This is an optimization exercise on Yosys and OpenROAD, whose aim is small area, not a production implementation.
At most, simulation tests tie the RTL to the original design; equivalence was not proved.
The series may have gaps, and a smaller design here may also do less where the tests do not look.
Only the layout flow was run in runs 1 to 5, 11 and 16; the RTL was not checked for function there.

### Logic cells by family, run 1

Drawn at 4 px/um.
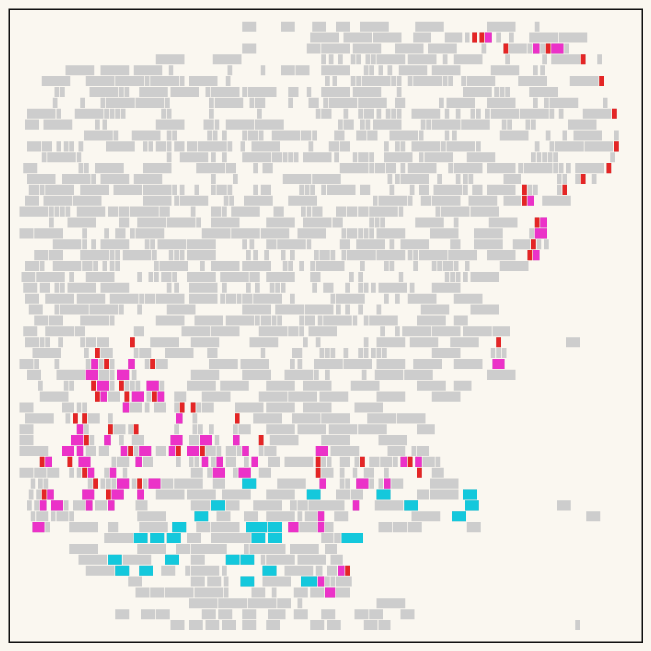
### M4 wires, run 1

Drawn at 4 px/um. Cells faint in the background.
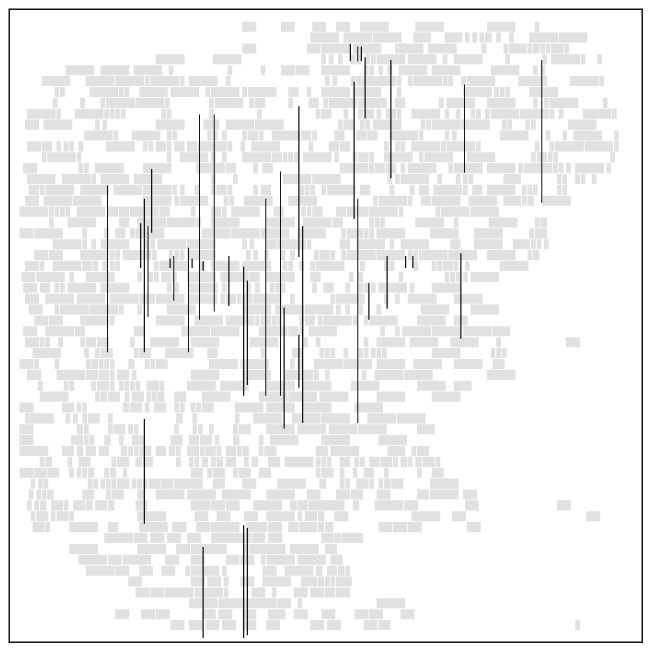
### Top view of the die, run 1

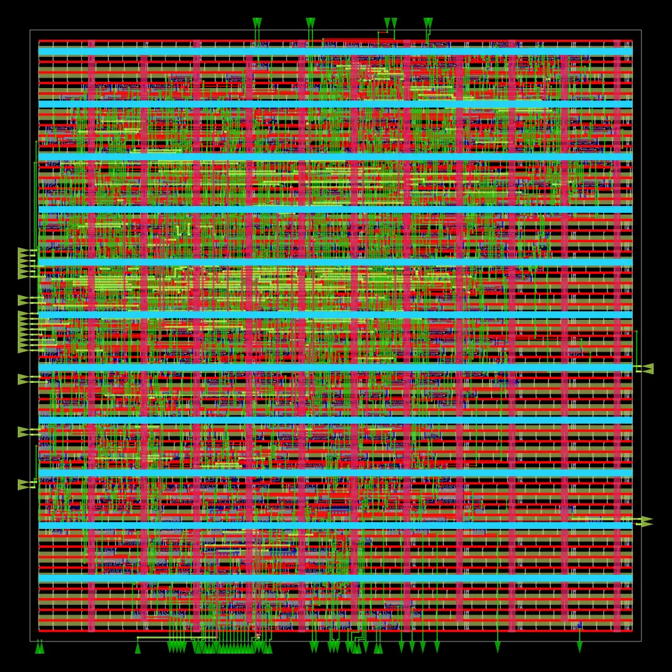
==> design/flow/config.mk <==
export PLATFORM = sky130hd
export DESIGN_NAME = FloatingPointMultiplier
export DESIGN_NICKNAME = FloatingPointMultiplier
export VERILOG_FILES = /design/flow/design.v
export SDC_FILE = /design/flow/constraint.sdc
export NUM_CORES = 4
export LEC_CHECK = 0
export CAP_MARGIN = 20
export CORE_MARGIN = 2
export CORE_UTILIZATION = 40
export SLEW_MARGIN = 20
export SYNTH_HIERARCHICAL = 1
==> design/flow/constraint.sdc <==
create_clock -name core_clock -period 6.8 [get_ports {clk_pll}]
set_input_delay 1.3600 -clock core_clock [delete_from_list [all_inputs] [get_ports {clk_pll}]]
set_output_delay 1.3600 -clock core_clock [all_outputs]
set_load 0.01 [all_outputs]
==> design/flow/design.v <==
`timescale 1ns / 1ps
module FPExpAdder(
	input wire [7 : 0] in,
	input wire [7 : 0] change,
	output wire [7 : 0] out
    );
	wire [8 : 0] c;
	wire [7 : 0] s;
	assign c[0] = 1'b0;
	assign s[0] = in[0] ^ change[0];
	assign c[1] = in[0] & change[0];
	genvar i;
	generate
		for (i = 1; i < 8; i = i + 1) begin : bit_add
			FullAdder fa (.a(in[i]), .b(change[i]), .ci(c[i]), .s(s[i]), .co(c[i + 1]));
		end
	endgenerate
	wire ovf = c[7] ^ c[8];
	assign out[7] = ovf ? in[7] : s[7];
	assign out[6 : 0] = ovf ? {7{~in[7]}} : s[6 : 0];
endmodule
module FPExpDec(
	input wire [7 : 0] in,
	input wire norm,
	output wire [7 : 0] out
    );
	wire [7 : 0] z;
	assign z[0] = 1'b1;
	genvar i;
	generate
		for (i = 1; i < 8; i = i + 1) begin : zero_chain
			assign z[i] = z[i - 1] & ~in[i - 1];
		end
	endgenerate
	wire dec = ~norm & ~(in[7] & z[7]);
	assign out = in ^ (z & {8{dec}});
endmodule
`timescale 1ns / 1ps
module FloatingPointMultiplier(
	input wire [26 : 0] in_1,
	input wire [26 : 0] in_2,
	input wire clk_pll,
	output wire [26 : 0] out
    );
	wire na0;
	Inv u_na0 (.a(in_1[0]), .y(na0));
	wire nb0;
	Inv u_nb0 (.a(in_2[0]), .y(nb0));
	wire na1;
	Inv u_na1 (.a(in_1[1]), .y(na1));
	wire nb1;
	Inv u_nb1 (.a(in_2[1]), .y(nb1));
	wire na2;
	Inv u_na2 (.a(in_1[2]), .y(na2));
	wire nb2;
	Inv u_nb2 (.a(in_2[2]), .y(nb2));
	wire na3;
	Inv u_na3 (.a(in_1[3]), .y(na3));
	wire nb3;
	Inv u_nb3 (.a(in_2[3]), .y(nb3));
	wire na4;
	Inv u_na4 (.a(in_1[4]), .y(na4));
	wire nb4;
	Inv u_nb4 (.a(in_2[4]), .y(nb4));
	wire na5;
	Inv u_na5 (.a(in_1[5]), .y(na5));
	wire nb5;
	Inv u_nb5 (.a(in_2[5]), .y(nb5));
	wire na6;
	Inv u_na6 (.a(in_1[6]), .y(na6));
	wire nb6;
	Inv u_nb6 (.a(in_2[6]), .y(nb6));
	wire na7;
	Inv u_na7 (.a(in_1[7]), .y(na7));
	wire nb7;
	Inv u_nb7 (.a(in_2[7]), .y(nb7));
	wire na8;
	Inv u_na8 (.a(in_1[8]), .y(na8));
	wire nb8;
	Inv u_nb8 (.a(in_2[8]), .y(nb8));
	wire na9;
	Inv u_na9 (.a(in_1[9]), .y(na9));
	wire nb9;
	Inv u_nb9 (.a(in_2[9]), .y(nb9));
	wire na10;
	Inv u_na10 (.a(in_1[10]), .y(na10));
	wire nb10;
	Inv u_nb10 (.a(in_2[10]), .y(nb10));
	wire na11;
	Inv u_na11 (.a(in_1[11]), .y(na11));
	wire nb11;
	Inv u_nb11 (.a(in_2[11]), .y(nb11));
	wire na12;
	Inv u_na12 (.a(in_1[12]), .y(na12));
	wire nb12;
	Inv u_nb12 (.a(in_2[12]), .y(nb12));
	wire na13;
	Inv u_na13 (.a(in_1[13]), .y(na13));
	wire nb13;
	Inv u_nb13 (.a(in_2[13]), .y(nb13));
	wire na14;
	Inv u_na14 (.a(in_1[14]), .y(na14));
	wire nb14;
	Inv u_nb14 (.a(in_2[14]), .y(nb14));
	wire na15;
	Inv u_na15 (.a(in_1[15]), .y(na15));
	wire nb15;
	Inv u_nb15 (.a(in_2[15]), .y(nb15));
	wire na16;
	Inv u_na16 (.a(in_1[16]), .y(na16));
	wire nb16;
	Inv u_nb16 (.a(in_2[16]), .y(nb16));
	wire pp_0_0 = ~(na0 | nb0);
	wire pp_0_1 = ~(na0 | nb1);
	wire pp_0_2 = ~(na0 | nb2);
	wire pp_0_3 = ~(na0 | nb3);
	wire pp_0_4 = ~(na0 | nb4);
	wire pp_0_5 = ~(na0 | nb5);
	wire pp_0_6 = ~(na0 | nb6);
	wire pp_0_7 = ~(na0 | nb7);
	wire pp_0_8 = ~(na0 | nb8);
	wire pp_0_9 = ~(na0 | nb9);
	wire pp_0_10 = ~(na0 | nb10);
	wire pp_0_11 = ~(na0 | nb11);
	wire pp_0_12 = ~(na0 | nb12);
	wire pp_0_13 = ~(na0 | nb13);
	wire pp_0_14 = ~(na0 | nb14);
	wire pp_0_15 = ~(na0 | nb15);
	wire pp_0_16 = ~(na0 | nb16);
	wire pp_1_0 = ~(na1 | nb0);
	wire pp_1_1 = ~(na1 | nb1);
	wire pp_1_2 = ~(na1 | nb2);
	wire pp_1_3 = ~(na1 | nb3);
	wire pp_1_4 = ~(na1 | nb4);
	wire pp_1_5 = ~(na1 | nb5);
	wire pp_1_6 = ~(na1 | nb6);
	wire pp_1_7 = ~(na1 | nb7);
	wire pp_1_8 = ~(na1 | nb8);
	wire pp_1_9 = ~(na1 | nb9);
	wire pp_1_10 = ~(na1 | nb10);
	wire pp_1_11 = ~(na1 | nb11);
	wire pp_1_12 = ~(na1 | nb12);
	wire pp_1_13 = ~(na1 | nb13);
	wire pp_1_14 = ~(na1 | nb14);
	wire pp_1_15 = ~(na1 | nb15);
	wire pp_1_16 = ~(na1 | nb16);
	wire pp_2_0 = ~(na2 | nb0);
	wire pp_2_1 = ~(na2 | nb1);
	wire pp_2_2 = ~(na2 | nb2);
	wire pp_2_3 = ~(na2 | nb3);
	wire pp_2_4 = ~(na2 | nb4);
	wire pp_2_5 = ~(na2 | nb5);
	wire pp_2_6 = ~(na2 | nb6);
	wire pp_2_7 = ~(na2 | nb7);
	wire pp_2_8 = ~(na2 | nb8);
	wire pp_2_9 = ~(na2 | nb9);
	wire pp_2_10 = ~(na2 | nb10);
	wire pp_2_11 = ~(na2 | nb11);
	wire pp_2_12 = ~(na2 | nb12);
	wire pp_2_13 = ~(na2 | nb13);
	wire pp_2_14 = ~(na2 | nb14);
	wire pp_2_15 = ~(na2 | nb15);
	wire pp_2_16 = ~(na2 | nb16);
	wire pp_3_0 = ~(na3 | nb0);
	wire pp_3_1 = ~(na3 | nb1);
	wire pp_3_2 = ~(na3 | nb2);
	wire pp_3_3 = ~(na3 | nb3);
	wire pp_3_4 = ~(na3 | nb4);
	wire pp_3_5 = ~(na3 | nb5);
	wire pp_3_6 = ~(na3 | nb6);
	wire pp_3_7 = ~(na3 | nb7);
	wire pp_3_8 = ~(na3 | nb8);
	wire pp_3_9 = ~(na3 | nb9);
	wire pp_3_10 = ~(na3 | nb10);
	wire pp_3_11 = ~(na3 | nb11);
	wire pp_3_12 = ~(na3 | nb12);
	wire pp_3_13 = ~(na3 | nb13);
	wire pp_3_14 = ~(na3 | nb14);
	wire pp_3_15 = ~(na3 | nb15);
	wire pp_3_16 = ~(na3 | nb16);
	wire pp_4_0 = ~(na4 | nb0);
	wire pp_4_1 = ~(na4 | nb1);
	wire pp_4_2 = ~(na4 | nb2);
	wire pp_4_3 = ~(na4 | nb3);
	wire pp_4_4 = ~(na4 | nb4);
	wire pp_4_5 = ~(na4 | nb5);
	wire pp_4_6 = ~(na4 | nb6);
	wire pp_4_7 = ~(na4 | nb7);
	wire pp_4_8 = ~(na4 | nb8);
	wire pp_4_9 = ~(na4 | nb9);
	wire pp_4_10 = ~(na4 | nb10);
	wire pp_4_11 = ~(na4 | nb11);
	wire pp_4_12 = ~(na4 | nb12);
	wire pp_4_13 = ~(na4 | nb13);
	wire pp_4_14 = ~(na4 | nb14);
	wire pp_4_15 = ~(na4 | nb15);
	wire pp_4_16 = ~(na4 | nb16);
	wire pp_5_0 = ~(na5 | nb0);
	wire pp_5_1 = ~(na5 | nb1);
	wire pp_5_2 = ~(na5 | nb2);
	wire pp_5_3 = ~(na5 | nb3);
	wire pp_5_4 = ~(na5 | nb4);
	wire pp_5_5 = ~(na5 | nb5);
	wire pp_5_6 = ~(na5 | nb6);
	wire pp_5_7 = ~(na5 | nb7);
	wire pp_5_8 = ~(na5 | nb8);
	wire pp_5_9 = ~(na5 | nb9);
	wire pp_5_10 = ~(na5 | nb10);
	wire pp_5_11 = ~(na5 | nb11);
	wire pp_5_12 = ~(na5 | nb12);
	wire pp_5_13 = ~(na5 | nb13);
	wire pp_5_14 = ~(na5 | nb14);
	wire pp_5_15 = ~(na5 | nb15);
	wire pp_5_16 = ~(na5 | nb16);
	wire pp_6_0 = ~(na6 | nb0);
	wire pp_6_1 = ~(na6 | nb1);
	wire pp_6_2 = ~(na6 | nb2);
	wire pp_6_3 = ~(na6 | nb3);
	wire pp_6_4 = ~(na6 | nb4);
	wire pp_6_5 = ~(na6 | nb5);
	wire pp_6_6 = ~(na6 | nb6);
	wire pp_6_7 = ~(na6 | nb7);
	wire pp_6_8 = ~(na6 | nb8);
	wire pp_6_9 = ~(na6 | nb9);
	wire pp_6_10 = ~(na6 | nb10);
	wire pp_6_11 = ~(na6 | nb11);
	wire pp_6_12 = ~(na6 | nb12);
	wire pp_6_13 = ~(na6 | nb13);
	wire pp_6_14 = ~(na6 | nb14);
	wire pp_6_15 = ~(na6 | nb15);
	wire pp_6_16 = ~(na6 | nb16);
	wire pp_7_0 = ~(na7 | nb0);
	wire pp_7_1 = ~(na7 | nb1);
	wire pp_7_2 = ~(na7 | nb2);
	wire pp_7_3 = ~(na7 | nb3);
	wire pp_7_4 = ~(na7 | nb4);
	wire pp_7_5 = ~(na7 | nb5);
	wire pp_7_6 = ~(na7 | nb6);
	wire pp_7_7 = ~(na7 | nb7);
	wire pp_7_8 = ~(na7 | nb8);
	wire pp_7_9 = ~(na7 | nb9);
	wire pp_7_10 = ~(na7 | nb10);
	wire pp_7_11 = ~(na7 | nb11);
	wire pp_7_12 = ~(na7 | nb12);
	wire pp_7_13 = ~(na7 | nb13);
	wire pp_7_14 = ~(na7 | nb14);
	wire pp_7_15 = ~(na7 | nb15);
	wire pp_7_16 = ~(na7 | nb16);
	wire pp_8_0 = ~(na8 | nb0);
	wire pp_8_1 = ~(na8 | nb1);
	wire pp_8_2 = ~(na8 | nb2);
	wire pp_8_3 = ~(na8 | nb3);
	wire pp_8_4 = ~(na8 | nb4);
	wire pp_8_5 = ~(na8 | nb5);
	wire pp_8_6 = ~(na8 | nb6);
	wire pp_8_7 = ~(na8 | nb7);
	wire pp_8_8 = ~(na8 | nb8);
	wire pp_8_9 = ~(na8 | nb9);
	wire pp_8_10 = ~(na8 | nb10);
	wire pp_8_11 = ~(na8 | nb11);
	wire pp_8_12 = ~(na8 | nb12);
	wire pp_8_13 = ~(na8 | nb13);
	wire pp_8_14 = ~(na8 | nb14);
	wire pp_8_15 = ~(na8 | nb15);
	wire pp_8_16 = ~(na8 | nb16);
	wire pp_9_0 = ~(na9 | nb0);
	wire pp_9_1 = ~(na9 | nb1);
	wire pp_9_2 = ~(na9 | nb2);
	wire pp_9_3 = ~(na9 | nb3);
	wire pp_9_4 = ~(na9 | nb4);
	wire pp_9_5 = ~(na9 | nb5);
	wire pp_9_6 = ~(na9 | nb6);
	wire pp_9_7 = ~(na9 | nb7);
	wire pp_9_8 = ~(na9 | nb8);
	wire pp_9_9 = ~(na9 | nb9);
	wire pp_9_10 = ~(na9 | nb10);
	wire pp_9_11 = ~(na9 | nb11);
	wire pp_9_12 = ~(na9 | nb12);
	wire pp_9_13 = ~(na9 | nb13);
	wire pp_9_14 = ~(na9 | nb14);
	wire pp_9_15 = ~(na9 | nb15);
	wire pp_9_16 = ~(na9 | nb16);
	wire pp_10_0 = ~(na10 | nb0);
	wire pp_10_1 = ~(na10 | nb1);
	wire pp_10_2 = ~(na10 | nb2);
	wire pp_10_3 = ~(na10 | nb3);
	wire pp_10_4 = ~(na10 | nb4);
	wire pp_10_5 = ~(na10 | nb5);
	wire pp_10_6 = ~(na10 | nb6);
	wire pp_10_7 = ~(na10 | nb7);
	wire pp_10_8 = ~(na10 | nb8);
	wire pp_10_9 = ~(na10 | nb9);
	wire pp_10_10 = ~(na10 | nb10);
	wire pp_10_11 = ~(na10 | nb11);
	wire pp_10_12 = ~(na10 | nb12);
	wire pp_10_13 = ~(na10 | nb13);
	wire pp_10_14 = ~(na10 | nb14);
	wire pp_10_15 = ~(na10 | nb15);
	wire pp_10_16 = ~(na10 | nb16);
	wire pp_11_0 = ~(na11 | nb0);
	wire pp_11_1 = ~(na11 | nb1);
	wire pp_11_2 = ~(na11 | nb2);
	wire pp_11_3 = ~(na11 | nb3);
	wire pp_11_4 = ~(na11 | nb4);
	wire pp_11_5 = ~(na11 | nb5);
	wire pp_11_6 = ~(na11 | nb6);
	wire pp_11_7 = ~(na11 | nb7);
	wire pp_11_8 = ~(na11 | nb8);
	wire pp_11_9 = ~(na11 | nb9);
	wire pp_11_10 = ~(na11 | nb10);
	wire pp_11_11 = ~(na11 | nb11);
	wire pp_11_12 = ~(na11 | nb12);
	wire pp_11_13 = ~(na11 | nb13);
	wire pp_11_14 = ~(na11 | nb14);
	wire pp_11_15 = ~(na11 | nb15);
	wire pp_11_16 = ~(na11 | nb16);
	wire pp_12_0 = ~(na12 | nb0);
	wire pp_12_1 = ~(na12 | nb1);
	wire pp_12_2 = ~(na12 | nb2);
	wire pp_12_3 = ~(na12 | nb3);
	wire pp_12_4 = ~(na12 | nb4);
	wire pp_12_5 = ~(na12 | nb5);
	wire pp_12_6 = ~(na12 | nb6);
	wire pp_12_7 = ~(na12 | nb7);
	wire pp_12_8 = ~(na12 | nb8);
	wire pp_12_9 = ~(na12 | nb9);
	wire pp_12_10 = ~(na12 | nb10);
	wire pp_12_11 = ~(na12 | nb11);
	wire pp_12_12 = ~(na12 | nb12);
	wire pp_12_13 = ~(na12 | nb13);
	wire pp_12_14 = ~(na12 | nb14);
	wire pp_12_15 = ~(na12 | nb15);
	wire pp_12_16 = ~(na12 | nb16);
	wire pp_13_0 = ~(na13 | nb0);
	wire pp_13_1 = ~(na13 | nb1);
	wire pp_13_2 = ~(na13 | nb2);
	wire pp_13_3 = ~(na13 | nb3);
	wire pp_13_4 = ~(na13 | nb4);
	wire pp_13_5 = ~(na13 | nb5);
	wire pp_13_6 = ~(na13 | nb6);
	wire pp_13_7 = ~(na13 | nb7);
	wire pp_13_8 = ~(na13 | nb8);
	wire pp_13_9 = ~(na13 | nb9);
	wire pp_13_10 = ~(na13 | nb10);
	wire pp_13_11 = ~(na13 | nb11);
	wire pp_13_12 = ~(na13 | nb12);
	wire pp_13_13 = ~(na13 | nb13);
	wire pp_13_14 = ~(na13 | nb14);
	wire pp_13_15 = ~(na13 | nb15);
	wire pp_13_16 = ~(na13 | nb16);
	wire pp_14_0 = ~(na14 | nb0);
	wire pp_14_1 = ~(na14 | nb1);
	wire pp_14_2 = ~(na14 | nb2);
	wire pp_14_3 = ~(na14 | nb3);
	wire pp_14_4 = ~(na14 | nb4);
	wire pp_14_5 = ~(na14 | nb5);
	wire pp_14_6 = ~(na14 | nb6);
	wire pp_14_7 = ~(na14 | nb7);
	wire pp_14_8 = ~(na14 | nb8);
	wire pp_14_9 = ~(na14 | nb9);
	wire pp_14_10 = ~(na14 | nb10);
	wire pp_14_11 = ~(na14 | nb11);
	wire pp_14_12 = ~(na14 | nb12);
	wire pp_14_13 = ~(na14 | nb13);
	wire pp_14_14 = ~(na14 | nb14);
	wire pp_14_15 = ~(na14 | nb15);
	wire pp_14_16 = ~(na14 | nb16);
	wire pp_15_0 = ~(na15 | nb0);
	wire pp_15_1 = ~(na15 | nb1);
	wire pp_15_2 = ~(na15 | nb2);
	wire pp_15_3 = ~(na15 | nb3);
	wire pp_15_4 = ~(na15 | nb4);
	wire pp_15_5 = ~(na15 | nb5);
	wire pp_15_6 = ~(na15 | nb6);
	wire pp_15_7 = ~(na15 | nb7);
	wire pp_15_8 = ~(na15 | nb8);
	wire pp_15_9 = ~(na15 | nb9);
	wire pp_15_10 = ~(na15 | nb10);
	wire pp_15_11 = ~(na15 | nb11);
	wire pp_15_12 = ~(na15 | nb12);
	wire pp_15_13 = ~(na15 | nb13);
	wire pp_15_14 = ~(na15 | nb14);
	wire pp_15_15 = ~(na15 | nb15);
	wire pp_15_16 = ~(na15 | nb16);
	wire pp_16_0 = ~(na16 | nb0);
	wire pp_16_1 = ~(na16 | nb1);
	wire pp_16_2 = ~(na16 | nb2);
	wire pp_16_3 = ~(na16 | nb3);
	wire pp_16_4 = ~(na16 | nb4);
	wire pp_16_5 = ~(na16 | nb5);
	wire pp_16_6 = ~(na16 | nb6);
	wire pp_16_7 = ~(na16 | nb7);
	wire pp_16_8 = ~(na16 | nb8);
	wire pp_16_9 = ~(na16 | nb9);
	wire pp_16_10 = ~(na16 | nb10);
	wire pp_16_11 = ~(na16 | nb11);
	wire pp_16_12 = ~(na16 | nb12);
	wire pp_16_13 = ~(na16 | nb13);
	wire pp_16_14 = ~(na16 | nb14);
	wire pp_16_15 = ~(na16 | nb15);
	wire pp_16_16 = ~(na16 | nb16);
	wire f1, f2;
	FullAdder u_fulladder_1 (.a(pp_0_2), .b(pp_1_1), .ci(pp_2_0), .s(f1), .co(f2));
	wire f3, f4;
	FullAdder u_fulladder_2 (.a(pp_0_3), .b(pp_1_2), .ci(pp_2_1), .s(f3), .co(f4));
	wire f5, f6;
	FullAdder u_fulladder_3 (.a(pp_3_0), .b(f2), .ci(f3), .s(f5), .co(f6));
	wire f7, f8;
	FullAdder u_fulladder_4 (.a(pp_0_4), .b(pp_1_3), .ci(pp_2_2), .s(f7), .co(f8));
	wire f9, f10;
	FullAdder u_fulladder_5 (.a(pp_3_1), .b(pp_4_0), .ci(f4), .s(f9), .co(f10));
	wire f11, f12;
	FullAdder u_fulladder_6 (.a(f7), .b(f9), .ci(f6), .s(f11), .co(f12));
	wire f13, f14;
	FullAdder u_fulladder_7 (.a(pp_0_5), .b(pp_1_4), .ci(pp_2_3), .s(f13), .co(f14));
	wire f15, f16;
	FullAdder u_fulladder_8 (.a(pp_3_2), .b(pp_4_1), .ci(pp_5_0), .s(f15), .co(f16));
	wire f17, f18;
	FullAdder u_fulladder_9 (.a(f8), .b(f13), .ci(f15), .s(f17), .co(f18));
	wire f19, f20;
	FullAdder u_fulladder_10 (.a(f10), .b(f17), .ci(f12), .s(f19), .co(f20));
	wire f21, f22;
	FullAdder u_fulladder_11 (.a(pp_0_6), .b(pp_1_5), .ci(pp_2_4), .s(f21), .co(f22));
	wire f23, f24;
	FullAdder u_fulladder_12 (.a(pp_3_3), .b(pp_4_2), .ci(pp_5_1), .s(f23), .co(f24));
	wire f25, f26;
	FullAdder u_fulladder_13 (.a(pp_6_0), .b(f14), .ci(f16), .s(f25), .co(f26));
	wire f27, f28;
	FullAdder u_fulladder_14 (.a(f21), .b(f23), .ci(f18), .s(f27), .co(f28));
	wire f29, f30;
	FullAdder u_fulladder_15 (.a(f25), .b(f27), .ci(f20), .s(f29), .co(f30));
	wire f31, f32;
	FullAdder u_fulladder_16 (.a(pp_0_7), .b(pp_1_6), .ci(pp_2_5), .s(f31), .co(f32));
	wire f33, f34;
	FullAdder u_fulladder_17 (.a(pp_3_4), .b(pp_4_3), .ci(pp_5_2), .s(f33), .co(f34));
	wire f35, f36;
	FullAdder u_fulladder_18 (.a(pp_6_1), .b(pp_7_0), .ci(f22), .s(f35), .co(f36));
	wire f37, f38;
	FullAdder u_fulladder_19 (.a(f24), .b(f31), .ci(f33), .s(f37), .co(f38));
	wire f39, f40;
	FullAdder u_fulladder_20 (.a(f26), .b(f35), .ci(f37), .s(f39), .co(f40));
	wire f41, f42;
	FullAdder u_fulladder_21 (.a(f28), .b(f39), .ci(f30), .s(f41), .co(f42));
	wire f43, f44;
	FullAdder u_fulladder_22 (.a(pp_0_8), .b(pp_1_7), .ci(pp_2_6), .s(f43), .co(f44));
	wire f45, f46;
	FullAdder u_fulladder_23 (.a(pp_3_5), .b(pp_4_4), .ci(pp_5_3), .s(f45), .co(f46));
	wire f47, f48;
	FullAdder u_fulladder_24 (.a(pp_6_2), .b(pp_7_1), .ci(pp_8_0), .s(f47), .co(f48));
	wire f49, f50;
	FullAdder u_fulladder_25 (.a(f32), .b(f34), .ci(f43), .s(f49), .co(f50));
	wire f51, f52;
	FullAdder u_fulladder_26 (.a(f45), .b(f47), .ci(f36), .s(f51), .co(f52));
	wire f53, f54;
	FullAdder u_fulladder_27 (.a(f38), .b(f49), .ci(f51), .s(f53), .co(f54));
	wire h1, h2;
	HalfAdder u_halfadder_1 (.a(f40), .b(f53), .s(h1), .co(h2));
	wire f55, f56;
	FullAdder u_fulladder_28 (.a(pp_0_9), .b(pp_1_8), .ci(pp_2_7), .s(f55), .co(f56));
	wire f57, f58;
	FullAdder u_fulladder_29 (.a(pp_3_6), .b(pp_4_5), .ci(pp_5_4), .s(f57), .co(f58));
	wire f59, f60;
	FullAdder u_fulladder_30 (.a(pp_6_3), .b(pp_7_2), .ci(pp_8_1), .s(f59), .co(f60));
	wire f61, f62;
	FullAdder u_fulladder_31 (.a(pp_9_0), .b(f44), .ci(f46), .s(f61), .co(f62));
	wire f63, f64;
	FullAdder u_fulladder_32 (.a(f48), .b(f55), .ci(f57), .s(f63), .co(f64));
	wire f65, f66;
	FullAdder u_fulladder_33 (.a(f59), .b(f50), .ci(f61), .s(f65), .co(f66));
	wire f67, f68;
	FullAdder u_fulladder_34 (.a(f63), .b(f52), .ci(f65), .s(f67), .co(f68));
	wire f69, f70;
	FullAdder u_fulladder_35 (.a(f54), .b(f67), .ci(h2), .s(f69), .co(f70));
	wire f71, f72;
	FullAdder u_fulladder_36 (.a(pp_0_10), .b(pp_10_0), .ci(pp_1_9), .s(f71), .co(f72));
	wire f73, f74;
	FullAdder u_fulladder_37 (.a(pp_2_8), .b(pp_3_7), .ci(pp_4_6), .s(f73), .co(f74));
	wire f75, f76;
	FullAdder u_fulladder_38 (.a(pp_5_5), .b(pp_6_4), .ci(pp_7_3), .s(f75), .co(f76));
	wire f77, f78;
	FullAdder u_fulladder_39 (.a(pp_8_2), .b(pp_9_1), .ci(f56), .s(f77), .co(f78));
	wire f79, f80;
	FullAdder u_fulladder_40 (.a(f58), .b(f60), .ci(f71), .s(f79), .co(f80));
	wire f81, f82;
	FullAdder u_fulladder_41 (.a(f73), .b(f75), .ci(f62), .s(f81), .co(f82));
	wire f83, f84;
	FullAdder u_fulladder_42 (.a(f77), .b(f64), .ci(f79), .s(f83), .co(f84));
	wire f85, f86;
	FullAdder u_fulladder_43 (.a(f81), .b(f66), .ci(f83), .s(f85), .co(f86));
	wire h3, h4;
	HalfAdder u_halfadder_2 (.a(f68), .b(f85), .s(h3), .co(h4));
	wire f87, f88;
	FullAdder u_fulladder_44 (.a(pp_0_11), .b(pp_10_1), .ci(pp_11_0), .s(f87), .co(f88));
	wire f89, f90;
	FullAdder u_fulladder_45 (.a(pp_1_10), .b(pp_2_9), .ci(pp_3_8), .s(f89), .co(f90));
	wire f91, f92;
	FullAdder u_fulladder_46 (.a(pp_4_7), .b(pp_5_6), .ci(pp_6_5), .s(f91), .co(f92));
	wire f93, f94;
	FullAdder u_fulladder_47 (.a(pp_7_4), .b(pp_8_3), .ci(pp_9_2), .s(f93), .co(f94));
	wire f95, f96;
	FullAdder u_fulladder_48 (.a(f72), .b(f74), .ci(f76), .s(f95), .co(f96));
	wire f97, f98;
	FullAdder u_fulladder_49 (.a(f87), .b(f89), .ci(f91), .s(f97), .co(f98));
	wire f99, f100;
	FullAdder u_fulladder_50 (.a(f93), .b(f78), .ci(f80), .s(f99), .co(f100));
	wire f101, f102;
	FullAdder u_fulladder_51 (.a(f95), .b(f97), .ci(f82), .s(f101), .co(f102));
	wire f103, f104;
	FullAdder u_fulladder_52 (.a(f99), .b(f84), .ci(f101), .s(f103), .co(f104));
	wire h5, h6;
	HalfAdder u_halfadder_3 (.a(f86), .b(f103), .s(h5), .co(h6));
	wire f105, f106;
	FullAdder u_fulladder_53 (.a(pp_0_12), .b(pp_10_2), .ci(pp_11_1), .s(f105), .co(f106));
	wire f107, f108;
	FullAdder u_fulladder_54 (.a(pp_12_0), .b(pp_1_11), .ci(pp_2_10), .s(f107), .co(f108));
	wire f109, f110;
	FullAdder u_fulladder_55 (.a(pp_3_9), .b(pp_4_8), .ci(pp_5_7), .s(f109), .co(f110));
	wire f111, f112;
	FullAdder u_fulladder_56 (.a(pp_6_6), .b(pp_7_5), .ci(pp_8_4), .s(f111), .co(f112));
	wire f113, f114;
	FullAdder u_fulladder_57 (.a(pp_9_3), .b(f88), .ci(f90), .s(f113), .co(f114));
	wire f115, f116;
	FullAdder u_fulladder_58 (.a(f92), .b(f94), .ci(f105), .s(f115), .co(f116));
	wire f117, f118;
	FullAdder u_fulladder_59 (.a(f107), .b(f109), .ci(f111), .s(f117), .co(f118));
	wire f119, f120;
	FullAdder u_fulladder_60 (.a(f96), .b(f113), .ci(f98), .s(f119), .co(f120));
	wire f121, f122;
	FullAdder u_fulladder_61 (.a(f115), .b(f117), .ci(f100), .s(f121), .co(f122));
	wire f123, f124;
	FullAdder u_fulladder_62 (.a(f119), .b(f102), .ci(f121), .s(f123), .co(f124));
	wire h7, h8;
	HalfAdder u_halfadder_4 (.a(f104), .b(f123), .s(h7), .co(h8));
	wire f125, f126;
	FullAdder u_fulladder_63 (.a(pp_0_13), .b(pp_10_3), .ci(pp_11_2), .s(f125), .co(f126));
	wire f127, f128;
	FullAdder u_fulladder_64 (.a(pp_12_1), .b(pp_13_0), .ci(pp_1_12), .s(f127), .co(f128));
	wire f129, f130;
	FullAdder u_fulladder_65 (.a(pp_2_11), .b(pp_3_10), .ci(pp_4_9), .s(f129), .co(f130));
	wire f131, f132;
	FullAdder u_fulladder_66 (.a(pp_5_8), .b(pp_6_7), .ci(pp_7_6), .s(f131), .co(f132));
	wire f133, f134;
	FullAdder u_fulladder_67 (.a(pp_8_5), .b(pp_9_4), .ci(f106), .s(f133), .co(f134));
	wire f135, f136;
	FullAdder u_fulladder_68 (.a(f108), .b(f110), .ci(f112), .s(f135), .co(f136));
	wire f137, f138;
	FullAdder u_fulladder_69 (.a(f125), .b(f127), .ci(f129), .s(f137), .co(f138));
	wire f139, f140;
	FullAdder u_fulladder_70 (.a(f131), .b(f114), .ci(f133), .s(f139), .co(f140));
	wire f141, f142;
	FullAdder u_fulladder_71 (.a(f116), .b(f118), .ci(f135), .s(f141), .co(f142));
	wire f143, f144;
	FullAdder u_fulladder_72 (.a(f137), .b(f120), .ci(f139), .s(f143), .co(f144));
	wire f145, f146;
	FullAdder u_fulladder_73 (.a(f141), .b(f122), .ci(f143), .s(f145), .co(f146));
	wire h9, h10;
	HalfAdder u_halfadder_5 (.a(f124), .b(f145), .s(h9), .co(h10));
	wire f147, f148;
	FullAdder u_fulladder_74 (.a(pp_0_14), .b(pp_10_4), .ci(pp_11_3), .s(f147), .co(f148));
	wire f149, f150;
	FullAdder u_fulladder_75 (.a(pp_12_2), .b(pp_13_1), .ci(pp_14_0), .s(f149), .co(f150));
	wire f151, f152;
	FullAdder u_fulladder_76 (.a(pp_1_13), .b(pp_2_12), .ci(pp_3_11), .s(f151), .co(f152));
	wire f153, f154;
	FullAdder u_fulladder_77 (.a(pp_4_10), .b(pp_5_9), .ci(pp_6_8), .s(f153), .co(f154));
	wire f155, f156;
	FullAdder u_fulladder_78 (.a(pp_7_7), .b(pp_8_6), .ci(pp_9_5), .s(f155), .co(f156));
	wire f157, f158;
	FullAdder u_fulladder_79 (.a(f126), .b(f128), .ci(f130), .s(f157), .co(f158));
	wire f159, f160;
	FullAdder u_fulladder_80 (.a(f132), .b(f147), .ci(f149), .s(f159), .co(f160));
	wire f161, f162;
	FullAdder u_fulladder_81 (.a(f151), .b(f153), .ci(f155), .s(f161), .co(f162));
	wire f163, f164;
	FullAdder u_fulladder_82 (.a(f134), .b(f136), .ci(f138), .s(f163), .co(f164));
	wire f165, f166;
	FullAdder u_fulladder_83 (.a(f157), .b(f159), .ci(f161), .s(f165), .co(f166));
	wire f167, f168;
	FullAdder u_fulladder_84 (.a(f140), .b(f142), .ci(f163), .s(f167), .co(f168));
	wire f169, f170;
	FullAdder u_fulladder_85 (.a(f165), .b(f144), .ci(f167), .s(f169), .co(f170));
	wire h11, h12;
	HalfAdder u_halfadder_6 (.a(f146), .b(f169), .s(h11), .co(h12));
	wire f171, f172;
	FullAdder u_fulladder_86 (.a(pp_0_15), .b(pp_10_5), .ci(pp_11_4), .s(f171), .co(f172));
	wire f173, f174;
	FullAdder u_fulladder_87 (.a(pp_12_3), .b(pp_13_2), .ci(pp_14_1), .s(f173), .co(f174));
	wire f175, f176;
	FullAdder u_fulladder_88 (.a(pp_15_0), .b(pp_1_14), .ci(pp_2_13), .s(f175), .co(f176));
	wire f177, f178;
	FullAdder u_fulladder_89 (.a(pp_3_12), .b(pp_4_11), .ci(pp_5_10), .s(f177), .co(f178));
	wire f179, f180;
	FullAdder u_fulladder_90 (.a(pp_6_9), .b(pp_7_8), .ci(pp_8_7), .s(f179), .co(f180));
	wire f181, f182;
	FullAdder u_fulladder_91 (.a(pp_9_6), .b(f148), .ci(f150), .s(f181), .co(f182));
	wire f183, f184;
	FullAdder u_fulladder_92 (.a(f152), .b(f154), .ci(f156), .s(f183), .co(f184));
	wire f185, f186;
	FullAdder u_fulladder_93 (.a(f171), .b(f173), .ci(f175), .s(f185), .co(f186));
	wire f187, f188;
	FullAdder u_fulladder_94 (.a(f177), .b(f179), .ci(f158), .s(f187), .co(f188));
	wire f189, f190;
	FullAdder u_fulladder_95 (.a(f160), .b(f162), .ci(f181), .s(f189), .co(f190));
	wire f191, f192;
	FullAdder u_fulladder_96 (.a(f183), .b(f185), .ci(f187), .s(f191), .co(f192));
	wire f193, f194;
	FullAdder u_fulladder_97 (.a(f164), .b(f166), .ci(f189), .s(f193), .co(f194));
	wire f195, f196;
	FullAdder u_fulladder_98 (.a(f191), .b(f168), .ci(f193), .s(f195), .co(f196));
	wire h13, h14;
	HalfAdder u_halfadder_7 (.a(f170), .b(f195), .s(h13), .co(h14));
	wire f197, f198;
	FullAdder u_fulladder_99 (.a(pp_0_16), .b(pp_10_6), .ci(pp_11_5), .s(f197), .co(f198));
	wire f199, f200;
	FullAdder u_fulladder_100 (.a(pp_12_4), .b(pp_13_3), .ci(pp_14_2), .s(f199), .co(f200));
	wire f201, f202;
	FullAdder u_fulladder_101 (.a(pp_15_1), .b(pp_16_0), .ci(pp_1_15), .s(f201), .co(f202));
	wire f203, f204;
	FullAdder u_fulladder_102 (.a(pp_2_14), .b(pp_3_13), .ci(pp_4_12), .s(f203), .co(f204));
	wire f205, f206;
	FullAdder u_fulladder_103 (.a(pp_5_11), .b(pp_6_10), .ci(pp_7_9), .s(f205), .co(f206));
	wire f207, f208;
	FullAdder u_fulladder_104 (.a(pp_8_8), .b(pp_9_7), .ci(f172), .s(f207), .co(f208));
	wire f209, f210;
	FullAdder u_fulladder_105 (.a(f174), .b(f176), .ci(f178), .s(f209), .co(f210));
	wire f211, f212;
	FullAdder u_fulladder_106 (.a(f180), .b(f197), .ci(f199), .s(f211), .co(f212));
	wire f213, f214;
	FullAdder u_fulladder_107 (.a(f201), .b(f203), .ci(f205), .s(f213), .co(f214));
	wire f215, f216;
	FullAdder u_fulladder_108 (.a(f182), .b(f184), .ci(f207), .s(f215), .co(f216));
	wire f217, f218;
	FullAdder u_fulladder_109 (.a(f186), .b(f209), .ci(f211), .s(f217), .co(f218));
	wire f219, f220;
	FullAdder u_fulladder_110 (.a(f213), .b(f188), .ci(f190), .s(f219), .co(f220));
	wire f221, f222;
	FullAdder u_fulladder_111 (.a(f215), .b(f217), .ci(f192), .s(f221), .co(f222));
	wire f223, f224;
	FullAdder u_fulladder_112 (.a(f219), .b(f194), .ci(f221), .s(f223), .co(f224));
	wire h15, h16;
	HalfAdder u_halfadder_8 (.a(f196), .b(f223), .s(h15), .co(h16));
	wire f225, f226;
	FullAdder u_fulladder_113 (.a(in_1[0]), .b(in_2[0]), .ci(pp_10_7), .s(f225), .co(f226));
	wire f227, f228;
	FullAdder u_fulladder_114 (.a(pp_11_6), .b(pp_12_5), .ci(pp_13_4), .s(f227), .co(f228));
	wire f229, f230;
	FullAdder u_fulladder_115 (.a(pp_14_3), .b(pp_15_2), .ci(pp_16_1), .s(f229), .co(f230));
	wire f231, f232;
	FullAdder u_fulladder_116 (.a(pp_1_16), .b(pp_2_15), .ci(pp_3_14), .s(f231), .co(f232));
	wire f233, f234;
	FullAdder u_fulladder_117 (.a(pp_4_13), .b(pp_5_12), .ci(pp_6_11), .s(f233), .co(f234));
	wire f235, f236;
	FullAdder u_fulladder_118 (.a(pp_7_10), .b(pp_8_9), .ci(pp_9_8), .s(f235), .co(f236));
	wire f237, f238;
	FullAdder u_fulladder_119 (.a(f198), .b(f200), .ci(f202), .s(f237), .co(f238));
	wire f239, f240;
	FullAdder u_fulladder_120 (.a(f204), .b(f206), .ci(f225), .s(f239), .co(f240));
	wire f241, f242;
	FullAdder u_fulladder_121 (.a(f227), .b(f229), .ci(f231), .s(f241), .co(f242));
	wire f243, f244;
	FullAdder u_fulladder_122 (.a(f233), .b(f235), .ci(f208), .s(f243), .co(f244));
	wire f245, f246;
	FullAdder u_fulladder_123 (.a(f210), .b(f212), .ci(f214), .s(f245), .co(f246));
	wire f247, f248;
	FullAdder u_fulladder_124 (.a(f237), .b(f239), .ci(f241), .s(f247), .co(f248));
	wire f249, f250;
	FullAdder u_fulladder_125 (.a(f243), .b(f216), .ci(f218), .s(f249), .co(f250));
	wire f251, f252;
	FullAdder u_fulladder_126 (.a(f245), .b(f247), .ci(f220), .s(f251), .co(f252));
	wire f253, f254;
	FullAdder u_fulladder_127 (.a(f249), .b(f222), .ci(f251), .s(f253), .co(f254));
	wire h17, h18;
	HalfAdder u_halfadder_9 (.a(f224), .b(f253), .s(h17), .co(h18));
	wire f255, f256;
	FullAdder u_fulladder_128 (.a(in_1[1]), .b(in_2[1]), .ci(pp_10_8), .s(f255), .co(f256));
	wire f257, f258;
	FullAdder u_fulladder_129 (.a(pp_11_7), .b(pp_12_6), .ci(pp_13_5), .s(f257), .co(f258));
	wire f259, f260;
	FullAdder u_fulladder_130 (.a(pp_14_4), .b(pp_15_3), .ci(pp_16_2), .s(f259), .co(f260));
	wire f261, f262;
	FullAdder u_fulladder_131 (.a(pp_2_16), .b(pp_3_15), .ci(pp_4_14), .s(f261), .co(f262));
	wire f263, f264;
	FullAdder u_fulladder_132 (.a(pp_5_13), .b(pp_6_12), .ci(pp_7_11), .s(f263), .co(f264));
	wire f265, f266;
	FullAdder u_fulladder_133 (.a(pp_8_10), .b(pp_9_9), .ci(f226), .s(f265), .co(f266));
	wire f267, f268;
	FullAdder u_fulladder_134 (.a(f228), .b(f230), .ci(f232), .s(f267), .co(f268));
	wire f269, f270;
	FullAdder u_fulladder_135 (.a(f234), .b(f236), .ci(f255), .s(f269), .co(f270));
	wire f271, f272;
	FullAdder u_fulladder_136 (.a(f257), .b(f259), .ci(f261), .s(f271), .co(f272));
	wire f273, f274;
	FullAdder u_fulladder_137 (.a(f263), .b(f265), .ci(f238), .s(f273), .co(f274));
	wire f275, f276;
	FullAdder u_fulladder_138 (.a(f240), .b(f242), .ci(f267), .s(f275), .co(f276));
	wire f277, f278;
	FullAdder u_fulladder_139 (.a(f269), .b(f271), .ci(f244), .s(f277), .co(f278));
	wire f279, f280;
	FullAdder u_fulladder_140 (.a(f273), .b(f246), .ci(f248), .s(f279), .co(f280));
	wire f281, f282;
	FullAdder u_fulladder_141 (.a(f275), .b(f277), .ci(f250), .s(f281), .co(f282));
	wire f283, f284;
	FullAdder u_fulladder_142 (.a(f279), .b(f252), .ci(f281), .s(f283), .co(f284));
	wire h19, h20;
	HalfAdder u_halfadder_10 (.a(f254), .b(f283), .s(h19), .co(h20));
	wire f285, f286;
	FullAdder u_fulladder_143 (.a(in_1[2]), .b(in_2[2]), .ci(pp_10_9), .s(f285), .co(f286));
	wire f287, f288;
	FullAdder u_fulladder_144 (.a(pp_11_8), .b(pp_12_7), .ci(pp_13_6), .s(f287), .co(f288));
	wire f289, f290;
	FullAdder u_fulladder_145 (.a(pp_14_5), .b(pp_15_4), .ci(pp_16_3), .s(f289), .co(f290));
	wire f291, f292;
	FullAdder u_fulladder_146 (.a(pp_3_16), .b(pp_4_15), .ci(pp_5_14), .s(f291), .co(f292));
	wire f293, f294;
	FullAdder u_fulladder_147 (.a(pp_6_13), .b(pp_7_12), .ci(pp_8_11), .s(f293), .co(f294));
	wire f295, f296;
	FullAdder u_fulladder_148 (.a(pp_9_10), .b(f256), .ci(f258), .s(f295), .co(f296));
	wire f297, f298;
	FullAdder u_fulladder_149 (.a(f260), .b(f262), .ci(f264), .s(f297), .co(f298));
	wire f299, f300;
	FullAdder u_fulladder_150 (.a(f285), .b(f287), .ci(f289), .s(f299), .co(f300));
	wire f301, f302;
	FullAdder u_fulladder_151 (.a(f291), .b(f293), .ci(f266), .s(f301), .co(f302));
	wire f303, f304;
	FullAdder u_fulladder_152 (.a(f268), .b(f270), .ci(f295), .s(f303), .co(f304));
	wire f305, f306;
	FullAdder u_fulladder_153 (.a(f272), .b(f297), .ci(f299), .s(f305), .co(f306));
	wire f307, f308;
	FullAdder u_fulladder_154 (.a(f301), .b(f274), .ci(f276), .s(f307), .co(f308));
	wire f309, f310;
	FullAdder u_fulladder_155 (.a(f303), .b(f305), .ci(f278), .s(f309), .co(f310));
	wire f311, f312;
	FullAdder u_fulladder_156 (.a(f307), .b(f280), .ci(f309), .s(f311), .co(f312));
	wire f313, f314;
	FullAdder u_fulladder_157 (.a(f282), .b(f311), .ci(f284), .s(f313), .co(f314));
	wire f315, f316;
	FullAdder u_fulladder_158 (.a(in_1[3]), .b(in_2[3]), .ci(pp_10_10), .s(f315), .co(f316));
	wire f317, f318;
	FullAdder u_fulladder_159 (.a(pp_11_9), .b(pp_12_8), .ci(pp_13_7), .s(f317), .co(f318));
	wire f319, f320;
	FullAdder u_fulladder_160 (.a(pp_14_6), .b(pp_15_5), .ci(pp_16_4), .s(f319), .co(f320));
	wire f321, f322;
	FullAdder u_fulladder_161 (.a(pp_4_16), .b(pp_5_15), .ci(pp_6_14), .s(f321), .co(f322));
	wire f323, f324;
	FullAdder u_fulladder_162 (.a(pp_7_13), .b(pp_8_12), .ci(pp_9_11), .s(f323), .co(f324));
	wire f325, f326;
	FullAdder u_fulladder_163 (.a(f286), .b(f288), .ci(f290), .s(f325), .co(f326));
	wire f327, f328;
	FullAdder u_fulladder_164 (.a(f292), .b(f294), .ci(f315), .s(f327), .co(f328));
	wire f329, f330;
	FullAdder u_fulladder_165 (.a(f317), .b(f319), .ci(f321), .s(f329), .co(f330));
	wire f331, f332;
	FullAdder u_fulladder_166 (.a(f323), .b(f296), .ci(f298), .s(f331), .co(f332));
	wire f333, f334;
	FullAdder u_fulladder_167 (.a(f300), .b(f325), .ci(f327), .s(f333), .co(f334));
	wire f335, f336;
	FullAdder u_fulladder_168 (.a(f329), .b(f302), .ci(f304), .s(f335), .co(f336));
	wire f337, f338;
	FullAdder u_fulladder_169 (.a(f331), .b(f306), .ci(f333), .s(f337), .co(f338));
	wire f339, f340;
	FullAdder u_fulladder_170 (.a(f335), .b(f308), .ci(f337), .s(f339), .co(f340));
	wire f341, f342;
	FullAdder u_fulladder_171 (.a(f310), .b(f339), .ci(f312), .s(f341), .co(f342));
	wire f343, f344;
	FullAdder u_fulladder_172 (.a(in_1[4]), .b(in_2[4]), .ci(pp_10_11), .s(f343), .co(f344));
	wire f345, f346;
	FullAdder u_fulladder_173 (.a(pp_11_10), .b(pp_12_9), .ci(pp_13_8), .s(f345), .co(f346));
	wire f347, f348;
	FullAdder u_fulladder_174 (.a(pp_14_7), .b(pp_15_6), .ci(pp_16_5), .s(f347), .co(f348));
	wire f349, f350;
	FullAdder u_fulladder_175 (.a(pp_5_16), .b(pp_6_15), .ci(pp_7_14), .s(f349), .co(f350));
	wire f351, f352;
	FullAdder u_fulladder_176 (.a(pp_8_13), .b(pp_9_12), .ci(f316), .s(f351), .co(f352));
	wire f353, f354;
	FullAdder u_fulladder_177 (.a(f318), .b(f320), .ci(f322), .s(f353), .co(f354));
	wire f355, f356;
	FullAdder u_fulladder_178 (.a(f324), .b(f343), .ci(f345), .s(f355), .co(f356));
	wire f357, f358;
	FullAdder u_fulladder_179 (.a(f347), .b(f349), .ci(f351), .s(f357), .co(f358));
	wire f359, f360;
	FullAdder u_fulladder_180 (.a(f326), .b(f328), .ci(f330), .s(f359), .co(f360));
	wire f361, f362;
	FullAdder u_fulladder_181 (.a(f353), .b(f355), .ci(f332), .s(f361), .co(f362));
	wire f363, f364;
	FullAdder u_fulladder_182 (.a(f357), .b(f334), .ci(f359), .s(f363), .co(f364));
	wire f365, f366;
	FullAdder u_fulladder_183 (.a(f361), .b(f336), .ci(f338), .s(f365), .co(f366));
	wire f367, f368;
	FullAdder u_fulladder_184 (.a(f363), .b(f365), .ci(f340), .s(f367), .co(f368));
	wire f369, f370;
	FullAdder u_fulladder_185 (.a(in_1[5]), .b(in_2[5]), .ci(pp_10_12), .s(f369), .co(f370));
	wire f371, f372;
	FullAdder u_fulladder_186 (.a(pp_11_11), .b(pp_12_10), .ci(pp_13_9), .s(f371), .co(f372));
	wire f373, f374;
	FullAdder u_fulladder_187 (.a(pp_14_8), .b(pp_15_7), .ci(pp_16_6), .s(f373), .co(f374));
	wire f375, f376;
	FullAdder u_fulladder_188 (.a(pp_6_16), .b(pp_7_15), .ci(pp_8_14), .s(f375), .co(f376));
	wire f377, f378;
	FullAdder u_fulladder_189 (.a(pp_9_13), .b(f344), .ci(f346), .s(f377), .co(f378));
	wire f379, f380;
	FullAdder u_fulladder_190 (.a(f348), .b(f350), .ci(f369), .s(f379), .co(f380));
	wire f381, f382;
	FullAdder u_fulladder_191 (.a(f371), .b(f373), .ci(f375), .s(f381), .co(f382));
	wire f383, f384;
	FullAdder u_fulladder_192 (.a(f352), .b(f354), .ci(f356), .s(f383), .co(f384));
	wire f385, f386;
	FullAdder u_fulladder_193 (.a(f377), .b(f379), .ci(f381), .s(f385), .co(f386));
	wire f387, f388;
	FullAdder u_fulladder_194 (.a(f358), .b(f360), .ci(f383), .s(f387), .co(f388));
	wire f389, f390;
	FullAdder u_fulladder_195 (.a(f385), .b(f362), .ci(f364), .s(f389), .co(f390));
	wire f391, f392;
	FullAdder u_fulladder_196 (.a(f387), .b(f389), .ci(f366), .s(f391), .co(f392));
	wire f393, f394;
	FullAdder u_fulladder_197 (.a(in_1[6]), .b(in_2[6]), .ci(pp_10_13), .s(f393), .co(f394));
	wire f395, f396;
	FullAdder u_fulladder_198 (.a(pp_11_12), .b(pp_12_11), .ci(pp_13_10), .s(f395), .co(f396));
	wire f397, f398;
	FullAdder u_fulladder_199 (.a(pp_14_9), .b(pp_15_8), .ci(pp_16_7), .s(f397), .co(f398));
	wire f399, f400;
	FullAdder u_fulladder_200 (.a(pp_7_16), .b(pp_8_15), .ci(pp_9_14), .s(f399), .co(f400));
	wire f401, f402;
	FullAdder u_fulladder_201 (.a(f370), .b(f372), .ci(f374), .s(f401), .co(f402));
	wire f403, f404;
	FullAdder u_fulladder_202 (.a(f376), .b(f393), .ci(f395), .s(f403), .co(f404));
	wire f405, f406;
	FullAdder u_fulladder_203 (.a(f397), .b(f399), .ci(f378), .s(f405), .co(f406));
	wire f407, f408;
	FullAdder u_fulladder_204 (.a(f380), .b(f382), .ci(f401), .s(f407), .co(f408));
	wire f409, f410;
	FullAdder u_fulladder_205 (.a(f403), .b(f405), .ci(f384), .s(f409), .co(f410));
	wire f411, f412;
	FullAdder u_fulladder_206 (.a(f386), .b(f407), .ci(f388), .s(f411), .co(f412));
	wire f413, f414;
	FullAdder u_fulladder_207 (.a(f409), .b(f390), .ci(f411), .s(f413), .co(f414));
	wire f415, f416;
	FullAdder u_fulladder_208 (.a(in_1[7]), .b(in_2[7]), .ci(pp_10_14), .s(f415), .co(f416));
	wire f417, f418;
	FullAdder u_fulladder_209 (.a(pp_11_13), .b(pp_12_12), .ci(pp_13_11), .s(f417), .co(f418));
	wire f419, f420;
	FullAdder u_fulladder_210 (.a(pp_14_10), .b(pp_15_9), .ci(pp_16_8), .s(f419), .co(f420));
	wire f421, f422;
	FullAdder u_fulladder_211 (.a(pp_8_16), .b(pp_9_15), .ci(f394), .s(f421), .co(f422));
	wire f423, f424;
	FullAdder u_fulladder_212 (.a(f396), .b(f398), .ci(f400), .s(f423), .co(f424));
	wire f425, f426;
	FullAdder u_fulladder_213 (.a(f415), .b(f417), .ci(f419), .s(f425), .co(f426));
	wire f427, f428;
	FullAdder u_fulladder_214 (.a(f421), .b(f402), .ci(f404), .s(f427), .co(f428));
	wire f429, f430;
	FullAdder u_fulladder_215 (.a(f423), .b(f425), .ci(f406), .s(f429), .co(f430));
	wire f431, f432;
	FullAdder u_fulladder_216 (.a(f408), .b(f427), .ci(f429), .s(f431), .co(f432));
	wire f433, f434;
	FullAdder u_fulladder_217 (.a(f410), .b(f431), .ci(f412), .s(f433), .co(f434));
	wire f435, f436;
	FullAdder u_fulladder_218 (.a(in_1[8]), .b(in_2[8]), .ci(pp_10_15), .s(f435), .co(f436));
	wire f437, f438;
	FullAdder u_fulladder_219 (.a(pp_11_14), .b(pp_12_13), .ci(pp_13_12), .s(f437), .co(f438));
	wire f439, f440;
	FullAdder u_fulladder_220 (.a(pp_14_11), .b(pp_15_10), .ci(pp_16_9), .s(f439), .co(f440));
	wire f441, f442;
	FullAdder u_fulladder_221 (.a(pp_9_16), .b(f416), .ci(f418), .s(f441), .co(f442));
	wire f443, f444;
	FullAdder u_fulladder_222 (.a(f420), .b(f435), .ci(f437), .s(f443), .co(f444));
	wire f445, f446;
	FullAdder u_fulladder_223 (.a(f439), .b(f422), .ci(f424), .s(f445), .co(f446));
	wire f447, f448;
	FullAdder u_fulladder_224 (.a(f441), .b(f426), .ci(f443), .s(f447), .co(f448));
	wire f449, f450;
	FullAdder u_fulladder_225 (.a(f428), .b(f445), .ci(f447), .s(f449), .co(f450));
	wire f451, f452;
	FullAdder u_fulladder_226 (.a(f430), .b(f449), .ci(f432), .s(f451), .co(f452));
	wire f453, f454;
	FullAdder u_fulladder_227 (.a(in_1[9]), .b(in_2[9]), .ci(pp_10_16), .s(f453), .co(f454));
	wire f455, f456;
	FullAdder u_fulladder_228 (.a(pp_11_15), .b(pp_12_14), .ci(pp_13_13), .s(f455), .co(f456));
	wire f457, f458;
	FullAdder u_fulladder_229 (.a(pp_14_12), .b(pp_15_11), .ci(pp_16_10), .s(f457), .co(f458));
	wire f459, f460;
	FullAdder u_fulladder_230 (.a(f436), .b(f438), .ci(f440), .s(f459), .co(f460));
	wire f461, f462;
	FullAdder u_fulladder_231 (.a(f453), .b(f455), .ci(f457), .s(f461), .co(f462));
	wire f463, f464;
	FullAdder u_fulladder_232 (.a(f442), .b(f444), .ci(f459), .s(f463), .co(f464));
	wire f465, f466;
	FullAdder u_fulladder_233 (.a(f461), .b(f446), .ci(f448), .s(f465), .co(f466));
	wire f467, f468;
	FullAdder u_fulladder_234 (.a(f463), .b(f465), .ci(f450), .s(f467), .co(f468));
	wire f469, f470;
	FullAdder u_fulladder_235 (.a(in_1[10]), .b(in_2[10]), .ci(pp_11_16), .s(f469), .co(f470));
	wire f471, f472;
	FullAdder u_fulladder_236 (.a(pp_12_15), .b(pp_13_14), .ci(pp_14_13), .s(f471), .co(f472));
	wire f473, f474;
	FullAdder u_fulladder_237 (.a(pp_15_12), .b(pp_16_11), .ci(f454), .s(f473), .co(f474));
	wire f475, f476;
	FullAdder u_fulladder_238 (.a(f456), .b(f458), .ci(f469), .s(f475), .co(f476));
	wire f477, f478;
	FullAdder u_fulladder_239 (.a(f471), .b(f473), .ci(f460), .s(f477), .co(f478));
	wire f479, f480;
	FullAdder u_fulladder_240 (.a(f462), .b(f475), .ci(f464), .s(f479), .co(f480));
	wire f481, f482;
	FullAdder u_fulladder_241 (.a(f477), .b(f466), .ci(f479), .s(f481), .co(f482));
	wire f483, f484;
	FullAdder u_fulladder_242 (.a(in_1[11]), .b(in_2[11]), .ci(pp_12_16), .s(f483), .co(f484));
	wire f485, f486;
	FullAdder u_fulladder_243 (.a(pp_13_15), .b(pp_14_14), .ci(pp_15_13), .s(f485), .co(f486));
	wire f487, f488;
	FullAdder u_fulladder_244 (.a(pp_16_12), .b(f470), .ci(f472), .s(f487), .co(f488));
	wire f489, f490;
	FullAdder u_fulladder_245 (.a(f483), .b(f485), .ci(f474), .s(f489), .co(f490));
	wire f491, f492;
	FullAdder u_fulladder_246 (.a(f476), .b(f487), .ci(f489), .s(f491), .co(f492));
	wire f493, f494;
	FullAdder u_fulladder_247 (.a(f478), .b(f491), .ci(f480), .s(f493), .co(f494));
	wire f495, f496;
	FullAdder u_fulladder_248 (.a(in_1[12]), .b(in_2[12]), .ci(pp_13_16), .s(f495), .co(f496));
	wire f497, f498;
	FullAdder u_fulladder_249 (.a(pp_14_15), .b(pp_15_14), .ci(pp_16_13), .s(f497), .co(f498));
	wire f499, f500;
	FullAdder u_fulladder_250 (.a(f484), .b(f486), .ci(f495), .s(f499), .co(f500));
	wire f501, f502;
	FullAdder u_fulladder_251 (.a(f497), .b(f488), .ci(f499), .s(f501), .co(f502));
	wire f503, f504;
	FullAdder u_fulladder_252 (.a(f490), .b(f501), .ci(f492), .s(f503), .co(f504));
	wire f505, f506;
	FullAdder u_fulladder_253 (.a(in_1[13]), .b(in_2[13]), .ci(pp_14_16), .s(f505), .co(f506));
	wire f507, f508;
	FullAdder u_fulladder_254 (.a(pp_15_15), .b(pp_16_14), .ci(f496), .s(f507), .co(f508));
	wire f509, f510;
	FullAdder u_fulladder_255 (.a(f498), .b(f505), .ci(f507), .s(f509), .co(f510));
	wire f511, f512;
	FullAdder u_fulladder_256 (.a(f500), .b(f509), .ci(f502), .s(f511), .co(f512));
	wire f513, f514;
	FullAdder u_fulladder_257 (.a(in_1[14]), .b(in_2[14]), .ci(pp_15_16), .s(f513), .co(f514));
	wire f515, f516;
	FullAdder u_fulladder_258 (.a(pp_16_15), .b(f506), .ci(f513), .s(f515), .co(f516));
	wire f517, f518;
	FullAdder u_fulladder_259 (.a(f508), .b(f515), .ci(f510), .s(f517), .co(f518));
	wire f519, f520;
	FullAdder u_fulladder_260 (.a(in_1[15]), .b(in_2[15]), .ci(pp_16_16), .s(f519), .co(f520));
	wire f521, f522;
	FullAdder u_fulladder_261 (.a(f514), .b(f519), .ci(f516), .s(f521), .co(f522));
	wire f523, f524;
	FullAdder u_fulladder_262 (.a(in_1[16]), .b(in_2[16]), .ci(f520), .s(f523), .co(f524));
	wire n1;
	Inv u_inv_1 (.a(f524), .y(n1));
	wire n2;
	Nand2 u_nand2_1 (.a(pp_0_1), .b(pp_1_0), .y(n2));
	wire n3;
	Nor2 u_nor2_1 (.a(pp_0_1), .b(pp_1_0), .y(n3));
	wire n4;
	Nand2 u_nand2_2 (.a(h1), .b(f42), .y(n4));
	wire n5;
	Nor2 u_nor2_2 (.a(h1), .b(f42), .y(n5));
	wire n6;
	Nand2 u_nand2_3 (.a(h3), .b(f70), .y(n6));
	wire n7;
	Nor2 u_nor2_3 (.a(h3), .b(f70), .y(n7));
	wire n8;
	Nand2 u_nand2_4 (.a(h4), .b(h5), .y(n8));
	wire n9;
	Nor2 u_nor2_4 (.a(h4), .b(h5), .y(n9));
	wire n10;
	Nand2 u_nand2_5 (.a(h6), .b(h7), .y(n10));
	wire n11;
	Nor2 u_nor2_5 (.a(h6), .b(h7), .y(n11));
	wire n12;
	Nand2 u_nand2_6 (.a(h8), .b(h9), .y(n12));
	wire n13;
	Nor2 u_nor2_6 (.a(h8), .b(h9), .y(n13));
	wire n14;
	Nand2 u_nand2_7 (.a(h10), .b(h11), .y(n14));
	wire n15;
	Nor2 u_nor2_7 (.a(h10), .b(h11), .y(n15));
	wire n16;
	Nand2 u_nand2_8 (.a(h12), .b(h13), .y(n16));
	wire n17;
	Nor2 u_nor2_8 (.a(h12), .b(h13), .y(n17));
	wire n18;
	Nand2 u_nand2_9 (.a(h14), .b(h15), .y(n18));
	wire n19;
	Nor2 u_nor2_9 (.a(h14), .b(h15), .y(n19));
	wire n20;
	Nand2 u_nand2_10 (.a(h16), .b(h17), .y(n20));
	wire n21;
	Nor2 u_nor2_10 (.a(h16), .b(h17), .y(n21));
	wire n22;
	Xor2 u_xor2_1 (.a(h16), .b(h17), .y(n22));
	wire n23;
	Nand2 u_nand2_11 (.a(h18), .b(h19), .y(n23));
	wire n24;
	Nor2 u_nor2_11 (.a(h18), .b(h19), .y(n24));
	wire n25;
	Xor2 u_xor2_2 (.a(h18), .b(h19), .y(n25));
	wire n26;
	Nand2 u_nand2_12 (.a(h20), .b(f313), .y(n26));
	wire n27;
	Nor2 u_nor2_12 (.a(h20), .b(f313), .y(n27));
	wire n28;
	Xor2 u_xor2_3 (.a(h20), .b(f313), .y(n28));
	wire n29;
	Nand2 u_nand2_13 (.a(f341), .b(f314), .y(n29));
	wire n30;
	Nor2 u_nor2_13 (.a(f341), .b(f314), .y(n30));
	wire n31;
	Xor2 u_xor2_4 (.a(f341), .b(f314), .y(n31));
	wire n32;
	Nand2 u_nand2_14 (.a(f367), .b(f342), .y(n32));
	wire n33;
	Nor2 u_nor2_14 (.a(f367), .b(f342), .y(n33));
	wire n34;
	Xor2 u_xor2_5 (.a(f367), .b(f342), .y(n34));
	wire n35;
	Nand2 u_nand2_15 (.a(f391), .b(f368), .y(n35));
	wire n36;
	Nor2 u_nor2_15 (.a(f391), .b(f368), .y(n36));
	wire n37;
	Xor2 u_xor2_6 (.a(f391), .b(f368), .y(n37));
	wire n38;
	Nand2 u_nand2_16 (.a(f392), .b(f413), .y(n38));
	wire n39;
	Nor2 u_nor2_16 (.a(f392), .b(f413), .y(n39));
	wire n40;
	Xor2 u_xor2_7 (.a(f392), .b(f413), .y(n40));
	wire n41;
	Nand2 u_nand2_17 (.a(f414), .b(f433), .y(n41));
	wire n42;
	Nor2 u_nor2_17 (.a(f414), .b(f433), .y(n42));
	wire n43;
	Xor2 u_xor2_8 (.a(f414), .b(f433), .y(n43));
	wire n44;
	Nand2 u_nand2_18 (.a(f451), .b(f434), .y(n44));
	wire n45;
	Nor2 u_nor2_18 (.a(f451), .b(f434), .y(n45));
	wire n46;
	Xor2 u_xor2_9 (.a(f451), .b(f434), .y(n46));
	wire n47;
	Nand2 u_nand2_19 (.a(f467), .b(f452), .y(n47));
	wire n48;
	Nor2 u_nor2_19 (.a(f467), .b(f452), .y(n48));
	wire n49;
	Xor2 u_xor2_10 (.a(f467), .b(f452), .y(n49));
	wire n50;
	Nand2 u_nand2_20 (.a(f468), .b(f481), .y(n50));
	wire n51;
	Nor2 u_nor2_20 (.a(f468), .b(f481), .y(n51));
	wire n52;
	Xor2 u_xor2_11 (.a(f468), .b(f481), .y(n52));
	wire n53;
	Nand2 u_nand2_21 (.a(f482), .b(f493), .y(n53));
	wire n54;
	Nor2 u_nor2_21 (.a(f482), .b(f493), .y(n54));
	wire n55;
	Xor2 u_xor2_12 (.a(f482), .b(f493), .y(n55));
	wire n56;
	Nand2 u_nand2_22 (.a(f503), .b(f494), .y(n56));
	wire n57;
	Nor2 u_nor2_22 (.a(f503), .b(f494), .y(n57));
	wire n58;
	Xor2 u_xor2_13 (.a(f503), .b(f494), .y(n58));
	wire n59;
	Nand2 u_nand2_23 (.a(f511), .b(f504), .y(n59));
	wire n60;
	Nor2 u_nor2_23 (.a(f511), .b(f504), .y(n60));
	wire n61;
	Xor2 u_xor2_14 (.a(f511), .b(f504), .y(n61));
	wire n62;
	Nand2 u_nand2_24 (.a(f517), .b(f512), .y(n62));
	wire n63;
	Nor2 u_nor2_24 (.a(f517), .b(f512), .y(n63));
	wire n64;
	Xor2 u_xor2_15 (.a(f517), .b(f512), .y(n64));
	wire n65;
	Nand2 u_nand2_25 (.a(f521), .b(f518), .y(n65));
	wire n66;
	Nor2 u_nor2_25 (.a(f521), .b(f518), .y(n66));
	wire n67;
	Xor2 u_xor2_16 (.a(f521), .b(f518), .y(n67));
	wire n68;
	Nand2 u_nand2_26 (.a(f523), .b(f522), .y(n68));
	wire n69;
	Nor2 u_nor2_26 (.a(f523), .b(f522), .y(n69));
	wire n70;
	Xor2 u_xor2_17 (.a(f523), .b(f522), .y(n70));
	wire n71;
	Inv u_inv_2 (.a(pp_0_0), .y(n71));
	wire n72;
	Nor2 u_nor2_27 (.a(n3), .b(n71), .y(n72));
	wire n73;
	Inv u_inv_3 (.a(n2), .y(n73));
	wire n74;
	Nand2 u_nand2_27 (.a(f1), .b(n73), .y(n74));
	wire n75;
	Nand2 u_nand2_28 (.a(f1), .b(n72), .y(n75));
	wire n76;
	Inv u_inv_4 (.a(n74), .y(n76));
	wire n77;
	Nand2 u_nand2_29 (.a(f5), .b(n76), .y(n77));
	wire n78;
	Inv u_inv_5 (.a(n75), .y(n78));
	wire n79;
	Nand2 u_nand2_30 (.a(f5), .b(n78), .y(n79));
	wire n80;
	Inv u_inv_6 (.a(n77), .y(n80));
	wire n81;
	Nand2 u_nand2_31 (.a(f11), .b(n80), .y(n81));
	wire n82;
	Inv u_inv_7 (.a(n79), .y(n82));
	wire n83;
	Nand2 u_nand2_32 (.a(f11), .b(n82), .y(n83));
	wire n84;
	Inv u_inv_8 (.a(n81), .y(n84));
	wire n85;
	Nand2 u_nand2_33 (.a(f19), .b(n84), .y(n85));
	wire n86;
	Inv u_inv_9 (.a(n83), .y(n86));
	wire n87;
	Nand2 u_nand2_34 (.a(f19), .b(n86), .y(n87));
	wire n88;
	Inv u_inv_10 (.a(n85), .y(n88));
	wire n89;
	Nand2 u_nand2_35 (.a(f29), .b(n88), .y(n89));
	wire n90;
	Inv u_inv_11 (.a(n87), .y(n90));
	wire n91;
	Nand2 u_nand2_36 (.a(f29), .b(n90), .y(n91));
	wire n92;
	Inv u_inv_12 (.a(f69), .y(n92));
	wire n93;
	Nor2 u_nor2_28 (.a(n7), .b(n92), .y(n93));
	wire n94;
	Inv u_inv_13 (.a(n89), .y(n94));
	wire n95;
	Nand2 u_nand2_37 (.a(f41), .b(n94), .y(n95));
	wire n96;
	Inv u_inv_14 (.a(n91), .y(n96));
	wire n97;
	Nand2 u_nand2_38 (.a(f41), .b(n96), .y(n97));
	wire n98;
	Oai21 u_oai21_1 (.a(n8), .b(n9), .c(n6), .y(n98));
	wire n99;
	Inv u_inv_15 (.a(n9), .y(n99));
	wire n100;
	Nand2 u_nand2_39 (.a(n99), .b(n93), .y(n100));
	wire n101;
	Inv u_inv_16 (.a(n98), .y(n101));
	wire n102;
	Oai21 u_oai21_2 (.a(n101), .b(n100), .c(n4), .y(n102));
	wire n103;
	Nor2 u_nor2_29 (.a(n100), .b(n5), .y(n103));
	wire n104;
	Oai21 u_oai21_3 (.a(n12), .b(n13), .c(n10), .y(n104));
	wire n105;
	Nor2 u_nor2_30 (.a(n13), .b(n11), .y(n105));
	wire n106;
	Oai21 u_oai21_4 (.a(n16), .b(n17), .c(n14), .y(n106));
	wire n107;
	Nor2 u_nor2_31 (.a(n17), .b(n15), .y(n107));
	wire n108;
	Inv u_inv_17 (.a(n95), .y(n108));
	wire n109;
	Aoi21 u_aoi21_1 (.a(n102), .b(n103), .c(n108), .y(n109));
	wire n110;
	Inv u_inv_18 (.a(n97), .y(n110));
	wire n111;
	Nand2 u_nand2_40 (.a(n103), .b(n110), .y(n111));
	wire n112;
	Aoi21 u_aoi21_2 (.a(n106), .b(n107), .c(n104), .y(n112));
	wire n113;
	Nand2 u_nand2_41 (.a(n107), .b(n105), .y(n113));
	wire n114;
	Oai21 u_oai21_5 (.a(n112), .b(n113), .c(n109), .y(n114));
	wire n115;
	Nor2 u_nor2_32 (.a(n113), .b(n111), .y(n115));
	wire n116;
	Inv u_inv_19 (.a(n18), .y(n116));
	wire n117;
	Inv u_inv_20 (.a(n19), .y(n117));
	wire n118;
	Aoi21 u_aoi21_3 (.a(n116), .b(n117), .c(n114), .y(n118));
	wire n119;
	Inv u_inv_21 (.a(n19), .y(n119));
	wire n120;
	Nand2 u_nand2_42 (.a(n119), .b(n115), .y(n120));
	wire n121;
	Oai21 u_oai21_6 (.a(n23), .b(n24), .c(n20), .y(n121));
	wire n122;
	Nor2 u_nor2_33 (.a(n24), .b(n21), .y(n122));
	wire n123;
	Oai21 u_oai21_7 (.a(n29), .b(n30), .c(n26), .y(n123));
	wire n124;
	Nor2 u_nor2_34 (.a(n30), .b(n27), .y(n124));
	wire n125;
	Oai21 u_oai21_8 (.a(n35), .b(n36), .c(n32), .y(n125));
	wire n126;
	Nor2 u_nor2_35 (.a(n36), .b(n33), .y(n126));
	wire n127;
	Oai21 u_oai21_9 (.a(n41), .b(n42), .c(n38), .y(n127));
	wire n128;
	Nor2 u_nor2_36 (.a(n42), .b(n39), .y(n128));
	wire n129;
	Oai21 u_oai21_10 (.a(n47), .b(n48), .c(n44), .y(n129));
	wire n130;
	Nor2 u_nor2_37 (.a(n48), .b(n45), .y(n130));
	wire n131;
	Oai21 u_oai21_11 (.a(n53), .b(n54), .c(n50), .y(n131));
	wire n132;
	Nor2 u_nor2_38 (.a(n54), .b(n51), .y(n132));
	wire n133;
	Oai21 u_oai21_12 (.a(n59), .b(n60), .c(n56), .y(n133));
	wire n134;
	Nor2 u_nor2_39 (.a(n60), .b(n57), .y(n134));
	wire n135;
	Oai21 u_oai21_13 (.a(n65), .b(n66), .c(n62), .y(n135));
	wire n136;
	Nor2 u_nor2_40 (.a(n66), .b(n63), .y(n136));
	wire n137;
	Inv u_inv_22 (.a(n68), .y(n137));
	wire n138;
	Nand2 u_nand2_43 (.a(n1), .b(n137), .y(n138));
	wire n139;
	Inv u_inv_23 (.a(n1), .y(n139));
	wire n140;
	Nor2 u_nor2_41 (.a(n139), .b(n69), .y(n140));
	wire n141;
	Inv u_inv_24 (.a(n26), .y(n141));
	wire n142;
	Inv u_inv_25 (.a(n27), .y(n142));
	wire n143;
	Aoi21 u_aoi21_4 (.a(n141), .b(n142), .c(n121), .y(n143));
	wire n144;
	Inv u_inv_26 (.a(n122), .y(n144));
	wire n145;
	Nor2 u_nor2_42 (.a(n27), .b(n144), .y(n145));
	wire n146;
	Aoi21 u_aoi21_5 (.a(n123), .b(n124), .c(n121), .y(n146));
	wire n147;
	Nand2 u_nand2_44 (.a(n124), .b(n122), .y(n147));
	wire n148;
	Inv u_inv_27 (.a(n38), .y(n148));
	wire n149;
	Inv u_inv_28 (.a(n39), .y(n149));
	wire n150;
	Aoi21 u_aoi21_6 (.a(n148), .b(n149), .c(n125), .y(n150));
	wire n151;
	Inv u_inv_29 (.a(n39), .y(n151));
	wire n152;
	Nand2 u_nand2_45 (.a(n151), .b(n126), .y(n152));
	wire n153;
	Aoi21 u_aoi21_7 (.a(n127), .b(n128), .c(n125), .y(n153));
	wire n154;
	Nand2 u_nand2_46 (.a(n128), .b(n126), .y(n154));
	wire n155;
	Inv u_inv_30 (.a(n50), .y(n155));
	wire n156;
	Inv u_inv_31 (.a(n51), .y(n156));
	wire n157;
	Aoi21 u_aoi21_8 (.a(n155), .b(n156), .c(n129), .y(n157));
	wire n158;
	Inv u_inv_32 (.a(n51), .y(n158));
	wire n159;
	Nand2 u_nand2_47 (.a(n158), .b(n130), .y(n159));
	wire n160;
	Aoi21 u_aoi21_9 (.a(n131), .b(n132), .c(n129), .y(n160));
	wire n161;
	Nand2 u_nand2_48 (.a(n132), .b(n130), .y(n161));
	wire n162;
	Inv u_inv_33 (.a(n62), .y(n162));
	wire n163;
	Inv u_inv_34 (.a(n63), .y(n163));
	wire n164;
	Aoi21 u_aoi21_10 (.a(n162), .b(n163), .c(n133), .y(n164));
	wire n165;
	Inv u_inv_35 (.a(n63), .y(n165));
	wire n166;
	Nand2 u_nand2_49 (.a(n165), .b(n134), .y(n166));
	wire n167;
	Aoi21 u_aoi21_11 (.a(n135), .b(n136), .c(n133), .y(n167));
	wire n168;
	Nand2 u_nand2_50 (.a(n136), .b(n134), .y(n168));
	wire n169;
	Oai21 u_oai21_14 (.a(n32), .b(n33), .c(n146), .y(n169));
	wire n170;
	Nor2 u_nor2_43 (.a(n33), .b(n147), .y(n170));
	wire n171;
	Inv u_inv_36 (.a(n125), .y(n171));
	wire n172;
	Inv u_inv_37 (.a(n126), .y(n172));
	wire n173;
	Oai21 u_oai21_15 (.a(n171), .b(n172), .c(n146), .y(n173));
	wire n174;
	Inv u_inv_38 (.a(n126), .y(n174));
	wire n175;
	Nor2 u_nor2_44 (.a(n174), .b(n147), .y(n175));
	wire n176;
	Oai21 u_oai21_16 (.a(n150), .b(n152), .c(n146), .y(n176));
	wire n177;
	Nor2 u_nor2_45 (.a(n152), .b(n147), .y(n177));
	wire n178;
	Oai21 u_oai21_17 (.a(n153), .b(n154), .c(n146), .y(n178));
	wire n179;
	Nor2 u_nor2_46 (.a(n154), .b(n147), .y(n179));
	wire n180;
	Oai21 u_oai21_18 (.a(n56), .b(n57), .c(n160), .y(n180));
	wire n181;
	Nor2 u_nor2_47 (.a(n57), .b(n161), .y(n181));
	wire n182;
	Inv u_inv_39 (.a(n133), .y(n182));
	wire n183;
	Inv u_inv_40 (.a(n134), .y(n183));
	wire n184;
	Oai21 u_oai21_19 (.a(n182), .b(n183), .c(n160), .y(n184));
	wire n185;
	Inv u_inv_41 (.a(n134), .y(n185));
	wire n186;
	Nor2 u_nor2_48 (.a(n185), .b(n161), .y(n186));
	wire n187;
	Oai21 u_oai21_20 (.a(n164), .b(n166), .c(n160), .y(n187));
	wire n188;
	Nor2 u_nor2_49 (.a(n166), .b(n161), .y(n188));
	wire n189;
	Oai21 u_oai21_21 (.a(n167), .b(n168), .c(n160), .y(n189));
	wire n190;
	Nor2 u_nor2_50 (.a(n168), .b(n161), .y(n190));
	wire n191;
	Inv u_inv_42 (.a(n44), .y(n191));
	wire n192;
	Inv u_inv_43 (.a(n45), .y(n192));
	wire n193;
	Aoi21 u_aoi21_12 (.a(n191), .b(n192), .c(n178), .y(n193));
	wire n194;
	Inv u_inv_44 (.a(n45), .y(n194));
	wire n195;
	Nand2 u_nand2_51 (.a(n194), .b(n179), .y(n195));
	wire n196;
	Aoi21 u_aoi21_13 (.a(n129), .b(n130), .c(n178), .y(n196));
	wire n197;
	Nand2 u_nand2_52 (.a(n130), .b(n179), .y(n197));
	wire n198;
	Inv u_inv_45 (.a(n157), .y(n198));
	wire n199;
	Inv u_inv_46 (.a(n159), .y(n199));
	wire n200;
	Aoi21 u_aoi21_14 (.a(n198), .b(n199), .c(n178), .y(n200));
	wire n201;
	Inv u_inv_47 (.a(n159), .y(n201));
	wire n202;
	Nand2 u_nand2_53 (.a(n201), .b(n179), .y(n202));
	wire n203;
	Inv u_inv_48 (.a(n160), .y(n203));
	wire n204;
	Inv u_inv_49 (.a(n161), .y(n204));
	wire n205;
	Aoi21 u_aoi21_15 (.a(n203), .b(n204), .c(n178), .y(n205));
	wire n206;
	Inv u_inv_50 (.a(n161), .y(n206));
	wire n207;
	Nand2 u_nand2_54 (.a(n206), .b(n179), .y(n207));
	wire n208;
	Aoi21 u_aoi21_16 (.a(n180), .b(n181), .c(n178), .y(n208));
	wire n209;
	Nand2 u_nand2_55 (.a(n181), .b(n179), .y(n209));
	wire n210;
	Aoi21 u_aoi21_17 (.a(n184), .b(n186), .c(n178), .y(n210));
	wire n211;
	Nand2 u_nand2_56 (.a(n186), .b(n179), .y(n211));
	wire n212;
	Aoi21 u_aoi21_18 (.a(n187), .b(n188), .c(n178), .y(n212));
	wire n213;
	Nand2 u_nand2_57 (.a(n188), .b(n179), .y(n213));
	wire n214;
	Aoi21 u_aoi21_19 (.a(n189), .b(n190), .c(n178), .y(n214));
	wire n215;
	Nand2 u_nand2_58 (.a(n190), .b(n179), .y(n215));
	wire n216;
	Oai21 u_oai21_22 (.a(n68), .b(n69), .c(n214), .y(n216));
	wire n217;
	Nor2 u_nor2_51 (.a(n69), .b(n215), .y(n217));
	wire n218;
	Inv u_inv_51 (.a(n140), .y(n218));
	wire n219;
	Oai21 u_oai21_23 (.a(n138), .b(n218), .c(n214), .y(n219));
	wire n220;
	Inv u_inv_52 (.a(n140), .y(n220));
	wire n221;
	Nor2 u_nor2_52 (.a(n220), .b(n215), .y(n221));
	wire n222;
	Oai21 u_oai21_24 (.a(n20), .b(n21), .c(n118), .y(n222));
	wire n223;
	Inv u_inv_53 (.a(n121), .y(n223));
	wire n224;
	Inv u_inv_54 (.a(n122), .y(n224));
	wire n225;
	Oai21 u_oai21_25 (.a(n223), .b(n224), .c(n118), .y(n225));
	wire n226;
	Inv u_inv_55 (.a(n145), .y(n226));
	wire n227;
	Oai21 u_oai21_26 (.a(n143), .b(n226), .c(n118), .y(n227));
	wire n228;
	Oai21 u_oai21_27 (.a(n146), .b(n147), .c(n118), .y(n228));
	wire n229;
	Inv u_inv_56 (.a(n118), .y(n229));
	wire n230;
	Aoi21 u_aoi21_20 (.a(n169), .b(n170), .c(n229), .y(n230));
	wire n231;
	Inv u_inv_57 (.a(n118), .y(n231));
	wire n232;
	Aoi21 u_aoi21_21 (.a(n173), .b(n175), .c(n231), .y(n232));
	wire n233;
	Inv u_inv_58 (.a(n118), .y(n233));
	wire n234;
	Aoi21 u_aoi21_22 (.a(n176), .b(n177), .c(n233), .y(n234));
	wire n235;
	Inv u_inv_59 (.a(n118), .y(n235));
	wire n236;
	Aoi21 u_aoi21_23 (.a(n178), .b(n179), .c(n235), .y(n236));
	wire n237;
	Oai21 u_oai21_28 (.a(n193), .b(n195), .c(n118), .y(n237));
	wire n238;
	Oai21 u_oai21_29 (.a(n196), .b(n197), .c(n118), .y(n238));
	wire n239;
	Oai21 u_oai21_30 (.a(n200), .b(n202), .c(n118), .y(n239));
	wire n240;
	Oai21 u_oai21_31 (.a(n205), .b(n207), .c(n118), .y(n240));
	wire n241;
	Oai21 u_oai21_32 (.a(n208), .b(n209), .c(n118), .y(n241));
	wire n242;
	Oai21 u_oai21_33 (.a(n210), .b(n211), .c(n118), .y(n242));
	wire n243;
	Oai21 u_oai21_34 (.a(n212), .b(n213), .c(n118), .y(n243));
	wire n244;
	Oai21 u_oai21_35 (.a(n214), .b(n215), .c(n118), .y(n244));
	wire n245;
	Inv u_inv_60 (.a(n118), .y(n245));
	wire n246;
	Aoi21 u_aoi21_24 (.a(n216), .b(n217), .c(n245), .y(n246));
	wire n247;
	Inv u_inv_61 (.a(n118), .y(n247));
	wire n248;
	Aoi21 u_aoi21_25 (.a(n219), .b(n221), .c(n247), .y(n248));
	wire n249;
	Xor2 u_xor2_18 (.a(n22), .b(n118), .y(n249));
	wire n250;
	Xnor2 u_xnor2_1 (.a(n25), .b(n222), .y(n250));
	wire n251;
	Xnor2 u_xnor2_2 (.a(n28), .b(n225), .y(n251));
	wire n252;
	Xnor2 u_xnor2_3 (.a(n31), .b(n227), .y(n252));
	wire n253;
	Xnor2 u_xnor2_4 (.a(n34), .b(n228), .y(n253));
	wire n254;
	Xor2 u_xor2_19 (.a(n37), .b(n230), .y(n254));
	wire n255;
	Xor2 u_xor2_20 (.a(n40), .b(n232), .y(n255));
	wire n256;
	Xor2 u_xor2_21 (.a(n43), .b(n234), .y(n256));
	wire n257;
	Xor2 u_xor2_22 (.a(n46), .b(n236), .y(n257));
	wire n258;
	Xnor2 u_xnor2_5 (.a(n49), .b(n237), .y(n258));
	wire n259;
	Xnor2 u_xnor2_6 (.a(n52), .b(n238), .y(n259));
	wire n260;
	Xnor2 u_xnor2_7 (.a(n55), .b(n239), .y(n260));
	wire n261;
	Xnor2 u_xnor2_8 (.a(n58), .b(n240), .y(n261));
	wire n262;
	Xnor2 u_xnor2_9 (.a(n61), .b(n241), .y(n262));
	wire n263;
	Xnor2 u_xnor2_10 (.a(n64), .b(n242), .y(n263));
	wire n264;
	Xnor2 u_xnor2_11 (.a(n67), .b(n243), .y(n264));
	wire n265;
	Xnor2 u_xnor2_12 (.a(n70), .b(n244), .y(n265));
	wire n266;
	Xor2 u_xor2_23 (.a(n1), .b(n246), .y(n266));
	wire n267;
	Xor2 u_xor2_24 (.a(f524), .b(n248), .y(n267));
	wire [35 : 17] nprod = {n267, n266, n265, n264, n263, n262, n261, n260, n259, n258, n257, n256, n255, n254, n253, n252, n251, n250, n249};
	wire [7 : 0] exp_sum;
	FPExpAdder fp_exp_adder (
		.in(in_1[25 : 18]),
		.change(in_2[25 : 18]),
		.out(exp_sum)
	);
	reg pipe_sign;
	reg [7 : 0] pipe_exp;
	reg pipe_norm;
	reg [34 : 17] pipe_nprod;
	always @(posedge clk_pll)
	begin
		pipe_sign <= in_1[26] ^ in_2[26];
		pipe_norm <= ~nprod[35];
		pipe_nprod <= nprod[34 : 17];
		pipe_exp <= exp_sum;
	end
	wire [7 : 0] exp_out;
	FPExpDec fp_exp_dec (
		.in(pipe_exp),
		.norm(pipe_norm),
		.out(exp_out)
	);
	assign out[26] = pipe_sign;
	assign out[25 : 18] = exp_out;
	assign out[17] = 1'b1;
	assign out[16 : 0] = ~(pipe_norm ? pipe_nprod[34 : 18] : pipe_nprod[33 : 17]);
endmodule
module FullAdder(input wire a, input wire b, input wire ci, output wire s, output wire co);
	assign s = a ^ b ^ ci;
	assign co = (a & b) | (a & ci) | (b & ci);
endmodule
module HalfAdder(input wire a, input wire b, output wire s, output wire co);
	assign s = a ^ b;
	assign co = a & b;
endmodule
module Or2(input wire a, input wire b, output wire y);
	assign y = a | b;
endmodule
module Aoi21(input wire a, input wire b, input wire c, output wire y);
	assign y = ~(a | (b & c));
endmodule
module Oai21(input wire a, input wire b, input wire c, output wire y);
	assign y = ~(a & (b | c));
endmodule
module Nand2(input wire a, input wire b, output wire y);
	assign y = ~(a & b);
endmodule
module Nor2(input wire a, input wire b, output wire y);
	assign y = ~(a | b);
endmodule
module Inv(input wire a, output wire y);
	assign y = ~a;
endmodule
module Xor2(input wire a, input wire b, output wire y);
	assign y = a ^ b;
endmodule
module Xnor2(input wire a, input wire b, output wire y);
	assign y = ~(a ^ b);
endmodule
==> design/flow/run.sh <==
#!/bin/bash
# synth_recipe.tcl (not shown) runs the flow's synth.tcl, then flattens the netlist and writes it again
# the make line also repeats each setting of config.mk as NAME=value (left out here)
make -C /OpenROAD-flow-scripts/flow DESIGN_CONFIG=/design/flow/config.mk WORK_HOME=/design/flow/orfs CLKGATE_MAP_FILE= SYNTH_SCRIPT=/design/flow/synth_recipe.tcl finish
==> results.py, run 1 <==
metrics = {
    "finish": {
        "non_clock_buffer_count": 159,
        "nNonClkInverters": 98,
        "nMultiInputCombCells": 813,
        "fin_cells": 1421,
        "nets": 1439,
        "multi_input_comb_area_mm2": 0.008144,
        "drive_gt1_share_pct": 10.62,
        "n_antenna_cell": 0,
        "flops_and_latches": 28,
        "fillers": 2204,
        "seq_area_share_pct": 5.114,
    },
    "global_routing": {
        "antenna_found_initial": 0,
        "grtUsageTotal_pct": 21.45,
    },
    "logic_synthesis": {
        "netlist_top_cells_area": "fa_1 (57%), nor2_1 (13%), dfxtp_1 (5.9%)",
        "yosys.area_share.adder_pct": 58.46,
        "ys_top_cells_by_count": "nor2_1 (338), fa_1 (269), inv_1 (98)",
        "synth-edff-count": 0,
        "synth_top_family_by_area": "adder cells",
    },
    "sta": {
        "max_slew_margin_pct": 62.06,
        "period_needed_ns": 6.588,
        "rsz0062_at_grt": "no",
        "period_share_pct": 96.88,
        "finalSetupViolCount": 0,
        "fmax_mhz": 151.8,
        "fin_setup_tns_ns": 0,
    },
    "run_status": {
        "status": "complete, no violations",
    },
    "clock_network": {
        "clock_sinks": 28,
        "cts_root_buf": "clkbuf_16",
        "clock_path_buffers": 2,
        "post_cts_buffers": 0,
    },
    "worst_setup_path": {
        "crit_arrival_ns": 6.75,
        "crit_slowest_cell": "fa_1",
        "path_cells": "clkdlybuf4s50_1 -> inv_1 -> nor2_1 -> fa_1 -> fa_1 -> fa_1 -> fa_1 -> fa_1 -> fa_1 -> fa_1 -> nor2_1 -> nor2_1 -> a21oi_2 -> o21ai_1 -> buf_4 -> a21oi_2 -> o21ai_1 -> xnor2_1",
    },
    "placed_design": {
        "dpl.hpwl_mm": 22.07,
        "numPortBuffers": 78,
    },
    "floorplan": {
        "core_area_mm2": 0.02333,
    },
    "routing": {
        "viasPerCell": 5.070,
    },
}
Back to the opening pictures, 'Logic cells by family':
legend:
  red:
    family: nand cells
    cells: 51
    where: all over the die
  magenta:
    family: aoi and oai cells
    cells: 66
  cyan:
    family: mux cells
    cells: 27

Back to the opening pictures, 'M4 wires':
main direction: vertical
longest straight run: 55.8 um

Back to the opening pictures, 'Top view of the die':
DIE HEIGHT: 157.9 um
Rows: 56
IO Pins: 82

-- run 1: Yosys stat by module (local to each module, per instance), excerpt --
| module | times used | area, um2 |
|---|---|---|
| Aoi21 | 25 | 8.758 |
| FPExpDec | 1 | 180.2 |
| Xor2 | 24 | 8.758 |
| FullAdder | 269 | 20.02 |
| Nand2 | 50 | 3.754 |
| HalfAdder | 10 | 12.51 |
| Inv | 87 | 3.754 |
| FloatingPointMultiplier | 1 | 2215 |
-- run 1: flip-flops by register name, indices dropped and copies added (netlist names) --
| signal | count |
|---|---|
| pipe_norm | 1 |
| pipe_nprod | 18 |
| pipe_exp | 8 |
| pipe_sign | 1 |
-- run 1: layer usage --
metal,vias up,global-route usage [%],share of wire [%]
li1,3181,-,-
met2,309,38.34,52
met5,-,0,0
met3,80,3.778,7.2
met1,3634,26.38,38
met4,0,6.667,3.6
-- run 1: metrics by stage --
stage	util (%)	cell area (um2)	hold WS, ns
floorplan	-	9468	1.453
global placement	46.60	10870	1.927
detailed placement	46.60	10870	1.950
CTS	46.98	10960	1.670
global route	46.98	10960	1.668
finish	46.98	10960	1.671
==> inputs of run 2 (changes only) <==
--- a/design/flow/config.mk
+++ b/design/flow/config.mk
@@ -8,5 +8,6 @@
 export CAP_MARGIN = 20
 export CORE_MARGIN = 2
 export CORE_UTILIZATION = 40
+export GPL_TIMING_DRIVEN = 0
 export SLEW_MARGIN = 20
 export SYNTH_HIERARCHICAL = 1
==> results.py, run 2 <==
metrics = {
    "finish": {
        "fillers": 2227,
        "non_clock_buffer_count": 145,
        "seq_area_share_pct": 5.107,
        "drive_gt1_share_pct": 11.31,
        "flops_and_latches": 28,
        "n_antenna_cell": 0,
        "multi_input_comb_area_mm2": 0.008234,
        "largest_reg_flops": 18,
        "largest_register": "pipe_nprod",
        "nets": 1425,
        "nMultiInputCombCells": 813,
        "nNonClkInverters": 98,
        "regArea_um2": 560.5,
        "layout_common_cells": "nor2_1 (323), fa_1 (267), inv_1 (98)",
    },
    "logic_synthesis": {
        "ys_top_cells_by_count": "nor2_1 (338), fa_1 (269), inv_1 (98)",
        "synth-edff-count": 0,
        "synth.most_common_cell": "nor2_1",
        "netlist_top_cells_area": "fa_1 (57%), nor2_1 (13%), dfxtp_1 (5.9%)",
    },
    "sta": {
        "hold_ws_ns": 1.660,
        "fmax_mhz": 151.8,
        "period_needed_ns": 6.590,
        "rsz0062_at_grt": "no",
        "period_share_pct": 96.91,
        "finalSetupViolCount": 0,
    },
    "worst_setup_path": {
        "crit_arrival_ns": 6.75,
        "crit_slowest_cell": "fa_1",
        "cp_top_family": "adder cells",
        "path_cells": "clkdlybuf4s50_1 -> inv_1 -> buf_2 -> clkbuf_4 -> nor2_1 -> fa_1 -> fa_1 -> fa_1 -> fa_1 -> fa_1 -> fa_1 -> nor2_1 -> o21ai_1 -> a21oi_2 -> buf_4 -> o21ai_4 -> a21oi_2 -> o21ai_1 -> a21oi_2 -> xor2_2 -> inv_1",
        "start_kind": "input port",
    },
    "global_routing": {
        "grtUsageTotal_pct": 20.08,
        "grt_pass1_vias": 7442,
        "antenna_found_initial": 0,
        "overflow": 0,
        "grt_max_degree": 20,
    },
    "placed_design": {
        "dpl.hpwl_mm": 19.85,
        "numPortBuffers": 78,
    },
    "routing": {
        "viasPerCell": 4.962,
        "drt_pass1_iterations": 5,
        "num_vias": 6982,
    },
    "floorplan": {
        "ios": 82,
        "core_area_mm2": 0.02333,
        "n_tap_cell": 319,
        "die_h_um": 157.9,
        "rows": 56,
    },
    "clock_network": {
        "post_cts_buffers": 3,
        "cts_root_buf": "clkbuf_16",
        "clock_path_buffers": 2,
        "clock_sinks": 28,
        "postCtsHoldBufs": 0,
        "cts_inserted_buffers": 3,
    },
    "run_status": {
        "status": "complete, no violations",
    },
}
[run 2: routing by layer]
metal	vias up	wire length (um)	GRT usage [%]
met2	249	12380	35.11
li1	3147	-	-
met5	-	0	0
met4	0	365	3.939
met3	24	1393	2.573
met1	3562	9740	26.94
[run 2: per-module statistics from Yosys (local to each module, per instance), excerpt]
module	copies in the design	cells	area, um2
Xor2	24	1	8.758
Nand2	50	1	3.754
FPExpAdder	1	18	155.1
Nor2	49	1	3.754
Oai21	35	1	5.005
Xnor2	12	1	8.758
Aoi21	25	1	8.758
Inv	87	1	3.754
FloatingPointMultiplier	1	408	2215
[run 2: stage by stage]
step                      setup WS, ns  std cells  setup TNS, ns  cell area (um2)
after floorplan                 0.2600       1013              0             9468
after global placement          -1.067       1410         -9.759            10650
after detailed placement        -1.080       1410         -9.560            10650
after CTS                      0.02825       1404              0            10760
after global routing          0.007796       1407              0            10980
final                           0.2104       1407              0            10980
[run 2: logic make-up after synthesis]
logic type	share of synthesized area, %
muxes	2.973
adders and majority gates	58.46
buffers and inverters	8.061
and+or+nand+nor	16.11
AOI/OAI and AO/OA	4.625
DFF	5.920
other	0.03961
xor gates and xnor gates	3.806
### M3 wires, run 2

Drawn at 4 px/um. Cells faint in the background.
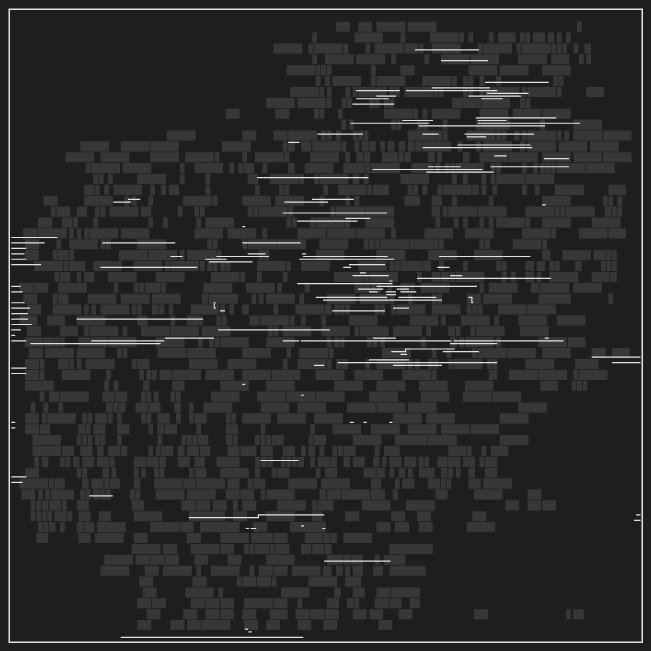
nets with wire on the layer: 103
wire length on this layer: 1390 um
main direction: horizontal

### Routing congestion map, run 2

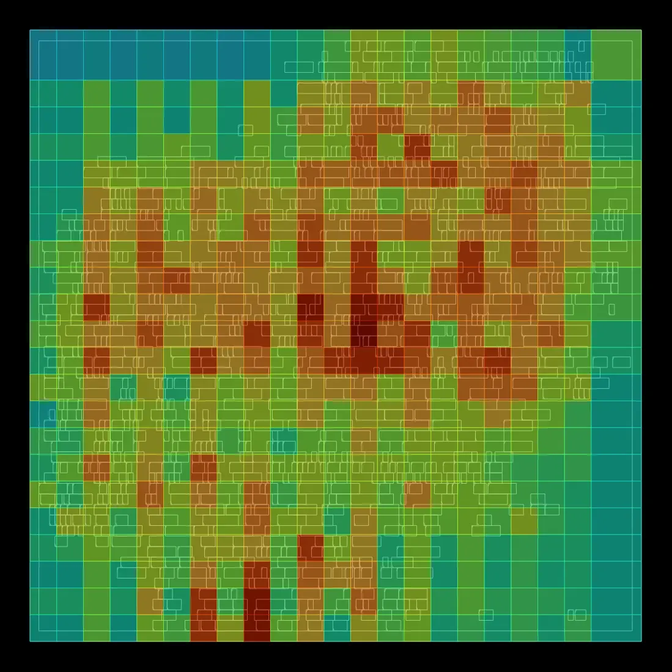
met3 Usage GRT: 2.573%
routing usage on met2: 35.11%
final core utilization: 47.05%
DR WL/cell: 16.97 um

### Top view of the die, run 2

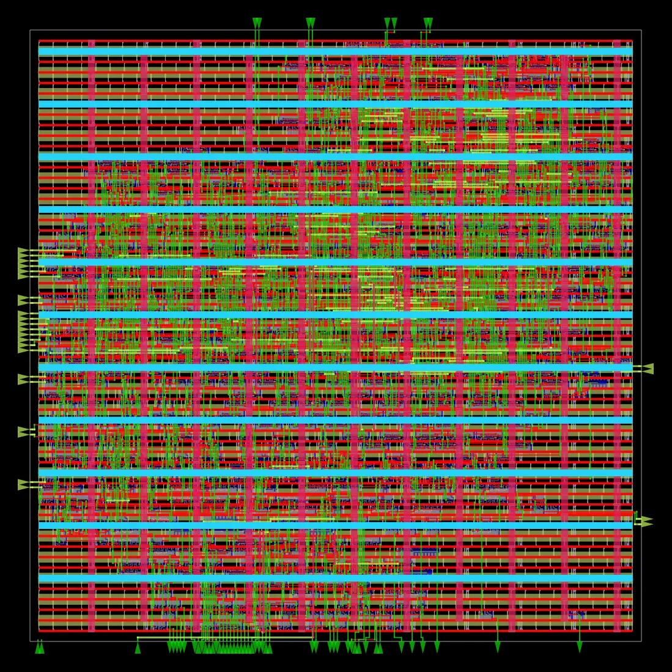
total wire length: 23.88 mm
post-route cell area: 0.01098 mm2
Die ar.: 0.02492 mm2

### Placement by cell class, run 2

Drawn at 3 px/um.
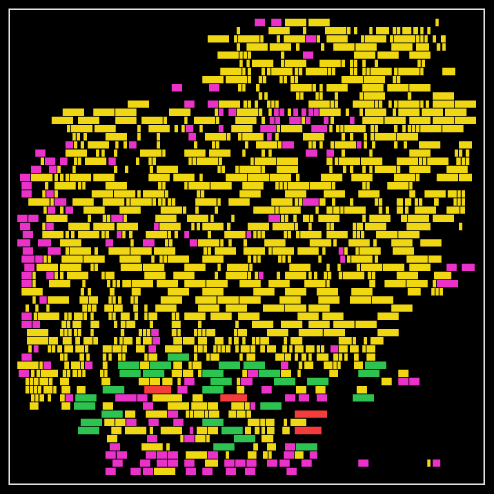
legend:
  red:
    class: clock drivers and dummy loads
    cells: 4
  magenta:
    class: remaining buffers and delay cells
    cells: 145
  yellow:
    class: remaining logic cells
    cells: 911
  green:
    class: registers
    cells: 28

### Logic cells by family, run 2

Drawn at 4 px/um.
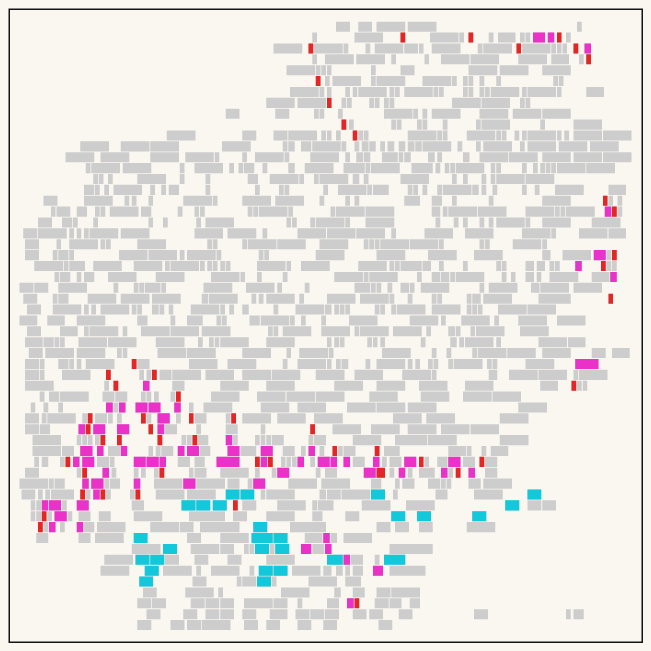

==> inputs of run 3 (changes only) <==
==> design/flow/flow/run.sh (new file) <==
#!/bin/bash
# Layout flow: the standard synthesis and layout, with the smallest buffer
# cell for the port buffers instead of the one buffer_ports picks by default.
set -euo pipefail
bash standard.sh synth > synth.log 2>&1
bash standard.sh 'BUFFER_PORTS_ARGS=-buffer_cell sky130_fd_sc_hd__buf_1' finish > layout.log 2>&1
==> design/flow/standard.sh (new file) <==
#!/bin/bash
# synth_recipe.tcl (not shown) runs the flow's synth.tcl, then flattens the netlist and writes it again
# the make line also repeats each setting of config.mk as NAME=value (left out here)
make -C /OpenROAD-flow-scripts/flow DESIGN_CONFIG=/design/flow/config.mk WORK_HOME=/design/flow/orfs CLKGATE_MAP_FILE= SYNTH_SCRIPT=/design/flow/synth_recipe.tcl "${@:-finish}"
--- a/design/flow/config.mk
+++ b/design/flow/config.mk
@@ -8,6 +8,5 @@
 export CAP_MARGIN = 20
 export CORE_MARGIN = 2
 export CORE_UTILIZATION = 40
-export GPL_TIMING_DRIVEN = 0
 export SLEW_MARGIN = 20
 export SYNTH_HIERARCHICAL = 1
removed: design/flow/run.sh
### Logic cells by family, run 3

Drawn at 4 px/um.
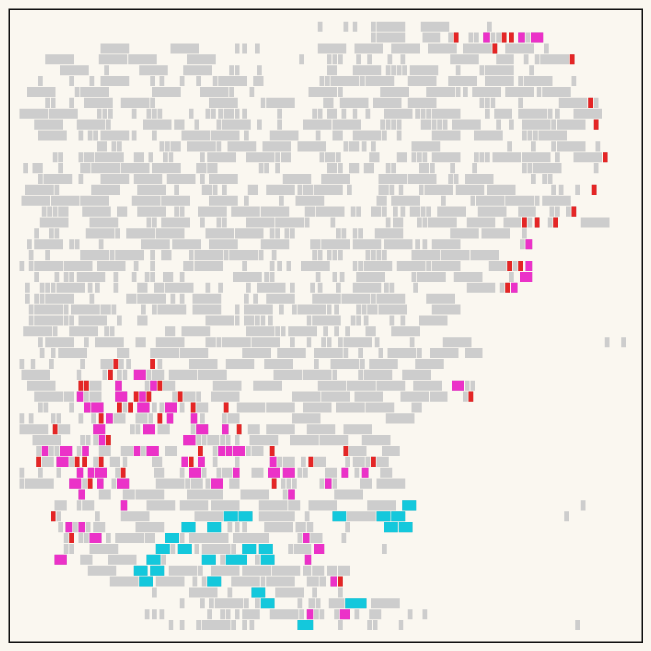
legend:
  red:
    family: nand cells
    cells: 51
  cyan:
    family: mux cells
    cells: 27
  magenta:
    family: aoi and oai cells
    cells: 66

### Top view of the die, run 3

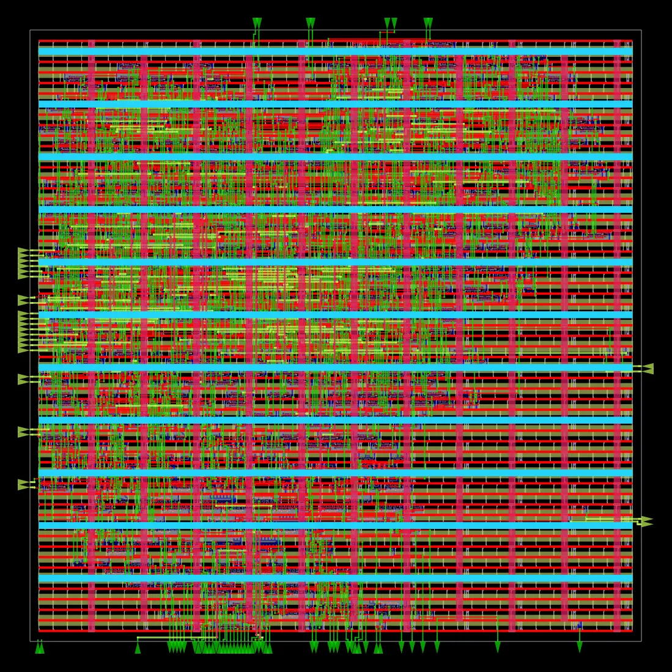
total wire length: 24.80 mm
post-route cell area: 0.01028 mm2
post-route insts no fill: 1398
Die Width: 157.9 um

### Routing congestion map, run 3

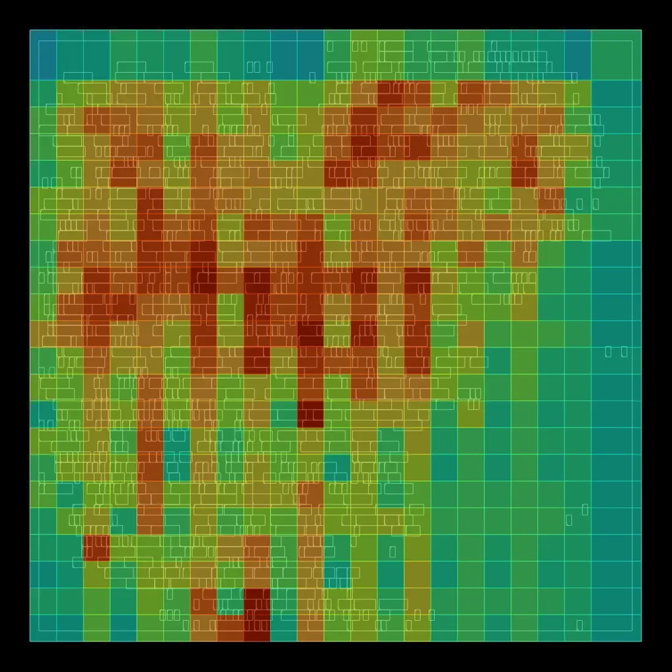
final core utilization: 44.07%
Most Crowded Layer GR: met2
met1 layer usage reported by global route: 27.06%
DR WL/cell: 17.74 um

### M4 wires, run 3

Drawn at 4 px/um. Cells faint in the background.
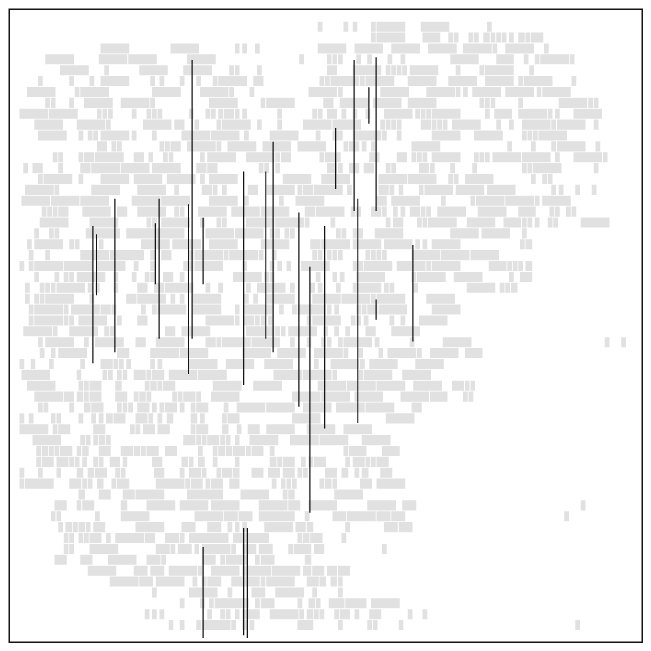
share of all routed wire: 3.4%
longest straight run: 69.4 um
wire length on this layer: 831 um

==> results.py, run 3 <==
metrics = {
    "run_status": {
        "status": "complete, no violations",
    },
    "clock_network": {
        "post_cts_buffers": 0,
        "clock_sinks": 28,
        "cts_inserted_buffers": 3,
        "clock_path_buffers": 2,
        "postCtsHoldBufs": 0,
        "cts_root_buf": "clkbuf_16",
    },
    "sta": {
        "period_share_pct": 93.06,
        "rsz0062_at_grt": "no",
        "fmax_mhz": 158.0,
        "max_slew_margin_pct": 61.05,
        "period_needed_ns": 6.328,
        "setup_ws_ns": 0.4716,
        "finalSetupViolCount": 0,
    },
    "global_routing": {
        "grt_pass1_vias": 7741,
        "grtUsageTotal_pct": 21.09,
        "grt_max_degree": 21,
        "overflow": 0,
        "antenna_found_initial": 0,
    },
    "logic_synthesis": {
        "synth-edff-count": 0,
        "yosys.area_share.adder_pct": 58.46,
        "synth-simple-area-share_pct": 16.11,
        "async_flop_share_pct": 0,
        "synth.most_common_cell": "nor2_1",
        "ys_top_cells_by_count": "nor2_1 (338), fa_1 (269), inv_1 (98)",
        "synth.area.mux_share_pct": 2.973,
        "synth_xor_area_share_pct": 3.806,
        "netlist_top_cells_area": "fa_1 (57%), nor2_1 (13%), dfxtp_1 (5.9%)",
        "synth_compound_area_share_pct": 4.625,
    },
    "finish": {
        "drive_gt1_share_pct": 8.712,
        "n_antenna_cell": 0,
        "layout_common_cells": "nor2_1 (338), fa_1 (269), inv_1 (98)",
        "top_regs": "pipe_nprod x18, pipe_exp x8",
        "largest_register": "pipe_nprod",
        "fillers": 2283,
        "nets": 1417,
        "largest_reg_flops": 18,
    },
    "placed_design": {
        "placed_cell_area_mm2": 0.01021,
        "dp_slack_ns": 0.1655,
        "dpl.hpwl_mm": 21.17,
        "numPortBuffers": 78,
    },
    "routing": {
        "viasPerCell": 5.016,
        "drt_pass1_iterations": 5,
    },
    "floorplan": {
        "ios": 82,
        "rows": 56,
        "die-area_mm2": 0.02492,
    },
    "worst_setup_path": {
        "path_cells": "buf_1 -> inv_1 -> nor2_1 -> fa_1 -> fa_1 -> fa_1 -> fa_1 -> fa_1 -> fa_1 -> fa_1 -> nor2_1 -> nor2_1 -> a21oi_2 -> o21ai_1 -> a21oi_2 -> o21ai_1 -> a21oi_2 -> xor2_1 -> inv_1",
        "cp_top_family": "adder cells",
        "crit_slowest_cell": "fa_1",
        "crit_arrival_ns": 6.48,
    },
}
-- run 3: cell counts after synthesis --
No cell type changed its count.
-- run 3: area by class of cell --
cell class                      instances  area, um2  area share, %
Timing Repair Buffer                  137      735.7          7.155
Sequential cell                        28      560.5          5.451
Tap cell                              319      399.1          3.882
Multi-Input combinational cell        813       8144          79.20
Inverter                               98      367.9          3.578
Clock buffer                            3      75.07         0.7301
-- run 3: per-layer routing --
| layer | track usage (%) | vias up | share of wire, % |
|---|---|---|---|
| li1 | - | 3135 | - |
| met1 | 27.06 | 3581 | 39 |
| met2 | 37.08 | 248 | 51 |
| met3 | 2.902 | 48 | 6.7 |
| met4 | 6.407 | 0 | 3.3 |
| met5 | 0 | - | 0 |
-- run 3: stage by stage --
stage | utilization, % | std cells | hold WS [ns]
4_1_cts | 44.07 | 1398 | 1.288
2_1_floorplan | - | 1013 | 1.453
3_5_place_dp | 43.75 | 1395 | 1.562
5_1_grt | 44.07 | 1398 | 1.295
6_report | 44.07 | 1398 | 1.290
3_3_place_gp | 43.75 | 1395 | 1.555
==> inputs of run 4 (changes only) <==
==> design/flow/flow/run.sh (replaced) <==
#!/bin/bash
# Layout flow: the standard synthesis and layout, with the smallest buffer
# cell for the port buffers, synthesis buffers removed at floorplan and no
# timing-driven buffering during global placement (timing is repaired after CTS).
set -euo pipefail
bash standard.sh synth > synth.log 2>&1
bash standard.sh 'BUFFER_PORTS_ARGS=-buffer_cell sky130_fd_sc_hd__buf_1' REMOVE_ABC_BUFFERS=1 GPL_TIMING_DRIVEN=0 finish > layout.log 2>&1
==> results.py, run 4 <==
metrics = {
    "sta": {
        "period_share_pct": 97.39,
        "max_slew_margin_pct": 52.79,
        "fmax_mhz": 151.0,
        "finalSetupViolCount": 0,
    },
    "worst_setup_path": {
        "path_cells": "buf_1 -> clkinvlp_4 -> nor2_1 -> fa_1 -> fa_1 -> fa_1 -> fa_1 -> fa_1 -> fa_1 -> ha_1 -> nand2_1 -> o21ai_1 -> a21oi_4 -> o21ai_4 -> a21oi_2 -> o21ai_1 -> a21oi_2 -> xor2_1 -> inv_1",
        "crit_slowest_cell": "fa_1",
        "crit_arrival_ns": 6.78,
    },
    "floorplan": {
        "die_h_um": 157.9,
        "core_area_mm2": 0.02333,
        "die_x_um": 157.9,
        "rows": 56,
        "ios": 82,
    },
    "logic_synthesis": {
        "synth_xor_area_share_pct": 3.806,
        "synth_compound_area_share_pct": 4.625,
        "synth.area.mux_share_pct": 2.973,
        "yosys.area_share.adder_pct": 58.46,
        "netlist_top_cells_area": "fa_1 (57%), nor2_1 (13%), dfxtp_1 (5.9%)",
        "synth_top_family_by_area": "adder cells",
        "synth.most_common_cell": "nor2_1",
    },
    "routing": {
        "drt_pass1_iterations": 5,
    },
    "clock_network": {
        "cts_inserted_buffers": 3,
        "clock_path_buffers": 2,
        "cts_root_buf": "clkbuf_16",
        "postCtsHoldBufs": 0,
        "clock_sinks": 28,
    },
    "finish": {
        "nets": 1468,
        "fillers": 2239,
        "regArea_um2": 561.8,
        "multi_input_comb_area_mm2": 0.008178,
        "largest_register": "pipe_nprod",
        "fin_cells": 1450,
    },
    "global_routing": {
        "overflow": 0,
        "grt_pass1_vias": 7281,
        "grt_max_degree": 21,
        "antenna_found_initial": 0,
    },
    "run_status": {
        "status": "complete, no violations",
    },
    "placed_design": {
        "dpl.hpwl_mm": 18.39,
        "numPortBuffers": 78,
    },
}
run 4: cell counts after synthesis:
No cell type changed its count.
run 4: per-layer routing:
metal	track usage, %	vias up	part of all wire, %
li1	-	3235	-
met1	26.67	3780	39
met5	0	-	0
met2	34.47	349	51
met4	3.333	0	2.0
met3	3.066	47	8.0
run 4: cell families (layout without fill, tap and decap cells):
| logic type | Yosys count | count (layout) |
|---|---|---|
| flops | 28 | 28 |
| mux | 27 | 27 |
| fa+ha+maj | 281 | 281 |
| other cells | 1 | 1 |
| compound gates | 67 | 67 |
| buf+inv | 172 | 290 |
| xor+xnor | 39 | 39 |
| simple gates | 398 | 398 |
run 4: per-module statistics from Yosys (local to each module, per instance), excerpt:
| module | cells | times used |
|---|---|---|
| Aoi21 | 1 | 25 |
| FloatingPointMultiplier | 408 | 1 |
| Xor2 | 1 | 24 |
| Oai21 | 1 | 35 |
| FPExpDec | 26 | 1 |
| FullAdder | 1 | 269 |
run 4: cell type report:
class | count | share of cell area [%]
timing repair inverter | 5 | 0.2283
clock inverter | 1 | 0.2740
multi-input combinational | 813 | 74.61
timing repair buffer | 183 | 10.95
inverter | 98 | 4.486
clock buffer | 3 | 0.6849
sequential | 28 | 5.126
tap | 319 | 3.642
### M3 wires, run 4

Drawn at 4 px/um. Cells faint in the background.
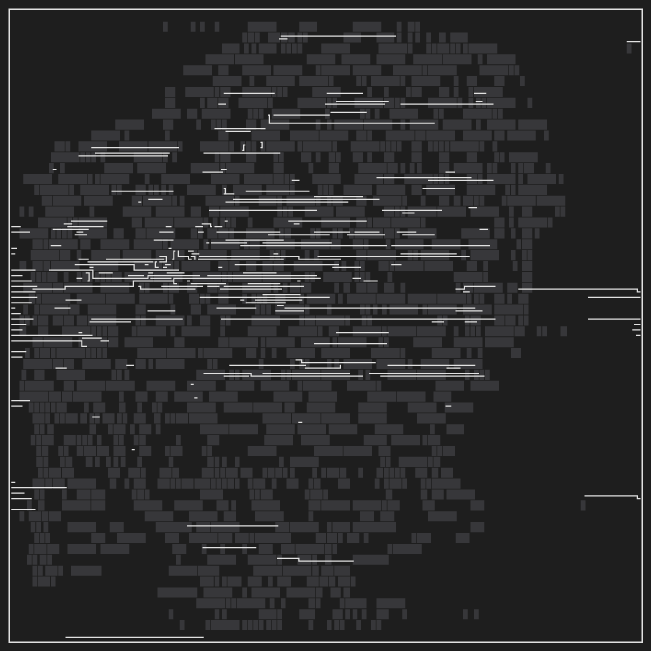
wire length on this layer: 2040 um
longest straight run: 68.3 um

### Logic cells by family, run 4

Drawn at 4 px/um.
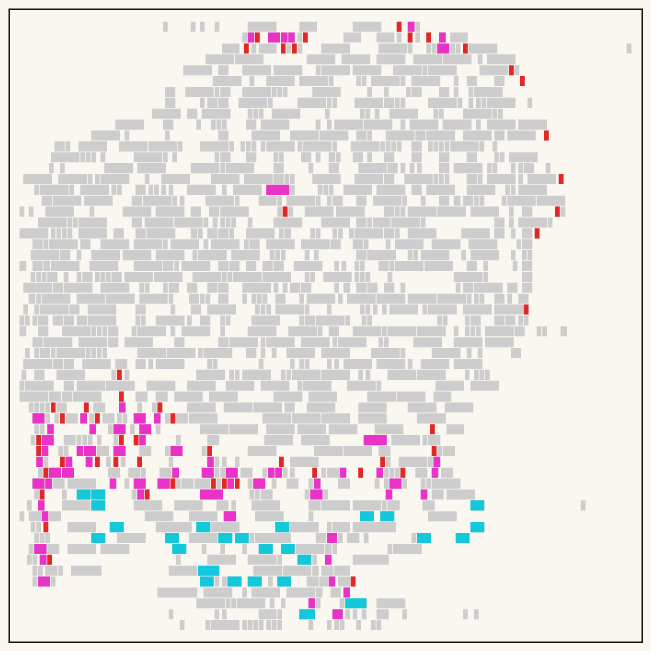
legend:
  cyan:
    family: mux cells
    cells: 27
  red:
    family: nand cells
    cells: 51
    where: all over the die
  magenta:
    family: aoi and oai cells
    cells: 66

### Routing congestion map, run 4

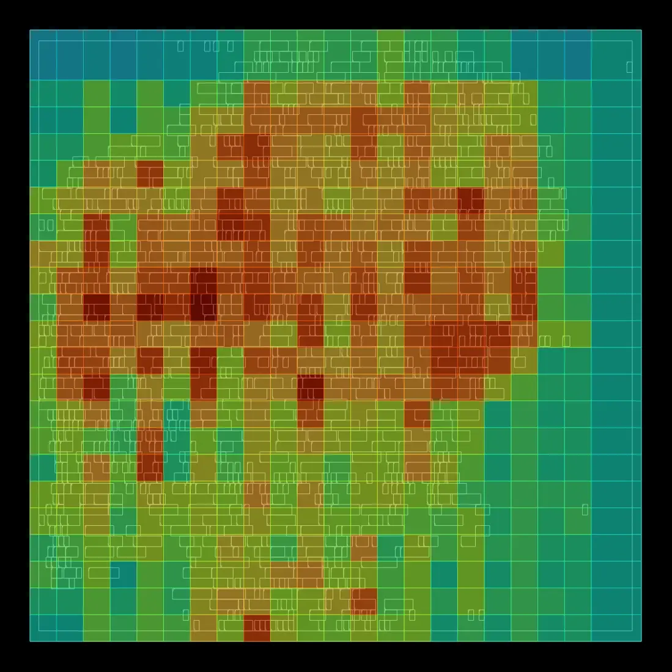
DR WL/cell: 17.56 um
met3 Usage GRT: 3.066%
total track usage: 19.82%
routing usage on met2: 34.47%
final core utilization: 46.98%

### M4 wires, run 4

Drawn at 4 px/um. Cells faint in the background.
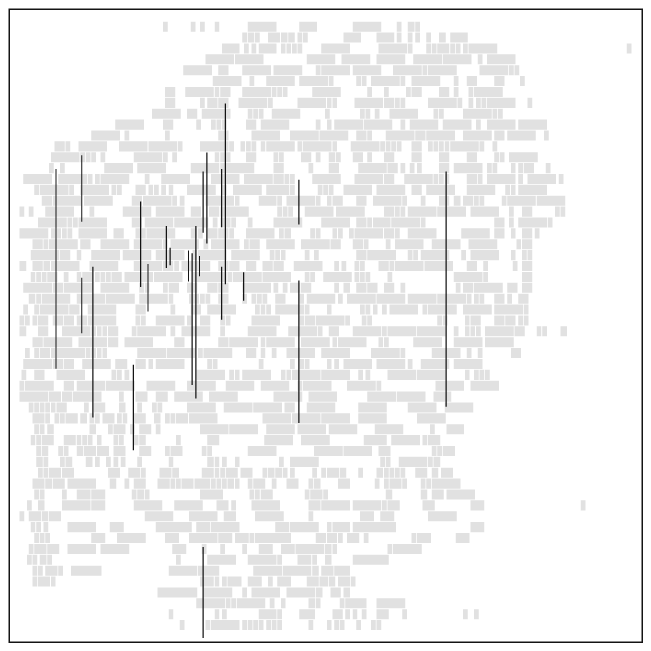
share of all routed wire: 2.0%
main direction: vertical
longest straight run: 58.5 um
nets with wire on the layer: 23

==> inputs of run 5 (changes only) <==
==> design/flow/flow/run.sh (replaced) <==
#!/bin/bash
# Layout flow: the standard synthesis and layout, with the smallest buffer
# cell for the port buffers, synthesis buffers removed at floorplan, no
# timing-driven buffering during global placement, and cells on paths with
# slack sized down after global routing.
set -euo pipefail
bash standard.sh synth > synth.log 2>&1
bash standard.sh 'BUFFER_PORTS_ARGS=-buffer_cell sky130_fd_sc_hd__buf_1' REMOVE_ABC_BUFFERS=1 GPL_TIMING_DRIVEN=0 RECOVER_POWER=100 finish > layout.log 2>&1
### Routing congestion map, run 5

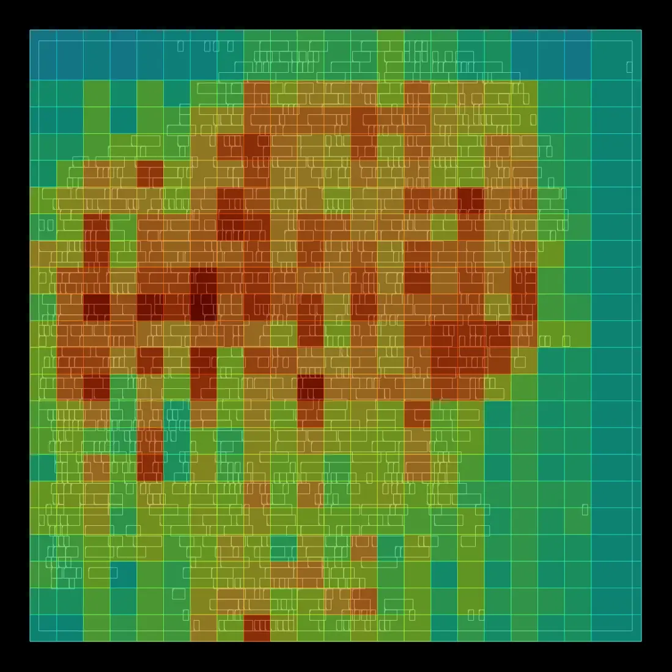
met1 layer usage reported by global route: 26.67%
DR WL/cell: 17.57 um
final core utilization: 46.81%

### M4 wires, run 5

Drawn at 4 px/um. Cells faint in the background.
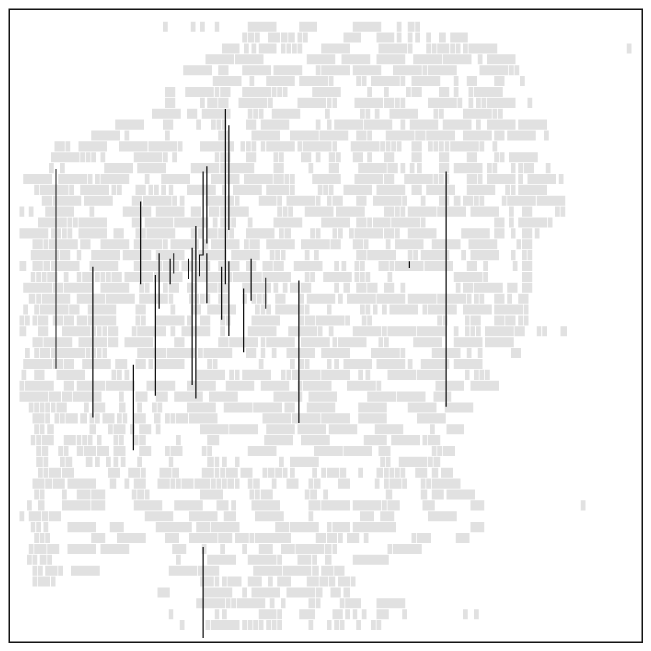
longest straight run: 58.5 um
nets with wire on the layer: 24

==> results.py, run 5 <==
metrics = {
    "global_routing": {
        "use_met3_pct": 3.066,
        "grt_pass1_vias": 7281,
        "grt_max_degree": 21,
        "grtUsageTotal_pct": 19.82,
        "busiest_layer": "met2",
        "overflow": 0,
    },
    "placed_design": {
        "numPortBuffers": 78,
        "dpl.hpwl_mm": 18.39,
        "placed_cell_area_mm2": 0.009764,
        "dp_slack_ns": -0.7454,
        "dp_cells": 1336,
    },
    "routing": {
        "met3WireLength_mm": 2.030,
        "drt_pass1_iterations": 5,
        "routed_wl_mm": 25.47,
        "maxUsedRoutingLayer": "met4",
        "drt-met1-wl_mm": 9.911,
        "met2_length_mm": 12.96,
        "viasPerCell": 5.115,
    },
    "logic_synthesis": {
        "synth.most_common_cell": "nor2_1",
        "yosys.area_share.adder_pct": 58.46,
        "synth.area.mux_share_pct": 2.973,
        "async_flop_share_pct": 0,
        "synth_compound_area_share_pct": 4.625,
        "ys_top_cells_by_count": "nor2_1 (338), fa_1 (269), inv_1 (98)",
        "synth-edff-count": 0,
    },
    "finish": {
        "top_regs": "pipe_nprod x18, pipe_exp x8",
        "largest_register": "pipe_nprod",
        "n_antenna_cell": 0,
        "fillers": 2241,
        "nets": 1468,
        "postLayoutCellArea_mm2": 0.01092,
    },
    "worst_setup_path": {
        "cp_top_family": "adder cells",
        "crit_slowest_cell": "fa_1",
        "path_cells": "buf_1 -> clkinvlp_4 -> nor2_1 -> fa_1 -> fa_1 -> fa_1 -> fa_1 -> fa_1 -> fa_1 -> ha_1 -> nand2_1 -> o21ai_1 -> a21oi_4 -> o21ai_4 -> a21oi_2 -> o21ai_1 -> a21oi_2 -> xor2_1 -> inv_1",
        "start_kind": "input port",
    },
    "sta": {
        "hold_ws_ns": 1.285,
        "period_share_pct": 97.31,
        "finalSetupViolCount": 0,
        "fin_setup_tns_ns": 0,
        "fmax_mhz": 151.1,
    },
    "floorplan": {
        "die-area_mm2": 0.02492,
        "ios": 82,
        "die_h_um": 157.9,
    },
    "run_status": {
        "status": "complete, no violations",
    },
    "clock_network": {
        "postCtsHoldBufs": 0,
        "cts_root_buf": "clkbuf_16",
    },
}
### M3 wires, run 5

Drawn at 4 px/um. Cells faint in the background.
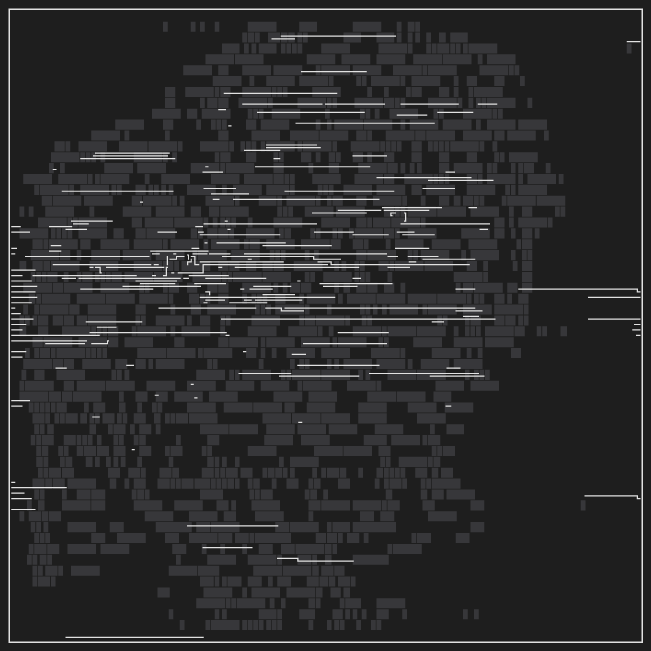
longest straight run: 68.3 um
main direction: horizontal
nets with wire on the layer: 132
share of all routed wire: 8.0%
wire length on this layer: 2030 um

### Placement by cell class, run 5

Drawn at 3 px/um.
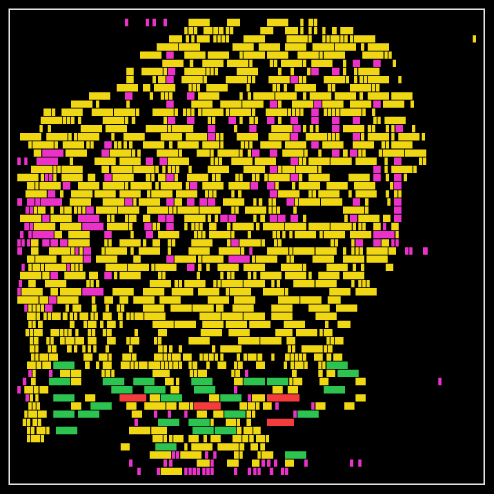
legend:
  magenta:
    class: remaining buffers and delay cells
    cells: 183
  red:
    class: clock drivers and dummy loads
    cells: 4
  green:
    class: registers
    cells: 28
  yellow:
    class: remaining logic cells
    cells: 916

[run 5: worst min path at each step]
stage	endpoint	slack [ns]	cells past startpoint	startpoint
after global placement	pipe_sign$_DFF_P_	1.55	2	in_1[26]
final	pipe_sign$_DFF_P_	1.29	2	in_1[26]
after CTS	pipe_sign$_DFF_P_	1.28	2	in_1[26]
after floorplan	pipe_sign$_DFF_P_	1.45	1	in_1[26]
after detailed placement	pipe_sign$_DFF_P_	1.56	2	in_1[26]
after global routing	pipe_sign$_DFF_P_	1.28	2	in_1[26]
[run 5: layout make-up]
| type | count | area [um2] | share of cell area (%) |
|---|---|---|---|
| timing repair inverter | 5 | 25.02 | 0.2291 |
| clock buffer | 3 | 75.07 | 0.6874 |
| timing repair buffer | 183 | 1196 | 10.95 |
| multi-input combinational | 813 | 8144 | 74.57 |
| tap | 319 | 399.1 | 3.654 |
| inverter | 98 | 491.7 | 4.502 |
| clock inverter | 1 | 30.03 | 0.2749 |
| sequential | 28 | 560.5 | 5.132 |
### Logic cells by family, run 5

Drawn at 4 px/um.
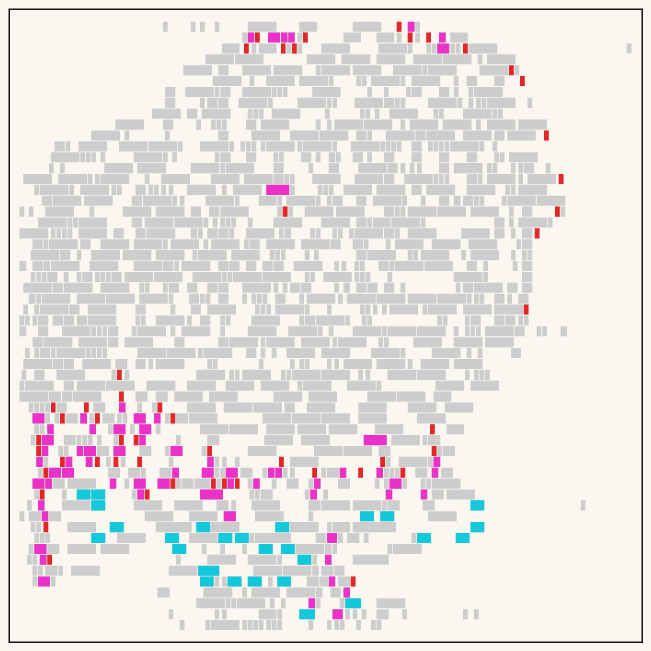

==> inputs of run 6 (changes only) <==
--- a/design/flow/design.v
+++ b/design/flow/design.v
@@ -2,25 +2,26 @@
 module FPExpAdder(
 	input wire [7 : 0] in,
 	input wire [7 : 0] change,
-	output wire [7 : 0] out
+	output wire [7 : 0] nout
     );
 	wire [8 : 0] c;
 	wire [7 : 0] s;
-	assign c[0] = 1'b0;
-	assign s[0] = in[0] ^ change[0];
-	assign c[1] = in[0] & change[0];
+	HalfAdder ha0 (.a(in[0]), .b(change[0]), .s(s[0]), .co(c[1]));
 	genvar i;
 	generate
 		for (i = 1; i < 8; i = i + 1) begin : bit_add
 			FullAdder fa (.a(in[i]), .b(change[i]), .ci(c[i]), .s(s[i]), .co(c[i + 1]));
 		end
 	endgenerate
-	wire ovf = c[7] ^ c[8];
-	assign out[7] = ovf ? in[7] : s[7];
-	assign out[6 : 0] = ovf ? {7{~in[7]}} : s[6 : 0];
+	wire ovf;
+	Xor2 x_ovf (.a(c[7]), .b(c[8]), .y(ovf));
+	wire set_ones = ovf & ~in[7];
+	wire nset_zeros = ~(ovf & in[7]);
+	assign nout[6 : 0] = ~((s[6 : 0] | {7{set_ones}}) & {7{nset_zeros}});
+	Xnor2 x_sign (.a(s[7]), .b(ovf), .y(nout[7]));
 endmodule
 module FPExpDec(
-	input wire [7 : 0] in,
+	input wire [7 : 0] nin,
 	input wire norm,
 	output wire [7 : 0] out
     );
@@ -29,11 +30,18 @@
 	genvar i;
 	generate
 		for (i = 1; i < 8; i = i + 1) begin : zero_chain
-			assign z[i] = z[i - 1] & ~in[i - 1];
+			assign z[i] = z[i - 1] & nin[i - 1];
+		end
+	endgenerate
+	wire min_exp = ~nin[7] & z[7];
+	wire dec = ~(norm | min_exp);
+	wire [7 : 0] nflip;
+	generate
+		for (i = 0; i < 8; i = i + 1) begin : out_bit
+			Nand2 n_flip (.a(dec), .b(z[i]), .y(nflip[i]));
+			Xor2 x_out (.a(nin[i]), .b(nflip[i]), .y(out[i]));
 		end
 	endgenerate
-	wire dec = ~norm & ~(in[7] & z[7]);
-	assign out = in ^ (z & {8{dec}});
 endmodule
 `timescale 1ns / 1ps
 module FloatingPointMultiplier(
@@ -1180,312 +1188,280 @@
 	wire n118;
 	Aoi21 u_aoi21_3 (.a(n116), .b(n117), .c(n114), .y(n118));
 	wire n119;
-	Inv u_inv_21 (.a(n19), .y(n119));
+	Nand2 u_nand2_42 (.a(n117), .b(n115), .y(n119));
 	wire n120;
-	Nand2 u_nand2_42 (.a(n119), .b(n115), .y(n120));
+	Oai21 u_oai21_6 (.a(n23), .b(n24), .c(n20), .y(n120));
 	wire n121;
-	Oai21 u_oai21_6 (.a(n23), .b(n24), .c(n20), .y(n121));
+	Nor2 u_nor2_33 (.a(n24), .b(n21), .y(n121));
 	wire n122;
-	Nor2 u_nor2_33 (.a(n24), .b(n21), .y(n122));
+	Oai21 u_oai21_7 (.a(n29), .b(n30), .c(n26), .y(n122));
 	wire n123;
-	Oai21 u_oai21_7 (.a(n29), .b(n30), .c(n26), .y(n123));
+	Nor2 u_nor2_34 (.a(n30), .b(n27), .y(n123));
 	wire n124;
-	Nor2 u_nor2_34 (.a(n30), .b(n27), .y(n124));
+	Oai21 u_oai21_8 (.a(n35), .b(n36), .c(n32), .y(n124));
 	wire n125;
-	Oai21 u_oai21_8 (.a(n35), .b(n36), .c(n32), .y(n125));
+	Nor2 u_nor2_35 (.a(n36), .b(n33), .y(n125));
 	wire n126;
-	Nor2 u_nor2_35 (.a(n36), .b(n33), .y(n126));
+	Oai21 u_oai21_9 (.a(n41), .b(n42), .c(n38), .y(n126));
 	wire n127;
-	Oai21 u_oai21_9 (.a(n41), .b(n42), .c(n38), .y(n127));
+	Nor2 u_nor2_36 (.a(n42), .b(n39), .y(n127));
 	wire n128;
-	Nor2 u_nor2_36 (.a(n42), .b(n39), .y(n128));
+	Oai21 u_oai21_10 (.a(n47), .b(n48), .c(n44), .y(n128));
 	wire n129;
-	Oai21 u_oai21_10 (.a(n47), .b(n48), .c(n44), .y(n129));
+	Nor2 u_nor2_37 (.a(n48), .b(n45), .y(n129));
 	wire n130;
-	Nor2 u_nor2_37 (.a(n48), .b(n45), .y(n130));
+	Oai21 u_oai21_11 (.a(n53), .b(n54), .c(n50), .y(n130));
 	wire n131;
-	Oai21 u_oai21_11 (.a(n53), .b(n54), .c(n50), .y(n131));
+	Nor2 u_nor2_38 (.a(n54), .b(n51), .y(n131));
 	wire n132;
-	Nor2 u_nor2_38 (.a(n54), .b(n51), .y(n132));
+	Oai21 u_oai21_12 (.a(n59), .b(n60), .c(n56), .y(n132));
 	wire n133;
-	Oai21 u_oai21_12 (.a(n59), .b(n60), .c(n56), .y(n133));
+	Nor2 u_nor2_39 (.a(n60), .b(n57), .y(n133));
 	wire n134;
-	Nor2 u_nor2_39 (.a(n60), .b(n57), .y(n134));
+	Oai21 u_oai21_13 (.a(n65), .b(n66), .c(n62), .y(n134));
 	wire n135;
-	Oai21 u_oai21_13 (.a(n65), .b(n66), .c(n62), .y(n135));
+	Nor2 u_nor2_40 (.a(n66), .b(n63), .y(n135));
 	wire n136;
-	Nor2 u_nor2_40 (.a(n66), .b(n63), .y(n136));
+	Inv u_inv_21 (.a(n68), .y(n136));
 	wire n137;
-	Inv u_inv_22 (.a(n68), .y(n137));
+	Nand2 u_nand2_43 (.a(n1), .b(n136), .y(n137));
 	wire n138;
-	Nand2 u_nand2_43 (.a(n1), .b(n137), .y(n138));
+	Inv u_inv_22 (.a(n1), .y(n138));
 	wire n139;
-	Inv u_inv_23 (.a(n1), .y(n139));
+	Nor2 u_nor2_41 (.a(n138), .b(n69), .y(n139));
 	wire n140;
-	Nor2 u_nor2_41 (.a(n139), .b(n69), .y(n140));
+	Inv u_inv_23 (.a(n26), .y(n140));
 	wire n141;
-	Inv u_inv_24 (.a(n26), .y(n141));
+	Inv u_inv_24 (.a(n27), .y(n141));
 	wire n142;
-	Inv u_inv_25 (.a(n27), .y(n142));
+	Aoi21 u_aoi21_4 (.a(n140), .b(n141), .c(n120), .y(n142));
 	wire n143;
-	Aoi21 u_aoi21_4 (.a(n141), .b(n142), .c(n121), .y(n143));
+	Inv u_inv_25 (.a(n121), .y(n143));
 	wire n144;
-	Inv u_inv_26 (.a(n122), .y(n144));
+	Nor2 u_nor2_42 (.a(n27), .b(n143), .y(n144));
 	wire n145;
-	Nor2 u_nor2_42 (.a(n27), .b(n144), .y(n145));
+	Aoi21 u_aoi21_5 (.a(n122), .b(n123), .c(n120), .y(n145));
 	wire n146;
-	Aoi21 u_aoi21_5 (.a(n123), .b(n124), .c(n121), .y(n146));
+	Nand2 u_nand2_44 (.a(n123), .b(n121), .y(n146));
 	wire n147;
-	Nand2 u_nand2_44 (.a(n124), .b(n122), .y(n147));
+	Inv u_inv_26 (.a(n38), .y(n147));
 	wire n148;
-	Inv u_inv_27 (.a(n38), .y(n148));
+	Inv u_inv_27 (.a(n39), .y(n148));
 	wire n149;
-	Inv u_inv_28 (.a(n39), .y(n149));
+	Aoi21 u_aoi21_6 (.a(n147), .b(n148), .c(n124), .y(n149));
 	wire n150;
-	Aoi21 u_aoi21_6 (.a(n148), .b(n149), .c(n125), .y(n150));
+	Nand2 u_nand2_45 (.a(n148), .b(n125), .y(n150));
 	wire n151;
-	Inv u_inv_29 (.a(n39), .y(n151));
+	Aoi21 u_aoi21_7 (.a(n126), .b(n127), .c(n124), .y(n151));
 	wire n152;
-	Nand2 u_nand2_45 (.a(n151), .b(n126), .y(n152));
+	Nand2 u_nand2_46 (.a(n127), .b(n125), .y(n152));
 	wire n153;
-	Aoi21 u_aoi21_7 (.a(n127), .b(n128), .c(n125), .y(n153));
+	Inv u_inv_28 (.a(n50), .y(n153));
 	wire n154;
-	Nand2 u_nand2_46 (.a(n128), .b(n126), .y(n154));
+	Inv u_inv_29 (.a(n51), .y(n154));
 	wire n155;
-	Inv u_inv_30 (.a(n50), .y(n155));
+	Aoi21 u_aoi21_8 (.a(n153), .b(n154), .c(n128), .y(n155));
 	wire n156;
-	Inv u_inv_31 (.a(n51), .y(n156));
+	Nand2 u_nand2_47 (.a(n154), .b(n129), .y(n156));
 	wire n157;
-	Aoi21 u_aoi21_8 (.a(n155), .b(n156), .c(n129), .y(n157));
+	Aoi21 u_aoi21_9 (.a(n130), .b(n131), .c(n128), .y(n157));
 	wire n158;
-	Inv u_inv_32 (.a(n51), .y(n158));
+	Nand2 u_nand2_48 (.a(n131), .b(n129), .y(n158));
 	wire n159;
-	Nand2 u_nand2_47 (.a(n158), .b(n130), .y(n159));
+	Inv u_inv_30 (.a(n62), .y(n159));
 	wire n160;
-	Aoi21 u_aoi21_9 (.a(n131), .b(n132), .c(n129), .y(n160));
+	Inv u_inv_31 (.a(n63), .y(n160));
 	wire n161;
-	Nand2 u_nand2_48 (.a(n132), .b(n130), .y(n161));
+	Aoi21 u_aoi21_10 (.a(n159), .b(n160), .c(n132), .y(n161));
 	wire n162;
-	Inv u_inv_33 (.a(n62), .y(n162));
+	Nand2 u_nand2_49 (.a(n160), .b(n133), .y(n162));
 	wire n163;
-	Inv u_inv_34 (.a(n63), .y(n163));
+	Aoi21 u_aoi21_11 (.a(n134), .b(n135), .c(n132), .y(n163));
 	wire n164;
-	Aoi21 u_aoi21_10 (.a(n162), .b(n163), .c(n133), .y(n164));
+	Nand2 u_nand2_50 (.a(n135), .b(n133), .y(n164));
 	wire n165;
-	Inv u_inv_35 (.a(n63), .y(n165));
+	Oai21 u_oai21_14 (.a(n32), .b(n33), .c(n145), .y(n165));
 	wire n166;
-	Nand2 u_nand2_49 (.a(n165), .b(n134), .y(n166));
+	Nor2 u_nor2_43 (.a(n33), .b(n146), .y(n166));
 	wire n167;
-	Aoi21 u_aoi21_11 (.a(n135), .b(n136), .c(n133), .y(n167));
+	Inv u_inv_32 (.a(n124), .y(n167));
 	wire n168;
-	Nand2 u_nand2_50 (.a(n136), .b(n134), .y(n168));
+	Inv u_inv_33 (.a(n125), .y(n168));
 	wire n169;
-	Oai21 u_oai21_14 (.a(n32), .b(n33), .c(n146), .y(n169));
+	Oai21 u_oai21_15 (.a(n167), .b(n168), .c(n145), .y(n169));
 	wire n170;
-	Nor2 u_nor2_43 (.a(n33), .b(n147), .y(n170));
+	Nor2 u_nor2_44 (.a(n168), .b(n146), .y(n170));
 	wire n171;
-	Inv u_inv_36 (.a(n125), .y(n171));
+	Oai21 u_oai21_16 (.a(n149), .b(n150), .c(n145), .y(n171));
 	wire n172;
-	Inv u_inv_37 (.a(n126), .y(n172));
+	Nor2 u_nor2_45 (.a(n150), .b(n146), .y(n172));
 	wire n173;
-	Oai21 u_oai21_15 (.a(n171), .b(n172), .c(n146), .y(n173));
+	Oai21 u_oai21_17 (.a(n151), .b(n152), .c(n145), .y(n173));
 	wire n174;
-	Inv u_inv_38 (.a(n126), .y(n174));
+	Nor2 u_nor2_46 (.a(n152), .b(n146), .y(n174));
 	wire n175;
-	Nor2 u_nor2_44 (.a(n174), .b(n147), .y(n175));
+	Oai21 u_oai21_18 (.a(n56), .b(n57), .c(n157), .y(n175));
 	wire n176;
-	Oai21 u_oai21_16 (.a(n150), .b(n152), .c(n146), .y(n176));
+	Nor2 u_nor2_47 (.a(n57), .b(n158), .y(n176));
 	wire n177;
-	Nor2 u_nor2_45 (.a(n152), .b(n147), .y(n177));
+	Inv u_inv_34 (.a(n132), .y(n177));
 	wire n178;
-	Oai21 u_oai21_17 (.a(n153), .b(n154), .c(n146), .y(n178));
+	Inv u_inv_35 (.a(n133), .y(n178));
 	wire n179;
-	Nor2 u_nor2_46 (.a(n154), .b(n147), .y(n179));
+	Oai21 u_oai21_19 (.a(n177), .b(n178), .c(n157), .y(n179));
 	wire n180;
-	Oai21 u_oai21_18 (.a(n56), .b(n57), .c(n160), .y(n180));
+	Nor2 u_nor2_48 (.a(n178), .b(n158), .y(n180));
 	wire n181;
-	Nor2 u_nor2_47 (.a(n57), .b(n161), .y(n181));
+	Oai21 u_oai21_20 (.a(n161), .b(n162), .c(n157), .y(n181));
 	wire n182;
-	Inv u_inv_39 (.a(n133), .y(n182));
+	Nor2 u_nor2_49 (.a(n162), .b(n158), .y(n182));
 	wire n183;
-	Inv u_inv_40 (.a(n134), .y(n183));
+	Oai21 u_oai21_21 (.a(n163), .b(n164), .c(n157), .y(n183));
 	wire n184;
-	Oai21 u_oai21_19 (.a(n182), .b(n183), .c(n160), .y(n184));
+	Nor2 u_nor2_50 (.a(n164), .b(n158), .y(n184));
 	wire n185;
-	Inv u_inv_41 (.a(n134), .y(n185));
+	Inv u_inv_36 (.a(n44), .y(n185));
 	wire n186;
-	Nor2 u_nor2_48 (.a(n185), .b(n161), .y(n186));
+	Inv u_inv_37 (.a(n45), .y(n186));
 	wire n187;
-	Oai21 u_oai21_20 (.a(n164), .b(n166), .c(n160), .y(n187));
+	Aoi21 u_aoi21_12 (.a(n185), .b(n186), .c(n173), .y(n187));
 	wire n188;
-	Nor2 u_nor2_49 (.a(n166), .b(n161), .y(n188));
+	Nand2 u_nand2_51 (.a(n186), .b(n174), .y(n188));
 	wire n189;
-	Oai21 u_oai21_21 (.a(n167), .b(n168), .c(n160), .y(n189));
+	Aoi21 u_aoi21_13 (.a(n128), .b(n129), .c(n173), .y(n189));
 	wire n190;
-	Nor2 u_nor2_50 (.a(n168), .b(n161), .y(n190));
+	Nand2 u_nand2_52 (.a(n129), .b(n174), .y(n190));
 	wire n191;
-	Inv u_inv_42 (.a(n44), .y(n191));
+	Inv u_inv_38 (.a(n155), .y(n191));
 	wire n192;
-	Inv u_inv_43 (.a(n45), .y(n192));
+	Inv u_inv_39 (.a(n156), .y(n192));
 	wire n193;
-	Aoi21 u_aoi21_12 (.a(n191), .b(n192), .c(n178), .y(n193));
+	Aoi21 u_aoi21_14 (.a(n191), .b(n192), .c(n173), .y(n193));
 	wire n194;
-	Inv u_inv_44 (.a(n45), .y(n194));
+	Nand2 u_nand2_53 (.a(n192), .b(n174), .y(n194));
 	wire n195;
-	Nand2 u_nand2_51 (.a(n194), .b(n179), .y(n195));
+	Inv u_inv_40 (.a(n157), .y(n195));
 	wire n196;
-	Aoi21 u_aoi21_13 (.a(n129), .b(n130), .c(n178), .y(n196));
+	Inv u_inv_41 (.a(n158), .y(n196));
 	wire n197;
-	Nand2 u_nand2_52 (.a(n130), .b(n179), .y(n197));
+	Aoi21 u_aoi21_15 (.a(n195), .b(n196), .c(n173), .y(n197));
 	wire n198;
-	Inv u_inv_45 (.a(n157), .y(n198));
+	Nand2 u_nand2_54 (.a(n196), .b(n174), .y(n198));
 	wire n199;
-	Inv u_inv_46 (.a(n159), .y(n199));
+	Aoi21 u_aoi21_16 (.a(n175), .b(n176), .c(n173), .y(n199));
 	wire n200;
-	Aoi21 u_aoi21_14 (.a(n198), .b(n199), .c(n178), .y(n200));
+	Nand2 u_nand2_55 (.a(n176), .b(n174), .y(n200));
 	wire n201;
-	Inv u_inv_47 (.a(n159), .y(n201));
+	Aoi21 u_aoi21_17 (.a(n179), .b(n180), .c(n173), .y(n201));
 	wire n202;
-	Nand2 u_nand2_53 (.a(n201), .b(n179), .y(n202));
+	Nand2 u_nand2_56 (.a(n180), .b(n174), .y(n202));
 	wire n203;
-	Inv u_inv_48 (.a(n160), .y(n203));
+	Aoi21 u_aoi21_18 (.a(n181), .b(n182), .c(n173), .y(n203));
 	wire n204;
-	Inv u_inv_49 (.a(n161), .y(n204));
+	Nand2 u_nand2_57 (.a(n182), .b(n174), .y(n204));
 	wire n205;
-	Aoi21 u_aoi21_15 (.a(n203), .b(n204), .c(n178), .y(n205));
+	Aoi21 u_aoi21_19 (.a(n183), .b(n184), .c(n173), .y(n205));
 	wire n206;
-	Inv u_inv_50 (.a(n161), .y(n206));
+	Nand2 u_nand2_58 (.a(n184), .b(n174), .y(n206));
 	wire n207;
-	Nand2 u_nand2_54 (.a(n206), .b(n179), .y(n207));
+	Oai21 u_oai21_22 (.a(n68), .b(n69), .c(n205), .y(n207));
 	wire n208;
-	Aoi21 u_aoi21_16 (.a(n180), .b(n181), .c(n178), .y(n208));
+	Nor2 u_nor2_51 (.a(n69), .b(n206), .y(n208));
 	wire n209;
-	Nand2 u_nand2_55 (.a(n181), .b(n179), .y(n209));
+	Inv u_inv_42 (.a(n139), .y(n209));
 	wire n210;
-	Aoi21 u_aoi21_17 (.a(n184), .b(n186), .c(n178), .y(n210));
+	Oai21 u_oai21_23 (.a(n137), .b(n209), .c(n205), .y(n210));
 	wire n211;
-	Nand2 u_nand2_56 (.a(n186), .b(n179), .y(n211));
+	Nor2 u_nor2_52 (.a(n209), .b(n206), .y(n211));
 	wire n212;
-	Aoi21 u_aoi21_18 (.a(n187), .b(n188), .c(n178), .y(n212));
+	Oai21 u_oai21_24 (.a(n20), .b(n21), .c(n118), .y(n212));
 	wire n213;
-	Nand2 u_nand2_57 (.a(n188), .b(n179), .y(n213));
+	Inv u_inv_43 (.a(n120), .y(n213));
 	wire n214;
-	Aoi21 u_aoi21_19 (.a(n189), .b(n190), .c(n178), .y(n214));
+	Oai21 u_oai21_25 (.a(n213), .b(n143), .c(n118), .y(n214));
 	wire n215;
-	Nand2 u_nand2_58 (.a(n190), .b(n179), .y(n215));
+	Inv u_inv_44 (.a(n144), .y(n215));
 	wire n216;
-	Oai21 u_oai21_22 (.a(n68), .b(n69), .c(n214), .y(n216));
+	Oai21 u_oai21_26 (.a(n142), .b(n215), .c(n118), .y(n216));
 	wire n217;
-	Nor2 u_nor2_51 (.a(n69), .b(n215), .y(n217));
+	Oai21 u_oai21_27 (.a(n145), .b(n146), .c(n118), .y(n217));
 	wire n218;
-	Inv u_inv_51 (.a(n140), .y(n218));
+	Inv u_inv_45 (.a(n118), .y(n218));
 	wire n219;
-	Oai21 u_oai21_23 (.a(n138), .b(n218), .c(n214), .y(n219));
+	Aoi21 u_aoi21_20 (.a(n165), .b(n166), .c(n218), .y(n219));
 	wire n220;
-	Inv u_inv_52 (.a(n140), .y(n220));
+	Aoi21 u_aoi21_21 (.a(n169), .b(n170), .c(n218), .y(n220));
 	wire n221;
-	Nor2 u_nor2_52 (.a(n220), .b(n215), .y(n221));
+	Aoi21 u_aoi21_22 (.a(n171), .b(n172), .c(n218), .y(n221));
 	wire n222;
-	Oai21 u_oai21_24 (.a(n20), .b(n21), .c(n118), .y(n222));
+	Aoi21 u_aoi21_23 (.a(n173), .b(n174), .c(n218), .y(n222));
 	wire n223;
-	Inv u_inv_53 (.a(n121), .y(n223));
+	Oai21 u_oai21_28 (.a(n187), .b(n188), .c(n118), .y(n223));
 	wire n224;
-	Inv u_inv_54 (.a(n122), .y(n224));
+	Oai21 u_oai21_29 (.a(n189), .b(n190), .c(n118), .y(n224));
 	wire n225;
-	Oai21 u_oai21_25 (.a(n223), .b(n224), .c(n118), .y(n225));
+	Oai21 u_oai21_30 (.a(n193), .b(n194), .c(n118), .y(n225));
 	wire n226;
-	Inv u_inv_55 (.a(n145), .y(n226));
+	Oai21 u_oai21_31 (.a(n197), .b(n198), .c(n118), .y(n226));
 	wire n227;
-	Oai21 u_oai21_26 (.a(n143), .b(n226), .c(n118), .y(n227));
+	Oai21 u_oai21_32 (.a(n199), .b(n200), .c(n118), .y(n227));
 	wire n228;
-	Oai21 u_oai21_27 (.a(n146), .b(n147), .c(n118), .y(n228));
+	Oai21 u_oai21_33 (.a(n201), .b(n202), .c(n118), .y(n228));
 	wire n229;
-	Inv u_inv_56 (.a(n118), .y(n229));
+	Oai21 u_oai21_34 (.a(n203), .b(n204), .c(n118), .y(n229));
 	wire n230;
-	Aoi21 u_aoi21_20 (.a(n169), .b(n170), .c(n229), .y(n230));
+	Oai21 u_oai21_35 (.a(n205), .b(n206), .c(n118), .y(n230));
 	wire n231;
-	Inv u_inv_57 (.a(n118), .y(n231));
+	Aoi21 u_aoi21_24 (.a(n207), .b(n208), .c(n218), .y(n231));
 	wire n232;
-	Aoi21 u_aoi21_21 (.a(n173), .b(n175), .c(n231), .y(n232));
+	Aoi21 u_aoi21_25 (.a(n210), .b(n211), .c(n218), .y(n232));
 	wire n233;
-	Inv u_inv_58 (.a(n118), .y(n233));
+	Xor2 u_xor2_18 (.a(n22), .b(n118), .y(n233));
 	wire n234;
-	Aoi21 u_aoi21_22 (.a(n176), .b(n177), .c(n233), .y(n234));
+	Xnor2 u_xnor2_1 (.a(n25), .b(n212), .y(n234));
 	wire n235;
-	Inv u_inv_59 (.a(n118), .y(n235));
+	Xnor2 u_xnor2_2 (.a(n28), .b(n214), .y(n235));
 	wire n236;
-	Aoi21 u_aoi21_23 (.a(n178), .b(n179), .c(n235), .y(n236));
+	Xnor2 u_xnor2_3 (.a(n31), .b(n216), .y(n236));
 	wire n237;
-	Oai21 u_oai21_28 (.a(n193), .b(n195), .c(n118), .y(n237));
+	Xnor2 u_xnor2_4 (.a(n34), .b(n217), .y(n237));
 	wire n238;
-	Oai21 u_oai21_29 (.a(n196), .b(n197), .c(n118), .y(n238));
+	Xor2 u_xor2_19 (.a(n37), .b(n219), .y(n238));
 	wire n239;
-	Oai21 u_oai21_30 (.a(n200), .b(n202), .c(n118), .y(n239));
+	Xor2 u_xor2_20 (.a(n40), .b(n220), .y(n239));
 	wire n240;
-	Oai21 u_oai21_31 (.a(n205), .b(n207), .c(n118), .y(n240));
+	Xor2 u_xor2_21 (.a(n43), .b(n221), .y(n240));
 	wire n241;
-	Oai21 u_oai21_32 (.a(n208), .b(n209), .c(n118), .y(n241));
+	Xor2 u_xor2_22 (.a(n46), .b(n222), .y(n241));
 	wire n242;
-	Oai21 u_oai21_33 (.a(n210), .b(n211), .c(n118), .y(n242));
+	Xnor2 u_xnor2_5 (.a(n49), .b(n223), .y(n242));
 	wire n243;
-	Oai21 u_oai21_34 (.a(n212), .b(n213), .c(n118), .y(n243));
+	Xnor2 u_xnor2_6 (.a(n52), .b(n224), .y(n243));
 	wire n244;
-	Oai21 u_oai21_35 (.a(n214), .b(n215), .c(n118), .y(n244));
+	Xnor2 u_xnor2_7 (.a(n55), .b(n225), .y(n244));
 	wire n245;
-	Inv u_inv_60 (.a(n118), .y(n245));
+	Xnor2 u_xnor2_8 (.a(n58), .b(n226), .y(n245));
 	wire n246;
-	Aoi21 u_aoi21_24 (.a(n216), .b(n217), .c(n245), .y(n246));
+	Xnor2 u_xnor2_9 (.a(n61), .b(n227), .y(n246));
 	wire n247;
-	Inv u_inv_61 (.a(n118), .y(n247));
+	Xnor2 u_xnor2_10 (.a(n64), .b(n228), .y(n247));
 	wire n248;
-	Aoi21 u_aoi21_25 (.a(n219), .b(n221), .c(n247), .y(n248));
+	Xnor2 u_xnor2_11 (.a(n67), .b(n229), .y(n248));
 	wire n249;
-	Xor2 u_xor2_18 (.a(n22), .b(n118), .y(n249));
+	Xnor2 u_xnor2_12 (.a(n70), .b(n230), .y(n249));
 	wire n250;
-	Xnor2 u_xnor2_1 (.a(n25), .b(n222), .y(n250));
+	Xor2 u_xor2_23 (.a(n1), .b(n231), .y(n250));
 	wire n251;
-	Xnor2 u_xnor2_2 (.a(n28), .b(n225), .y(n251));
-	wire n252;
-	Xnor2 u_xnor2_3 (.a(n31), .b(n227), .y(n252));
-	wire n253;
-	Xnor2 u_xnor2_4 (.a(n34), .b(n228), .y(n253));
-	wire n254;
-	Xor2 u_xor2_19 (.a(n37), .b(n230), .y(n254));
-	wire n255;
-	Xor2 u_xor2_20 (.a(n40), .b(n232), .y(n255));
-	wire n256;
-	Xor2 u_xor2_21 (.a(n43), .b(n234), .y(n256));
-	wire n257;
-	Xor2 u_xor2_22 (.a(n46), .b(n236), .y(n257));
-	wire n258;
-	Xnor2 u_xnor2_5 (.a(n49), .b(n237), .y(n258));
-	wire n259;
-	Xnor2 u_xnor2_6 (.a(n52), .b(n238), .y(n259));
-	wire n260;
-	Xnor2 u_xnor2_7 (.a(n55), .b(n239), .y(n260));
-	wire n261;
-	Xnor2 u_xnor2_8 (.a(n58), .b(n240), .y(n261));
-	wire n262;
-	Xnor2 u_xnor2_9 (.a(n61), .b(n241), .y(n262));
-	wire n263;
-	Xnor2 u_xnor2_10 (.a(n64), .b(n242), .y(n263));
-	wire n264;
-	Xnor2 u_xnor2_11 (.a(n67), .b(n243), .y(n264));
-	wire n265;
-	Xnor2 u_xnor2_12 (.a(n70), .b(n244), .y(n265));
-	wire n266;
-	Xor2 u_xor2_23 (.a(n1), .b(n246), .y(n266));
-	wire n267;
-	Xor2 u_xor2_24 (.a(f524), .b(n248), .y(n267));
-	wire [35 : 17] nprod = {n267, n266, n265, n264, n263, n262, n261, n260, n259, n258, n257, n256, n255, n254, n253, n252, n251, n250, n249};
-	wire [7 : 0] exp_sum;
+	Xor2 u_xor2_24 (.a(f524), .b(n232), .y(n251));
+	wire [35 : 17] nprod = {n251, n250, n249, n248, n247, n246, n245, n244, n243, n242, n241, n240, n239, n238, n237, n236, n235, n234, n233};
+	wire [7 : 0] nexp_sum;
 	FPExpAdder fp_exp_adder (
 		.in(in_1[25 : 18]),
 		.change(in_2[25 : 18]),
-		.out(exp_sum)
+		.nout(nexp_sum)
 	);
 	reg pipe_sign;
-	reg [7 : 0] pipe_exp;
+	reg [7 : 0] pipe_nexp;
 	reg pipe_norm;
 	reg [34 : 17] pipe_nprod;
 	always @(posedge clk_pll)
@@ -1493,11 +1469,11 @@
 		pipe_sign <= in_1[26] ^ in_2[26];
 		pipe_norm <= ~nprod[35];
 		pipe_nprod <= nprod[34 : 17];
-		pipe_exp <= exp_sum;
+		pipe_nexp <= nexp_sum;
 	end
 	wire [7 : 0] exp_out;
 	FPExpDec fp_exp_dec (
-		.in(pipe_exp),
+		.nin(pipe_nexp),
 		.norm(pipe_norm),
 		.out(exp_out)
 	);
==> design/flow/flow/run.sh (replaced) <==
#!/bin/bash
# Layout flow: the standard synthesis and layout, with the smallest buffer
# cell for the port buffers instead of the one buffer_ports picks by default.
set -euo pipefail
bash standard.sh synth > synth.log 2>&1
bash standard.sh 'BUFFER_PORTS_ARGS=-buffer_cell sky130_fd_sc_hd__buf_1' finish > layout.log 2>&1
--- a/design/flow/config.mk
+++ b/design/flow/config.mk
@@ -7,6 +7,7 @@
 export LEC_CHECK = 0
 export CAP_MARGIN = 20
 export CORE_MARGIN = 2
-export CORE_UTILIZATION = 40
+export CORE_UTILIZATION = 65
+export PLACE_DENSITY = 0.8
 export SLEW_MARGIN = 20
 export SYNTH_HIERARCHICAL = 1
### Logic cells by family, run 6

Drawn at 4 px/um.
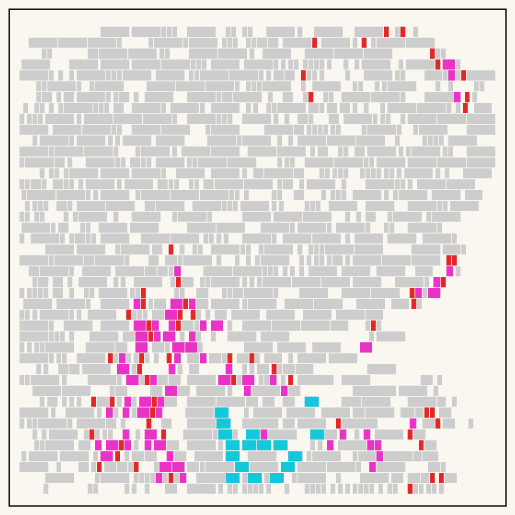
legend:
  cyan:
    family: mux cells
    cells: 17
    where: bottom centre
  red:
    family: nand cells
    cells: 59
    where: all over the die
  magenta:
    family: aoi and oai cells
    cells: 68

### Routing congestion map, run 6

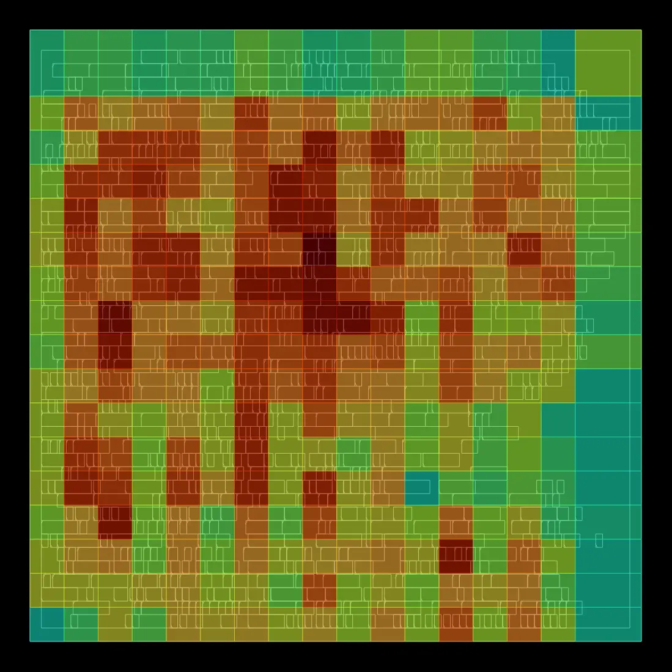
met3 Usage GRT: 5.037%
DR WL/cell: 18.26 um

==> results.py, run 6 <==
metrics = {
    "placed_design": {
        "numPortBuffers": 78,
        "dpl.hpwl_mm": 19.27,
        "dp_cells": 1231,
    },
    "clock_network": {
        "post_cts_buffers": 0,
        "cts_root_buf": "clkbuf_16",
        "clock_sinks": 28,
    },
    "sta": {
        "finalSetupViolCount": 0,
        "max_slew_margin_pct": 37.17,
        "rsz0062_at_grt": "no",
        "setup_ws_ns": 0.5206,
        "period_share_pct": 92.34,
        "period_needed_ns": 6.279,
    },
    "logic_synthesis": {
        "synth_compound_area_share_pct": 4.655,
        "synth-edff-count": 0,
        "synth.area.mux_share_pct": 1.825,
        "synth_top_family_by_area": "adder cells",
        "synth.most_common_cell": "nor2_1",
        "yosys.area_share.adder_pct": 59.22,
        "netlist_top_cells_area": "fa_1 (58%), nor2_1 (14%), dfxtp_1 (6.0%)",
    },
    "finish": {
        "regArea_um2": 560.5,
        "largest_reg_flops": 18,
        "clk_share_pct": 1.055,
        "non_clock_buffer_count": 131,
        "nMultiInputCombCells": 818,
        "n_antenna_cell": 0,
        "multi_input_area_share_pct": 81.33,
        "fin_cells": 1235,
        "fin_util_pct": 71.48,
        "nNonClkInverters": 74,
        "drive_gt1_share_pct": 7.962,
        "top_regs": "pipe_nprod x18, pipe_nexp x8",
        "flops_and_latches": 28,
        "nets": 1391,
        "largest_cell_class": "multi-input combinational cells",
        "fillers": 1034,
        "buffer_area_share_pct": 6.934,
        "multi_input_comb_area_mm2": 0.008102,
    },
    "global_routing": {
        "grtUsageTotal_pct": 31.91,
        "grt_max_degree": 19,
        "overflow": 0,
        "grt_pass1_vias": 7648,
        "antenna_found_initial": 0,
    },
    "min_path": {
        "min_from": "in_1[26]",
        "hold_path_end": "pipe_sign$_DFF_P_",
    },
    "routing": {
        "drt_pass1_iterations": 6,
        "num_vias": 7151,
        "viasPerCell": 5.790,
    },
    "floorplan": {
        "ios": 82,
        "rows": 43,
    },
    "worst_setup_path": {
        "start_kind": "input port",
    },
    "run_status": {
        "status": "complete, no violations",
    },
}
### Top view of the die, run 6

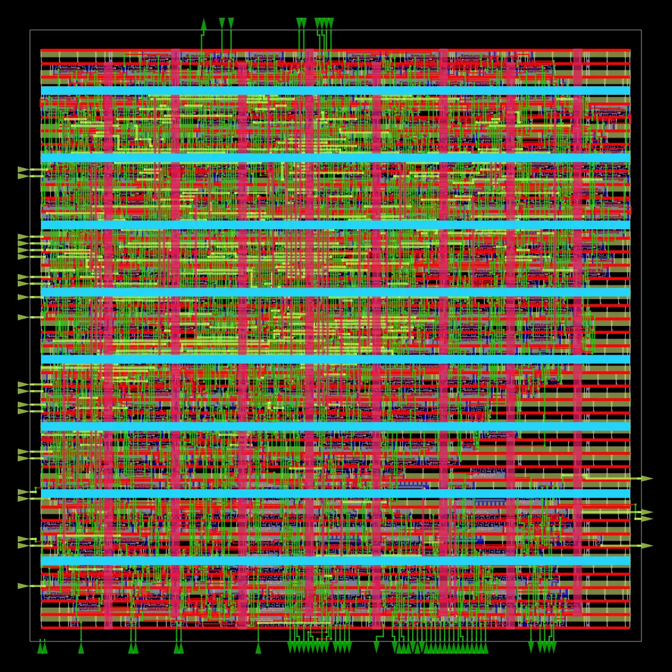
Die Width: 123.8 um
total wire length: 22.55 mm
Die ar.: 0.01532 mm2

### M4 wires, run 6

Drawn at 4 px/um. Cells faint in the background.
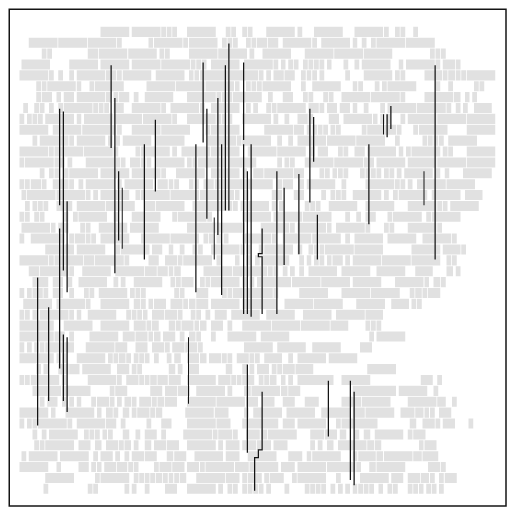
nets with wire on the layer: 41
longest straight run: 48.3 um
share of all routed wire: 4.9%

## run 6: metal layers
layer	vias up	GRT usage (%)	wire length (um)	share of wire, %
met4	0	14.56	1098	4.9
met5	-	0	0	0
met2	459	53.71	11400	51
li1	3078	-	-	-
met1	3515	41.11	7998	35
met3	99	5.037	2061	9.1
## run 6: logic make-up after synthesis
| logic type | Yosys count |
|---|---|
| and+or+nand+nor | 404 |
| adders and majority gates | 280 |
| buffers and inverters | 146 |
| AOI/OAI and AO/OA | 68 |
| xor gates and xnor gates | 47 |
| DFF | 28 |
| muxes | 17 |
| other | 2 |
## run 6: worst max-delay path, cell delays in order
cell,delay (ns)
buf_1,0.11
inv_1,0.45
buf_4,0.26
nor2_1,0.06
fa_1,0.45
fa_1,0.53
fa_1,0.45
fa_1,0.54
fa_1,0.48
fa_1,0.59
nor2_1,0.09
nor2_1,0.17
nand2_1,0.16
nor2_1,0.20
nand2_1,0.12
nor2_1,0.15
a21oi_2,0.07
xor2_1,0.15
inv_1,0.04
## run 6: through the flow
step	instance area, um2	hold slack, ns
final	9961	1.301
after CTS	9961	1.311
after global placement	9856	1.583
after detailed placement	9856	1.585
after global routing	9961	1.324
after floorplan	9326	1.453
==> inputs of run 7 (changes only) <==
--- a/design/flow/config.mk
+++ b/design/flow/config.mk
@@ -7,7 +7,6 @@
 export LEC_CHECK = 0
 export CAP_MARGIN = 20
 export CORE_MARGIN = 2
-export CORE_UTILIZATION = 65
-export PLACE_DENSITY = 0.8
+export CORE_UTILIZATION = 40
 export SLEW_MARGIN = 20
 export SYNTH_HIERARCHICAL = 1
### Routing congestion map, run 7

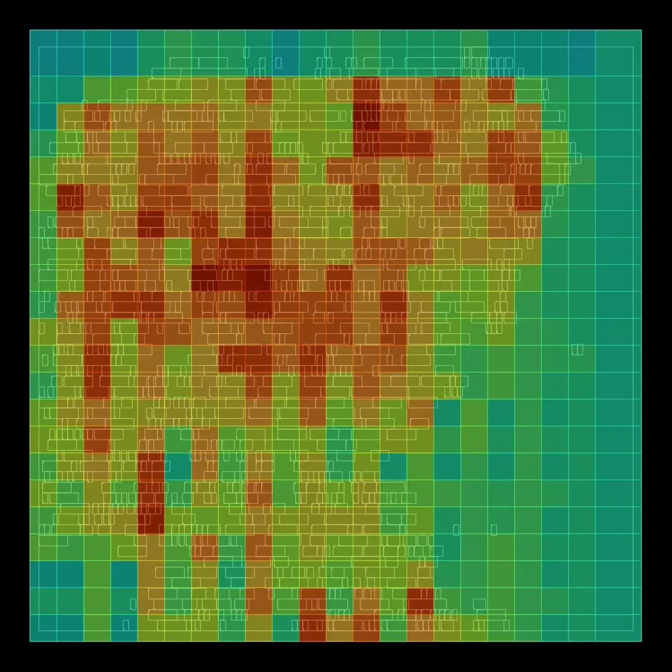
total track usage: 20.92%
routing usage on met2: 36.48%
met1 layer usage reported by global route: 26.44%

### M4 wires, run 7

Drawn at 4 px/um. Cells faint in the background.
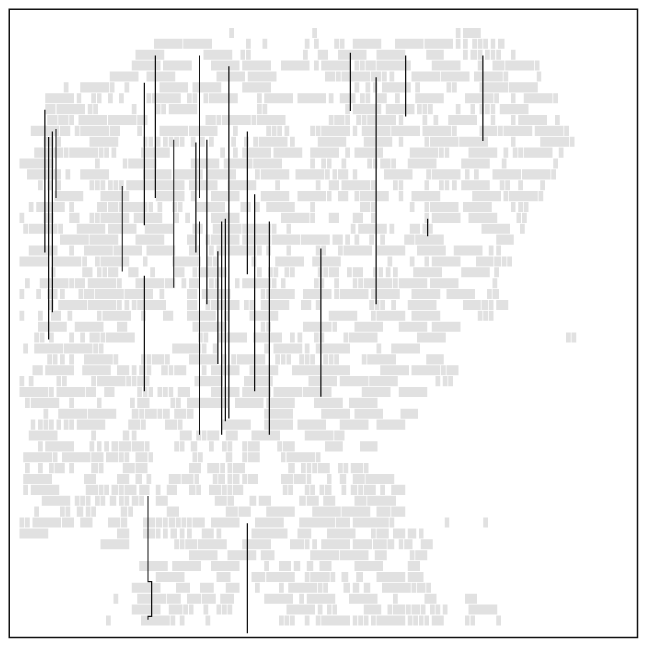
wire length on this layer: 1020 um
nets with wire on the layer: 26

==> results.py, run 7 <==
metrics = {
    "run_status": {
        "status": "complete, no violations",
    },
    "worst_setup_path": {
        "start_kind": "input port",
        "path_cells": "buf_1 -> inv_1 -> nor2_1 -> fa_1 -> fa_1 -> fa_1 -> fa_1 -> fa_1 -> fa_1 -> fa_1 -> nor2_1 -> nor2_1 -> a21oi_2 -> o21ai_1 -> buf_4 -> a21oi_2 -> o21ai_1 -> xnor2_1",
        "cp_common_cell": "fa_1",
        "cp_top_family": "adder cells",
        "crit_slowest_cell": "fa_1",
    },
    "logic_synthesis": {
        "synth-simple-area-share_pct": 16.68,
        "synth_xor_area_share_pct": 4.414,
        "synth-edff-count": 0,
        "async_flop_share_pct": 0,
        "synth.area.mux_share_pct": 1.825,
        "synth_compound_area_share_pct": 4.655,
        "synth_top_family_by_area": "adder cells",
        "synth.most_common_cell": "nor2_1",
    },
    "finish": {
        "drive_gt1_share_pct": 8.396,
        "regArea_um2": 560.5,
        "nMultiInputCombCells": 818,
        "largest_cell_class": "multi-input combinational cells",
        "nNonClkInverters": 74,
        "clk_share_pct": 0.8743,
        "non_clock_buffer_count": 136,
        "largest_reg_flops": 18,
        "top_regs": "pipe_nprod x18, pipe_nexp x8",
        "nets": 1396,
        "multi_input_comb_area_mm2": 0.008102,
    },
    "global_routing": {
        "grt_max_degree": 19,
        "busiest_layer": "met2",
        "grt_pass1_vias": 7520,
        "antenna_found_initial": 0,
    },
    "placed_design": {
        "dp_cells": 1369,
        "dp_slack_ns": 0.3132,
    },
    "sta": {
        "finalSetupViolCount": 0,
        "rsz0062_at_grt": "no",
        "setup_ws_ns": 0.5783,
    },
    "routing": {
        "maxUsedRoutingLayer": "met4",
        "wl_per_cell_um": 17.53,
        "num_vias": 6886,
        "drt_pass1_iterations": 5,
        "met3WireLength_mm": 1.663,
        "viasPerCell": 5.015,
    },
    "min_path": {
        "hold_path_end": "pipe_sign$_DFF_P_",
    },
    "floorplan": {
        "die_x_um": 156.7,
        "die_h_um": 156.7,
        "core_area_mm2": 0.02278,
    },
    "clock_network": {
        "cts_root_buf": "clkbuf_16",
        "clock_sinks": 28,
        "clock_path_buffers": 2,
        "postCtsHoldBufs": 0,
    },
}
### Top view of the die, run 7

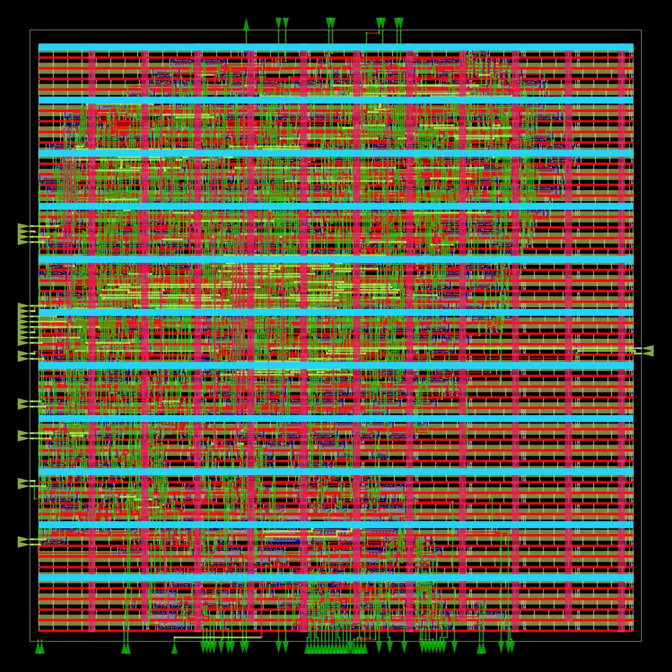
Die ar.: 0.02455 mm2
post-route insts no fill: 1373
post-route cell area: 0.01016 mm2
total wire length: 24.07 mm
Rows: 55

### Placement by cell class, run 7

Drawn at 3 px/um.
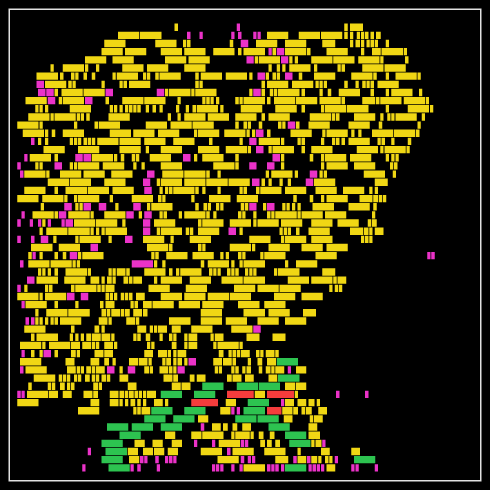
legend:
  magenta:
    class: remaining buffers and delay cells
    cells: 136
  yellow:
    class: remaining logic cells
    cells: 892
  green:
    class: registers
    cells: 28
  red:
    class: clock drivers and dummy loads
    cells: 4

run 7: cell types whose count changed in the layout (fill, tap and decap cells not counted):
cell       before  now
buf_4          53   57
buf_12          0    1
bufinv_16       1    0
clkbuf_8        0    1
run 7: worst max path at each step:
| stage | to | slack, ns | depth (start not counted) |
|---|---|---|---|
| floorplan | pipe_norm$_DFF_P_ | 0.25 | 20 |
| global placement | pipe_nprod[26]$_DFF_P_ | 0.32 | 18 |
| detailed placement | pipe_nprod[29]$_DFF_P_ | 0.31 | 18 |
| CTS | pipe_nprod[29]$_DFF_P_ | 0.57 | 18 |
| global route | pipe_norm$_DFF_P_ | 0.25 | 19 |
| finish | pipe_nprod[27]$_DFF_P_ | 0.58 | 18 |
run 7: metrics by stage:
stage / util, % / cell area (um2)
finish: 44.61 / 10160
detailed placement: 44.22 / 10070
CTS: 44.61 / 10160
global route: 44.61 / 10160
global placement: 44.22 / 10070
floorplan: - / 9326
run 7: logic make-up after synthesis:
kind of cell / count (synthesis)
xor gates and xnor gates: 47
buffers and inverters: 146
muxes: 17
other: 2
adders and majority gates: 280
AOI/OAI and AO/OA: 68
DFF: 28
and+or+nand+nor: 404
==> run 8: too many edits to list; what changed since run 7 <==
design/flow/design.v: 1516 -> 1510 lines; modules unchanged: 12
  FloatingPointMultiplier: edited, 1438 -> 1432 lines
==> design/flow/flow/run.sh (replaced) <==
#!/bin/bash
# Layout flow: the standard synthesis and layout, with
# - the smallest buffer cell for the port buffers instead of the one
#   buffer_ports picks by default,
# - every combinational cell sized down before global placement
#   (flow/downsize.tcl), so that timing repair sizes up only what it needs.
set -euo pipefail
bash standard.sh synth > synth.log 2>&1
bash standard.sh 'BUFFER_PORTS_ARGS=-buffer_cell sky130_fd_sc_hd__buf_1' \
  "PRE_GLOBAL_PLACE_TCL=$PWD/flow/downsize.tcl" finish > layout.log 2>&1
==> design/flow/flow/downsize.tcl (new file) <==
# Before global placement: give every combinational cell the smallest-area
# variant of its own cell (same function and pins). Timing repair later sizes up only what needs it.
set db [ord::get_db]
set block [ord::get_db_block]
set swapped 0
foreach inst [$block getInsts] {
  set master [$inst getMaster]
  set name [$master getName]
  if {![regexp {^(sky130_fd_sc_hd__([a-z0-9]+))_([0-9]+)$} $name -> base kind size]} { continue }
  # leave sequential, clock, tap, fill and delay cells alone
  if {[regexp {^(df|dl|sdf|edf|sedf|clk|tap|fill|decap|conb|diode|lpflow|probe|dly|macro)} $kind]} { continue }
  set best $master
  foreach s {0 1 2 4 6 8 12 16} {
    set m [$db findMaster "${base}_$s"]
    if {$m == "NULL" || $m == ""} { continue }
    if {[$m getWidth] < [$best getWidth]} {
      set best $m
    }
  }
  if {$best != $master} {
    $inst swapMaster $best
    incr swapped
  }
}
puts "downsize.tcl: swapped $swapped instances to smaller cells"
--- a/design/flow/config.mk
+++ b/design/flow/config.mk
@@ -9,4 +9,5 @@
 export CORE_MARGIN = 2
 export CORE_UTILIZATION = 40
+export CTS_BUF_LIST = sky130_fd_sc_hd__clkbuf_4 sky130_fd_sc_hd__clkbuf_8
 export SLEW_MARGIN = 20
 export SYNTH_HIERARCHICAL = 1
==> results.py, run 8 <==
metrics = {
    "run_status": {
        "status": "complete, no violations",
    },
    "sta": {
        "hold_ws_ns": 1.262,
        "fmax_mhz": 155.5,
        "period_needed_ns": 6.432,
        "period_share_pct": 94.59,
        "setup_ws_ns": 0.3678,
        "finalSetupViolCount": 0,
        "fin_setup_tns_ns": 0,
        "max_slew_margin_pct": 63.56,
    },
    "finish": {
        "postLayoutCellArea_mm2": 0.01007,
        "drive_gt1_share_pct": 7.096,
        "n_antenna_cell": 0,
        "regArea_um2": 560.5,
        "seq_area_share_pct": 5.569,
        "largest_reg_flops": 18,
        "flops_and_latches": 28,
        "nets": 1407,
        "non_clock_buffer_count": 150,
        "multi_input_area_share_pct": 78.06,
        "clk_share_pct": 0.7085,
        "fillers": 2239,
        "largest_cell_class": "multi-input combinational cells",
    },
    "clock_network": {
        "cts_root_buf": "clkbuf_8",
        "postCtsHoldBufs": 0,
        "cts_inserted_buffers": 3,
        "post_cts_buffers": 0,
    },
    "worst_setup_path": {
        "path_cells": "buf_1 -> inv_1 -> buf_4 -> nor2_1 -> fa_1 -> fa_1 -> fa_1 -> fa_1 -> fa_1 -> ha_1 -> nor2_1 -> nor2_1 -> a21oi_1 -> o21ai_1 -> a21oi_1 -> o21ai_1 -> a21oi_1 -> buf_4 -> o21ai_1 -> a21oi_1 -> buf_4 -> o21ai_1 -> xnor2_1 -> inv_1",
        "crit_arrival_ns": 6.61,
        "crit_cells": 24,
        "crit_path_end": "pipe_norm$_DFF_P_",
        "cpPeakStageDelay_ns": 0.56,
        "cp_common_cell": "fa_1",
        "start_kind": "input port",
    },
    "floorplan": {
        "n_tap_cell": 285,
        "die-area_mm2": 0.02420,
        "ios": 82,
    },
    "global_routing": {
        "antenna_found_initial": 0,
    },
    "routing": {
        "num_vias": 6733,
        "wl_per_cell_um": 17.52,
        "drt_pass1_iterations": 6,
    },
    "logic_synthesis": {
        "synth-edff-count": 0,
        "ys_top_cells_by_count": "nor2_1 (329), fa_1 (269), inv_1 (103)",
        "async_flop_share_pct": 0,
        "netlist_top_cells_area": "fa_1 (59%), nor2_1 (13%), dfxtp_1 (6.1%)",
        "synth.most_common_cell": "nor2_1",
    },
    "placed_design": {
        "dp_slack_ns": 0.08252,
        "numPortBuffers": 78,
        "dp_cells": 1352,
        "dpl.hpwl_mm": 21.20,
    },
    "min_path": {
        "hold_path_end": "pipe_sign$_DFF_P_",
        "whs_path_depth": 2,
    },
}
## run 8: cell count changes after synthesis, sizes merged
cell / change
buf: -64
clkbuf: +64
inv: +29
o21ai: -10
nand2: -8
nor2: -8
a21oi: -6
xnor2: -4
xor2: +4
## run 8: metal layers
| layer | GRT usage [%] | routed length (um) | up-vias |
|---|---|---|---|
| met5 | 0 | 0 | - |
| met4 | 4.412 | 479 | 0 |
| met3 | 4.194 | 1659 | 35 |
| met2 | 36.56 | 12080 | 252 |
| met1 | 27.32 | 9532 | 3391 |
| li1 | - | - | 3055 |
## run 8: cells by family after synthesis
group	count (synthesis)	synth area share (%)
compound gates	52	3.609
simple gates	388	16.27
buf+inv	175	7.490
other cells	2	0.08174
xor+xnor	47	4.481
fa+ha+maj	280	60.11
mux	17	1.852
flops	28	6.101
### Top view of the die, run 8

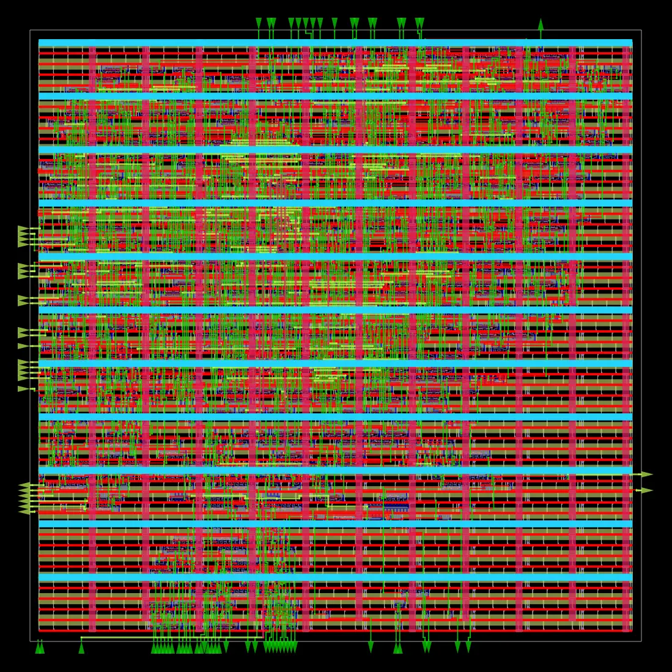
post-route insts no fill: 1356
total wire length: 23.75 mm
Die Width: 155.6 um
DIE HEIGHT: 155.6 um
final core utilization: 44.60%

### M3 wires, run 8

Drawn at 4 px/um. Cells faint in the background.
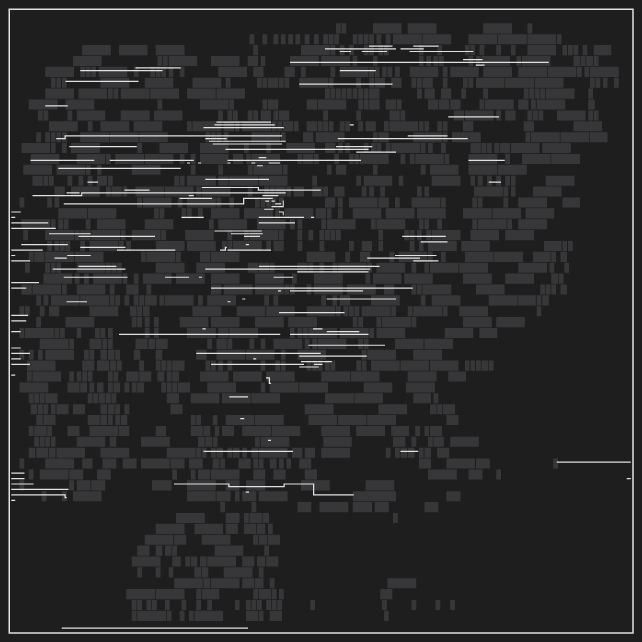
share of all routed wire: 7.0%
wire length on this layer: 1660 um

### M4 wires, run 8

Drawn at 4 px/um. Cells faint in the background.
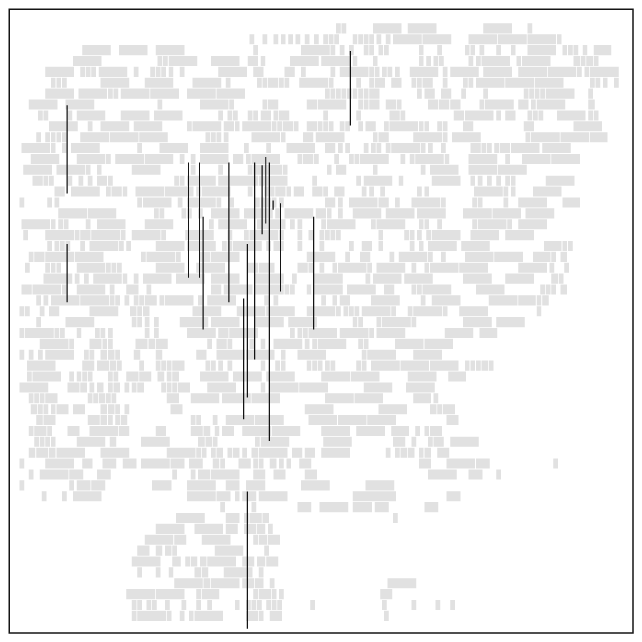
main direction: vertical
wire length on this layer: 479 um
nets with wire on the layer: 17

### Routing congestion map, run 8

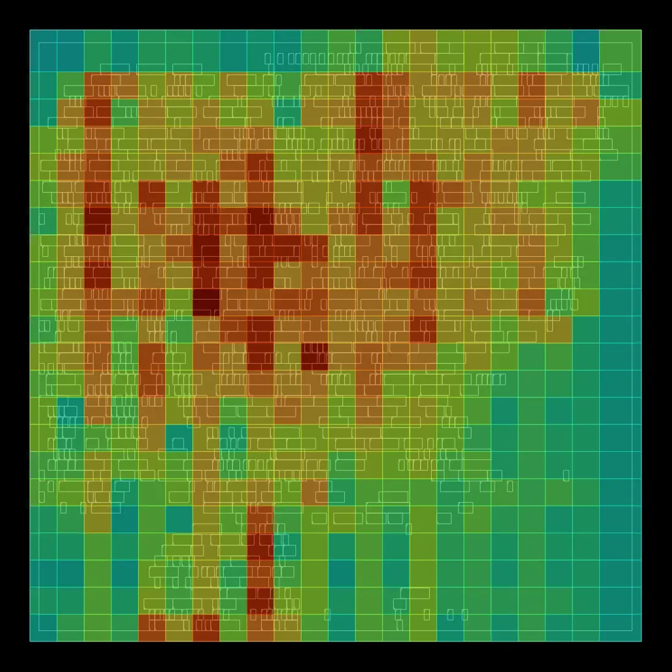
met3 Usage GRT: 4.194%
total track usage: 20.98%
met1 layer usage reported by global route: 27.32%

### Placement by cell class, run 8

Drawn at 3 px/um.
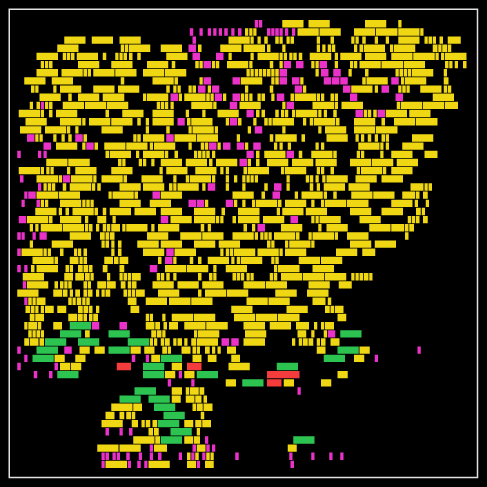

==> inputs of run 9 (changes only) <==
==> design/flow/flow/run.sh (replaced) <==
#!/bin/bash
# Layout flow: the standard synthesis and layout, with
# - the smallest buffer cell for the port buffers instead of the one
#   buffer_ports picks by default,
# - every combinational cell sized down before global placement
#   (flow/downsize.tcl), so that timing repair sizes up only what it needs,
# - timing-driven global placement that does not keep the buffers its
#   virtual repair inserts (GPL_KEEP_OVERFLOW=0); timing is repaired later.
set -euo pipefail
bash standard.sh synth > synth.log 2>&1
bash standard.sh 'BUFFER_PORTS_ARGS=-buffer_cell sky130_fd_sc_hd__buf_1' \
  "PRE_GLOBAL_PLACE_TCL=$PWD/flow/downsize.tcl" GPL_KEEP_OVERFLOW=0 finish > layout.log 2>&1
### Placement by cell class, run 9

Drawn at 3 px/um.
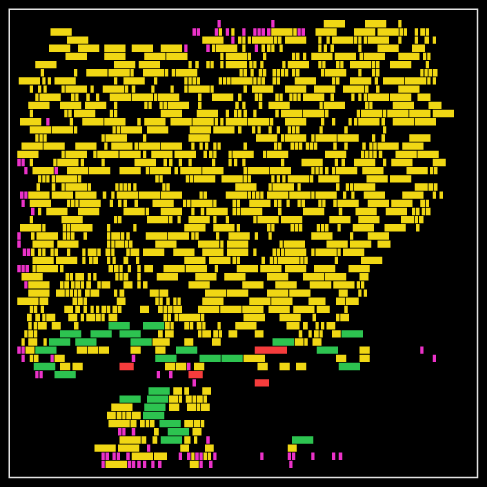
legend:
  red:
    class: clock drivers and dummy loads
    cells: 4
  yellow:
    class: remaining logic cells
    cells: 889
  magenta:
    class: remaining buffers and delay cells
    cells: 78
  green:
    class: registers
    cells: 28

### Logic cells by family, run 9

Drawn at 4 px/um.
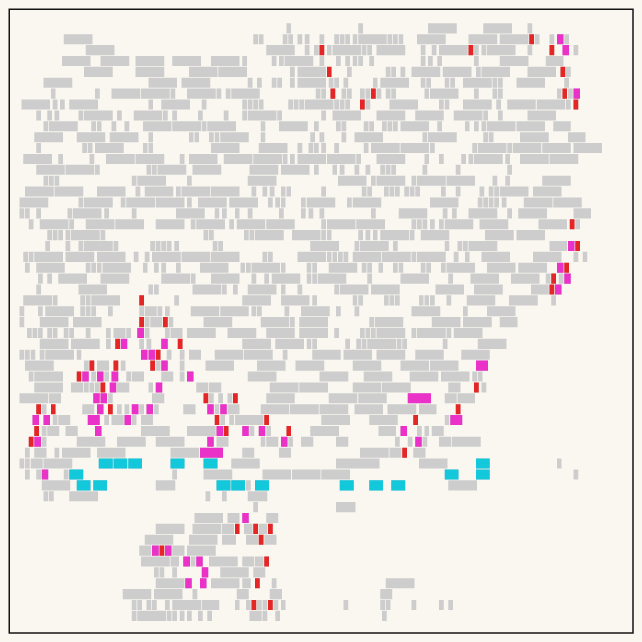
legend:
  cyan:
    family: mux cells
    cells: 17
  magenta:
    family: aoi and oai cells
    cells: 52
  red:
    family: nand cells
    cells: 51
    where: all over the die

### M4 wires, run 9

Drawn at 4 px/um. Cells faint in the background.
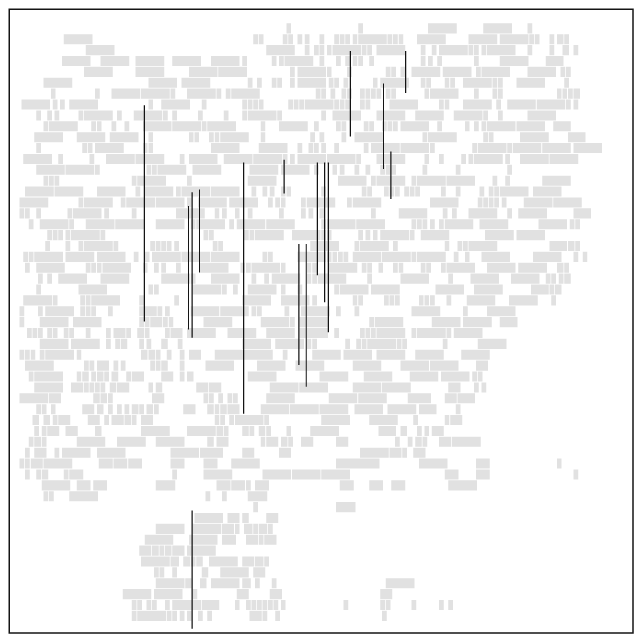
nets with wire on the layer: 16
share of all routed wire: 2.1%
longest straight run: 62.6 um

### Routing congestion map, run 9

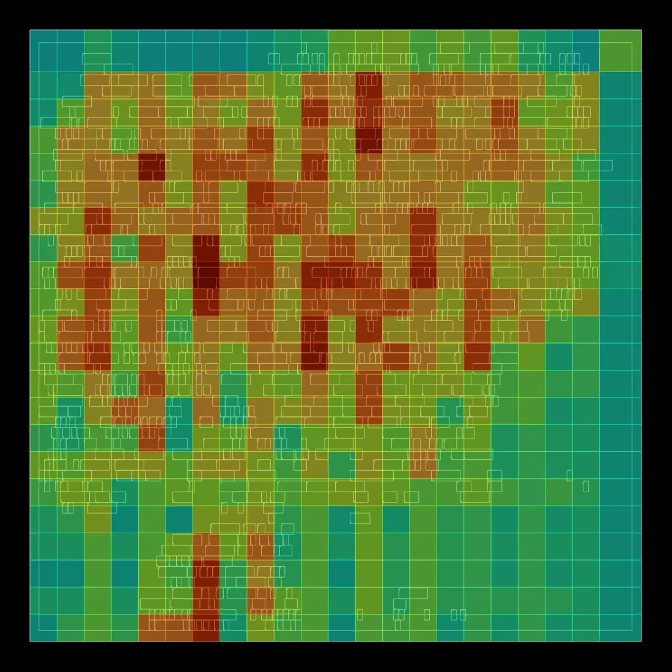
met1 layer usage reported by global route: 26.49%
total track usage: 20.20%

==> results.py, run 9 <==
metrics = {
    "run_status": {
        "status": "complete, no violations",
    },
    "finish": {
        "fin_util_pct": 42.35,
        "largest_register": "pipe_nprod",
        "fillers": 2260,
        "top_regs": "pipe_nprod x18, pipe_nexp x8",
        "drive_gt1_share_pct": 1.401,
    },
    "clock_network": {
        "postCtsHoldBufs": 0,
        "cts_root_buf": "clkbuf_8",
        "cts_inserted_buffers": 3,
        "post_cts_buffers": 0,
    },
    "sta": {
        "period_needed_ns": 6.373,
        "rsz0062_at_grt": "no",
        "period_share_pct": 93.72,
        "finalSetupViolCount": 0,
    },
    "worst_setup_path": {
        "cp_top_family": "adder cells",
        "crit_arrival_ns": 6.55,
        "start_kind": "input port",
    },
    "floorplan": {
        "die_h_um": 155.6,
        "ios": 82,
        "rows": 55,
    },
    "global_routing": {
        "antenna_found_initial": 0,
        "grt_pass1_vias": 7236,
        "overflow": 0,
    },
    "logic_synthesis": {
        "async_flop_share_pct": 0,
        "synth-edff-count": 0,
        "netlist_top_cells_area": "fa_1 (59%), nor2_1 (13%), dfxtp_1 (6.1%)",
    },
    "routing": {
        "viasPerCell": 5.164,
        "routed_wl_mm": 23.21,
        "num_vias": 6630,
    },
    "placed_design": {
        "dp_slack_ns": -0.5821,
        "placed_cell_area_mm2": 0.009454,
    },
    "min_path": {
        "min_from": "in_2[26]",
    },
}
[run 9: cell counts after synthesis]
Identical to the previous run, type by type.
[run 9: kinds of logic after synthesis]
group / after synthesis / synth area share [%]
AO/OA/AOI/OAI: 52 / 3.609
XOR/XNOR: 47 / 4.481
adder cells (fa/ha/maj): 280 / 60.11
buffers and inverters: 175 / 7.490
flip-flops: 28 / 6.101
multiplexers: 17 / 1.852
other: 2 / 0.08174
AND/OR/NAND/NOR: 388 / 16.27
[run 9: final cells by class]
class                   instances  area, um2  area share, %
clock inverters                 1      30.03         0.3141
inverters                     103      386.6          4.045
clock buffers                   3      41.29         0.4319
well taps                     285      356.6          3.730
multi-input cells             786       7891          82.55
repair buffers                 78      292.8          3.063
flip-flops and latches         28      560.5          5.864
[run 9: routing by layer]
layer / vias up / global-route usage, % / share of wire, %
met5: - / 0 / 0
met4: 0 / 3.932 / 2.0
met3: 32 / 3.194 / 6.4
met2: 263 / 35.76 / 52
met1: 3429 / 26.49 / 39
li1: 2906 / - / -
[run 9: final timing paths]
path / end / slack (ns) / cells after the start
setup / recovery: pipe_norm$_DFF_P_ / 0.43 / 21
hold / removal: pipe_sign$_DFF_P_ / 1.26 / 2
==> inputs of run 10 (changes only) <==
==> design/flow/flow/run.sh (replaced) <==
#!/bin/bash
# Layout flow: the standard synthesis and layout, with
# - the smallest buffer cell for the port buffers instead of the one
#   buffer_ports picks by default,
# - timing-driven global placement that does not keep the buffers its
#   virtual repair inserts (GPL_KEEP_OVERFLOW=0); timing is repaired later.
set -euo pipefail
bash standard.sh synth > synth.log 2>&1
bash standard.sh 'BUFFER_PORTS_ARGS=-buffer_cell sky130_fd_sc_hd__buf_1' \
  GPL_KEEP_OVERFLOW=0 finish > layout.log 2>&1
--- a/design/flow/config.mk
+++ b/design/flow/config.mk
@@ -8,6 +8,5 @@
 export CAP_MARGIN = 20
 export CORE_MARGIN = 2
 export CORE_UTILIZATION = 40
-export CTS_BUF_LIST = sky130_fd_sc_hd__clkbuf_4 sky130_fd_sc_hd__clkbuf_8
 export SLEW_MARGIN = 20
 export SYNTH_HIERARCHICAL = 1
removed: design/flow/flow/downsize.tcl
### Placement by cell class, run 10

Drawn at 3 px/um.
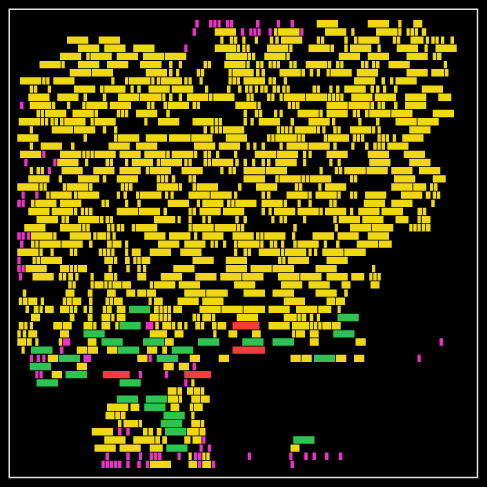
legend:
  green:
    class: registers
    cells: 28
  magenta:
    class: remaining buffers and delay cells
    cells: 81
  yellow:
    class: remaining logic cells
    cells: 889
  red:
    class: clock drivers and dummy loads
    cells: 4

### M3 wires, run 10

Drawn at 4 px/um. Cells faint in the background.
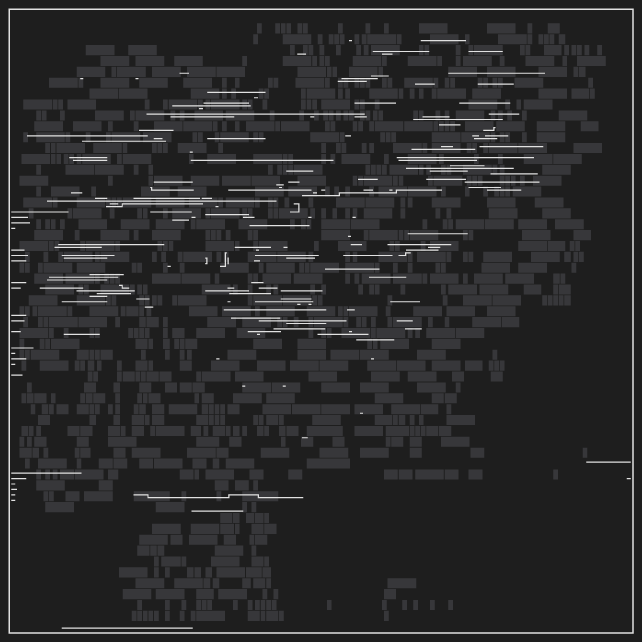
main direction: horizontal
nets with wire on the layer: 121
share of all routed wire: 6.5%
wire length on this layer: 1530 um
longest straight run: 57.0 um

==> results.py, run 10 <==
metrics = {
    "run_status": {
        "status": "complete, no violations",
    },
    "routing": {
        "maxUsedRoutingLayer": "met4",
        "viasPerCell": 5.228,
    },
    "clock_network": {
        "postCtsHoldBufs": 0,
        "clock_path_buffers": 2,
        "cts_inserted_buffers": 3,
        "post_cts_buffers": 0,
    },
    "finish": {
        "largest_register": "pipe_nprod",
        "fillers": 2273,
        "nets": 1338,
        "fin_util_pct": 42.91,
        "fin_cells": 1287,
        "layout_common_cells": "nor2_1 (329), fa_1 (269), inv_1 (103)",
    },
    "logic_synthesis": {
        "ys_top_cells_by_count": "nor2_1 (329), fa_1 (269), inv_1 (103)",
        "synth.most_common_cell": "nor2_1",
    },
    "worst_setup_path": {
        "crit_cells": 21,
    },
    "global_routing": {
        "use_met1_pct": 27.83,
        "antenna_found_initial": 0,
    },
    "sta": {
        "setup_ws_ns": 0.4365,
        "finalSetupViolCount": 0,
        "rsz0062_at_grt": "no",
        "fin_setup_tns_ns": 0,
    },
    "placed_design": {
        "numPortBuffers": 78,
    },
}
### Logic cells by family, run 10

Drawn at 4 px/um.
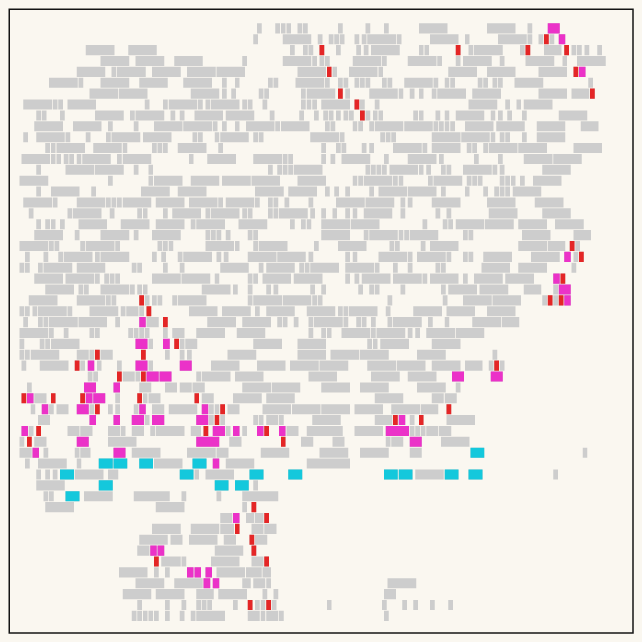
legend:
  magenta:
    family: aoi and oai cells
    cells: 52
  cyan:
    family: mux cells
    cells: 17
  red:
    family: nand cells
    cells: 51
    where: all over the die

### M4 wires, run 10

Drawn at 4 px/um. Cells faint in the background.
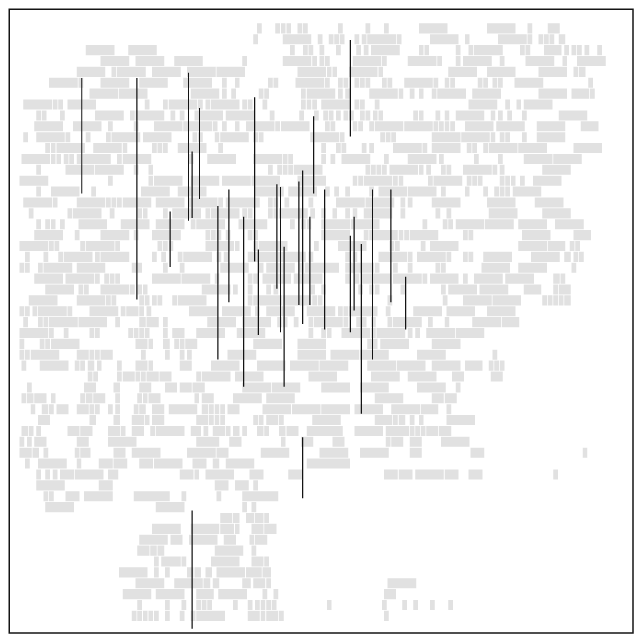
main direction: vertical
longest straight run: 55.1 um
nets with wire on the layer: 27
wire length on this layer: 824 um
share of all routed wire: 3.5%

-- run 10: cell count changes in the layout (fill, tap and decap cells not counted) --
| cell | previous run | this run |
|---|---|---|
| a21oi_1 | 22 | 6 |
| a21oi_2 | 2 | 18 |
| inv_1 | 98 | 103 |
| inv_2 | 5 | 0 |
| buf_4 | 0 | 3 |
| clkbuf_16 | 0 | 3 |
| clkbuf_8 | 3 | 0 |
| and4_1 | 2 | 1 |
| and4_4 | 0 | 1 |
| nor2b_1 | 1 | 0 |
| nor2b_4 | 0 | 1 |
-- run 10: layout make-up --
type | count | area share, %
sequential | 28 | 5.787
multi-input combinational | 786 | 82.20
clock inverter | 1 | 0.3100
clock buffer | 3 | 0.7751
inverter | 103 | 3.992
tap | 285 | 3.682
timing repair buffer | 81 | 3.255
-- run 10: cell families (layout without fill, tap and decap cells) --
kind of cell,Yosys count,in the layout,synth area share (%)
AO/OA/AOI/OAI,52,52,3.609
XOR/XNOR,47,47,4.481
adder cells (fa/ha/maj),280,280,60.11
buffers and inverters,175,188,7.490
flip-flops,28,28,6.101
multiplexers,17,17,1.852
other,2,2,0.08174
AND/OR/NAND/NOR,388,388,16.27
### Top view of the die, run 10

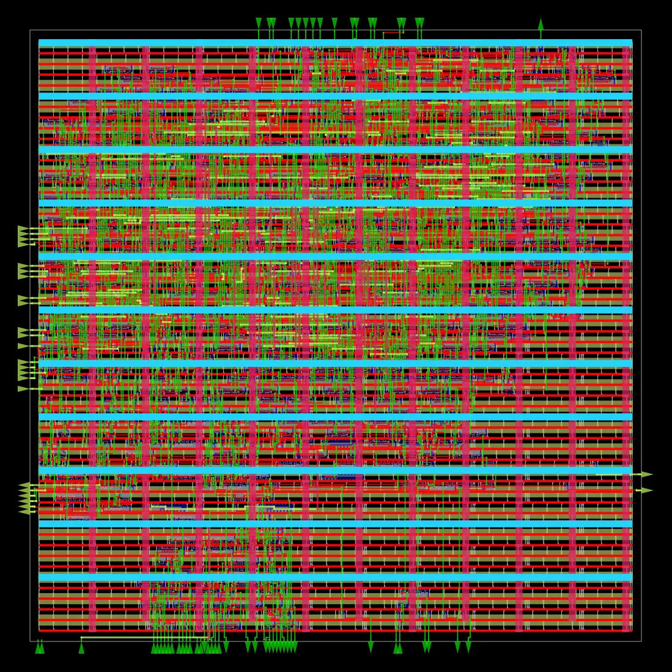

--- run 11: outline of the changes from run 10 ---
design/flow/design.v: 1510 -> 1491 lines; modules unchanged: 11
  FPExpDec: edited, 23 -> 26 lines
  FloatingPointMultiplier: edited, 1432 -> 1407 lines
  Aoi22: new, 3 lines
==> module FPExpDec as of run 11 <==
module FPExpDec(
	input wire [7 : 0] nin,
	input wire norm,
	output wire [7 : 0] out
    );
	wire [7 : 0] z;
	assign z[0] = 1'b1;
	genvar i;
	generate
		for (i = 1; i < 8; i = i + 1) begin : zero_chain
			assign z[i] = z[i - 1] & nin[i - 1];
		end
	endgenerate
	wire min_exp = ~nin[7] & z[7];
	wire dec = ~(norm | min_exp);
	wire [7 : 0] nflip;
	assign nflip[0] = ~dec;
	generate
		for (i = 1; i < 8; i = i + 1) begin : flip_bit
			Nand2 n_flip (.a(dec), .b(z[i]), .y(nflip[i]));
		end
		for (i = 0; i < 8; i = i + 1) begin : out_bit
			Xor2 x_out (.a(nin[i]), .b(nflip[i]), .y(out[i]));
		end
	endgenerate
endmodule
==> module Aoi22 as of run 11 <==
module Aoi22(input wire a1, input wire a2, input wire b1, input wire b2, output wire y);
	assign y = ~((a1 & a2) | (b1 & b2));
endmodule
==> design/flow/flow/run.sh (replaced) <==
#!/bin/bash
# Layout flow: the standard synthesis and layout, with
# - the smallest buffer cell for the port buffers instead of the one
#   buffer_ports picks by default,
# - every combinational cell sized down before global placement
#   (flow/downsize.tcl), so that timing repair sizes up only what it needs,
# - timing-driven global placement that does not keep the buffers its
#   virtual repair inserts (GPL_KEEP_OVERFLOW=0); timing is repaired later,
# - input port buffers with many loads sized up to buf_2 after global
#   placement (flow/portbuf.tcl),
# - clock tree synthesis without dummy loads.
set -euo pipefail
bash standard.sh synth > synth.log 2>&1
bash standard.sh 'BUFFER_PORTS_ARGS=-buffer_cell sky130_fd_sc_hd__buf_1' \
  "PRE_GLOBAL_PLACE_TCL=$PWD/flow/downsize.tcl" GPL_KEEP_OVERFLOW=0 \
  "POST_GLOBAL_PLACE_TCL=$PWD/flow/portbuf.tcl" \
  'CTS_ARGS=-sink_clustering_enable -repair_clock_nets -dont_use_dummy_load -buf_list {sky130_fd_sc_hd__clkbuf_4 sky130_fd_sc_hd__clkbuf_8}' \
  finish > layout.log 2>&1
==> design/flow/flow/downsize.tcl (new file) <==
# Before global placement: give every combinational cell the smallest-area
# variant of its own cell (same function and pins). Timing repair later sizes up only what needs it.
set db [ord::get_db]
set block [ord::get_db_block]
set swapped 0
foreach inst [$block getInsts] {
  set master [$inst getMaster]
  set name [$master getName]
  if {![regexp {^(sky130_fd_sc_hd__([a-z0-9]+))_([0-9]+)$} $name -> base kind size]} { continue }
  # leave sequential, clock, tap, fill and delay cells alone
  if {[regexp {^(df|dl|sdf|edf|sedf|clk|tap|fill|decap|conb|diode|lpflow|probe|dly|macro)} $kind]} { continue }
  set best $master
  foreach s {0 1 2 4 6 8 12 16} {
    set m [$db findMaster "${base}_$s"]
    if {$m == "NULL" || $m == ""} { continue }
    if {[$m getWidth] < [$best getWidth]} {
      set best $m
    }
  }
  if {$best != $master} {
    $inst swapMaster $best
    incr swapped
  }
}
puts "downsize.tcl: swapped $swapped instances to smaller cells"
==> design/flow/flow/portbuf.tcl (new file) <==
# After global placement: an input port buffer that drives many cells gets the
# next size up (buf_2) rather than having the timing repair pick a clock or
# delay buffer for it later.
set db [ord::get_db]
set block [ord::get_db_block]
set buf2 [$db findMaster sky130_fd_sc_hd__buf_2]
set n 0
foreach inst [$block getInsts] {
  if {[[$inst getMaster] getName] != "sky130_fd_sc_hd__buf_1"} { continue }
  foreach it [$inst getITerms] {
    if {[$it isOutputSignal]} {
      set net [$it getNet]
      if {$net != "NULL" && [llength [$net getITerms]] > 8} {
        $inst swapMaster $buf2
        incr n
      }
    }
  }
}
puts "portbuf.tcl: sized up $n buffers driving more than 7 cells"
--- a/design/flow/config.mk
+++ b/design/flow/config.mk
@@ -9,4 +9,5 @@
 export CORE_MARGIN = 2
 export CORE_UTILIZATION = 40
+export CTS_BUF_LIST = sky130_fd_sc_hd__clkbuf_4 sky130_fd_sc_hd__clkbuf_8
 export SLEW_MARGIN = 20
 export SYNTH_HIERARCHICAL = 1
### Top view of the die, run 11

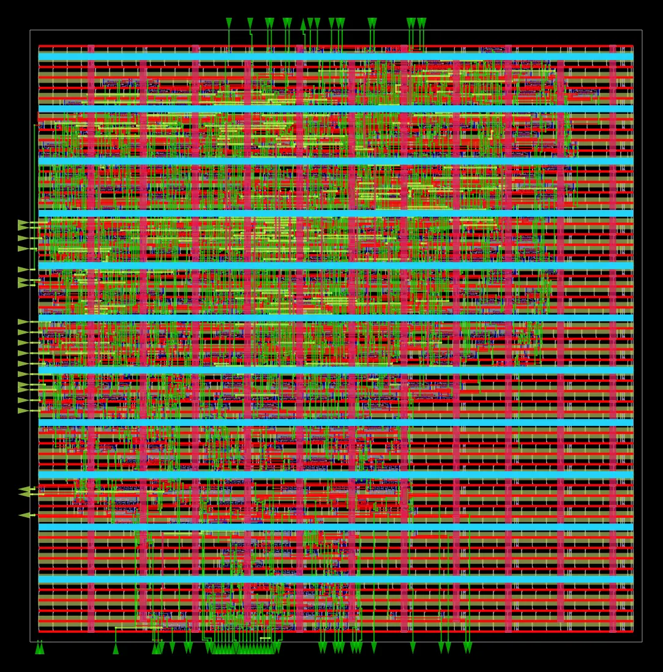
total wire length: 23.89 mm
Rows: 56
DIE HEIGHT: 159.2 um
post-route insts no fill: 1325

### M3 wires, run 11

Drawn at 4 px/um. Cells faint in the background.
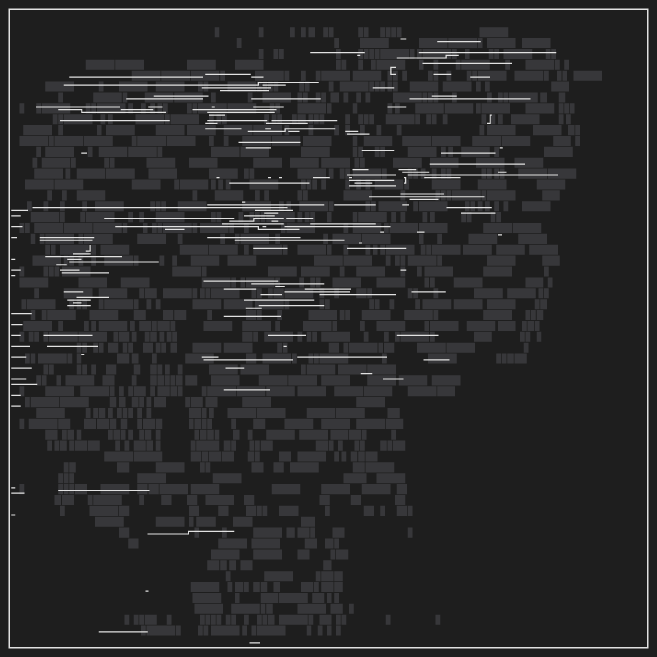
longest straight run: 63.5 um
main direction: horizontal

### Routing congestion map, run 11

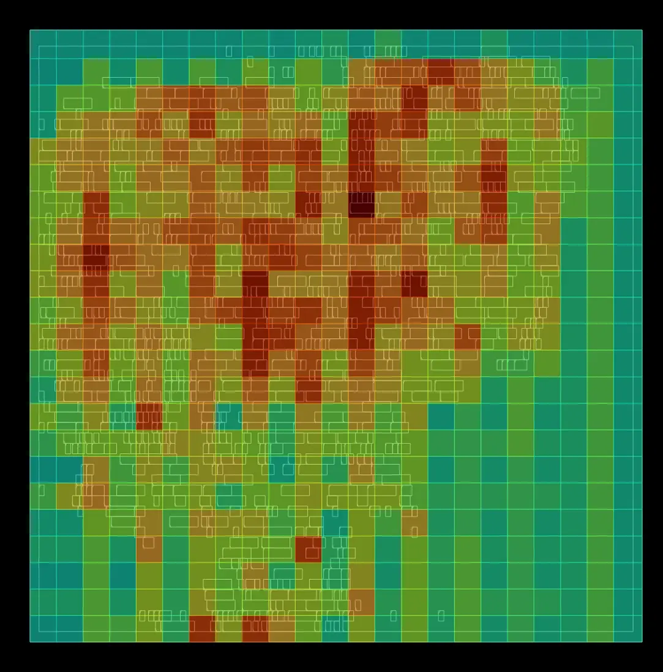
final core utilization: 40.86%
routing usage on met2: 34.01%

### Logic cells by family, run 11

Drawn at 4 px/um.
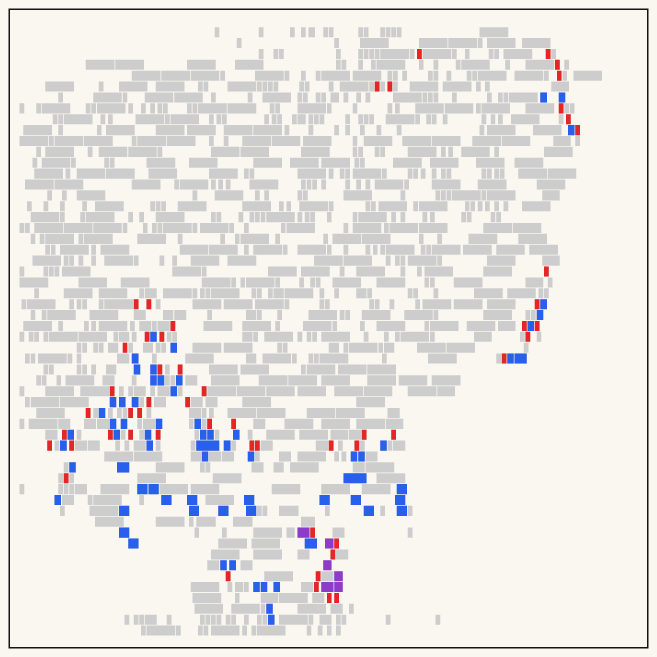
legend:
  purple:
    family: and/or cells
    cells: 6
    where: bottom centre
  red:
    family: nand cells
    cells: 53
    where: all over the die
  blue:
    family: aoi and oai cells
    cells: 69

==> results.py, run 11 <==
metrics = {
    "finish": {
        "largest_reg_flops": 18,
        "layout_common_cells": "nor2_1 (310), fa_1 (269), inv_1 (88)",
        "postLayoutCellArea_mm2": 0.009620,
        "nNonClkInverters": 117,
        "seq_area_share_pct": 5.827,
        "fillers": 2416,
        "clk_share_pct": 0.4292,
        "regArea_um2": 560.5,
        "top_regs": "pipe_nprod x18, pipe_nexp x8",
        "n_clock_buffer": 3,
        "multi_input_comb_area_mm2": 0.007787,
        "nMultiInputCombCells": 769,
        "nets": 1343,
        "n_antenna_cell": 0,
    },
    "global_routing": {
        "overflow": 0,
        "use_met3_pct": 2.475,
        "busiest_layer": "met2",
        "grt_max_degree": 21,
    },
    "worst_setup_path": {
        "cpPeakStageDelay_ns": 0.60,
        "start_kind": "input port",
        "critical_path_buf_inv_count": 4,
        "crit_arrival_ns": 6.65,
        "cp_top_family": "adder cells",
    },
    "sta": {
        "period_needed_ns": 6.480,
        "period_share_pct": 95.29,
        "max_slew_margin_pct": 56.37,
        "hold_ws_ns": 1.273,
    },
    "placed_design": {
        "dp_cells": 1311,
        "numPortBuffers": 78,
        "placed_cell_area_mm2": 0.009449,
    },
    "logic_synthesis": {
        "netlist_top_cells_area": "fa_1 (56%), nor2_1 (12%), buf_6 (6.3%)",
        "synth_xor_area_share_pct": 4.271,
        "synth.area.mux_share_pct": 0,
        "yosys.area_share.adder_pct": 57.30,
    },
    "clock_network": {
        "clock_path_buffers": 2,
        "postCtsHoldBufs": 0,
        "cts_inserted_buffers": 3,
        "cts_root_buf": "clkbuf_8",
        "clock_sinks": 28,
    },
    "routing": {
        "num_vias": 6755,
        "met3WireLength_mm": 1.710,
        "viasPerCell": 5.098,
        "drt_pass1_iterations": 5,
        "drt-met1-wl_mm": 9.331,
        "met2_length_mm": 12.26,
    },
    "run_status": {
        "status": "complete, no violations",
    },
    "floorplan": {
        "die_x_um": 159.2,
        "n_tap_cell": 319,
        "die-area_mm2": 0.02535,
    },
}
==> run 11: changes by cell type in the layout (fill, tap and decap cells not counted), moves of 8 or more <==
cell	before	now
a22oi_1	0	17
a21oi_1	6	25
a21oi_2	18	2
inv_1	103	88
buf_4	3	11
inv_2	0	24
mux2i_1	17	0
nor2_1	329	310
==> run 11: what timing repair did <==
action | 4_1_cts | 5_1_grt
endpoints found under the setup margin | 10 | 11
gates resized for setup | 4 | 34
gates cloned | 0 | 0
pin swaps | 0 | 1
setup buffers | 0 | 11
==> run 11: worst min path at each step <==
| stage | start | to | slack, ns | depth (start not counted) |
|---|---|---|---|---|
| 2_1_floorplan | in_1[26] | pipe_sign$_DFF_P_ | 1.45 | 1 |
| 3_3_place_gp | in_1[26] | pipe_sign$_DFF_P_ | 1.55 | 2 |
| 3_5_place_dp | in_2[26] | pipe_sign$_DFF_P_ | 1.56 | 2 |
| 4_1_cts | in_2[26] | pipe_sign$_DFF_P_ | 1.27 | 2 |
| 5_1_grt | in_1[26] | pipe_sign$_DFF_P_ | 1.28 | 2 |
| 6_report | in_1[26] | pipe_sign$_DFF_P_ | 1.27 | 2 |
--- run 12: outline of the changes from run 11 ---
design/flow/design.v: 1491 -> 1462 lines; modules unchanged: 11
  FPExpDec: edited, 26 -> 23 lines
  FloatingPointMultiplier: edited, 1407 -> 1384 lines
  removed: Aoi22
==> module FPExpDec as of run 12 <==
module FPExpDec(
	input wire [7 : 0] nin,
	input wire norm,
	output wire [7 : 0] out
    );
	wire [7 : 0] z;
	assign z[0] = 1'b1;
	genvar i;
	generate
		for (i = 1; i < 8; i = i + 1) begin : zero_chain
			assign z[i] = z[i - 1] & nin[i - 1];
		end
	endgenerate
	wire min_exp = ~nin[7] & z[7];
	wire dec = ~(norm | min_exp);
	wire [7 : 0] nflip;
	generate
		for (i = 0; i < 8; i = i + 1) begin : out_bit
			Nand2 n_flip (.a(dec), .b(z[i]), .y(nflip[i]));
			Xor2 x_out (.a(nin[i]), .b(nflip[i]), .y(out[i]));
		end
	endgenerate
endmodule
--- a/design/flow/flow/run.sh
+++ b/design/flow/flow/run.sh
@@ -7,6 +7,4 @@
 # - timing-driven global placement that does not keep the buffers its
 #   virtual repair inserts (GPL_KEEP_OVERFLOW=0); timing is repaired later,
-# - input port buffers with many loads sized up to buf_2 after global
-#   placement (flow/portbuf.tcl),
 # - clock tree synthesis without dummy loads.
 set -euo pipefail
@@ -14,5 +12,4 @@
 bash standard.sh 'BUFFER_PORTS_ARGS=-buffer_cell sky130_fd_sc_hd__buf_1' \
   "PRE_GLOBAL_PLACE_TCL=$PWD/flow/downsize.tcl" GPL_KEEP_OVERFLOW=0 \
-  "POST_GLOBAL_PLACE_TCL=$PWD/flow/portbuf.tcl" \
   'CTS_ARGS=-sink_clustering_enable -repair_clock_nets -dont_use_dummy_load -buf_list {sky130_fd_sc_hd__clkbuf_4 sky130_fd_sc_hd__clkbuf_8}' \
   finish > layout.log 2>&1
removed: design/flow/flow/portbuf.tcl
### Placement by cell class, run 12

Drawn at 3 px/um.
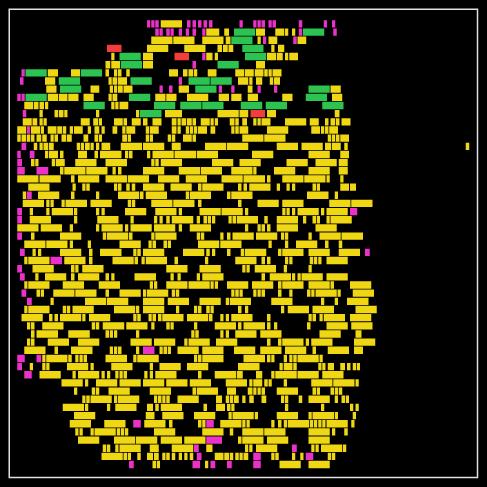
legend:
  green:
    class: registers
    cells: 28
  magenta:
    class: remaining buffers and delay cells
    cells: 80
  red:
    class: clock-net drivers
    cells: 3
  yellow:
    class: remaining logic cells
    cells: 865

### Top view of the die, run 12

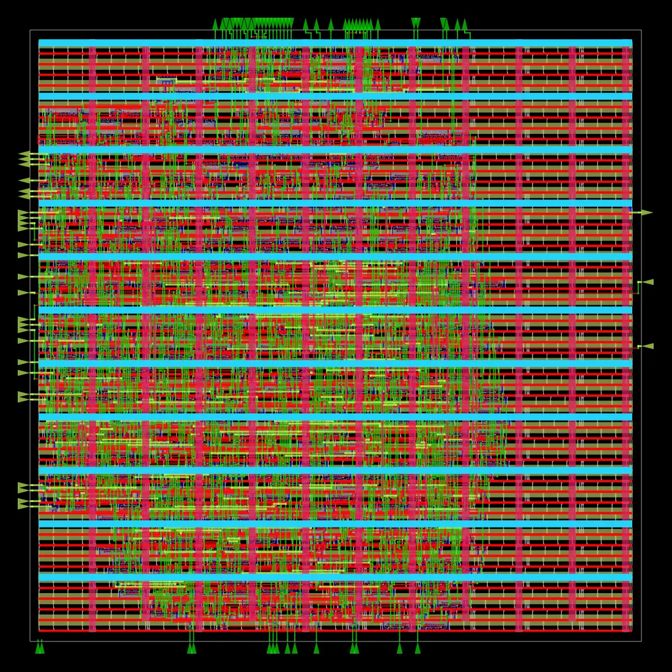
post-route cell area: 0.009520 mm2
total wire length: 23.44 mm
Die ar.: 0.02421 mm2

### M4 wires, run 12

Drawn at 4 px/um. Cells faint in the background.
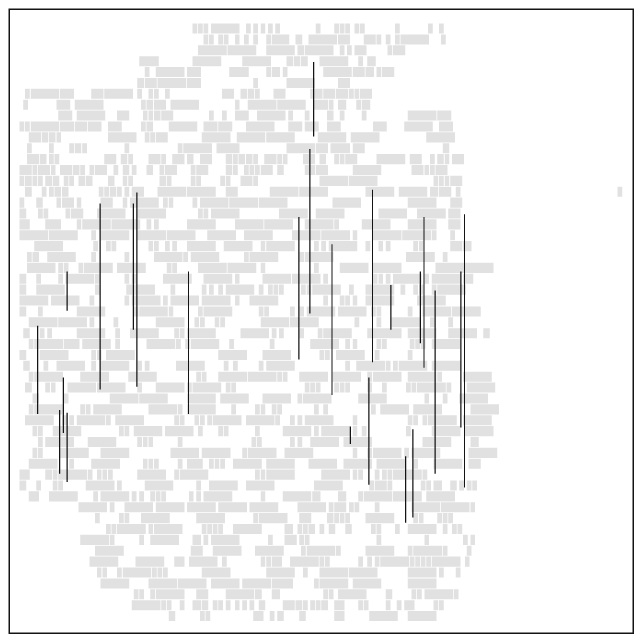
wire length on this layer: 700 um
nets with wire on the layer: 22
longest straight run: 68.0 um
main direction: vertical
share of all routed wire: 3.0%

### M3 wires, run 12

Drawn at 4 px/um. Cells faint in the background.
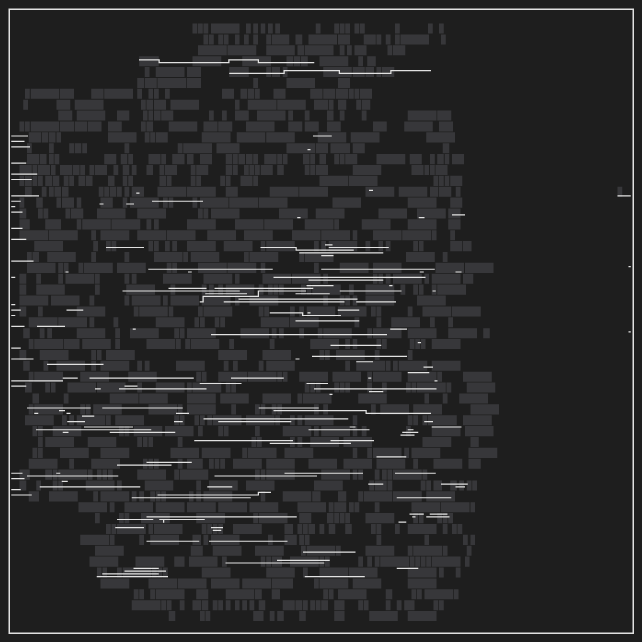
wire length on this layer: 1650 um
longest straight run: 43.7 um

==> results.py, run 12 <==
metrics = {
    "sta": {
        "fin_setup_tns_ns": 0,
        "fmax_mhz": 152.7,
        "finalSetupViolCount": 0,
        "period_share_pct": 96.33,
        "rsz0062_at_grt": "no",
        "setup_ws_ns": 0.2494,
    },
    "logic_synthesis": {
        "yosys.area_share.adder_pct": 58.72,
        "synth_xor_area_share_pct": 5.431,
        "synth_top_family_by_area": "adder cells",
        "synth-simple-area-share_pct": 16.95,
        "synth-edff-count": 0,
        "synth.area.mux_share_pct": 1.851,
        "ys_top_cells_by_count": "nand2_1 (338), fa_1 (269), inv_1 (69)",
        "synth_compound_area_share_pct": 3.852,
    },
    "clock_network": {
        "clock_sinks": 28,
        "clock_path_buffers": 2,
        "cts_root_buf": "clkbuf_8",
    },
    "worst_setup_path": {
        "start_kind": "input port",
        "crit_slowest_cell": "fa_1",
        "critical_path_buf_inv_count": 2,
        "crit_arrival_ns": 6.73,
        "cp_common_cell": "fa_1",
    },
    "global_routing": {
        "antenna_found_initial": 0,
        "busiest_layer": "met2",
        "grt_max_degree": 19,
        "use_met1_pct": 26.67,
        "grtUsageTotal_pct": 20.56,
        "grt_pass1_vias": 7368,
    },
    "finish": {
        "largest_register": "pipe_nprod",
        "drive_gt1_share_pct": 4.303,
        "n_antenna_cell": 0,
        "fin_cells": 1261,
        "largest_reg_flops": 18,
        "fin_util_pct": 42.18,
        "top_regs": "pipe_nprod x18, pipe_nexp x8",
    },
    "placed_design": {
        "placed_cell_area_mm2": 0.009378,
        "numPortBuffers": 78,
    },
    "routing": {
        "num_vias": 6619,
        "drt_pass1_iterations": 4,
        "wl_per_cell_um": 18.59,
        "viasPerCell": 5.249,
    },
    "floorplan": {
        "core_area_mm2": 0.02257,
        "rows": 55,
        "ios": 82,
    },
    "run_status": {
        "status": "complete, no violations",
    },
}
==> run 12: cell types whose count changed after synthesis, moves of 15 or more <==
cell / delta
nor2_1: -268
buf_2: +51
inv_1: -48
a22oi_2: -17
mux2i_1: +17
xnor2_1: +15
nand2_1: +285
buf_6: -53
==> run 12: layout make-up <==
type | instances | area, um2 | area share (%)
inverters | 69 | 259.0 | 2.720
multi-input cells | 796 | 7905 | 83.03
repair buffers | 80 | 397.9 | 4.179
flip-flops and latches | 28 | 560.5 | 5.888
clock buffers | 3 | 41.29 | 0.4337
well taps | 285 | 356.6 | 3.746
==> run 12: modules after synthesis (local to each module, per instance) <==
module	flip-flops and latches	cells	copies in the design
Aoi21	0	1	25
FPExpAdder	0	10	1
FPExpDec	0	9	1
FloatingPointMultiplier	28	408	1
FullAdder	0	1	269
HalfAdder	0	1	1
Inv	0	1	67
Nand2	0	1	49
Nor2	0	1	42
Oai21	0	1	19
Or2	0	1	10
Xnor2	0	1	24
Xor2	0	1	32
==> run 12: final timing paths <==
kind	depth (start not counted)	slack, ns	end
worst max-delay path	20	0.25	pipe_norm$_DFF_P_
worst min-delay path	2	1.26	pipe_sign$_DFF_P_
==> inputs of run 13 (changes only) <==
--- a/design/flow/flow/run.sh
+++ b/design/flow/flow/run.sh
@@ -6,10 +6,13 @@
 #   (flow/downsize.tcl), so that timing repair sizes up only what it needs,
 # - timing-driven global placement that does not keep the buffers its
 #   virtual repair inserts (GPL_KEEP_OVERFLOW=0); timing is repaired later,
+# - input port buffers with many loads sized up to buf_2 after global
+#   placement (flow/portbuf.tcl),
 # - clock tree synthesis without dummy loads.
 set -euo pipefail
 bash standard.sh synth > synth.log 2>&1
 bash standard.sh 'BUFFER_PORTS_ARGS=-buffer_cell sky130_fd_sc_hd__buf_1' \
   "PRE_GLOBAL_PLACE_TCL=$PWD/flow/downsize.tcl" GPL_KEEP_OVERFLOW=0 \
+  "POST_GLOBAL_PLACE_TCL=$PWD/flow/portbuf.tcl" \
   'CTS_ARGS=-sink_clustering_enable -repair_clock_nets -dont_use_dummy_load -buf_list {sky130_fd_sc_hd__clkbuf_4 sky130_fd_sc_hd__clkbuf_8}' \
   finish > layout.log 2>&1
==> design/flow/flow/portbuf.tcl (new file) <==
# After global placement: an input port buffer that drives many cells gets the
# next size up (buf_2) rather than having the timing repair pick a clock or
# delay buffer for it later.
set db [ord::get_db]
set block [ord::get_db_block]
set buf2 [$db findMaster sky130_fd_sc_hd__buf_2]
set n 0
foreach inst [$block getInsts] {
  if {[[$inst getMaster] getName] != "sky130_fd_sc_hd__buf_1"} { continue }
  foreach it [$inst getITerms] {
    if {[$it isOutputSignal]} {
      set net [$it getNet]
      if {$net != "NULL" && [llength [$net getITerms]] > 8} {
        $inst swapMaster $buf2
        incr n
      }
    }
  }
}
puts "portbuf.tcl: sized up $n buffers driving more than 7 cells"
### Logic cells by family, run 13

Drawn at 4 px/um.
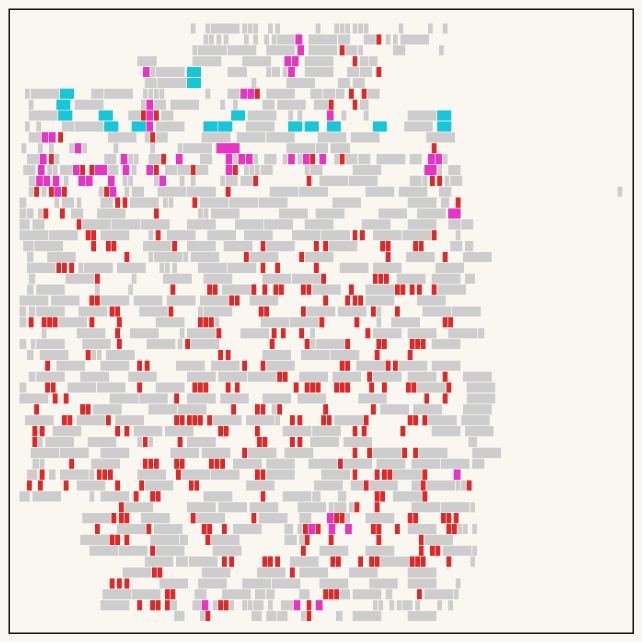
legend:
  cyan:
    family: mux cells
    cells: 17
  magenta:
    family: aoi and oai cells
    cells: 52
  red:
    family: nand cells
    cells: 338

### M3 wires, run 13

Drawn at 4 px/um. Cells faint in the background.
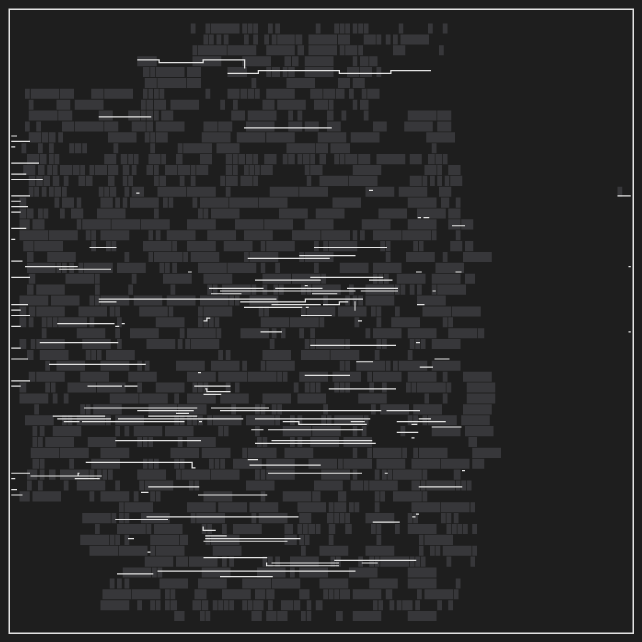
main direction: horizontal
longest straight run: 49.2 um
wire length on this layer: 1490 um
share of all routed wire: 6.4%

### Top view of the die, run 13

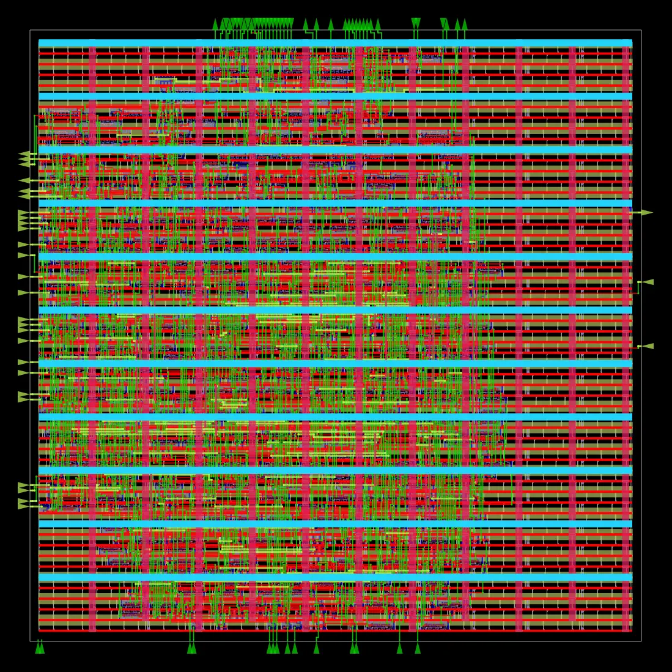
DIE HEIGHT: 155.6 um
post-route insts no fill: 1260
total wire length: 23.49 mm
final core utilization: 42.09%

### Routing congestion map, run 13

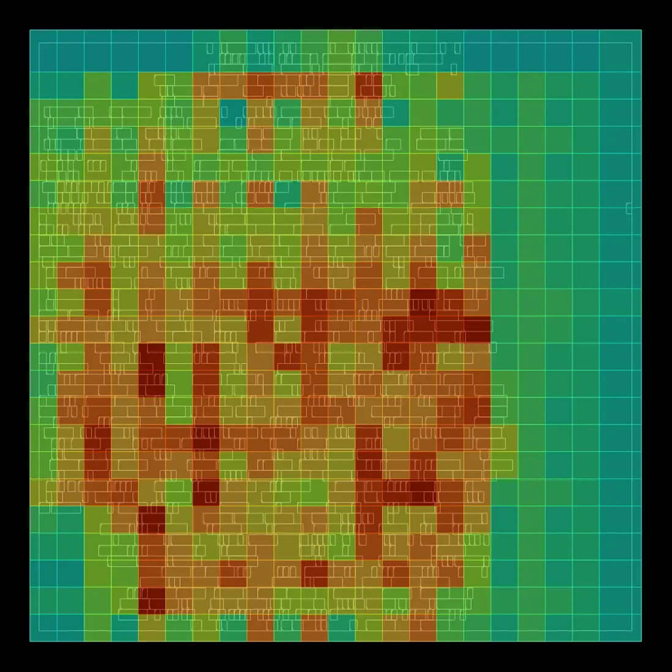
DR WL/cell: 18.64 um
met1 layer usage reported by global route: 27.54%
total track usage: 20.71%
routing usage on met2: 36.14%

==> results.py, run 13 <==
metrics = {
    "finish": {
        "regArea_um2": 560.5,
        "largest_cell_class": "multi-input combinational cells",
        "multi_input_area_share_pct": 83.21,
        "fillers": 2224,
        "nNonClkInverters": 69,
        "drive_gt1_share_pct": 4.308,
        "top_regs": "pipe_nprod x18, pipe_nexp x8",
        "n_antenna_cell": 0,
        "seq_area_share_pct": 5.900,
        "largest_register": "pipe_nprod",
        "n_clock_buffer": 3,
        "postLayoutCellArea_mm2": 0.009500,
    },
    "worst_setup_path": {
        "crit_arrival_ns": 6.63,
        "start_kind": "input port",
    },
    "logic_synthesis": {
        "synth-edff-count": 0,
        "netlist_top_cells_area": "fa_1 (59%), nand2_1 (14%), dfxtp_1 (6.1%)",
        "ys_top_cells_by_count": "nand2_1 (338), fa_1 (269), inv_1 (69)",
        "async_flop_share_pct": 0,
    },
    "clock_network": {
        "clock_sinks": 28,
        "cts_inserted_buffers": 3,
        "cts_resized": 3,
    },
    "sta": {
        "period_share_pct": 94.91,
        "fin_setup_tns_ns": 0,
        "period_needed_ns": 6.454,
    },
    "floorplan": {
        "die-area_mm2": 0.02421,
        "n_tap_cell": 285,
        "rows": 55,
    },
    "global_routing": {
        "grt_max_degree": 19,
        "use_met3_pct": 2.889,
        "busiest_layer": "met2",
        "antenna_found_initial": 0,
        "grt_pass1_vias": 7285,
    },
    "run_status": {
        "status": "complete, no violations",
    },
    "routing": {
        "met3WireLength_mm": 1.491,
        "viasPerCell": 5.216,
        "drt-met1-wl_mm": 9.675,
        "drt_pass1_iterations": 7,
        "num_vias": 6572,
    },
    "placed_design": {
        "dp_cells": 1256,
    },
}
run 13: cell counts after synthesis:
Identical to the previous run, type by type.
run 13: kinds of logic (layout without fill, tap and decap cells):
| group | after synthesis | count (layout) | synth area share (%) |
|---|---|---|---|
| mux | 17 | 17 | 1.851 |
| xor+xnor | 57 | 57 | 5.431 |
| flops | 28 | 28 | 6.098 |
| buf+inv | 141 | 151 | 7.023 |
| fa+ha+maj | 270 | 270 | 58.72 |
| other cells | 2 | 2 | 0.08170 |
| simple gates | 398 | 398 | 16.95 |
| compound gates | 52 | 52 | 3.852 |
run 13: worst paths after layout:
kind	cells after the start	slack, ns	to
hold / removal	2	1.26	pipe_sign$_DFF_P_
setup / recovery	20	0.35	pipe_norm$_DFF_P_
run 13: worst max-delay path, cell delays in order:
cell and delay, ns:
buf_2 0.41, nand2_1 0.16, fa_1 0.47, fa_1 0.49, fa_1 0.50, fa_1 0.58, fa_1 0.48, xnor2_1 0.18
nand2_1 0.09, nand2_1 0.07, o21ai_1 0.12, a21oi_1 0.08, o21ai_1 0.40, a21oi_2 0.15, o21ai_2 0.37, a21oi_4 0.14
o21ai_2 0.25, a21oi_1 0.12, xnor2_1 0.16, inv_1 0.05
--- run 14: outline of the changes from run 13 ---
design/flow/design.v: 1462 -> 1428 lines; modules unchanged: 12
  FloatingPointMultiplier: edited, 1384 -> 1350 lines
--- a/design/flow/config.mk
+++ b/design/flow/config.mk
@@ -8,6 +8,6 @@
 export CAP_MARGIN = 20
 export CORE_MARGIN = 2
-export CORE_UTILIZATION = 40
-export CTS_BUF_LIST = sky130_fd_sc_hd__clkbuf_4 sky130_fd_sc_hd__clkbuf_8
+export CORE_UTILIZATION = 60
+export PLACE_DENSITY = 0.75
 export SLEW_MARGIN = 20
 export SYNTH_HIERARCHICAL = 1
### M3 wires, run 14

Drawn at 4 px/um. Cells faint in the background.
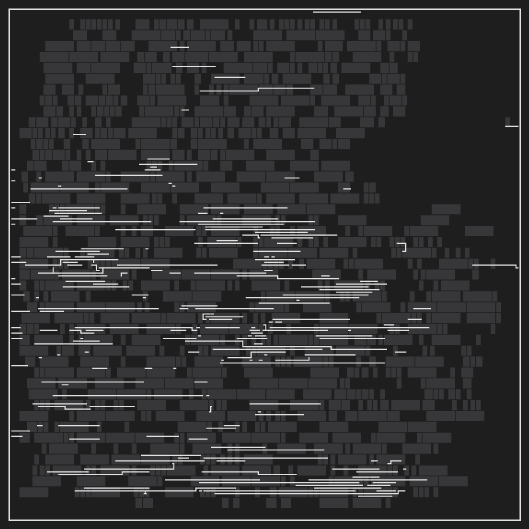
nets with wire on the layer: 88
share of all routed wire: 9.4%
longest straight run: 45.8 um

### Routing congestion map, run 14

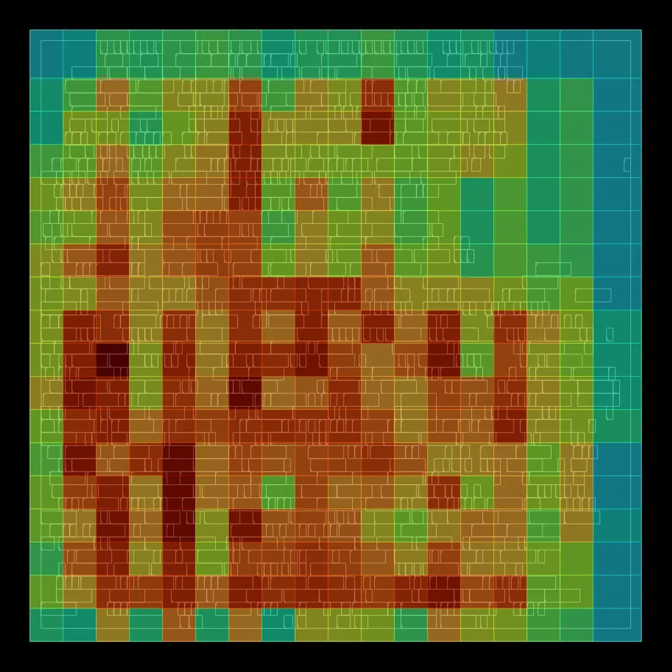
met1 layer usage reported by global route: 36.30%
DR WL/cell: 19.35 um
total track usage: 29.51%
met3 Usage GRT: 6.449%
routing usage on met2: 51.56%

==> results.py, run 14 <==
metrics = {
    "run_status": {
        "status": "complete, no violations",
    },
    "finish": {
        "largest_reg_flops": 18,
        "fin_cells": 1145,
        "clk_share_pct": 0.4441,
        "non_clock_buffer_count": 78,
        "nNonClkInverters": 69,
        "top_regs": "pipe_nprod x18, pipe_nexp x8",
        "seq_area_share_pct": 6.030,
        "layout_common_cells": "nand2_1 (321), fa_1 (269), inv_1 (69)",
        "multi_input_comb_area_mm2": 0.007838,
        "n_clock_buffer": 3,
        "regArea_um2": 560.5,
        "buffer_area_share_pct": 3.903,
    },
    "worst_setup_path": {
        "crit_path_end": "pipe_norm$_DFF_P_",
        "crit_arrival_ns": 6.69,
        "path_cells": "buf_2 -> nand2_1 -> fa_1 -> fa_1 -> fa_1 -> fa_1 -> fa_1 -> fa_1 -> fa_1 -> xor2_1 -> nand2_1 -> o21ai_2 -> a21oi_4 -> o21ai_1 -> a21oi_1 -> xnor2_1 -> inv_1",
    },
    "sta": {
        "finalSetupViolCount": 0,
        "fmax_mhz": 153.1,
        "max_slew_margin_pct": 36.90,
        "fin_setup_tns_ns": 0,
    },
    "logic_synthesis": {
        "netlist_top_cells_area": "fa_1 (59%), nand2_1 (13%), dfxtp_1 (6.1%)",
        "async_flop_share_pct": 0,
        "synth-edff-count": 0,
        "ys_top_cells_by_count": "nand2_1 (321), fa_1 (269), inv_1 (69)",
    },
    "clock_network": {
        "clock_path_buffers": 2,
        "clock_sinks": 28,
    },
    "global_routing": {
        "overflow": 0,
    },
    "routing": {
        "num_vias": 6669,
        "drt_pass1_iterations": 6,
        "routed_wl_mm": 22.16,
    },
    "placed_design": {
        "dpl.hpwl_mm": 16.28,
        "dp_cells": 1142,
    },
    "min_path": {
        "hold_path_end": "pipe_sign$_DFF_P_",
    },
    "floorplan": {
        "ios": 82,
        "die_x_um": 127.3,
        "n_tap_cell": 188,
    },
}
### Top view of the die, run 14

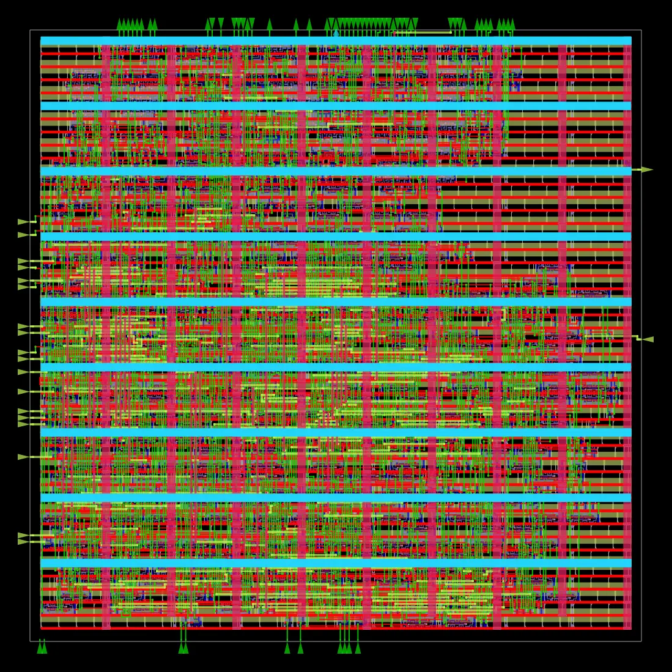
Die ar.: 0.01622 mm2
final core utilization: 61.84%
post-route cell area: 0.009296 mm2

### M4 wires, run 14

Drawn at 4 px/um. Cells faint in the background.
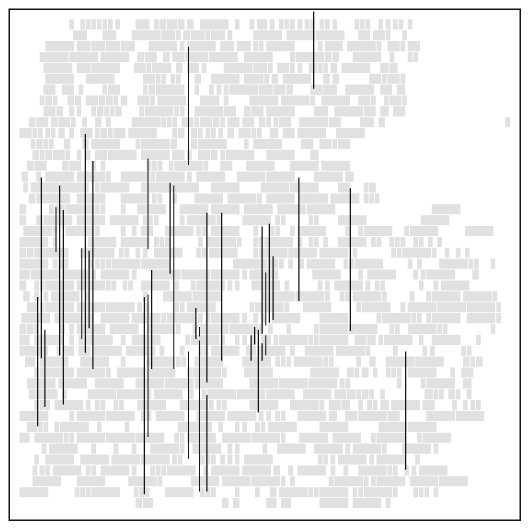
share of all routed wire: 4.4%
main direction: vertical

==> run 14: metal layers <==
metal  up-vias  GRT usage, %  part of all wire [%]  routed length, um
met5         -             0                     0                  0
met4         0         10.99                   4.4                982
met3        84         6.449                   9.4               2083
met2       391         51.56                    52              11420
met1      3391         36.30                    35               7674
li1       2803             -                     -                  -
==> run 14: Yosys stat by module (local to each module, per instance), a selection <==
module | cells | area, um2 | flops+latches
Nor2 | 1 | 3.754 | 0
HalfAdder | 1 | 12.51 | 0
Aoi21 | 1 | 8.758 | 0
Or2 | 1 | 6.256 | 0
Nand2 | 1 | 3.754 | 0
Oai21 | 1 | 5.005 | 0
Xor2 | 1 | 8.758 | 0
FullAdder | 1 | 20.02 | 0
==> run 14: cell families after synthesis <==
kind of cell	Yosys count	share of synthesized area, %
compound gates	52	3.879
xor+xnor	57	5.469
fa+ha+maj	270	59.13
buf+inv	141	7.072
flops	28	6.140
mux	17	1.864
other cells	2	0.08227
simple gates	381	16.37
==> run 14: critical path, delay by kind of cell <==
kind            cells  cell delay [ns]
fa+ha+maj           7             3.24
xor+xnor            2             0.41
buf+inv             2             0.44
compound gates      4             0.94
simple gates        2             0.26
==> inputs of run 15 (changes only) <==
--- a/design/flow/config.mk
+++ b/design/flow/config.mk
@@ -7,7 +7,7 @@
 export LEC_CHECK = 0
 export CAP_MARGIN = 20
 export CORE_MARGIN = 2
-export CORE_UTILIZATION = 60
-export PLACE_DENSITY = 0.75
+export CORE_UTILIZATION = 40
+export CTS_BUF_LIST = sky130_fd_sc_hd__clkbuf_4 sky130_fd_sc_hd__clkbuf_8
 export SLEW_MARGIN = 20
 export SYNTH_HIERARCHICAL = 1
### M4 wires, run 15

Drawn at 4 px/um. Cells faint in the background.
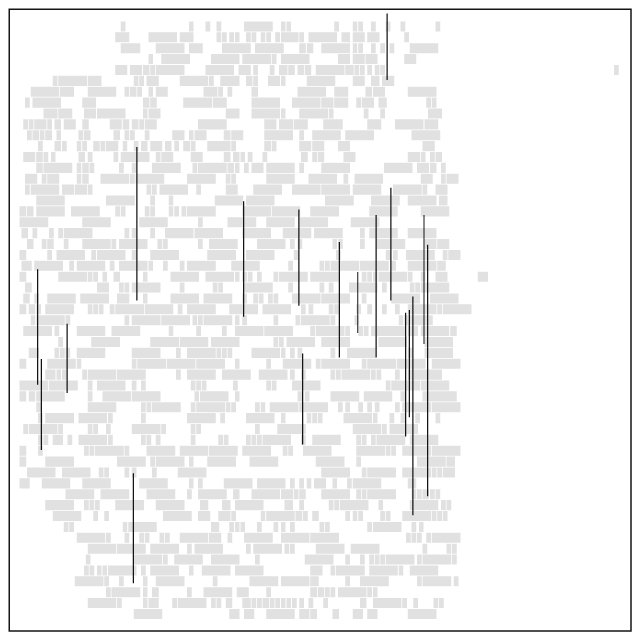
longest straight run: 62.6 um
nets with wire on the layer: 15
wire length on this layer: 537 um
main direction: vertical

### Placement by cell class, run 15

Drawn at 3 px/um.
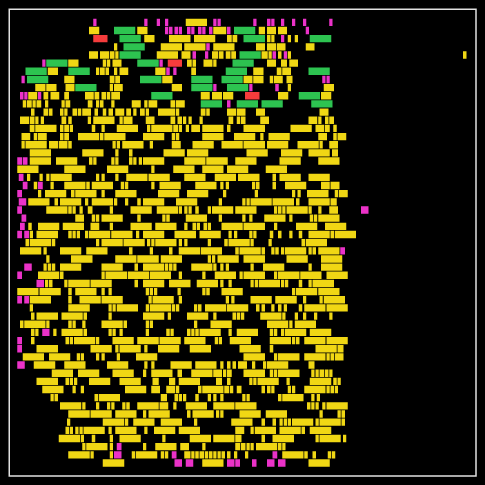
legend:
  yellow:
    class: remaining logic cells
    cells: 848
  green:
    class: registers
    cells: 28
  magenta:
    class: remaining buffers and delay cells
    cells: 78
  red:
    class: clock-net drivers
    cells: 3

### M3 wires, run 15

Drawn at 4 px/um. Cells faint in the background.
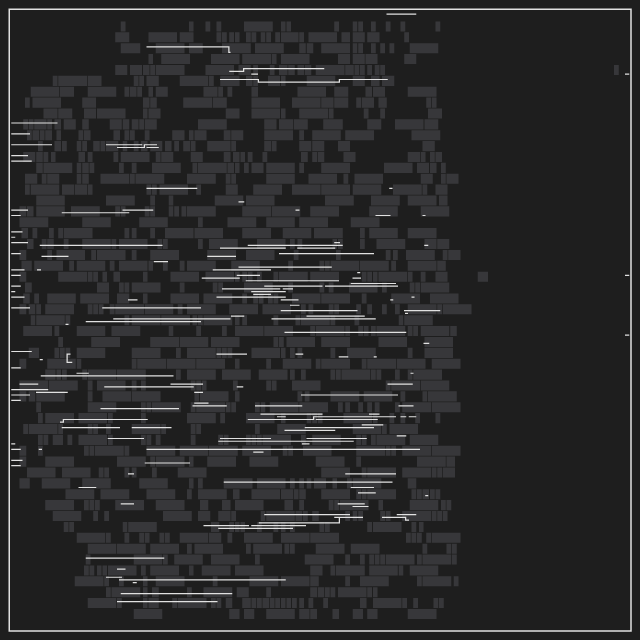
main direction: horizontal
wire length on this layer: 1530 um
longest straight run: 68.1 um

### Top view of the die, run 15

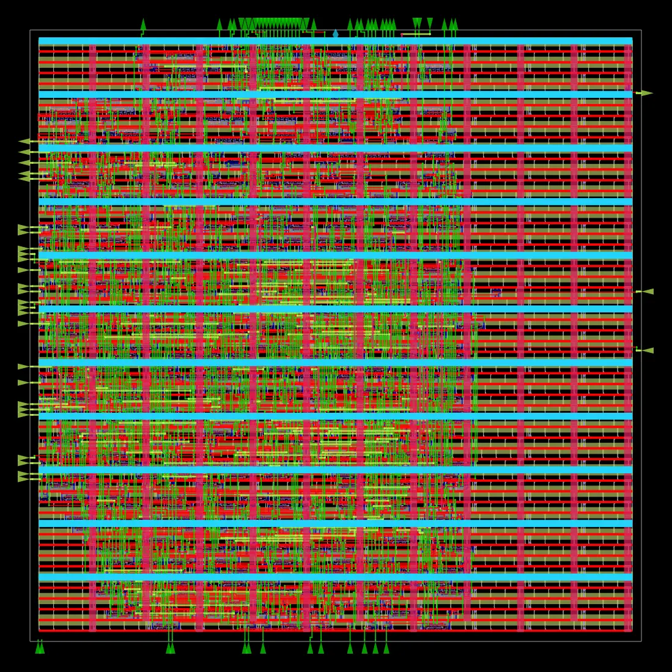
Die ar.: 0.02405 mm2
DIE HEIGHT: 155.1 um

==> results.py, run 15 <==
metrics = {
    "floorplan": {
        "core_area_mm2": 0.02250,
        "die_x_um": 155.1,
        "n_tap_cell": 285,
    },
    "placed_design": {
        "dp_slack_ns": -0.6078,
        "dpl.hpwl_mm": 17.12,
        "numPortBuffers": 78,
    },
    "min_path": {
        "hold_path_end": "pipe_sign$_DFF_P_",
        "min_from": "in_1[26]",
    },
    "clock_network": {
        "postCtsHoldBufs": 0,
        "clock_path_buffers": 2,
        "clock_sinks": 28,
        "cts_root_buf": "clkbuf_8",
    },
    "routing": {
        "wl_per_cell_um": 18.65,
        "maxUsedRoutingLayer": "met4",
        "met2_length_mm": 11.64,
        "routed_wl_mm": 23.16,
        "drt-met1-wl_mm": 9.459,
        "num_vias": 6572,
    },
    "finish": {
        "drive_gt1_share_pct": 4.284,
        "clk_share_pct": 0.4381,
        "largest_cell_class": "multi-input combinational cells",
        "top_regs": "pipe_nprod x18, pipe_nexp x8",
        "n_clock_buffer": 3,
        "nNonClkInverters": 69,
        "largest_reg_flops": 18,
        "layout_common_cells": "nand2_1 (321), fa_1 (269), inv_1 (69)",
    },
    "logic_synthesis": {
        "netlist_top_cells_area": "fa_1 (59%), nand2_1 (13%), dfxtp_1 (6.1%)",
        "synth-edff-count": 0,
        "async_flop_share_pct": 0,
        "ys_top_cells_by_count": "nand2_1 (321), fa_1 (269), inv_1 (69)",
    },
    "worst_setup_path": {
        "cp_common_cell": "fa_1",
        "crit_slowest_cell": "fa_1",
        "path_cells": "buf_2 -> nand2_1 -> fa_1 -> fa_1 -> fa_1 -> fa_1 -> fa_1 -> fa_1 -> fa_1 -> xor2_1 -> nand2_1 -> o21ai_2 -> a21oi_4 -> o21ai_2 -> a21oi_1 -> xnor2_1 -> inv_1",
        "start_kind": "input port",
        "cpPeakStageDelay_ns": 0.53,
        "cp_top_family": "adder cells",
    },
    "sta": {
        "finalSetupViolCount": 0,
        "period_share_pct": 95.48,
        "hold_ws_ns": 1.261,
        "rsz0062_at_grt": "no",
    },
    "global_routing": {
        "use_met3_pct": 2.813,
        "grt_use_met2_pct": 35.92,
        "overflow": 0,
        "busiest_layer": "met2",
        "grt_max_degree": 19,
    },
    "run_status": {
        "status": "complete, no violations",
    },
}
run 15: cell families (layout without fill, tap and decap cells):
group / count (synthesis) / in the layout / share of synthesized area, %
simple gates: 381 / 381 / 16.37
flops: 28 / 28 / 6.140
other cells: 2 / 2 / 0.08227
xor+xnor: 57 / 57 / 5.469
compound gates: 52 / 52 / 3.879
buf+inv: 141 / 150 / 7.072
fa+ha+maj: 270 / 270 / 59.13
mux: 17 / 17 / 1.864
run 15: timing repair:
action,4_1_cts,5_1_grt
gates resized for setup,3,14
endpoints found under the hold margin,0,0
pin swaps,0,0
setup endpoints to repair,4,4
run 15: worst max path at each step:
stage,startpoint,to,slack [ns],cells past startpoint
floorplan,in_1[10],pipe_norm$_DFF_P_,0.24,18
global placement,in_1[4],pipe_norm$_DFF_P_,-1.13,20
detailed placement,in_2[13],pipe_norm$_DFF_P_,-0.61,20
CTS,in_2[13],pipe_norm$_DFF_P_,0.15,20
global route,in_2[14],pipe_norm$_DFF_P_,0.006,17
finish,in_2[14],pipe_norm$_DFF_P_,0.31,17
### Logic cells by family, run 15

Drawn at 4 px/um.
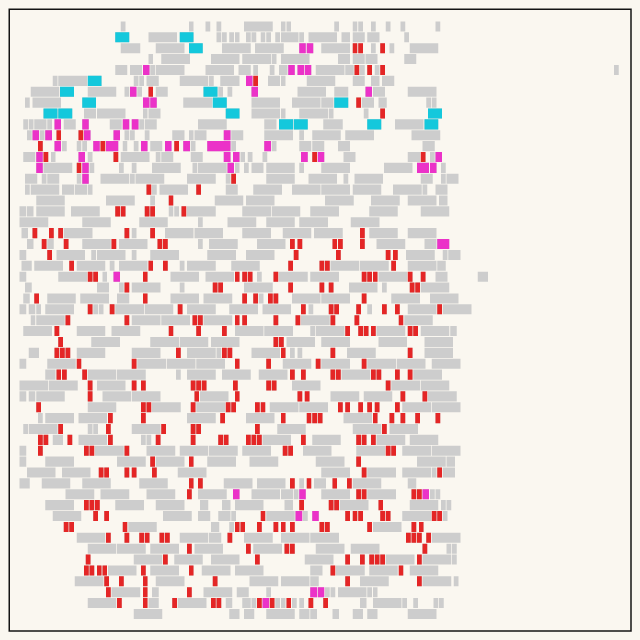

## Run 16: large edit since run 15, in outline
design/flow/design.v: 1428 -> 1389 lines; modules unchanged: 11
  FPExpDec: edited, 23 -> 26 lines
  FloatingPointMultiplier: edited, 1350 -> 1308 lines
==> module FPExpDec as of run 16 <==
module FPExpDec(
	input wire [7 : 0] nin,
	input wire norm,
	output wire [7 : 0] out
    );
	wire [7 : 0] z;
	assign z[0] = 1'b1;
	genvar i;
	generate
		for (i = 1; i < 8; i = i + 1) begin : zero_chain
			assign z[i] = z[i - 1] & nin[i - 1];
		end
	endgenerate
	wire min_exp = ~nin[7] & z[7];
	wire dec = ~(norm | min_exp);
	wire [7 : 0] nflip;
	assign nflip[0] = ~dec;
	generate
		for (i = 1; i < 8; i = i + 1) begin : flip_bit
			Nand2 n_flip (.a(dec), .b(z[i]), .y(nflip[i]));
		end
		for (i = 0; i < 8; i = i + 1) begin : out_bit
			Xor2 x_out (.a(nin[i]), .b(nflip[i]), .y(out[i]));
		end
	endgenerate
endmodule
### Logic cells by family, run 16

Drawn at 4 px/um.
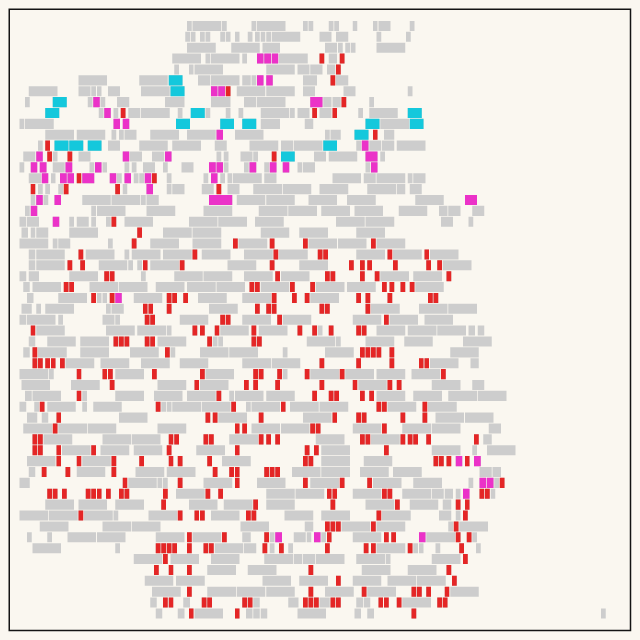
legend:
  magenta:
    family: aoi and oai cells
    cells: 52
    where: all over the die
  red:
    family: nand cells
    cells: 323
  cyan:
    family: mux cells
    cells: 17

### Top view of the die, run 16

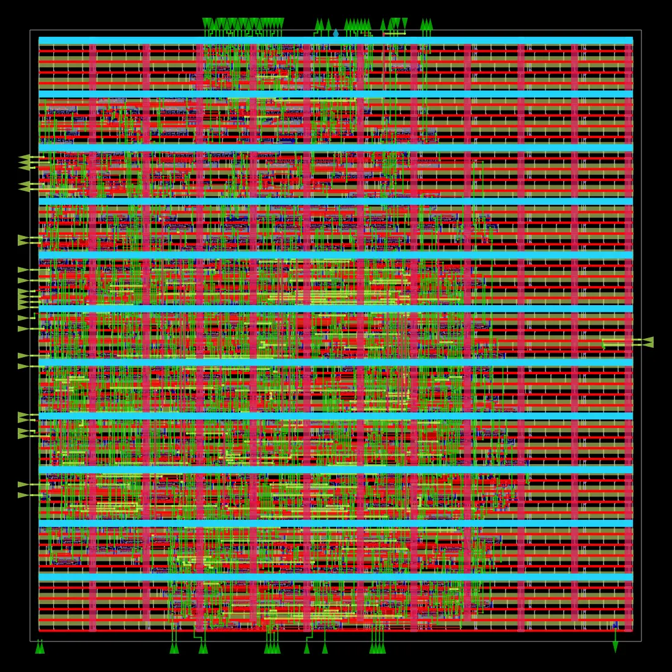
post-route insts no fill: 1235
post-route cell area: 0.009397 mm2
DIE HEIGHT: 154.9 um

==> results.py, run 16 <==
metrics = {
    "global_routing": {
        "overflow": 0,
    },
    "clock_network": {
        "clock_path_buffers": 2,
        "post_cts_buffers": 0,
        "clock_sinks": 28,
    },
    "routing": {
        "num_vias": 6458,
    },
    "logic_synthesis": {
        "netlist_top_cells_area": "fa_1 (59%), nand2_1 (13%), dfxtp_1 (6.2%)",
    },
    "sta": {
        "period_needed_ns": 6.426,
    },
    "floorplan": {
        "core_area_mm2": 0.02250,
    },
    "finish": {
        "largest_reg_flops": 18,
    },
    "run_status": {
        "status": "complete, no violations",
    },
}
### Routing congestion map, run 16

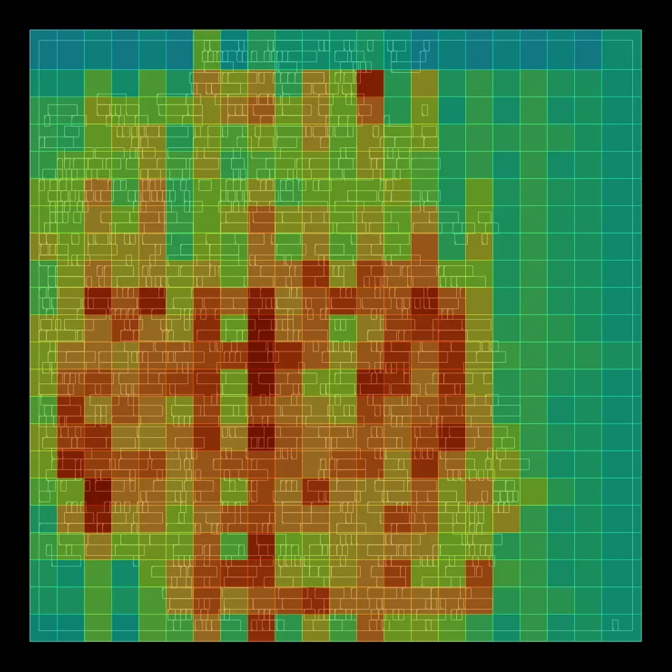
met1 layer usage reported by global route: 25.59%
met3 Usage GRT: 3.370%
total track usage: 20.19%
routing usage on met2: 36.15%
DR WL/cell: 18.47 um

### M4 wires, run 16

Drawn at 4 px/um. Cells faint in the background.
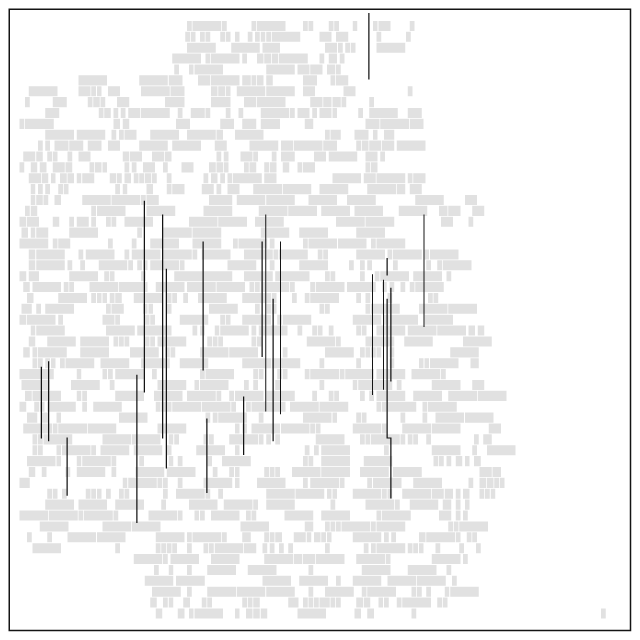
wire length on this layer: 641 um
share of all routed wire: 2.8%
main direction: vertical
nets with wire on the layer: 17
longest straight run: 55.8 um

-- run 16: cell types whose count changed after synthesis, moves of 2 or more --
cell	before	now
nor2_1	42	40
inv_1	69	60
and3_2	0	2
nand2_1	321	323
and3_1	2	0
-- run 16: through the flow --
step / area, um2
2_1_floorplan: 9114
3_3_place_gp: 9260
3_5_place_dp: 9303
4_1_cts: 9355
5_1_grt: 9397
6_report: 9397
-- run 16: cell type report --
cell class	count	area (um2)	area share, %
multi-input cells	779	7848	83.52
flip-flops and latches	28	560.5	5.965
repair buffers	80	365.4	3.888
well taps	285	356.6	3.795
inverters	60	225.2	2.397
clock buffers	3	41.29	0.4394
-- run 16: worst paths after layout --
path	start	endpoint	slack [ns]	cells past startpoint
max	in_1[0]	pipe_norm$_DFF_P_	0.37	20
min	in_1[26]	pipe_sign$_DFF_P_	1.27	2

## Gallery

M4 wires.
Drawn at 4 px/um. Cells faint in the background.
image #1
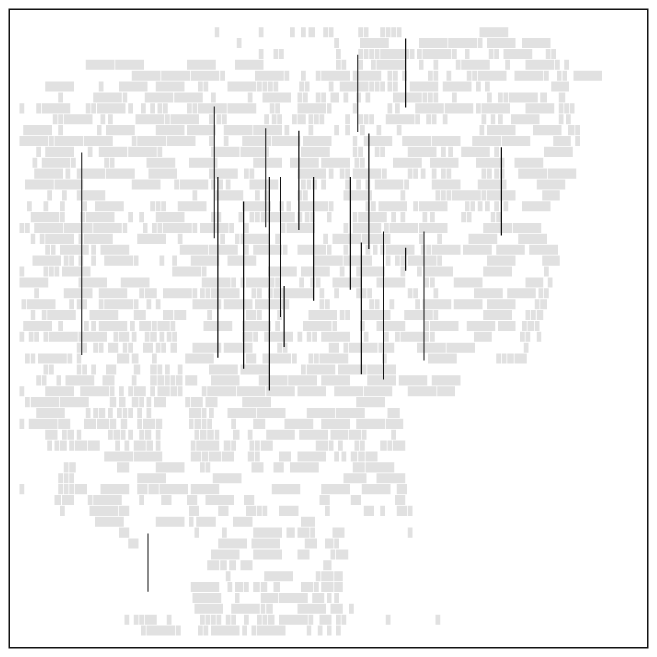
image #2
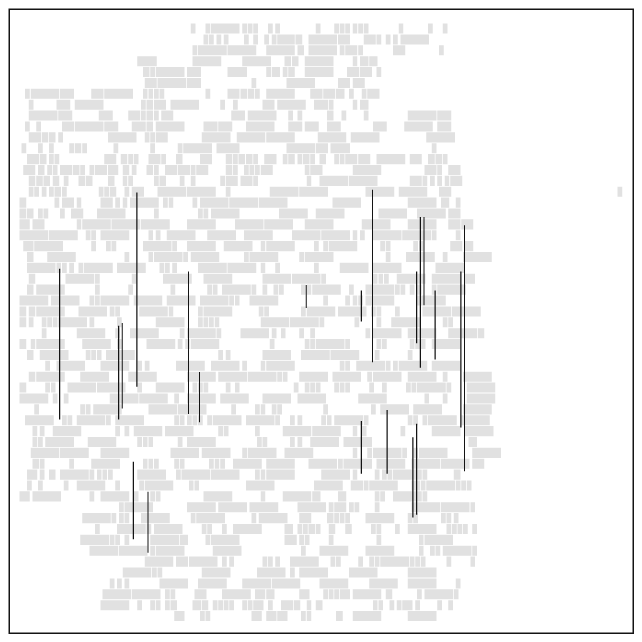
image #3
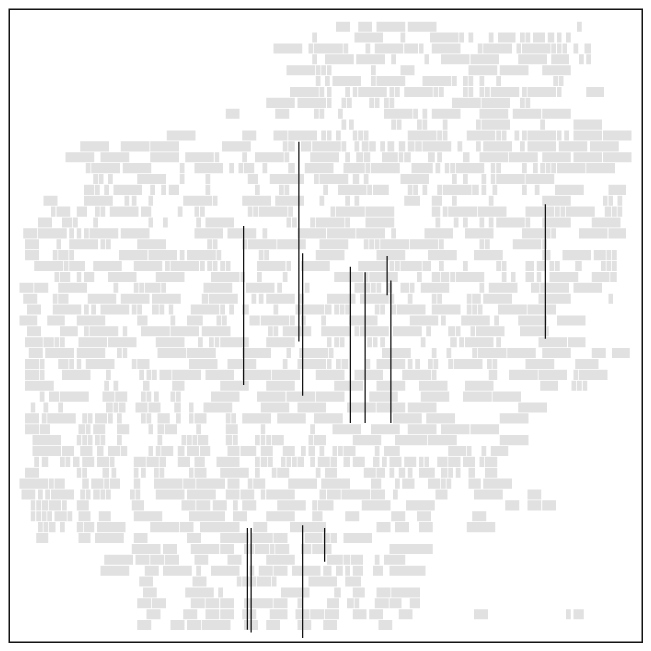
run 13 -> image #2
run 11 -> image #1
run 2 -> image #3

Key to image #3:
main direction: vertical
share of all routed wire: 1.5%
longest straight run: 49.6 um

## static timing again, ports no longer ideal
No port has a modelled driver above. Below, the same layouts with a new extraction and two added sets of constraints. Step 1: set_driving_cell puts a clkbuf_16 on clk_pll and a buf_2 on each other input, an assumption about the parent block. Step 2 times the ports against the registers' clock, not the clock port: input delays grow and output delays shrink by t, the midpoint of the rising clock arrivals with the driver on. Three values: no drivers, after step 1, after step 2; two values: the first two.
run | t, ns | slack for setup (ns) | worst setup path at the end | worst register clock-pin slew, ns
run 1 | 0.289 | 0.212 / 0.222 / -0.067 | input to register | 0.07 / 0.07
run 2 | 0.297 | 0.210 / 0.219 / -0.078 | input to register | 0.07 / 0.07
run 3 | 0.281 | 0.472 / 0.463 / 0.181 | input to register | 0.06 / 0.06
run 4 | 0.293 | 0.177 / 0.186 / -0.107 | input to register | 0.07 / 0.07
run 5 | 0.294 | 0.183 / 0.192 / -0.102 | input to register | 0.07 / 0.07
run 6 | 0.287 | 0.521 / 0.531 / 0.244 | input to register | 0.06 / 0.06
run 7 | 0.285 | 0.578 / 0.585 / 0.300 | input to register | 0.06 / 0.06
run 8 | 0.308 | 0.368 / 0.377 / 0.069 | input to register | 0.10 / 0.10
run 9 | 0.305 | 0.427 / 0.434 / 0.128 | input to register | 0.10 / 0.10
run 10 | 0.299 | 0.437 / 0.446 / 0.146 | input to register | 0.07 / 0.07
run 11 | 0.286 | 0.320 / 0.323 / 0.037 | input to register | 0.09 / 0.09
run 12 | 0.304 | 0.249 / 0.254 / -0.050 | input to register | 0.09 / 0.09
run 13 | 0.302 | 0.346 / 0.353 / 0.051 | input to register | 0.09 / 0.09
run 14 | 0.292 | 0.268 / 0.265 / -0.028 | input to register | 0.10 / 0.10
run 15 | 0.301 | 0.308 / 0.313 / 0.012 | input to register | 0.09 / 0.09
run 16 | 0.293 | 0.374 / 0.350 / 0.057 | input to register | 0.10 / 0.10
Met with ideal ports but missed after step 2: setup timing in 6 of these runs. The setup slack of run 16, which loses most, moves by -0.024 ns with the drivers and by -0.317 ns with both steps.
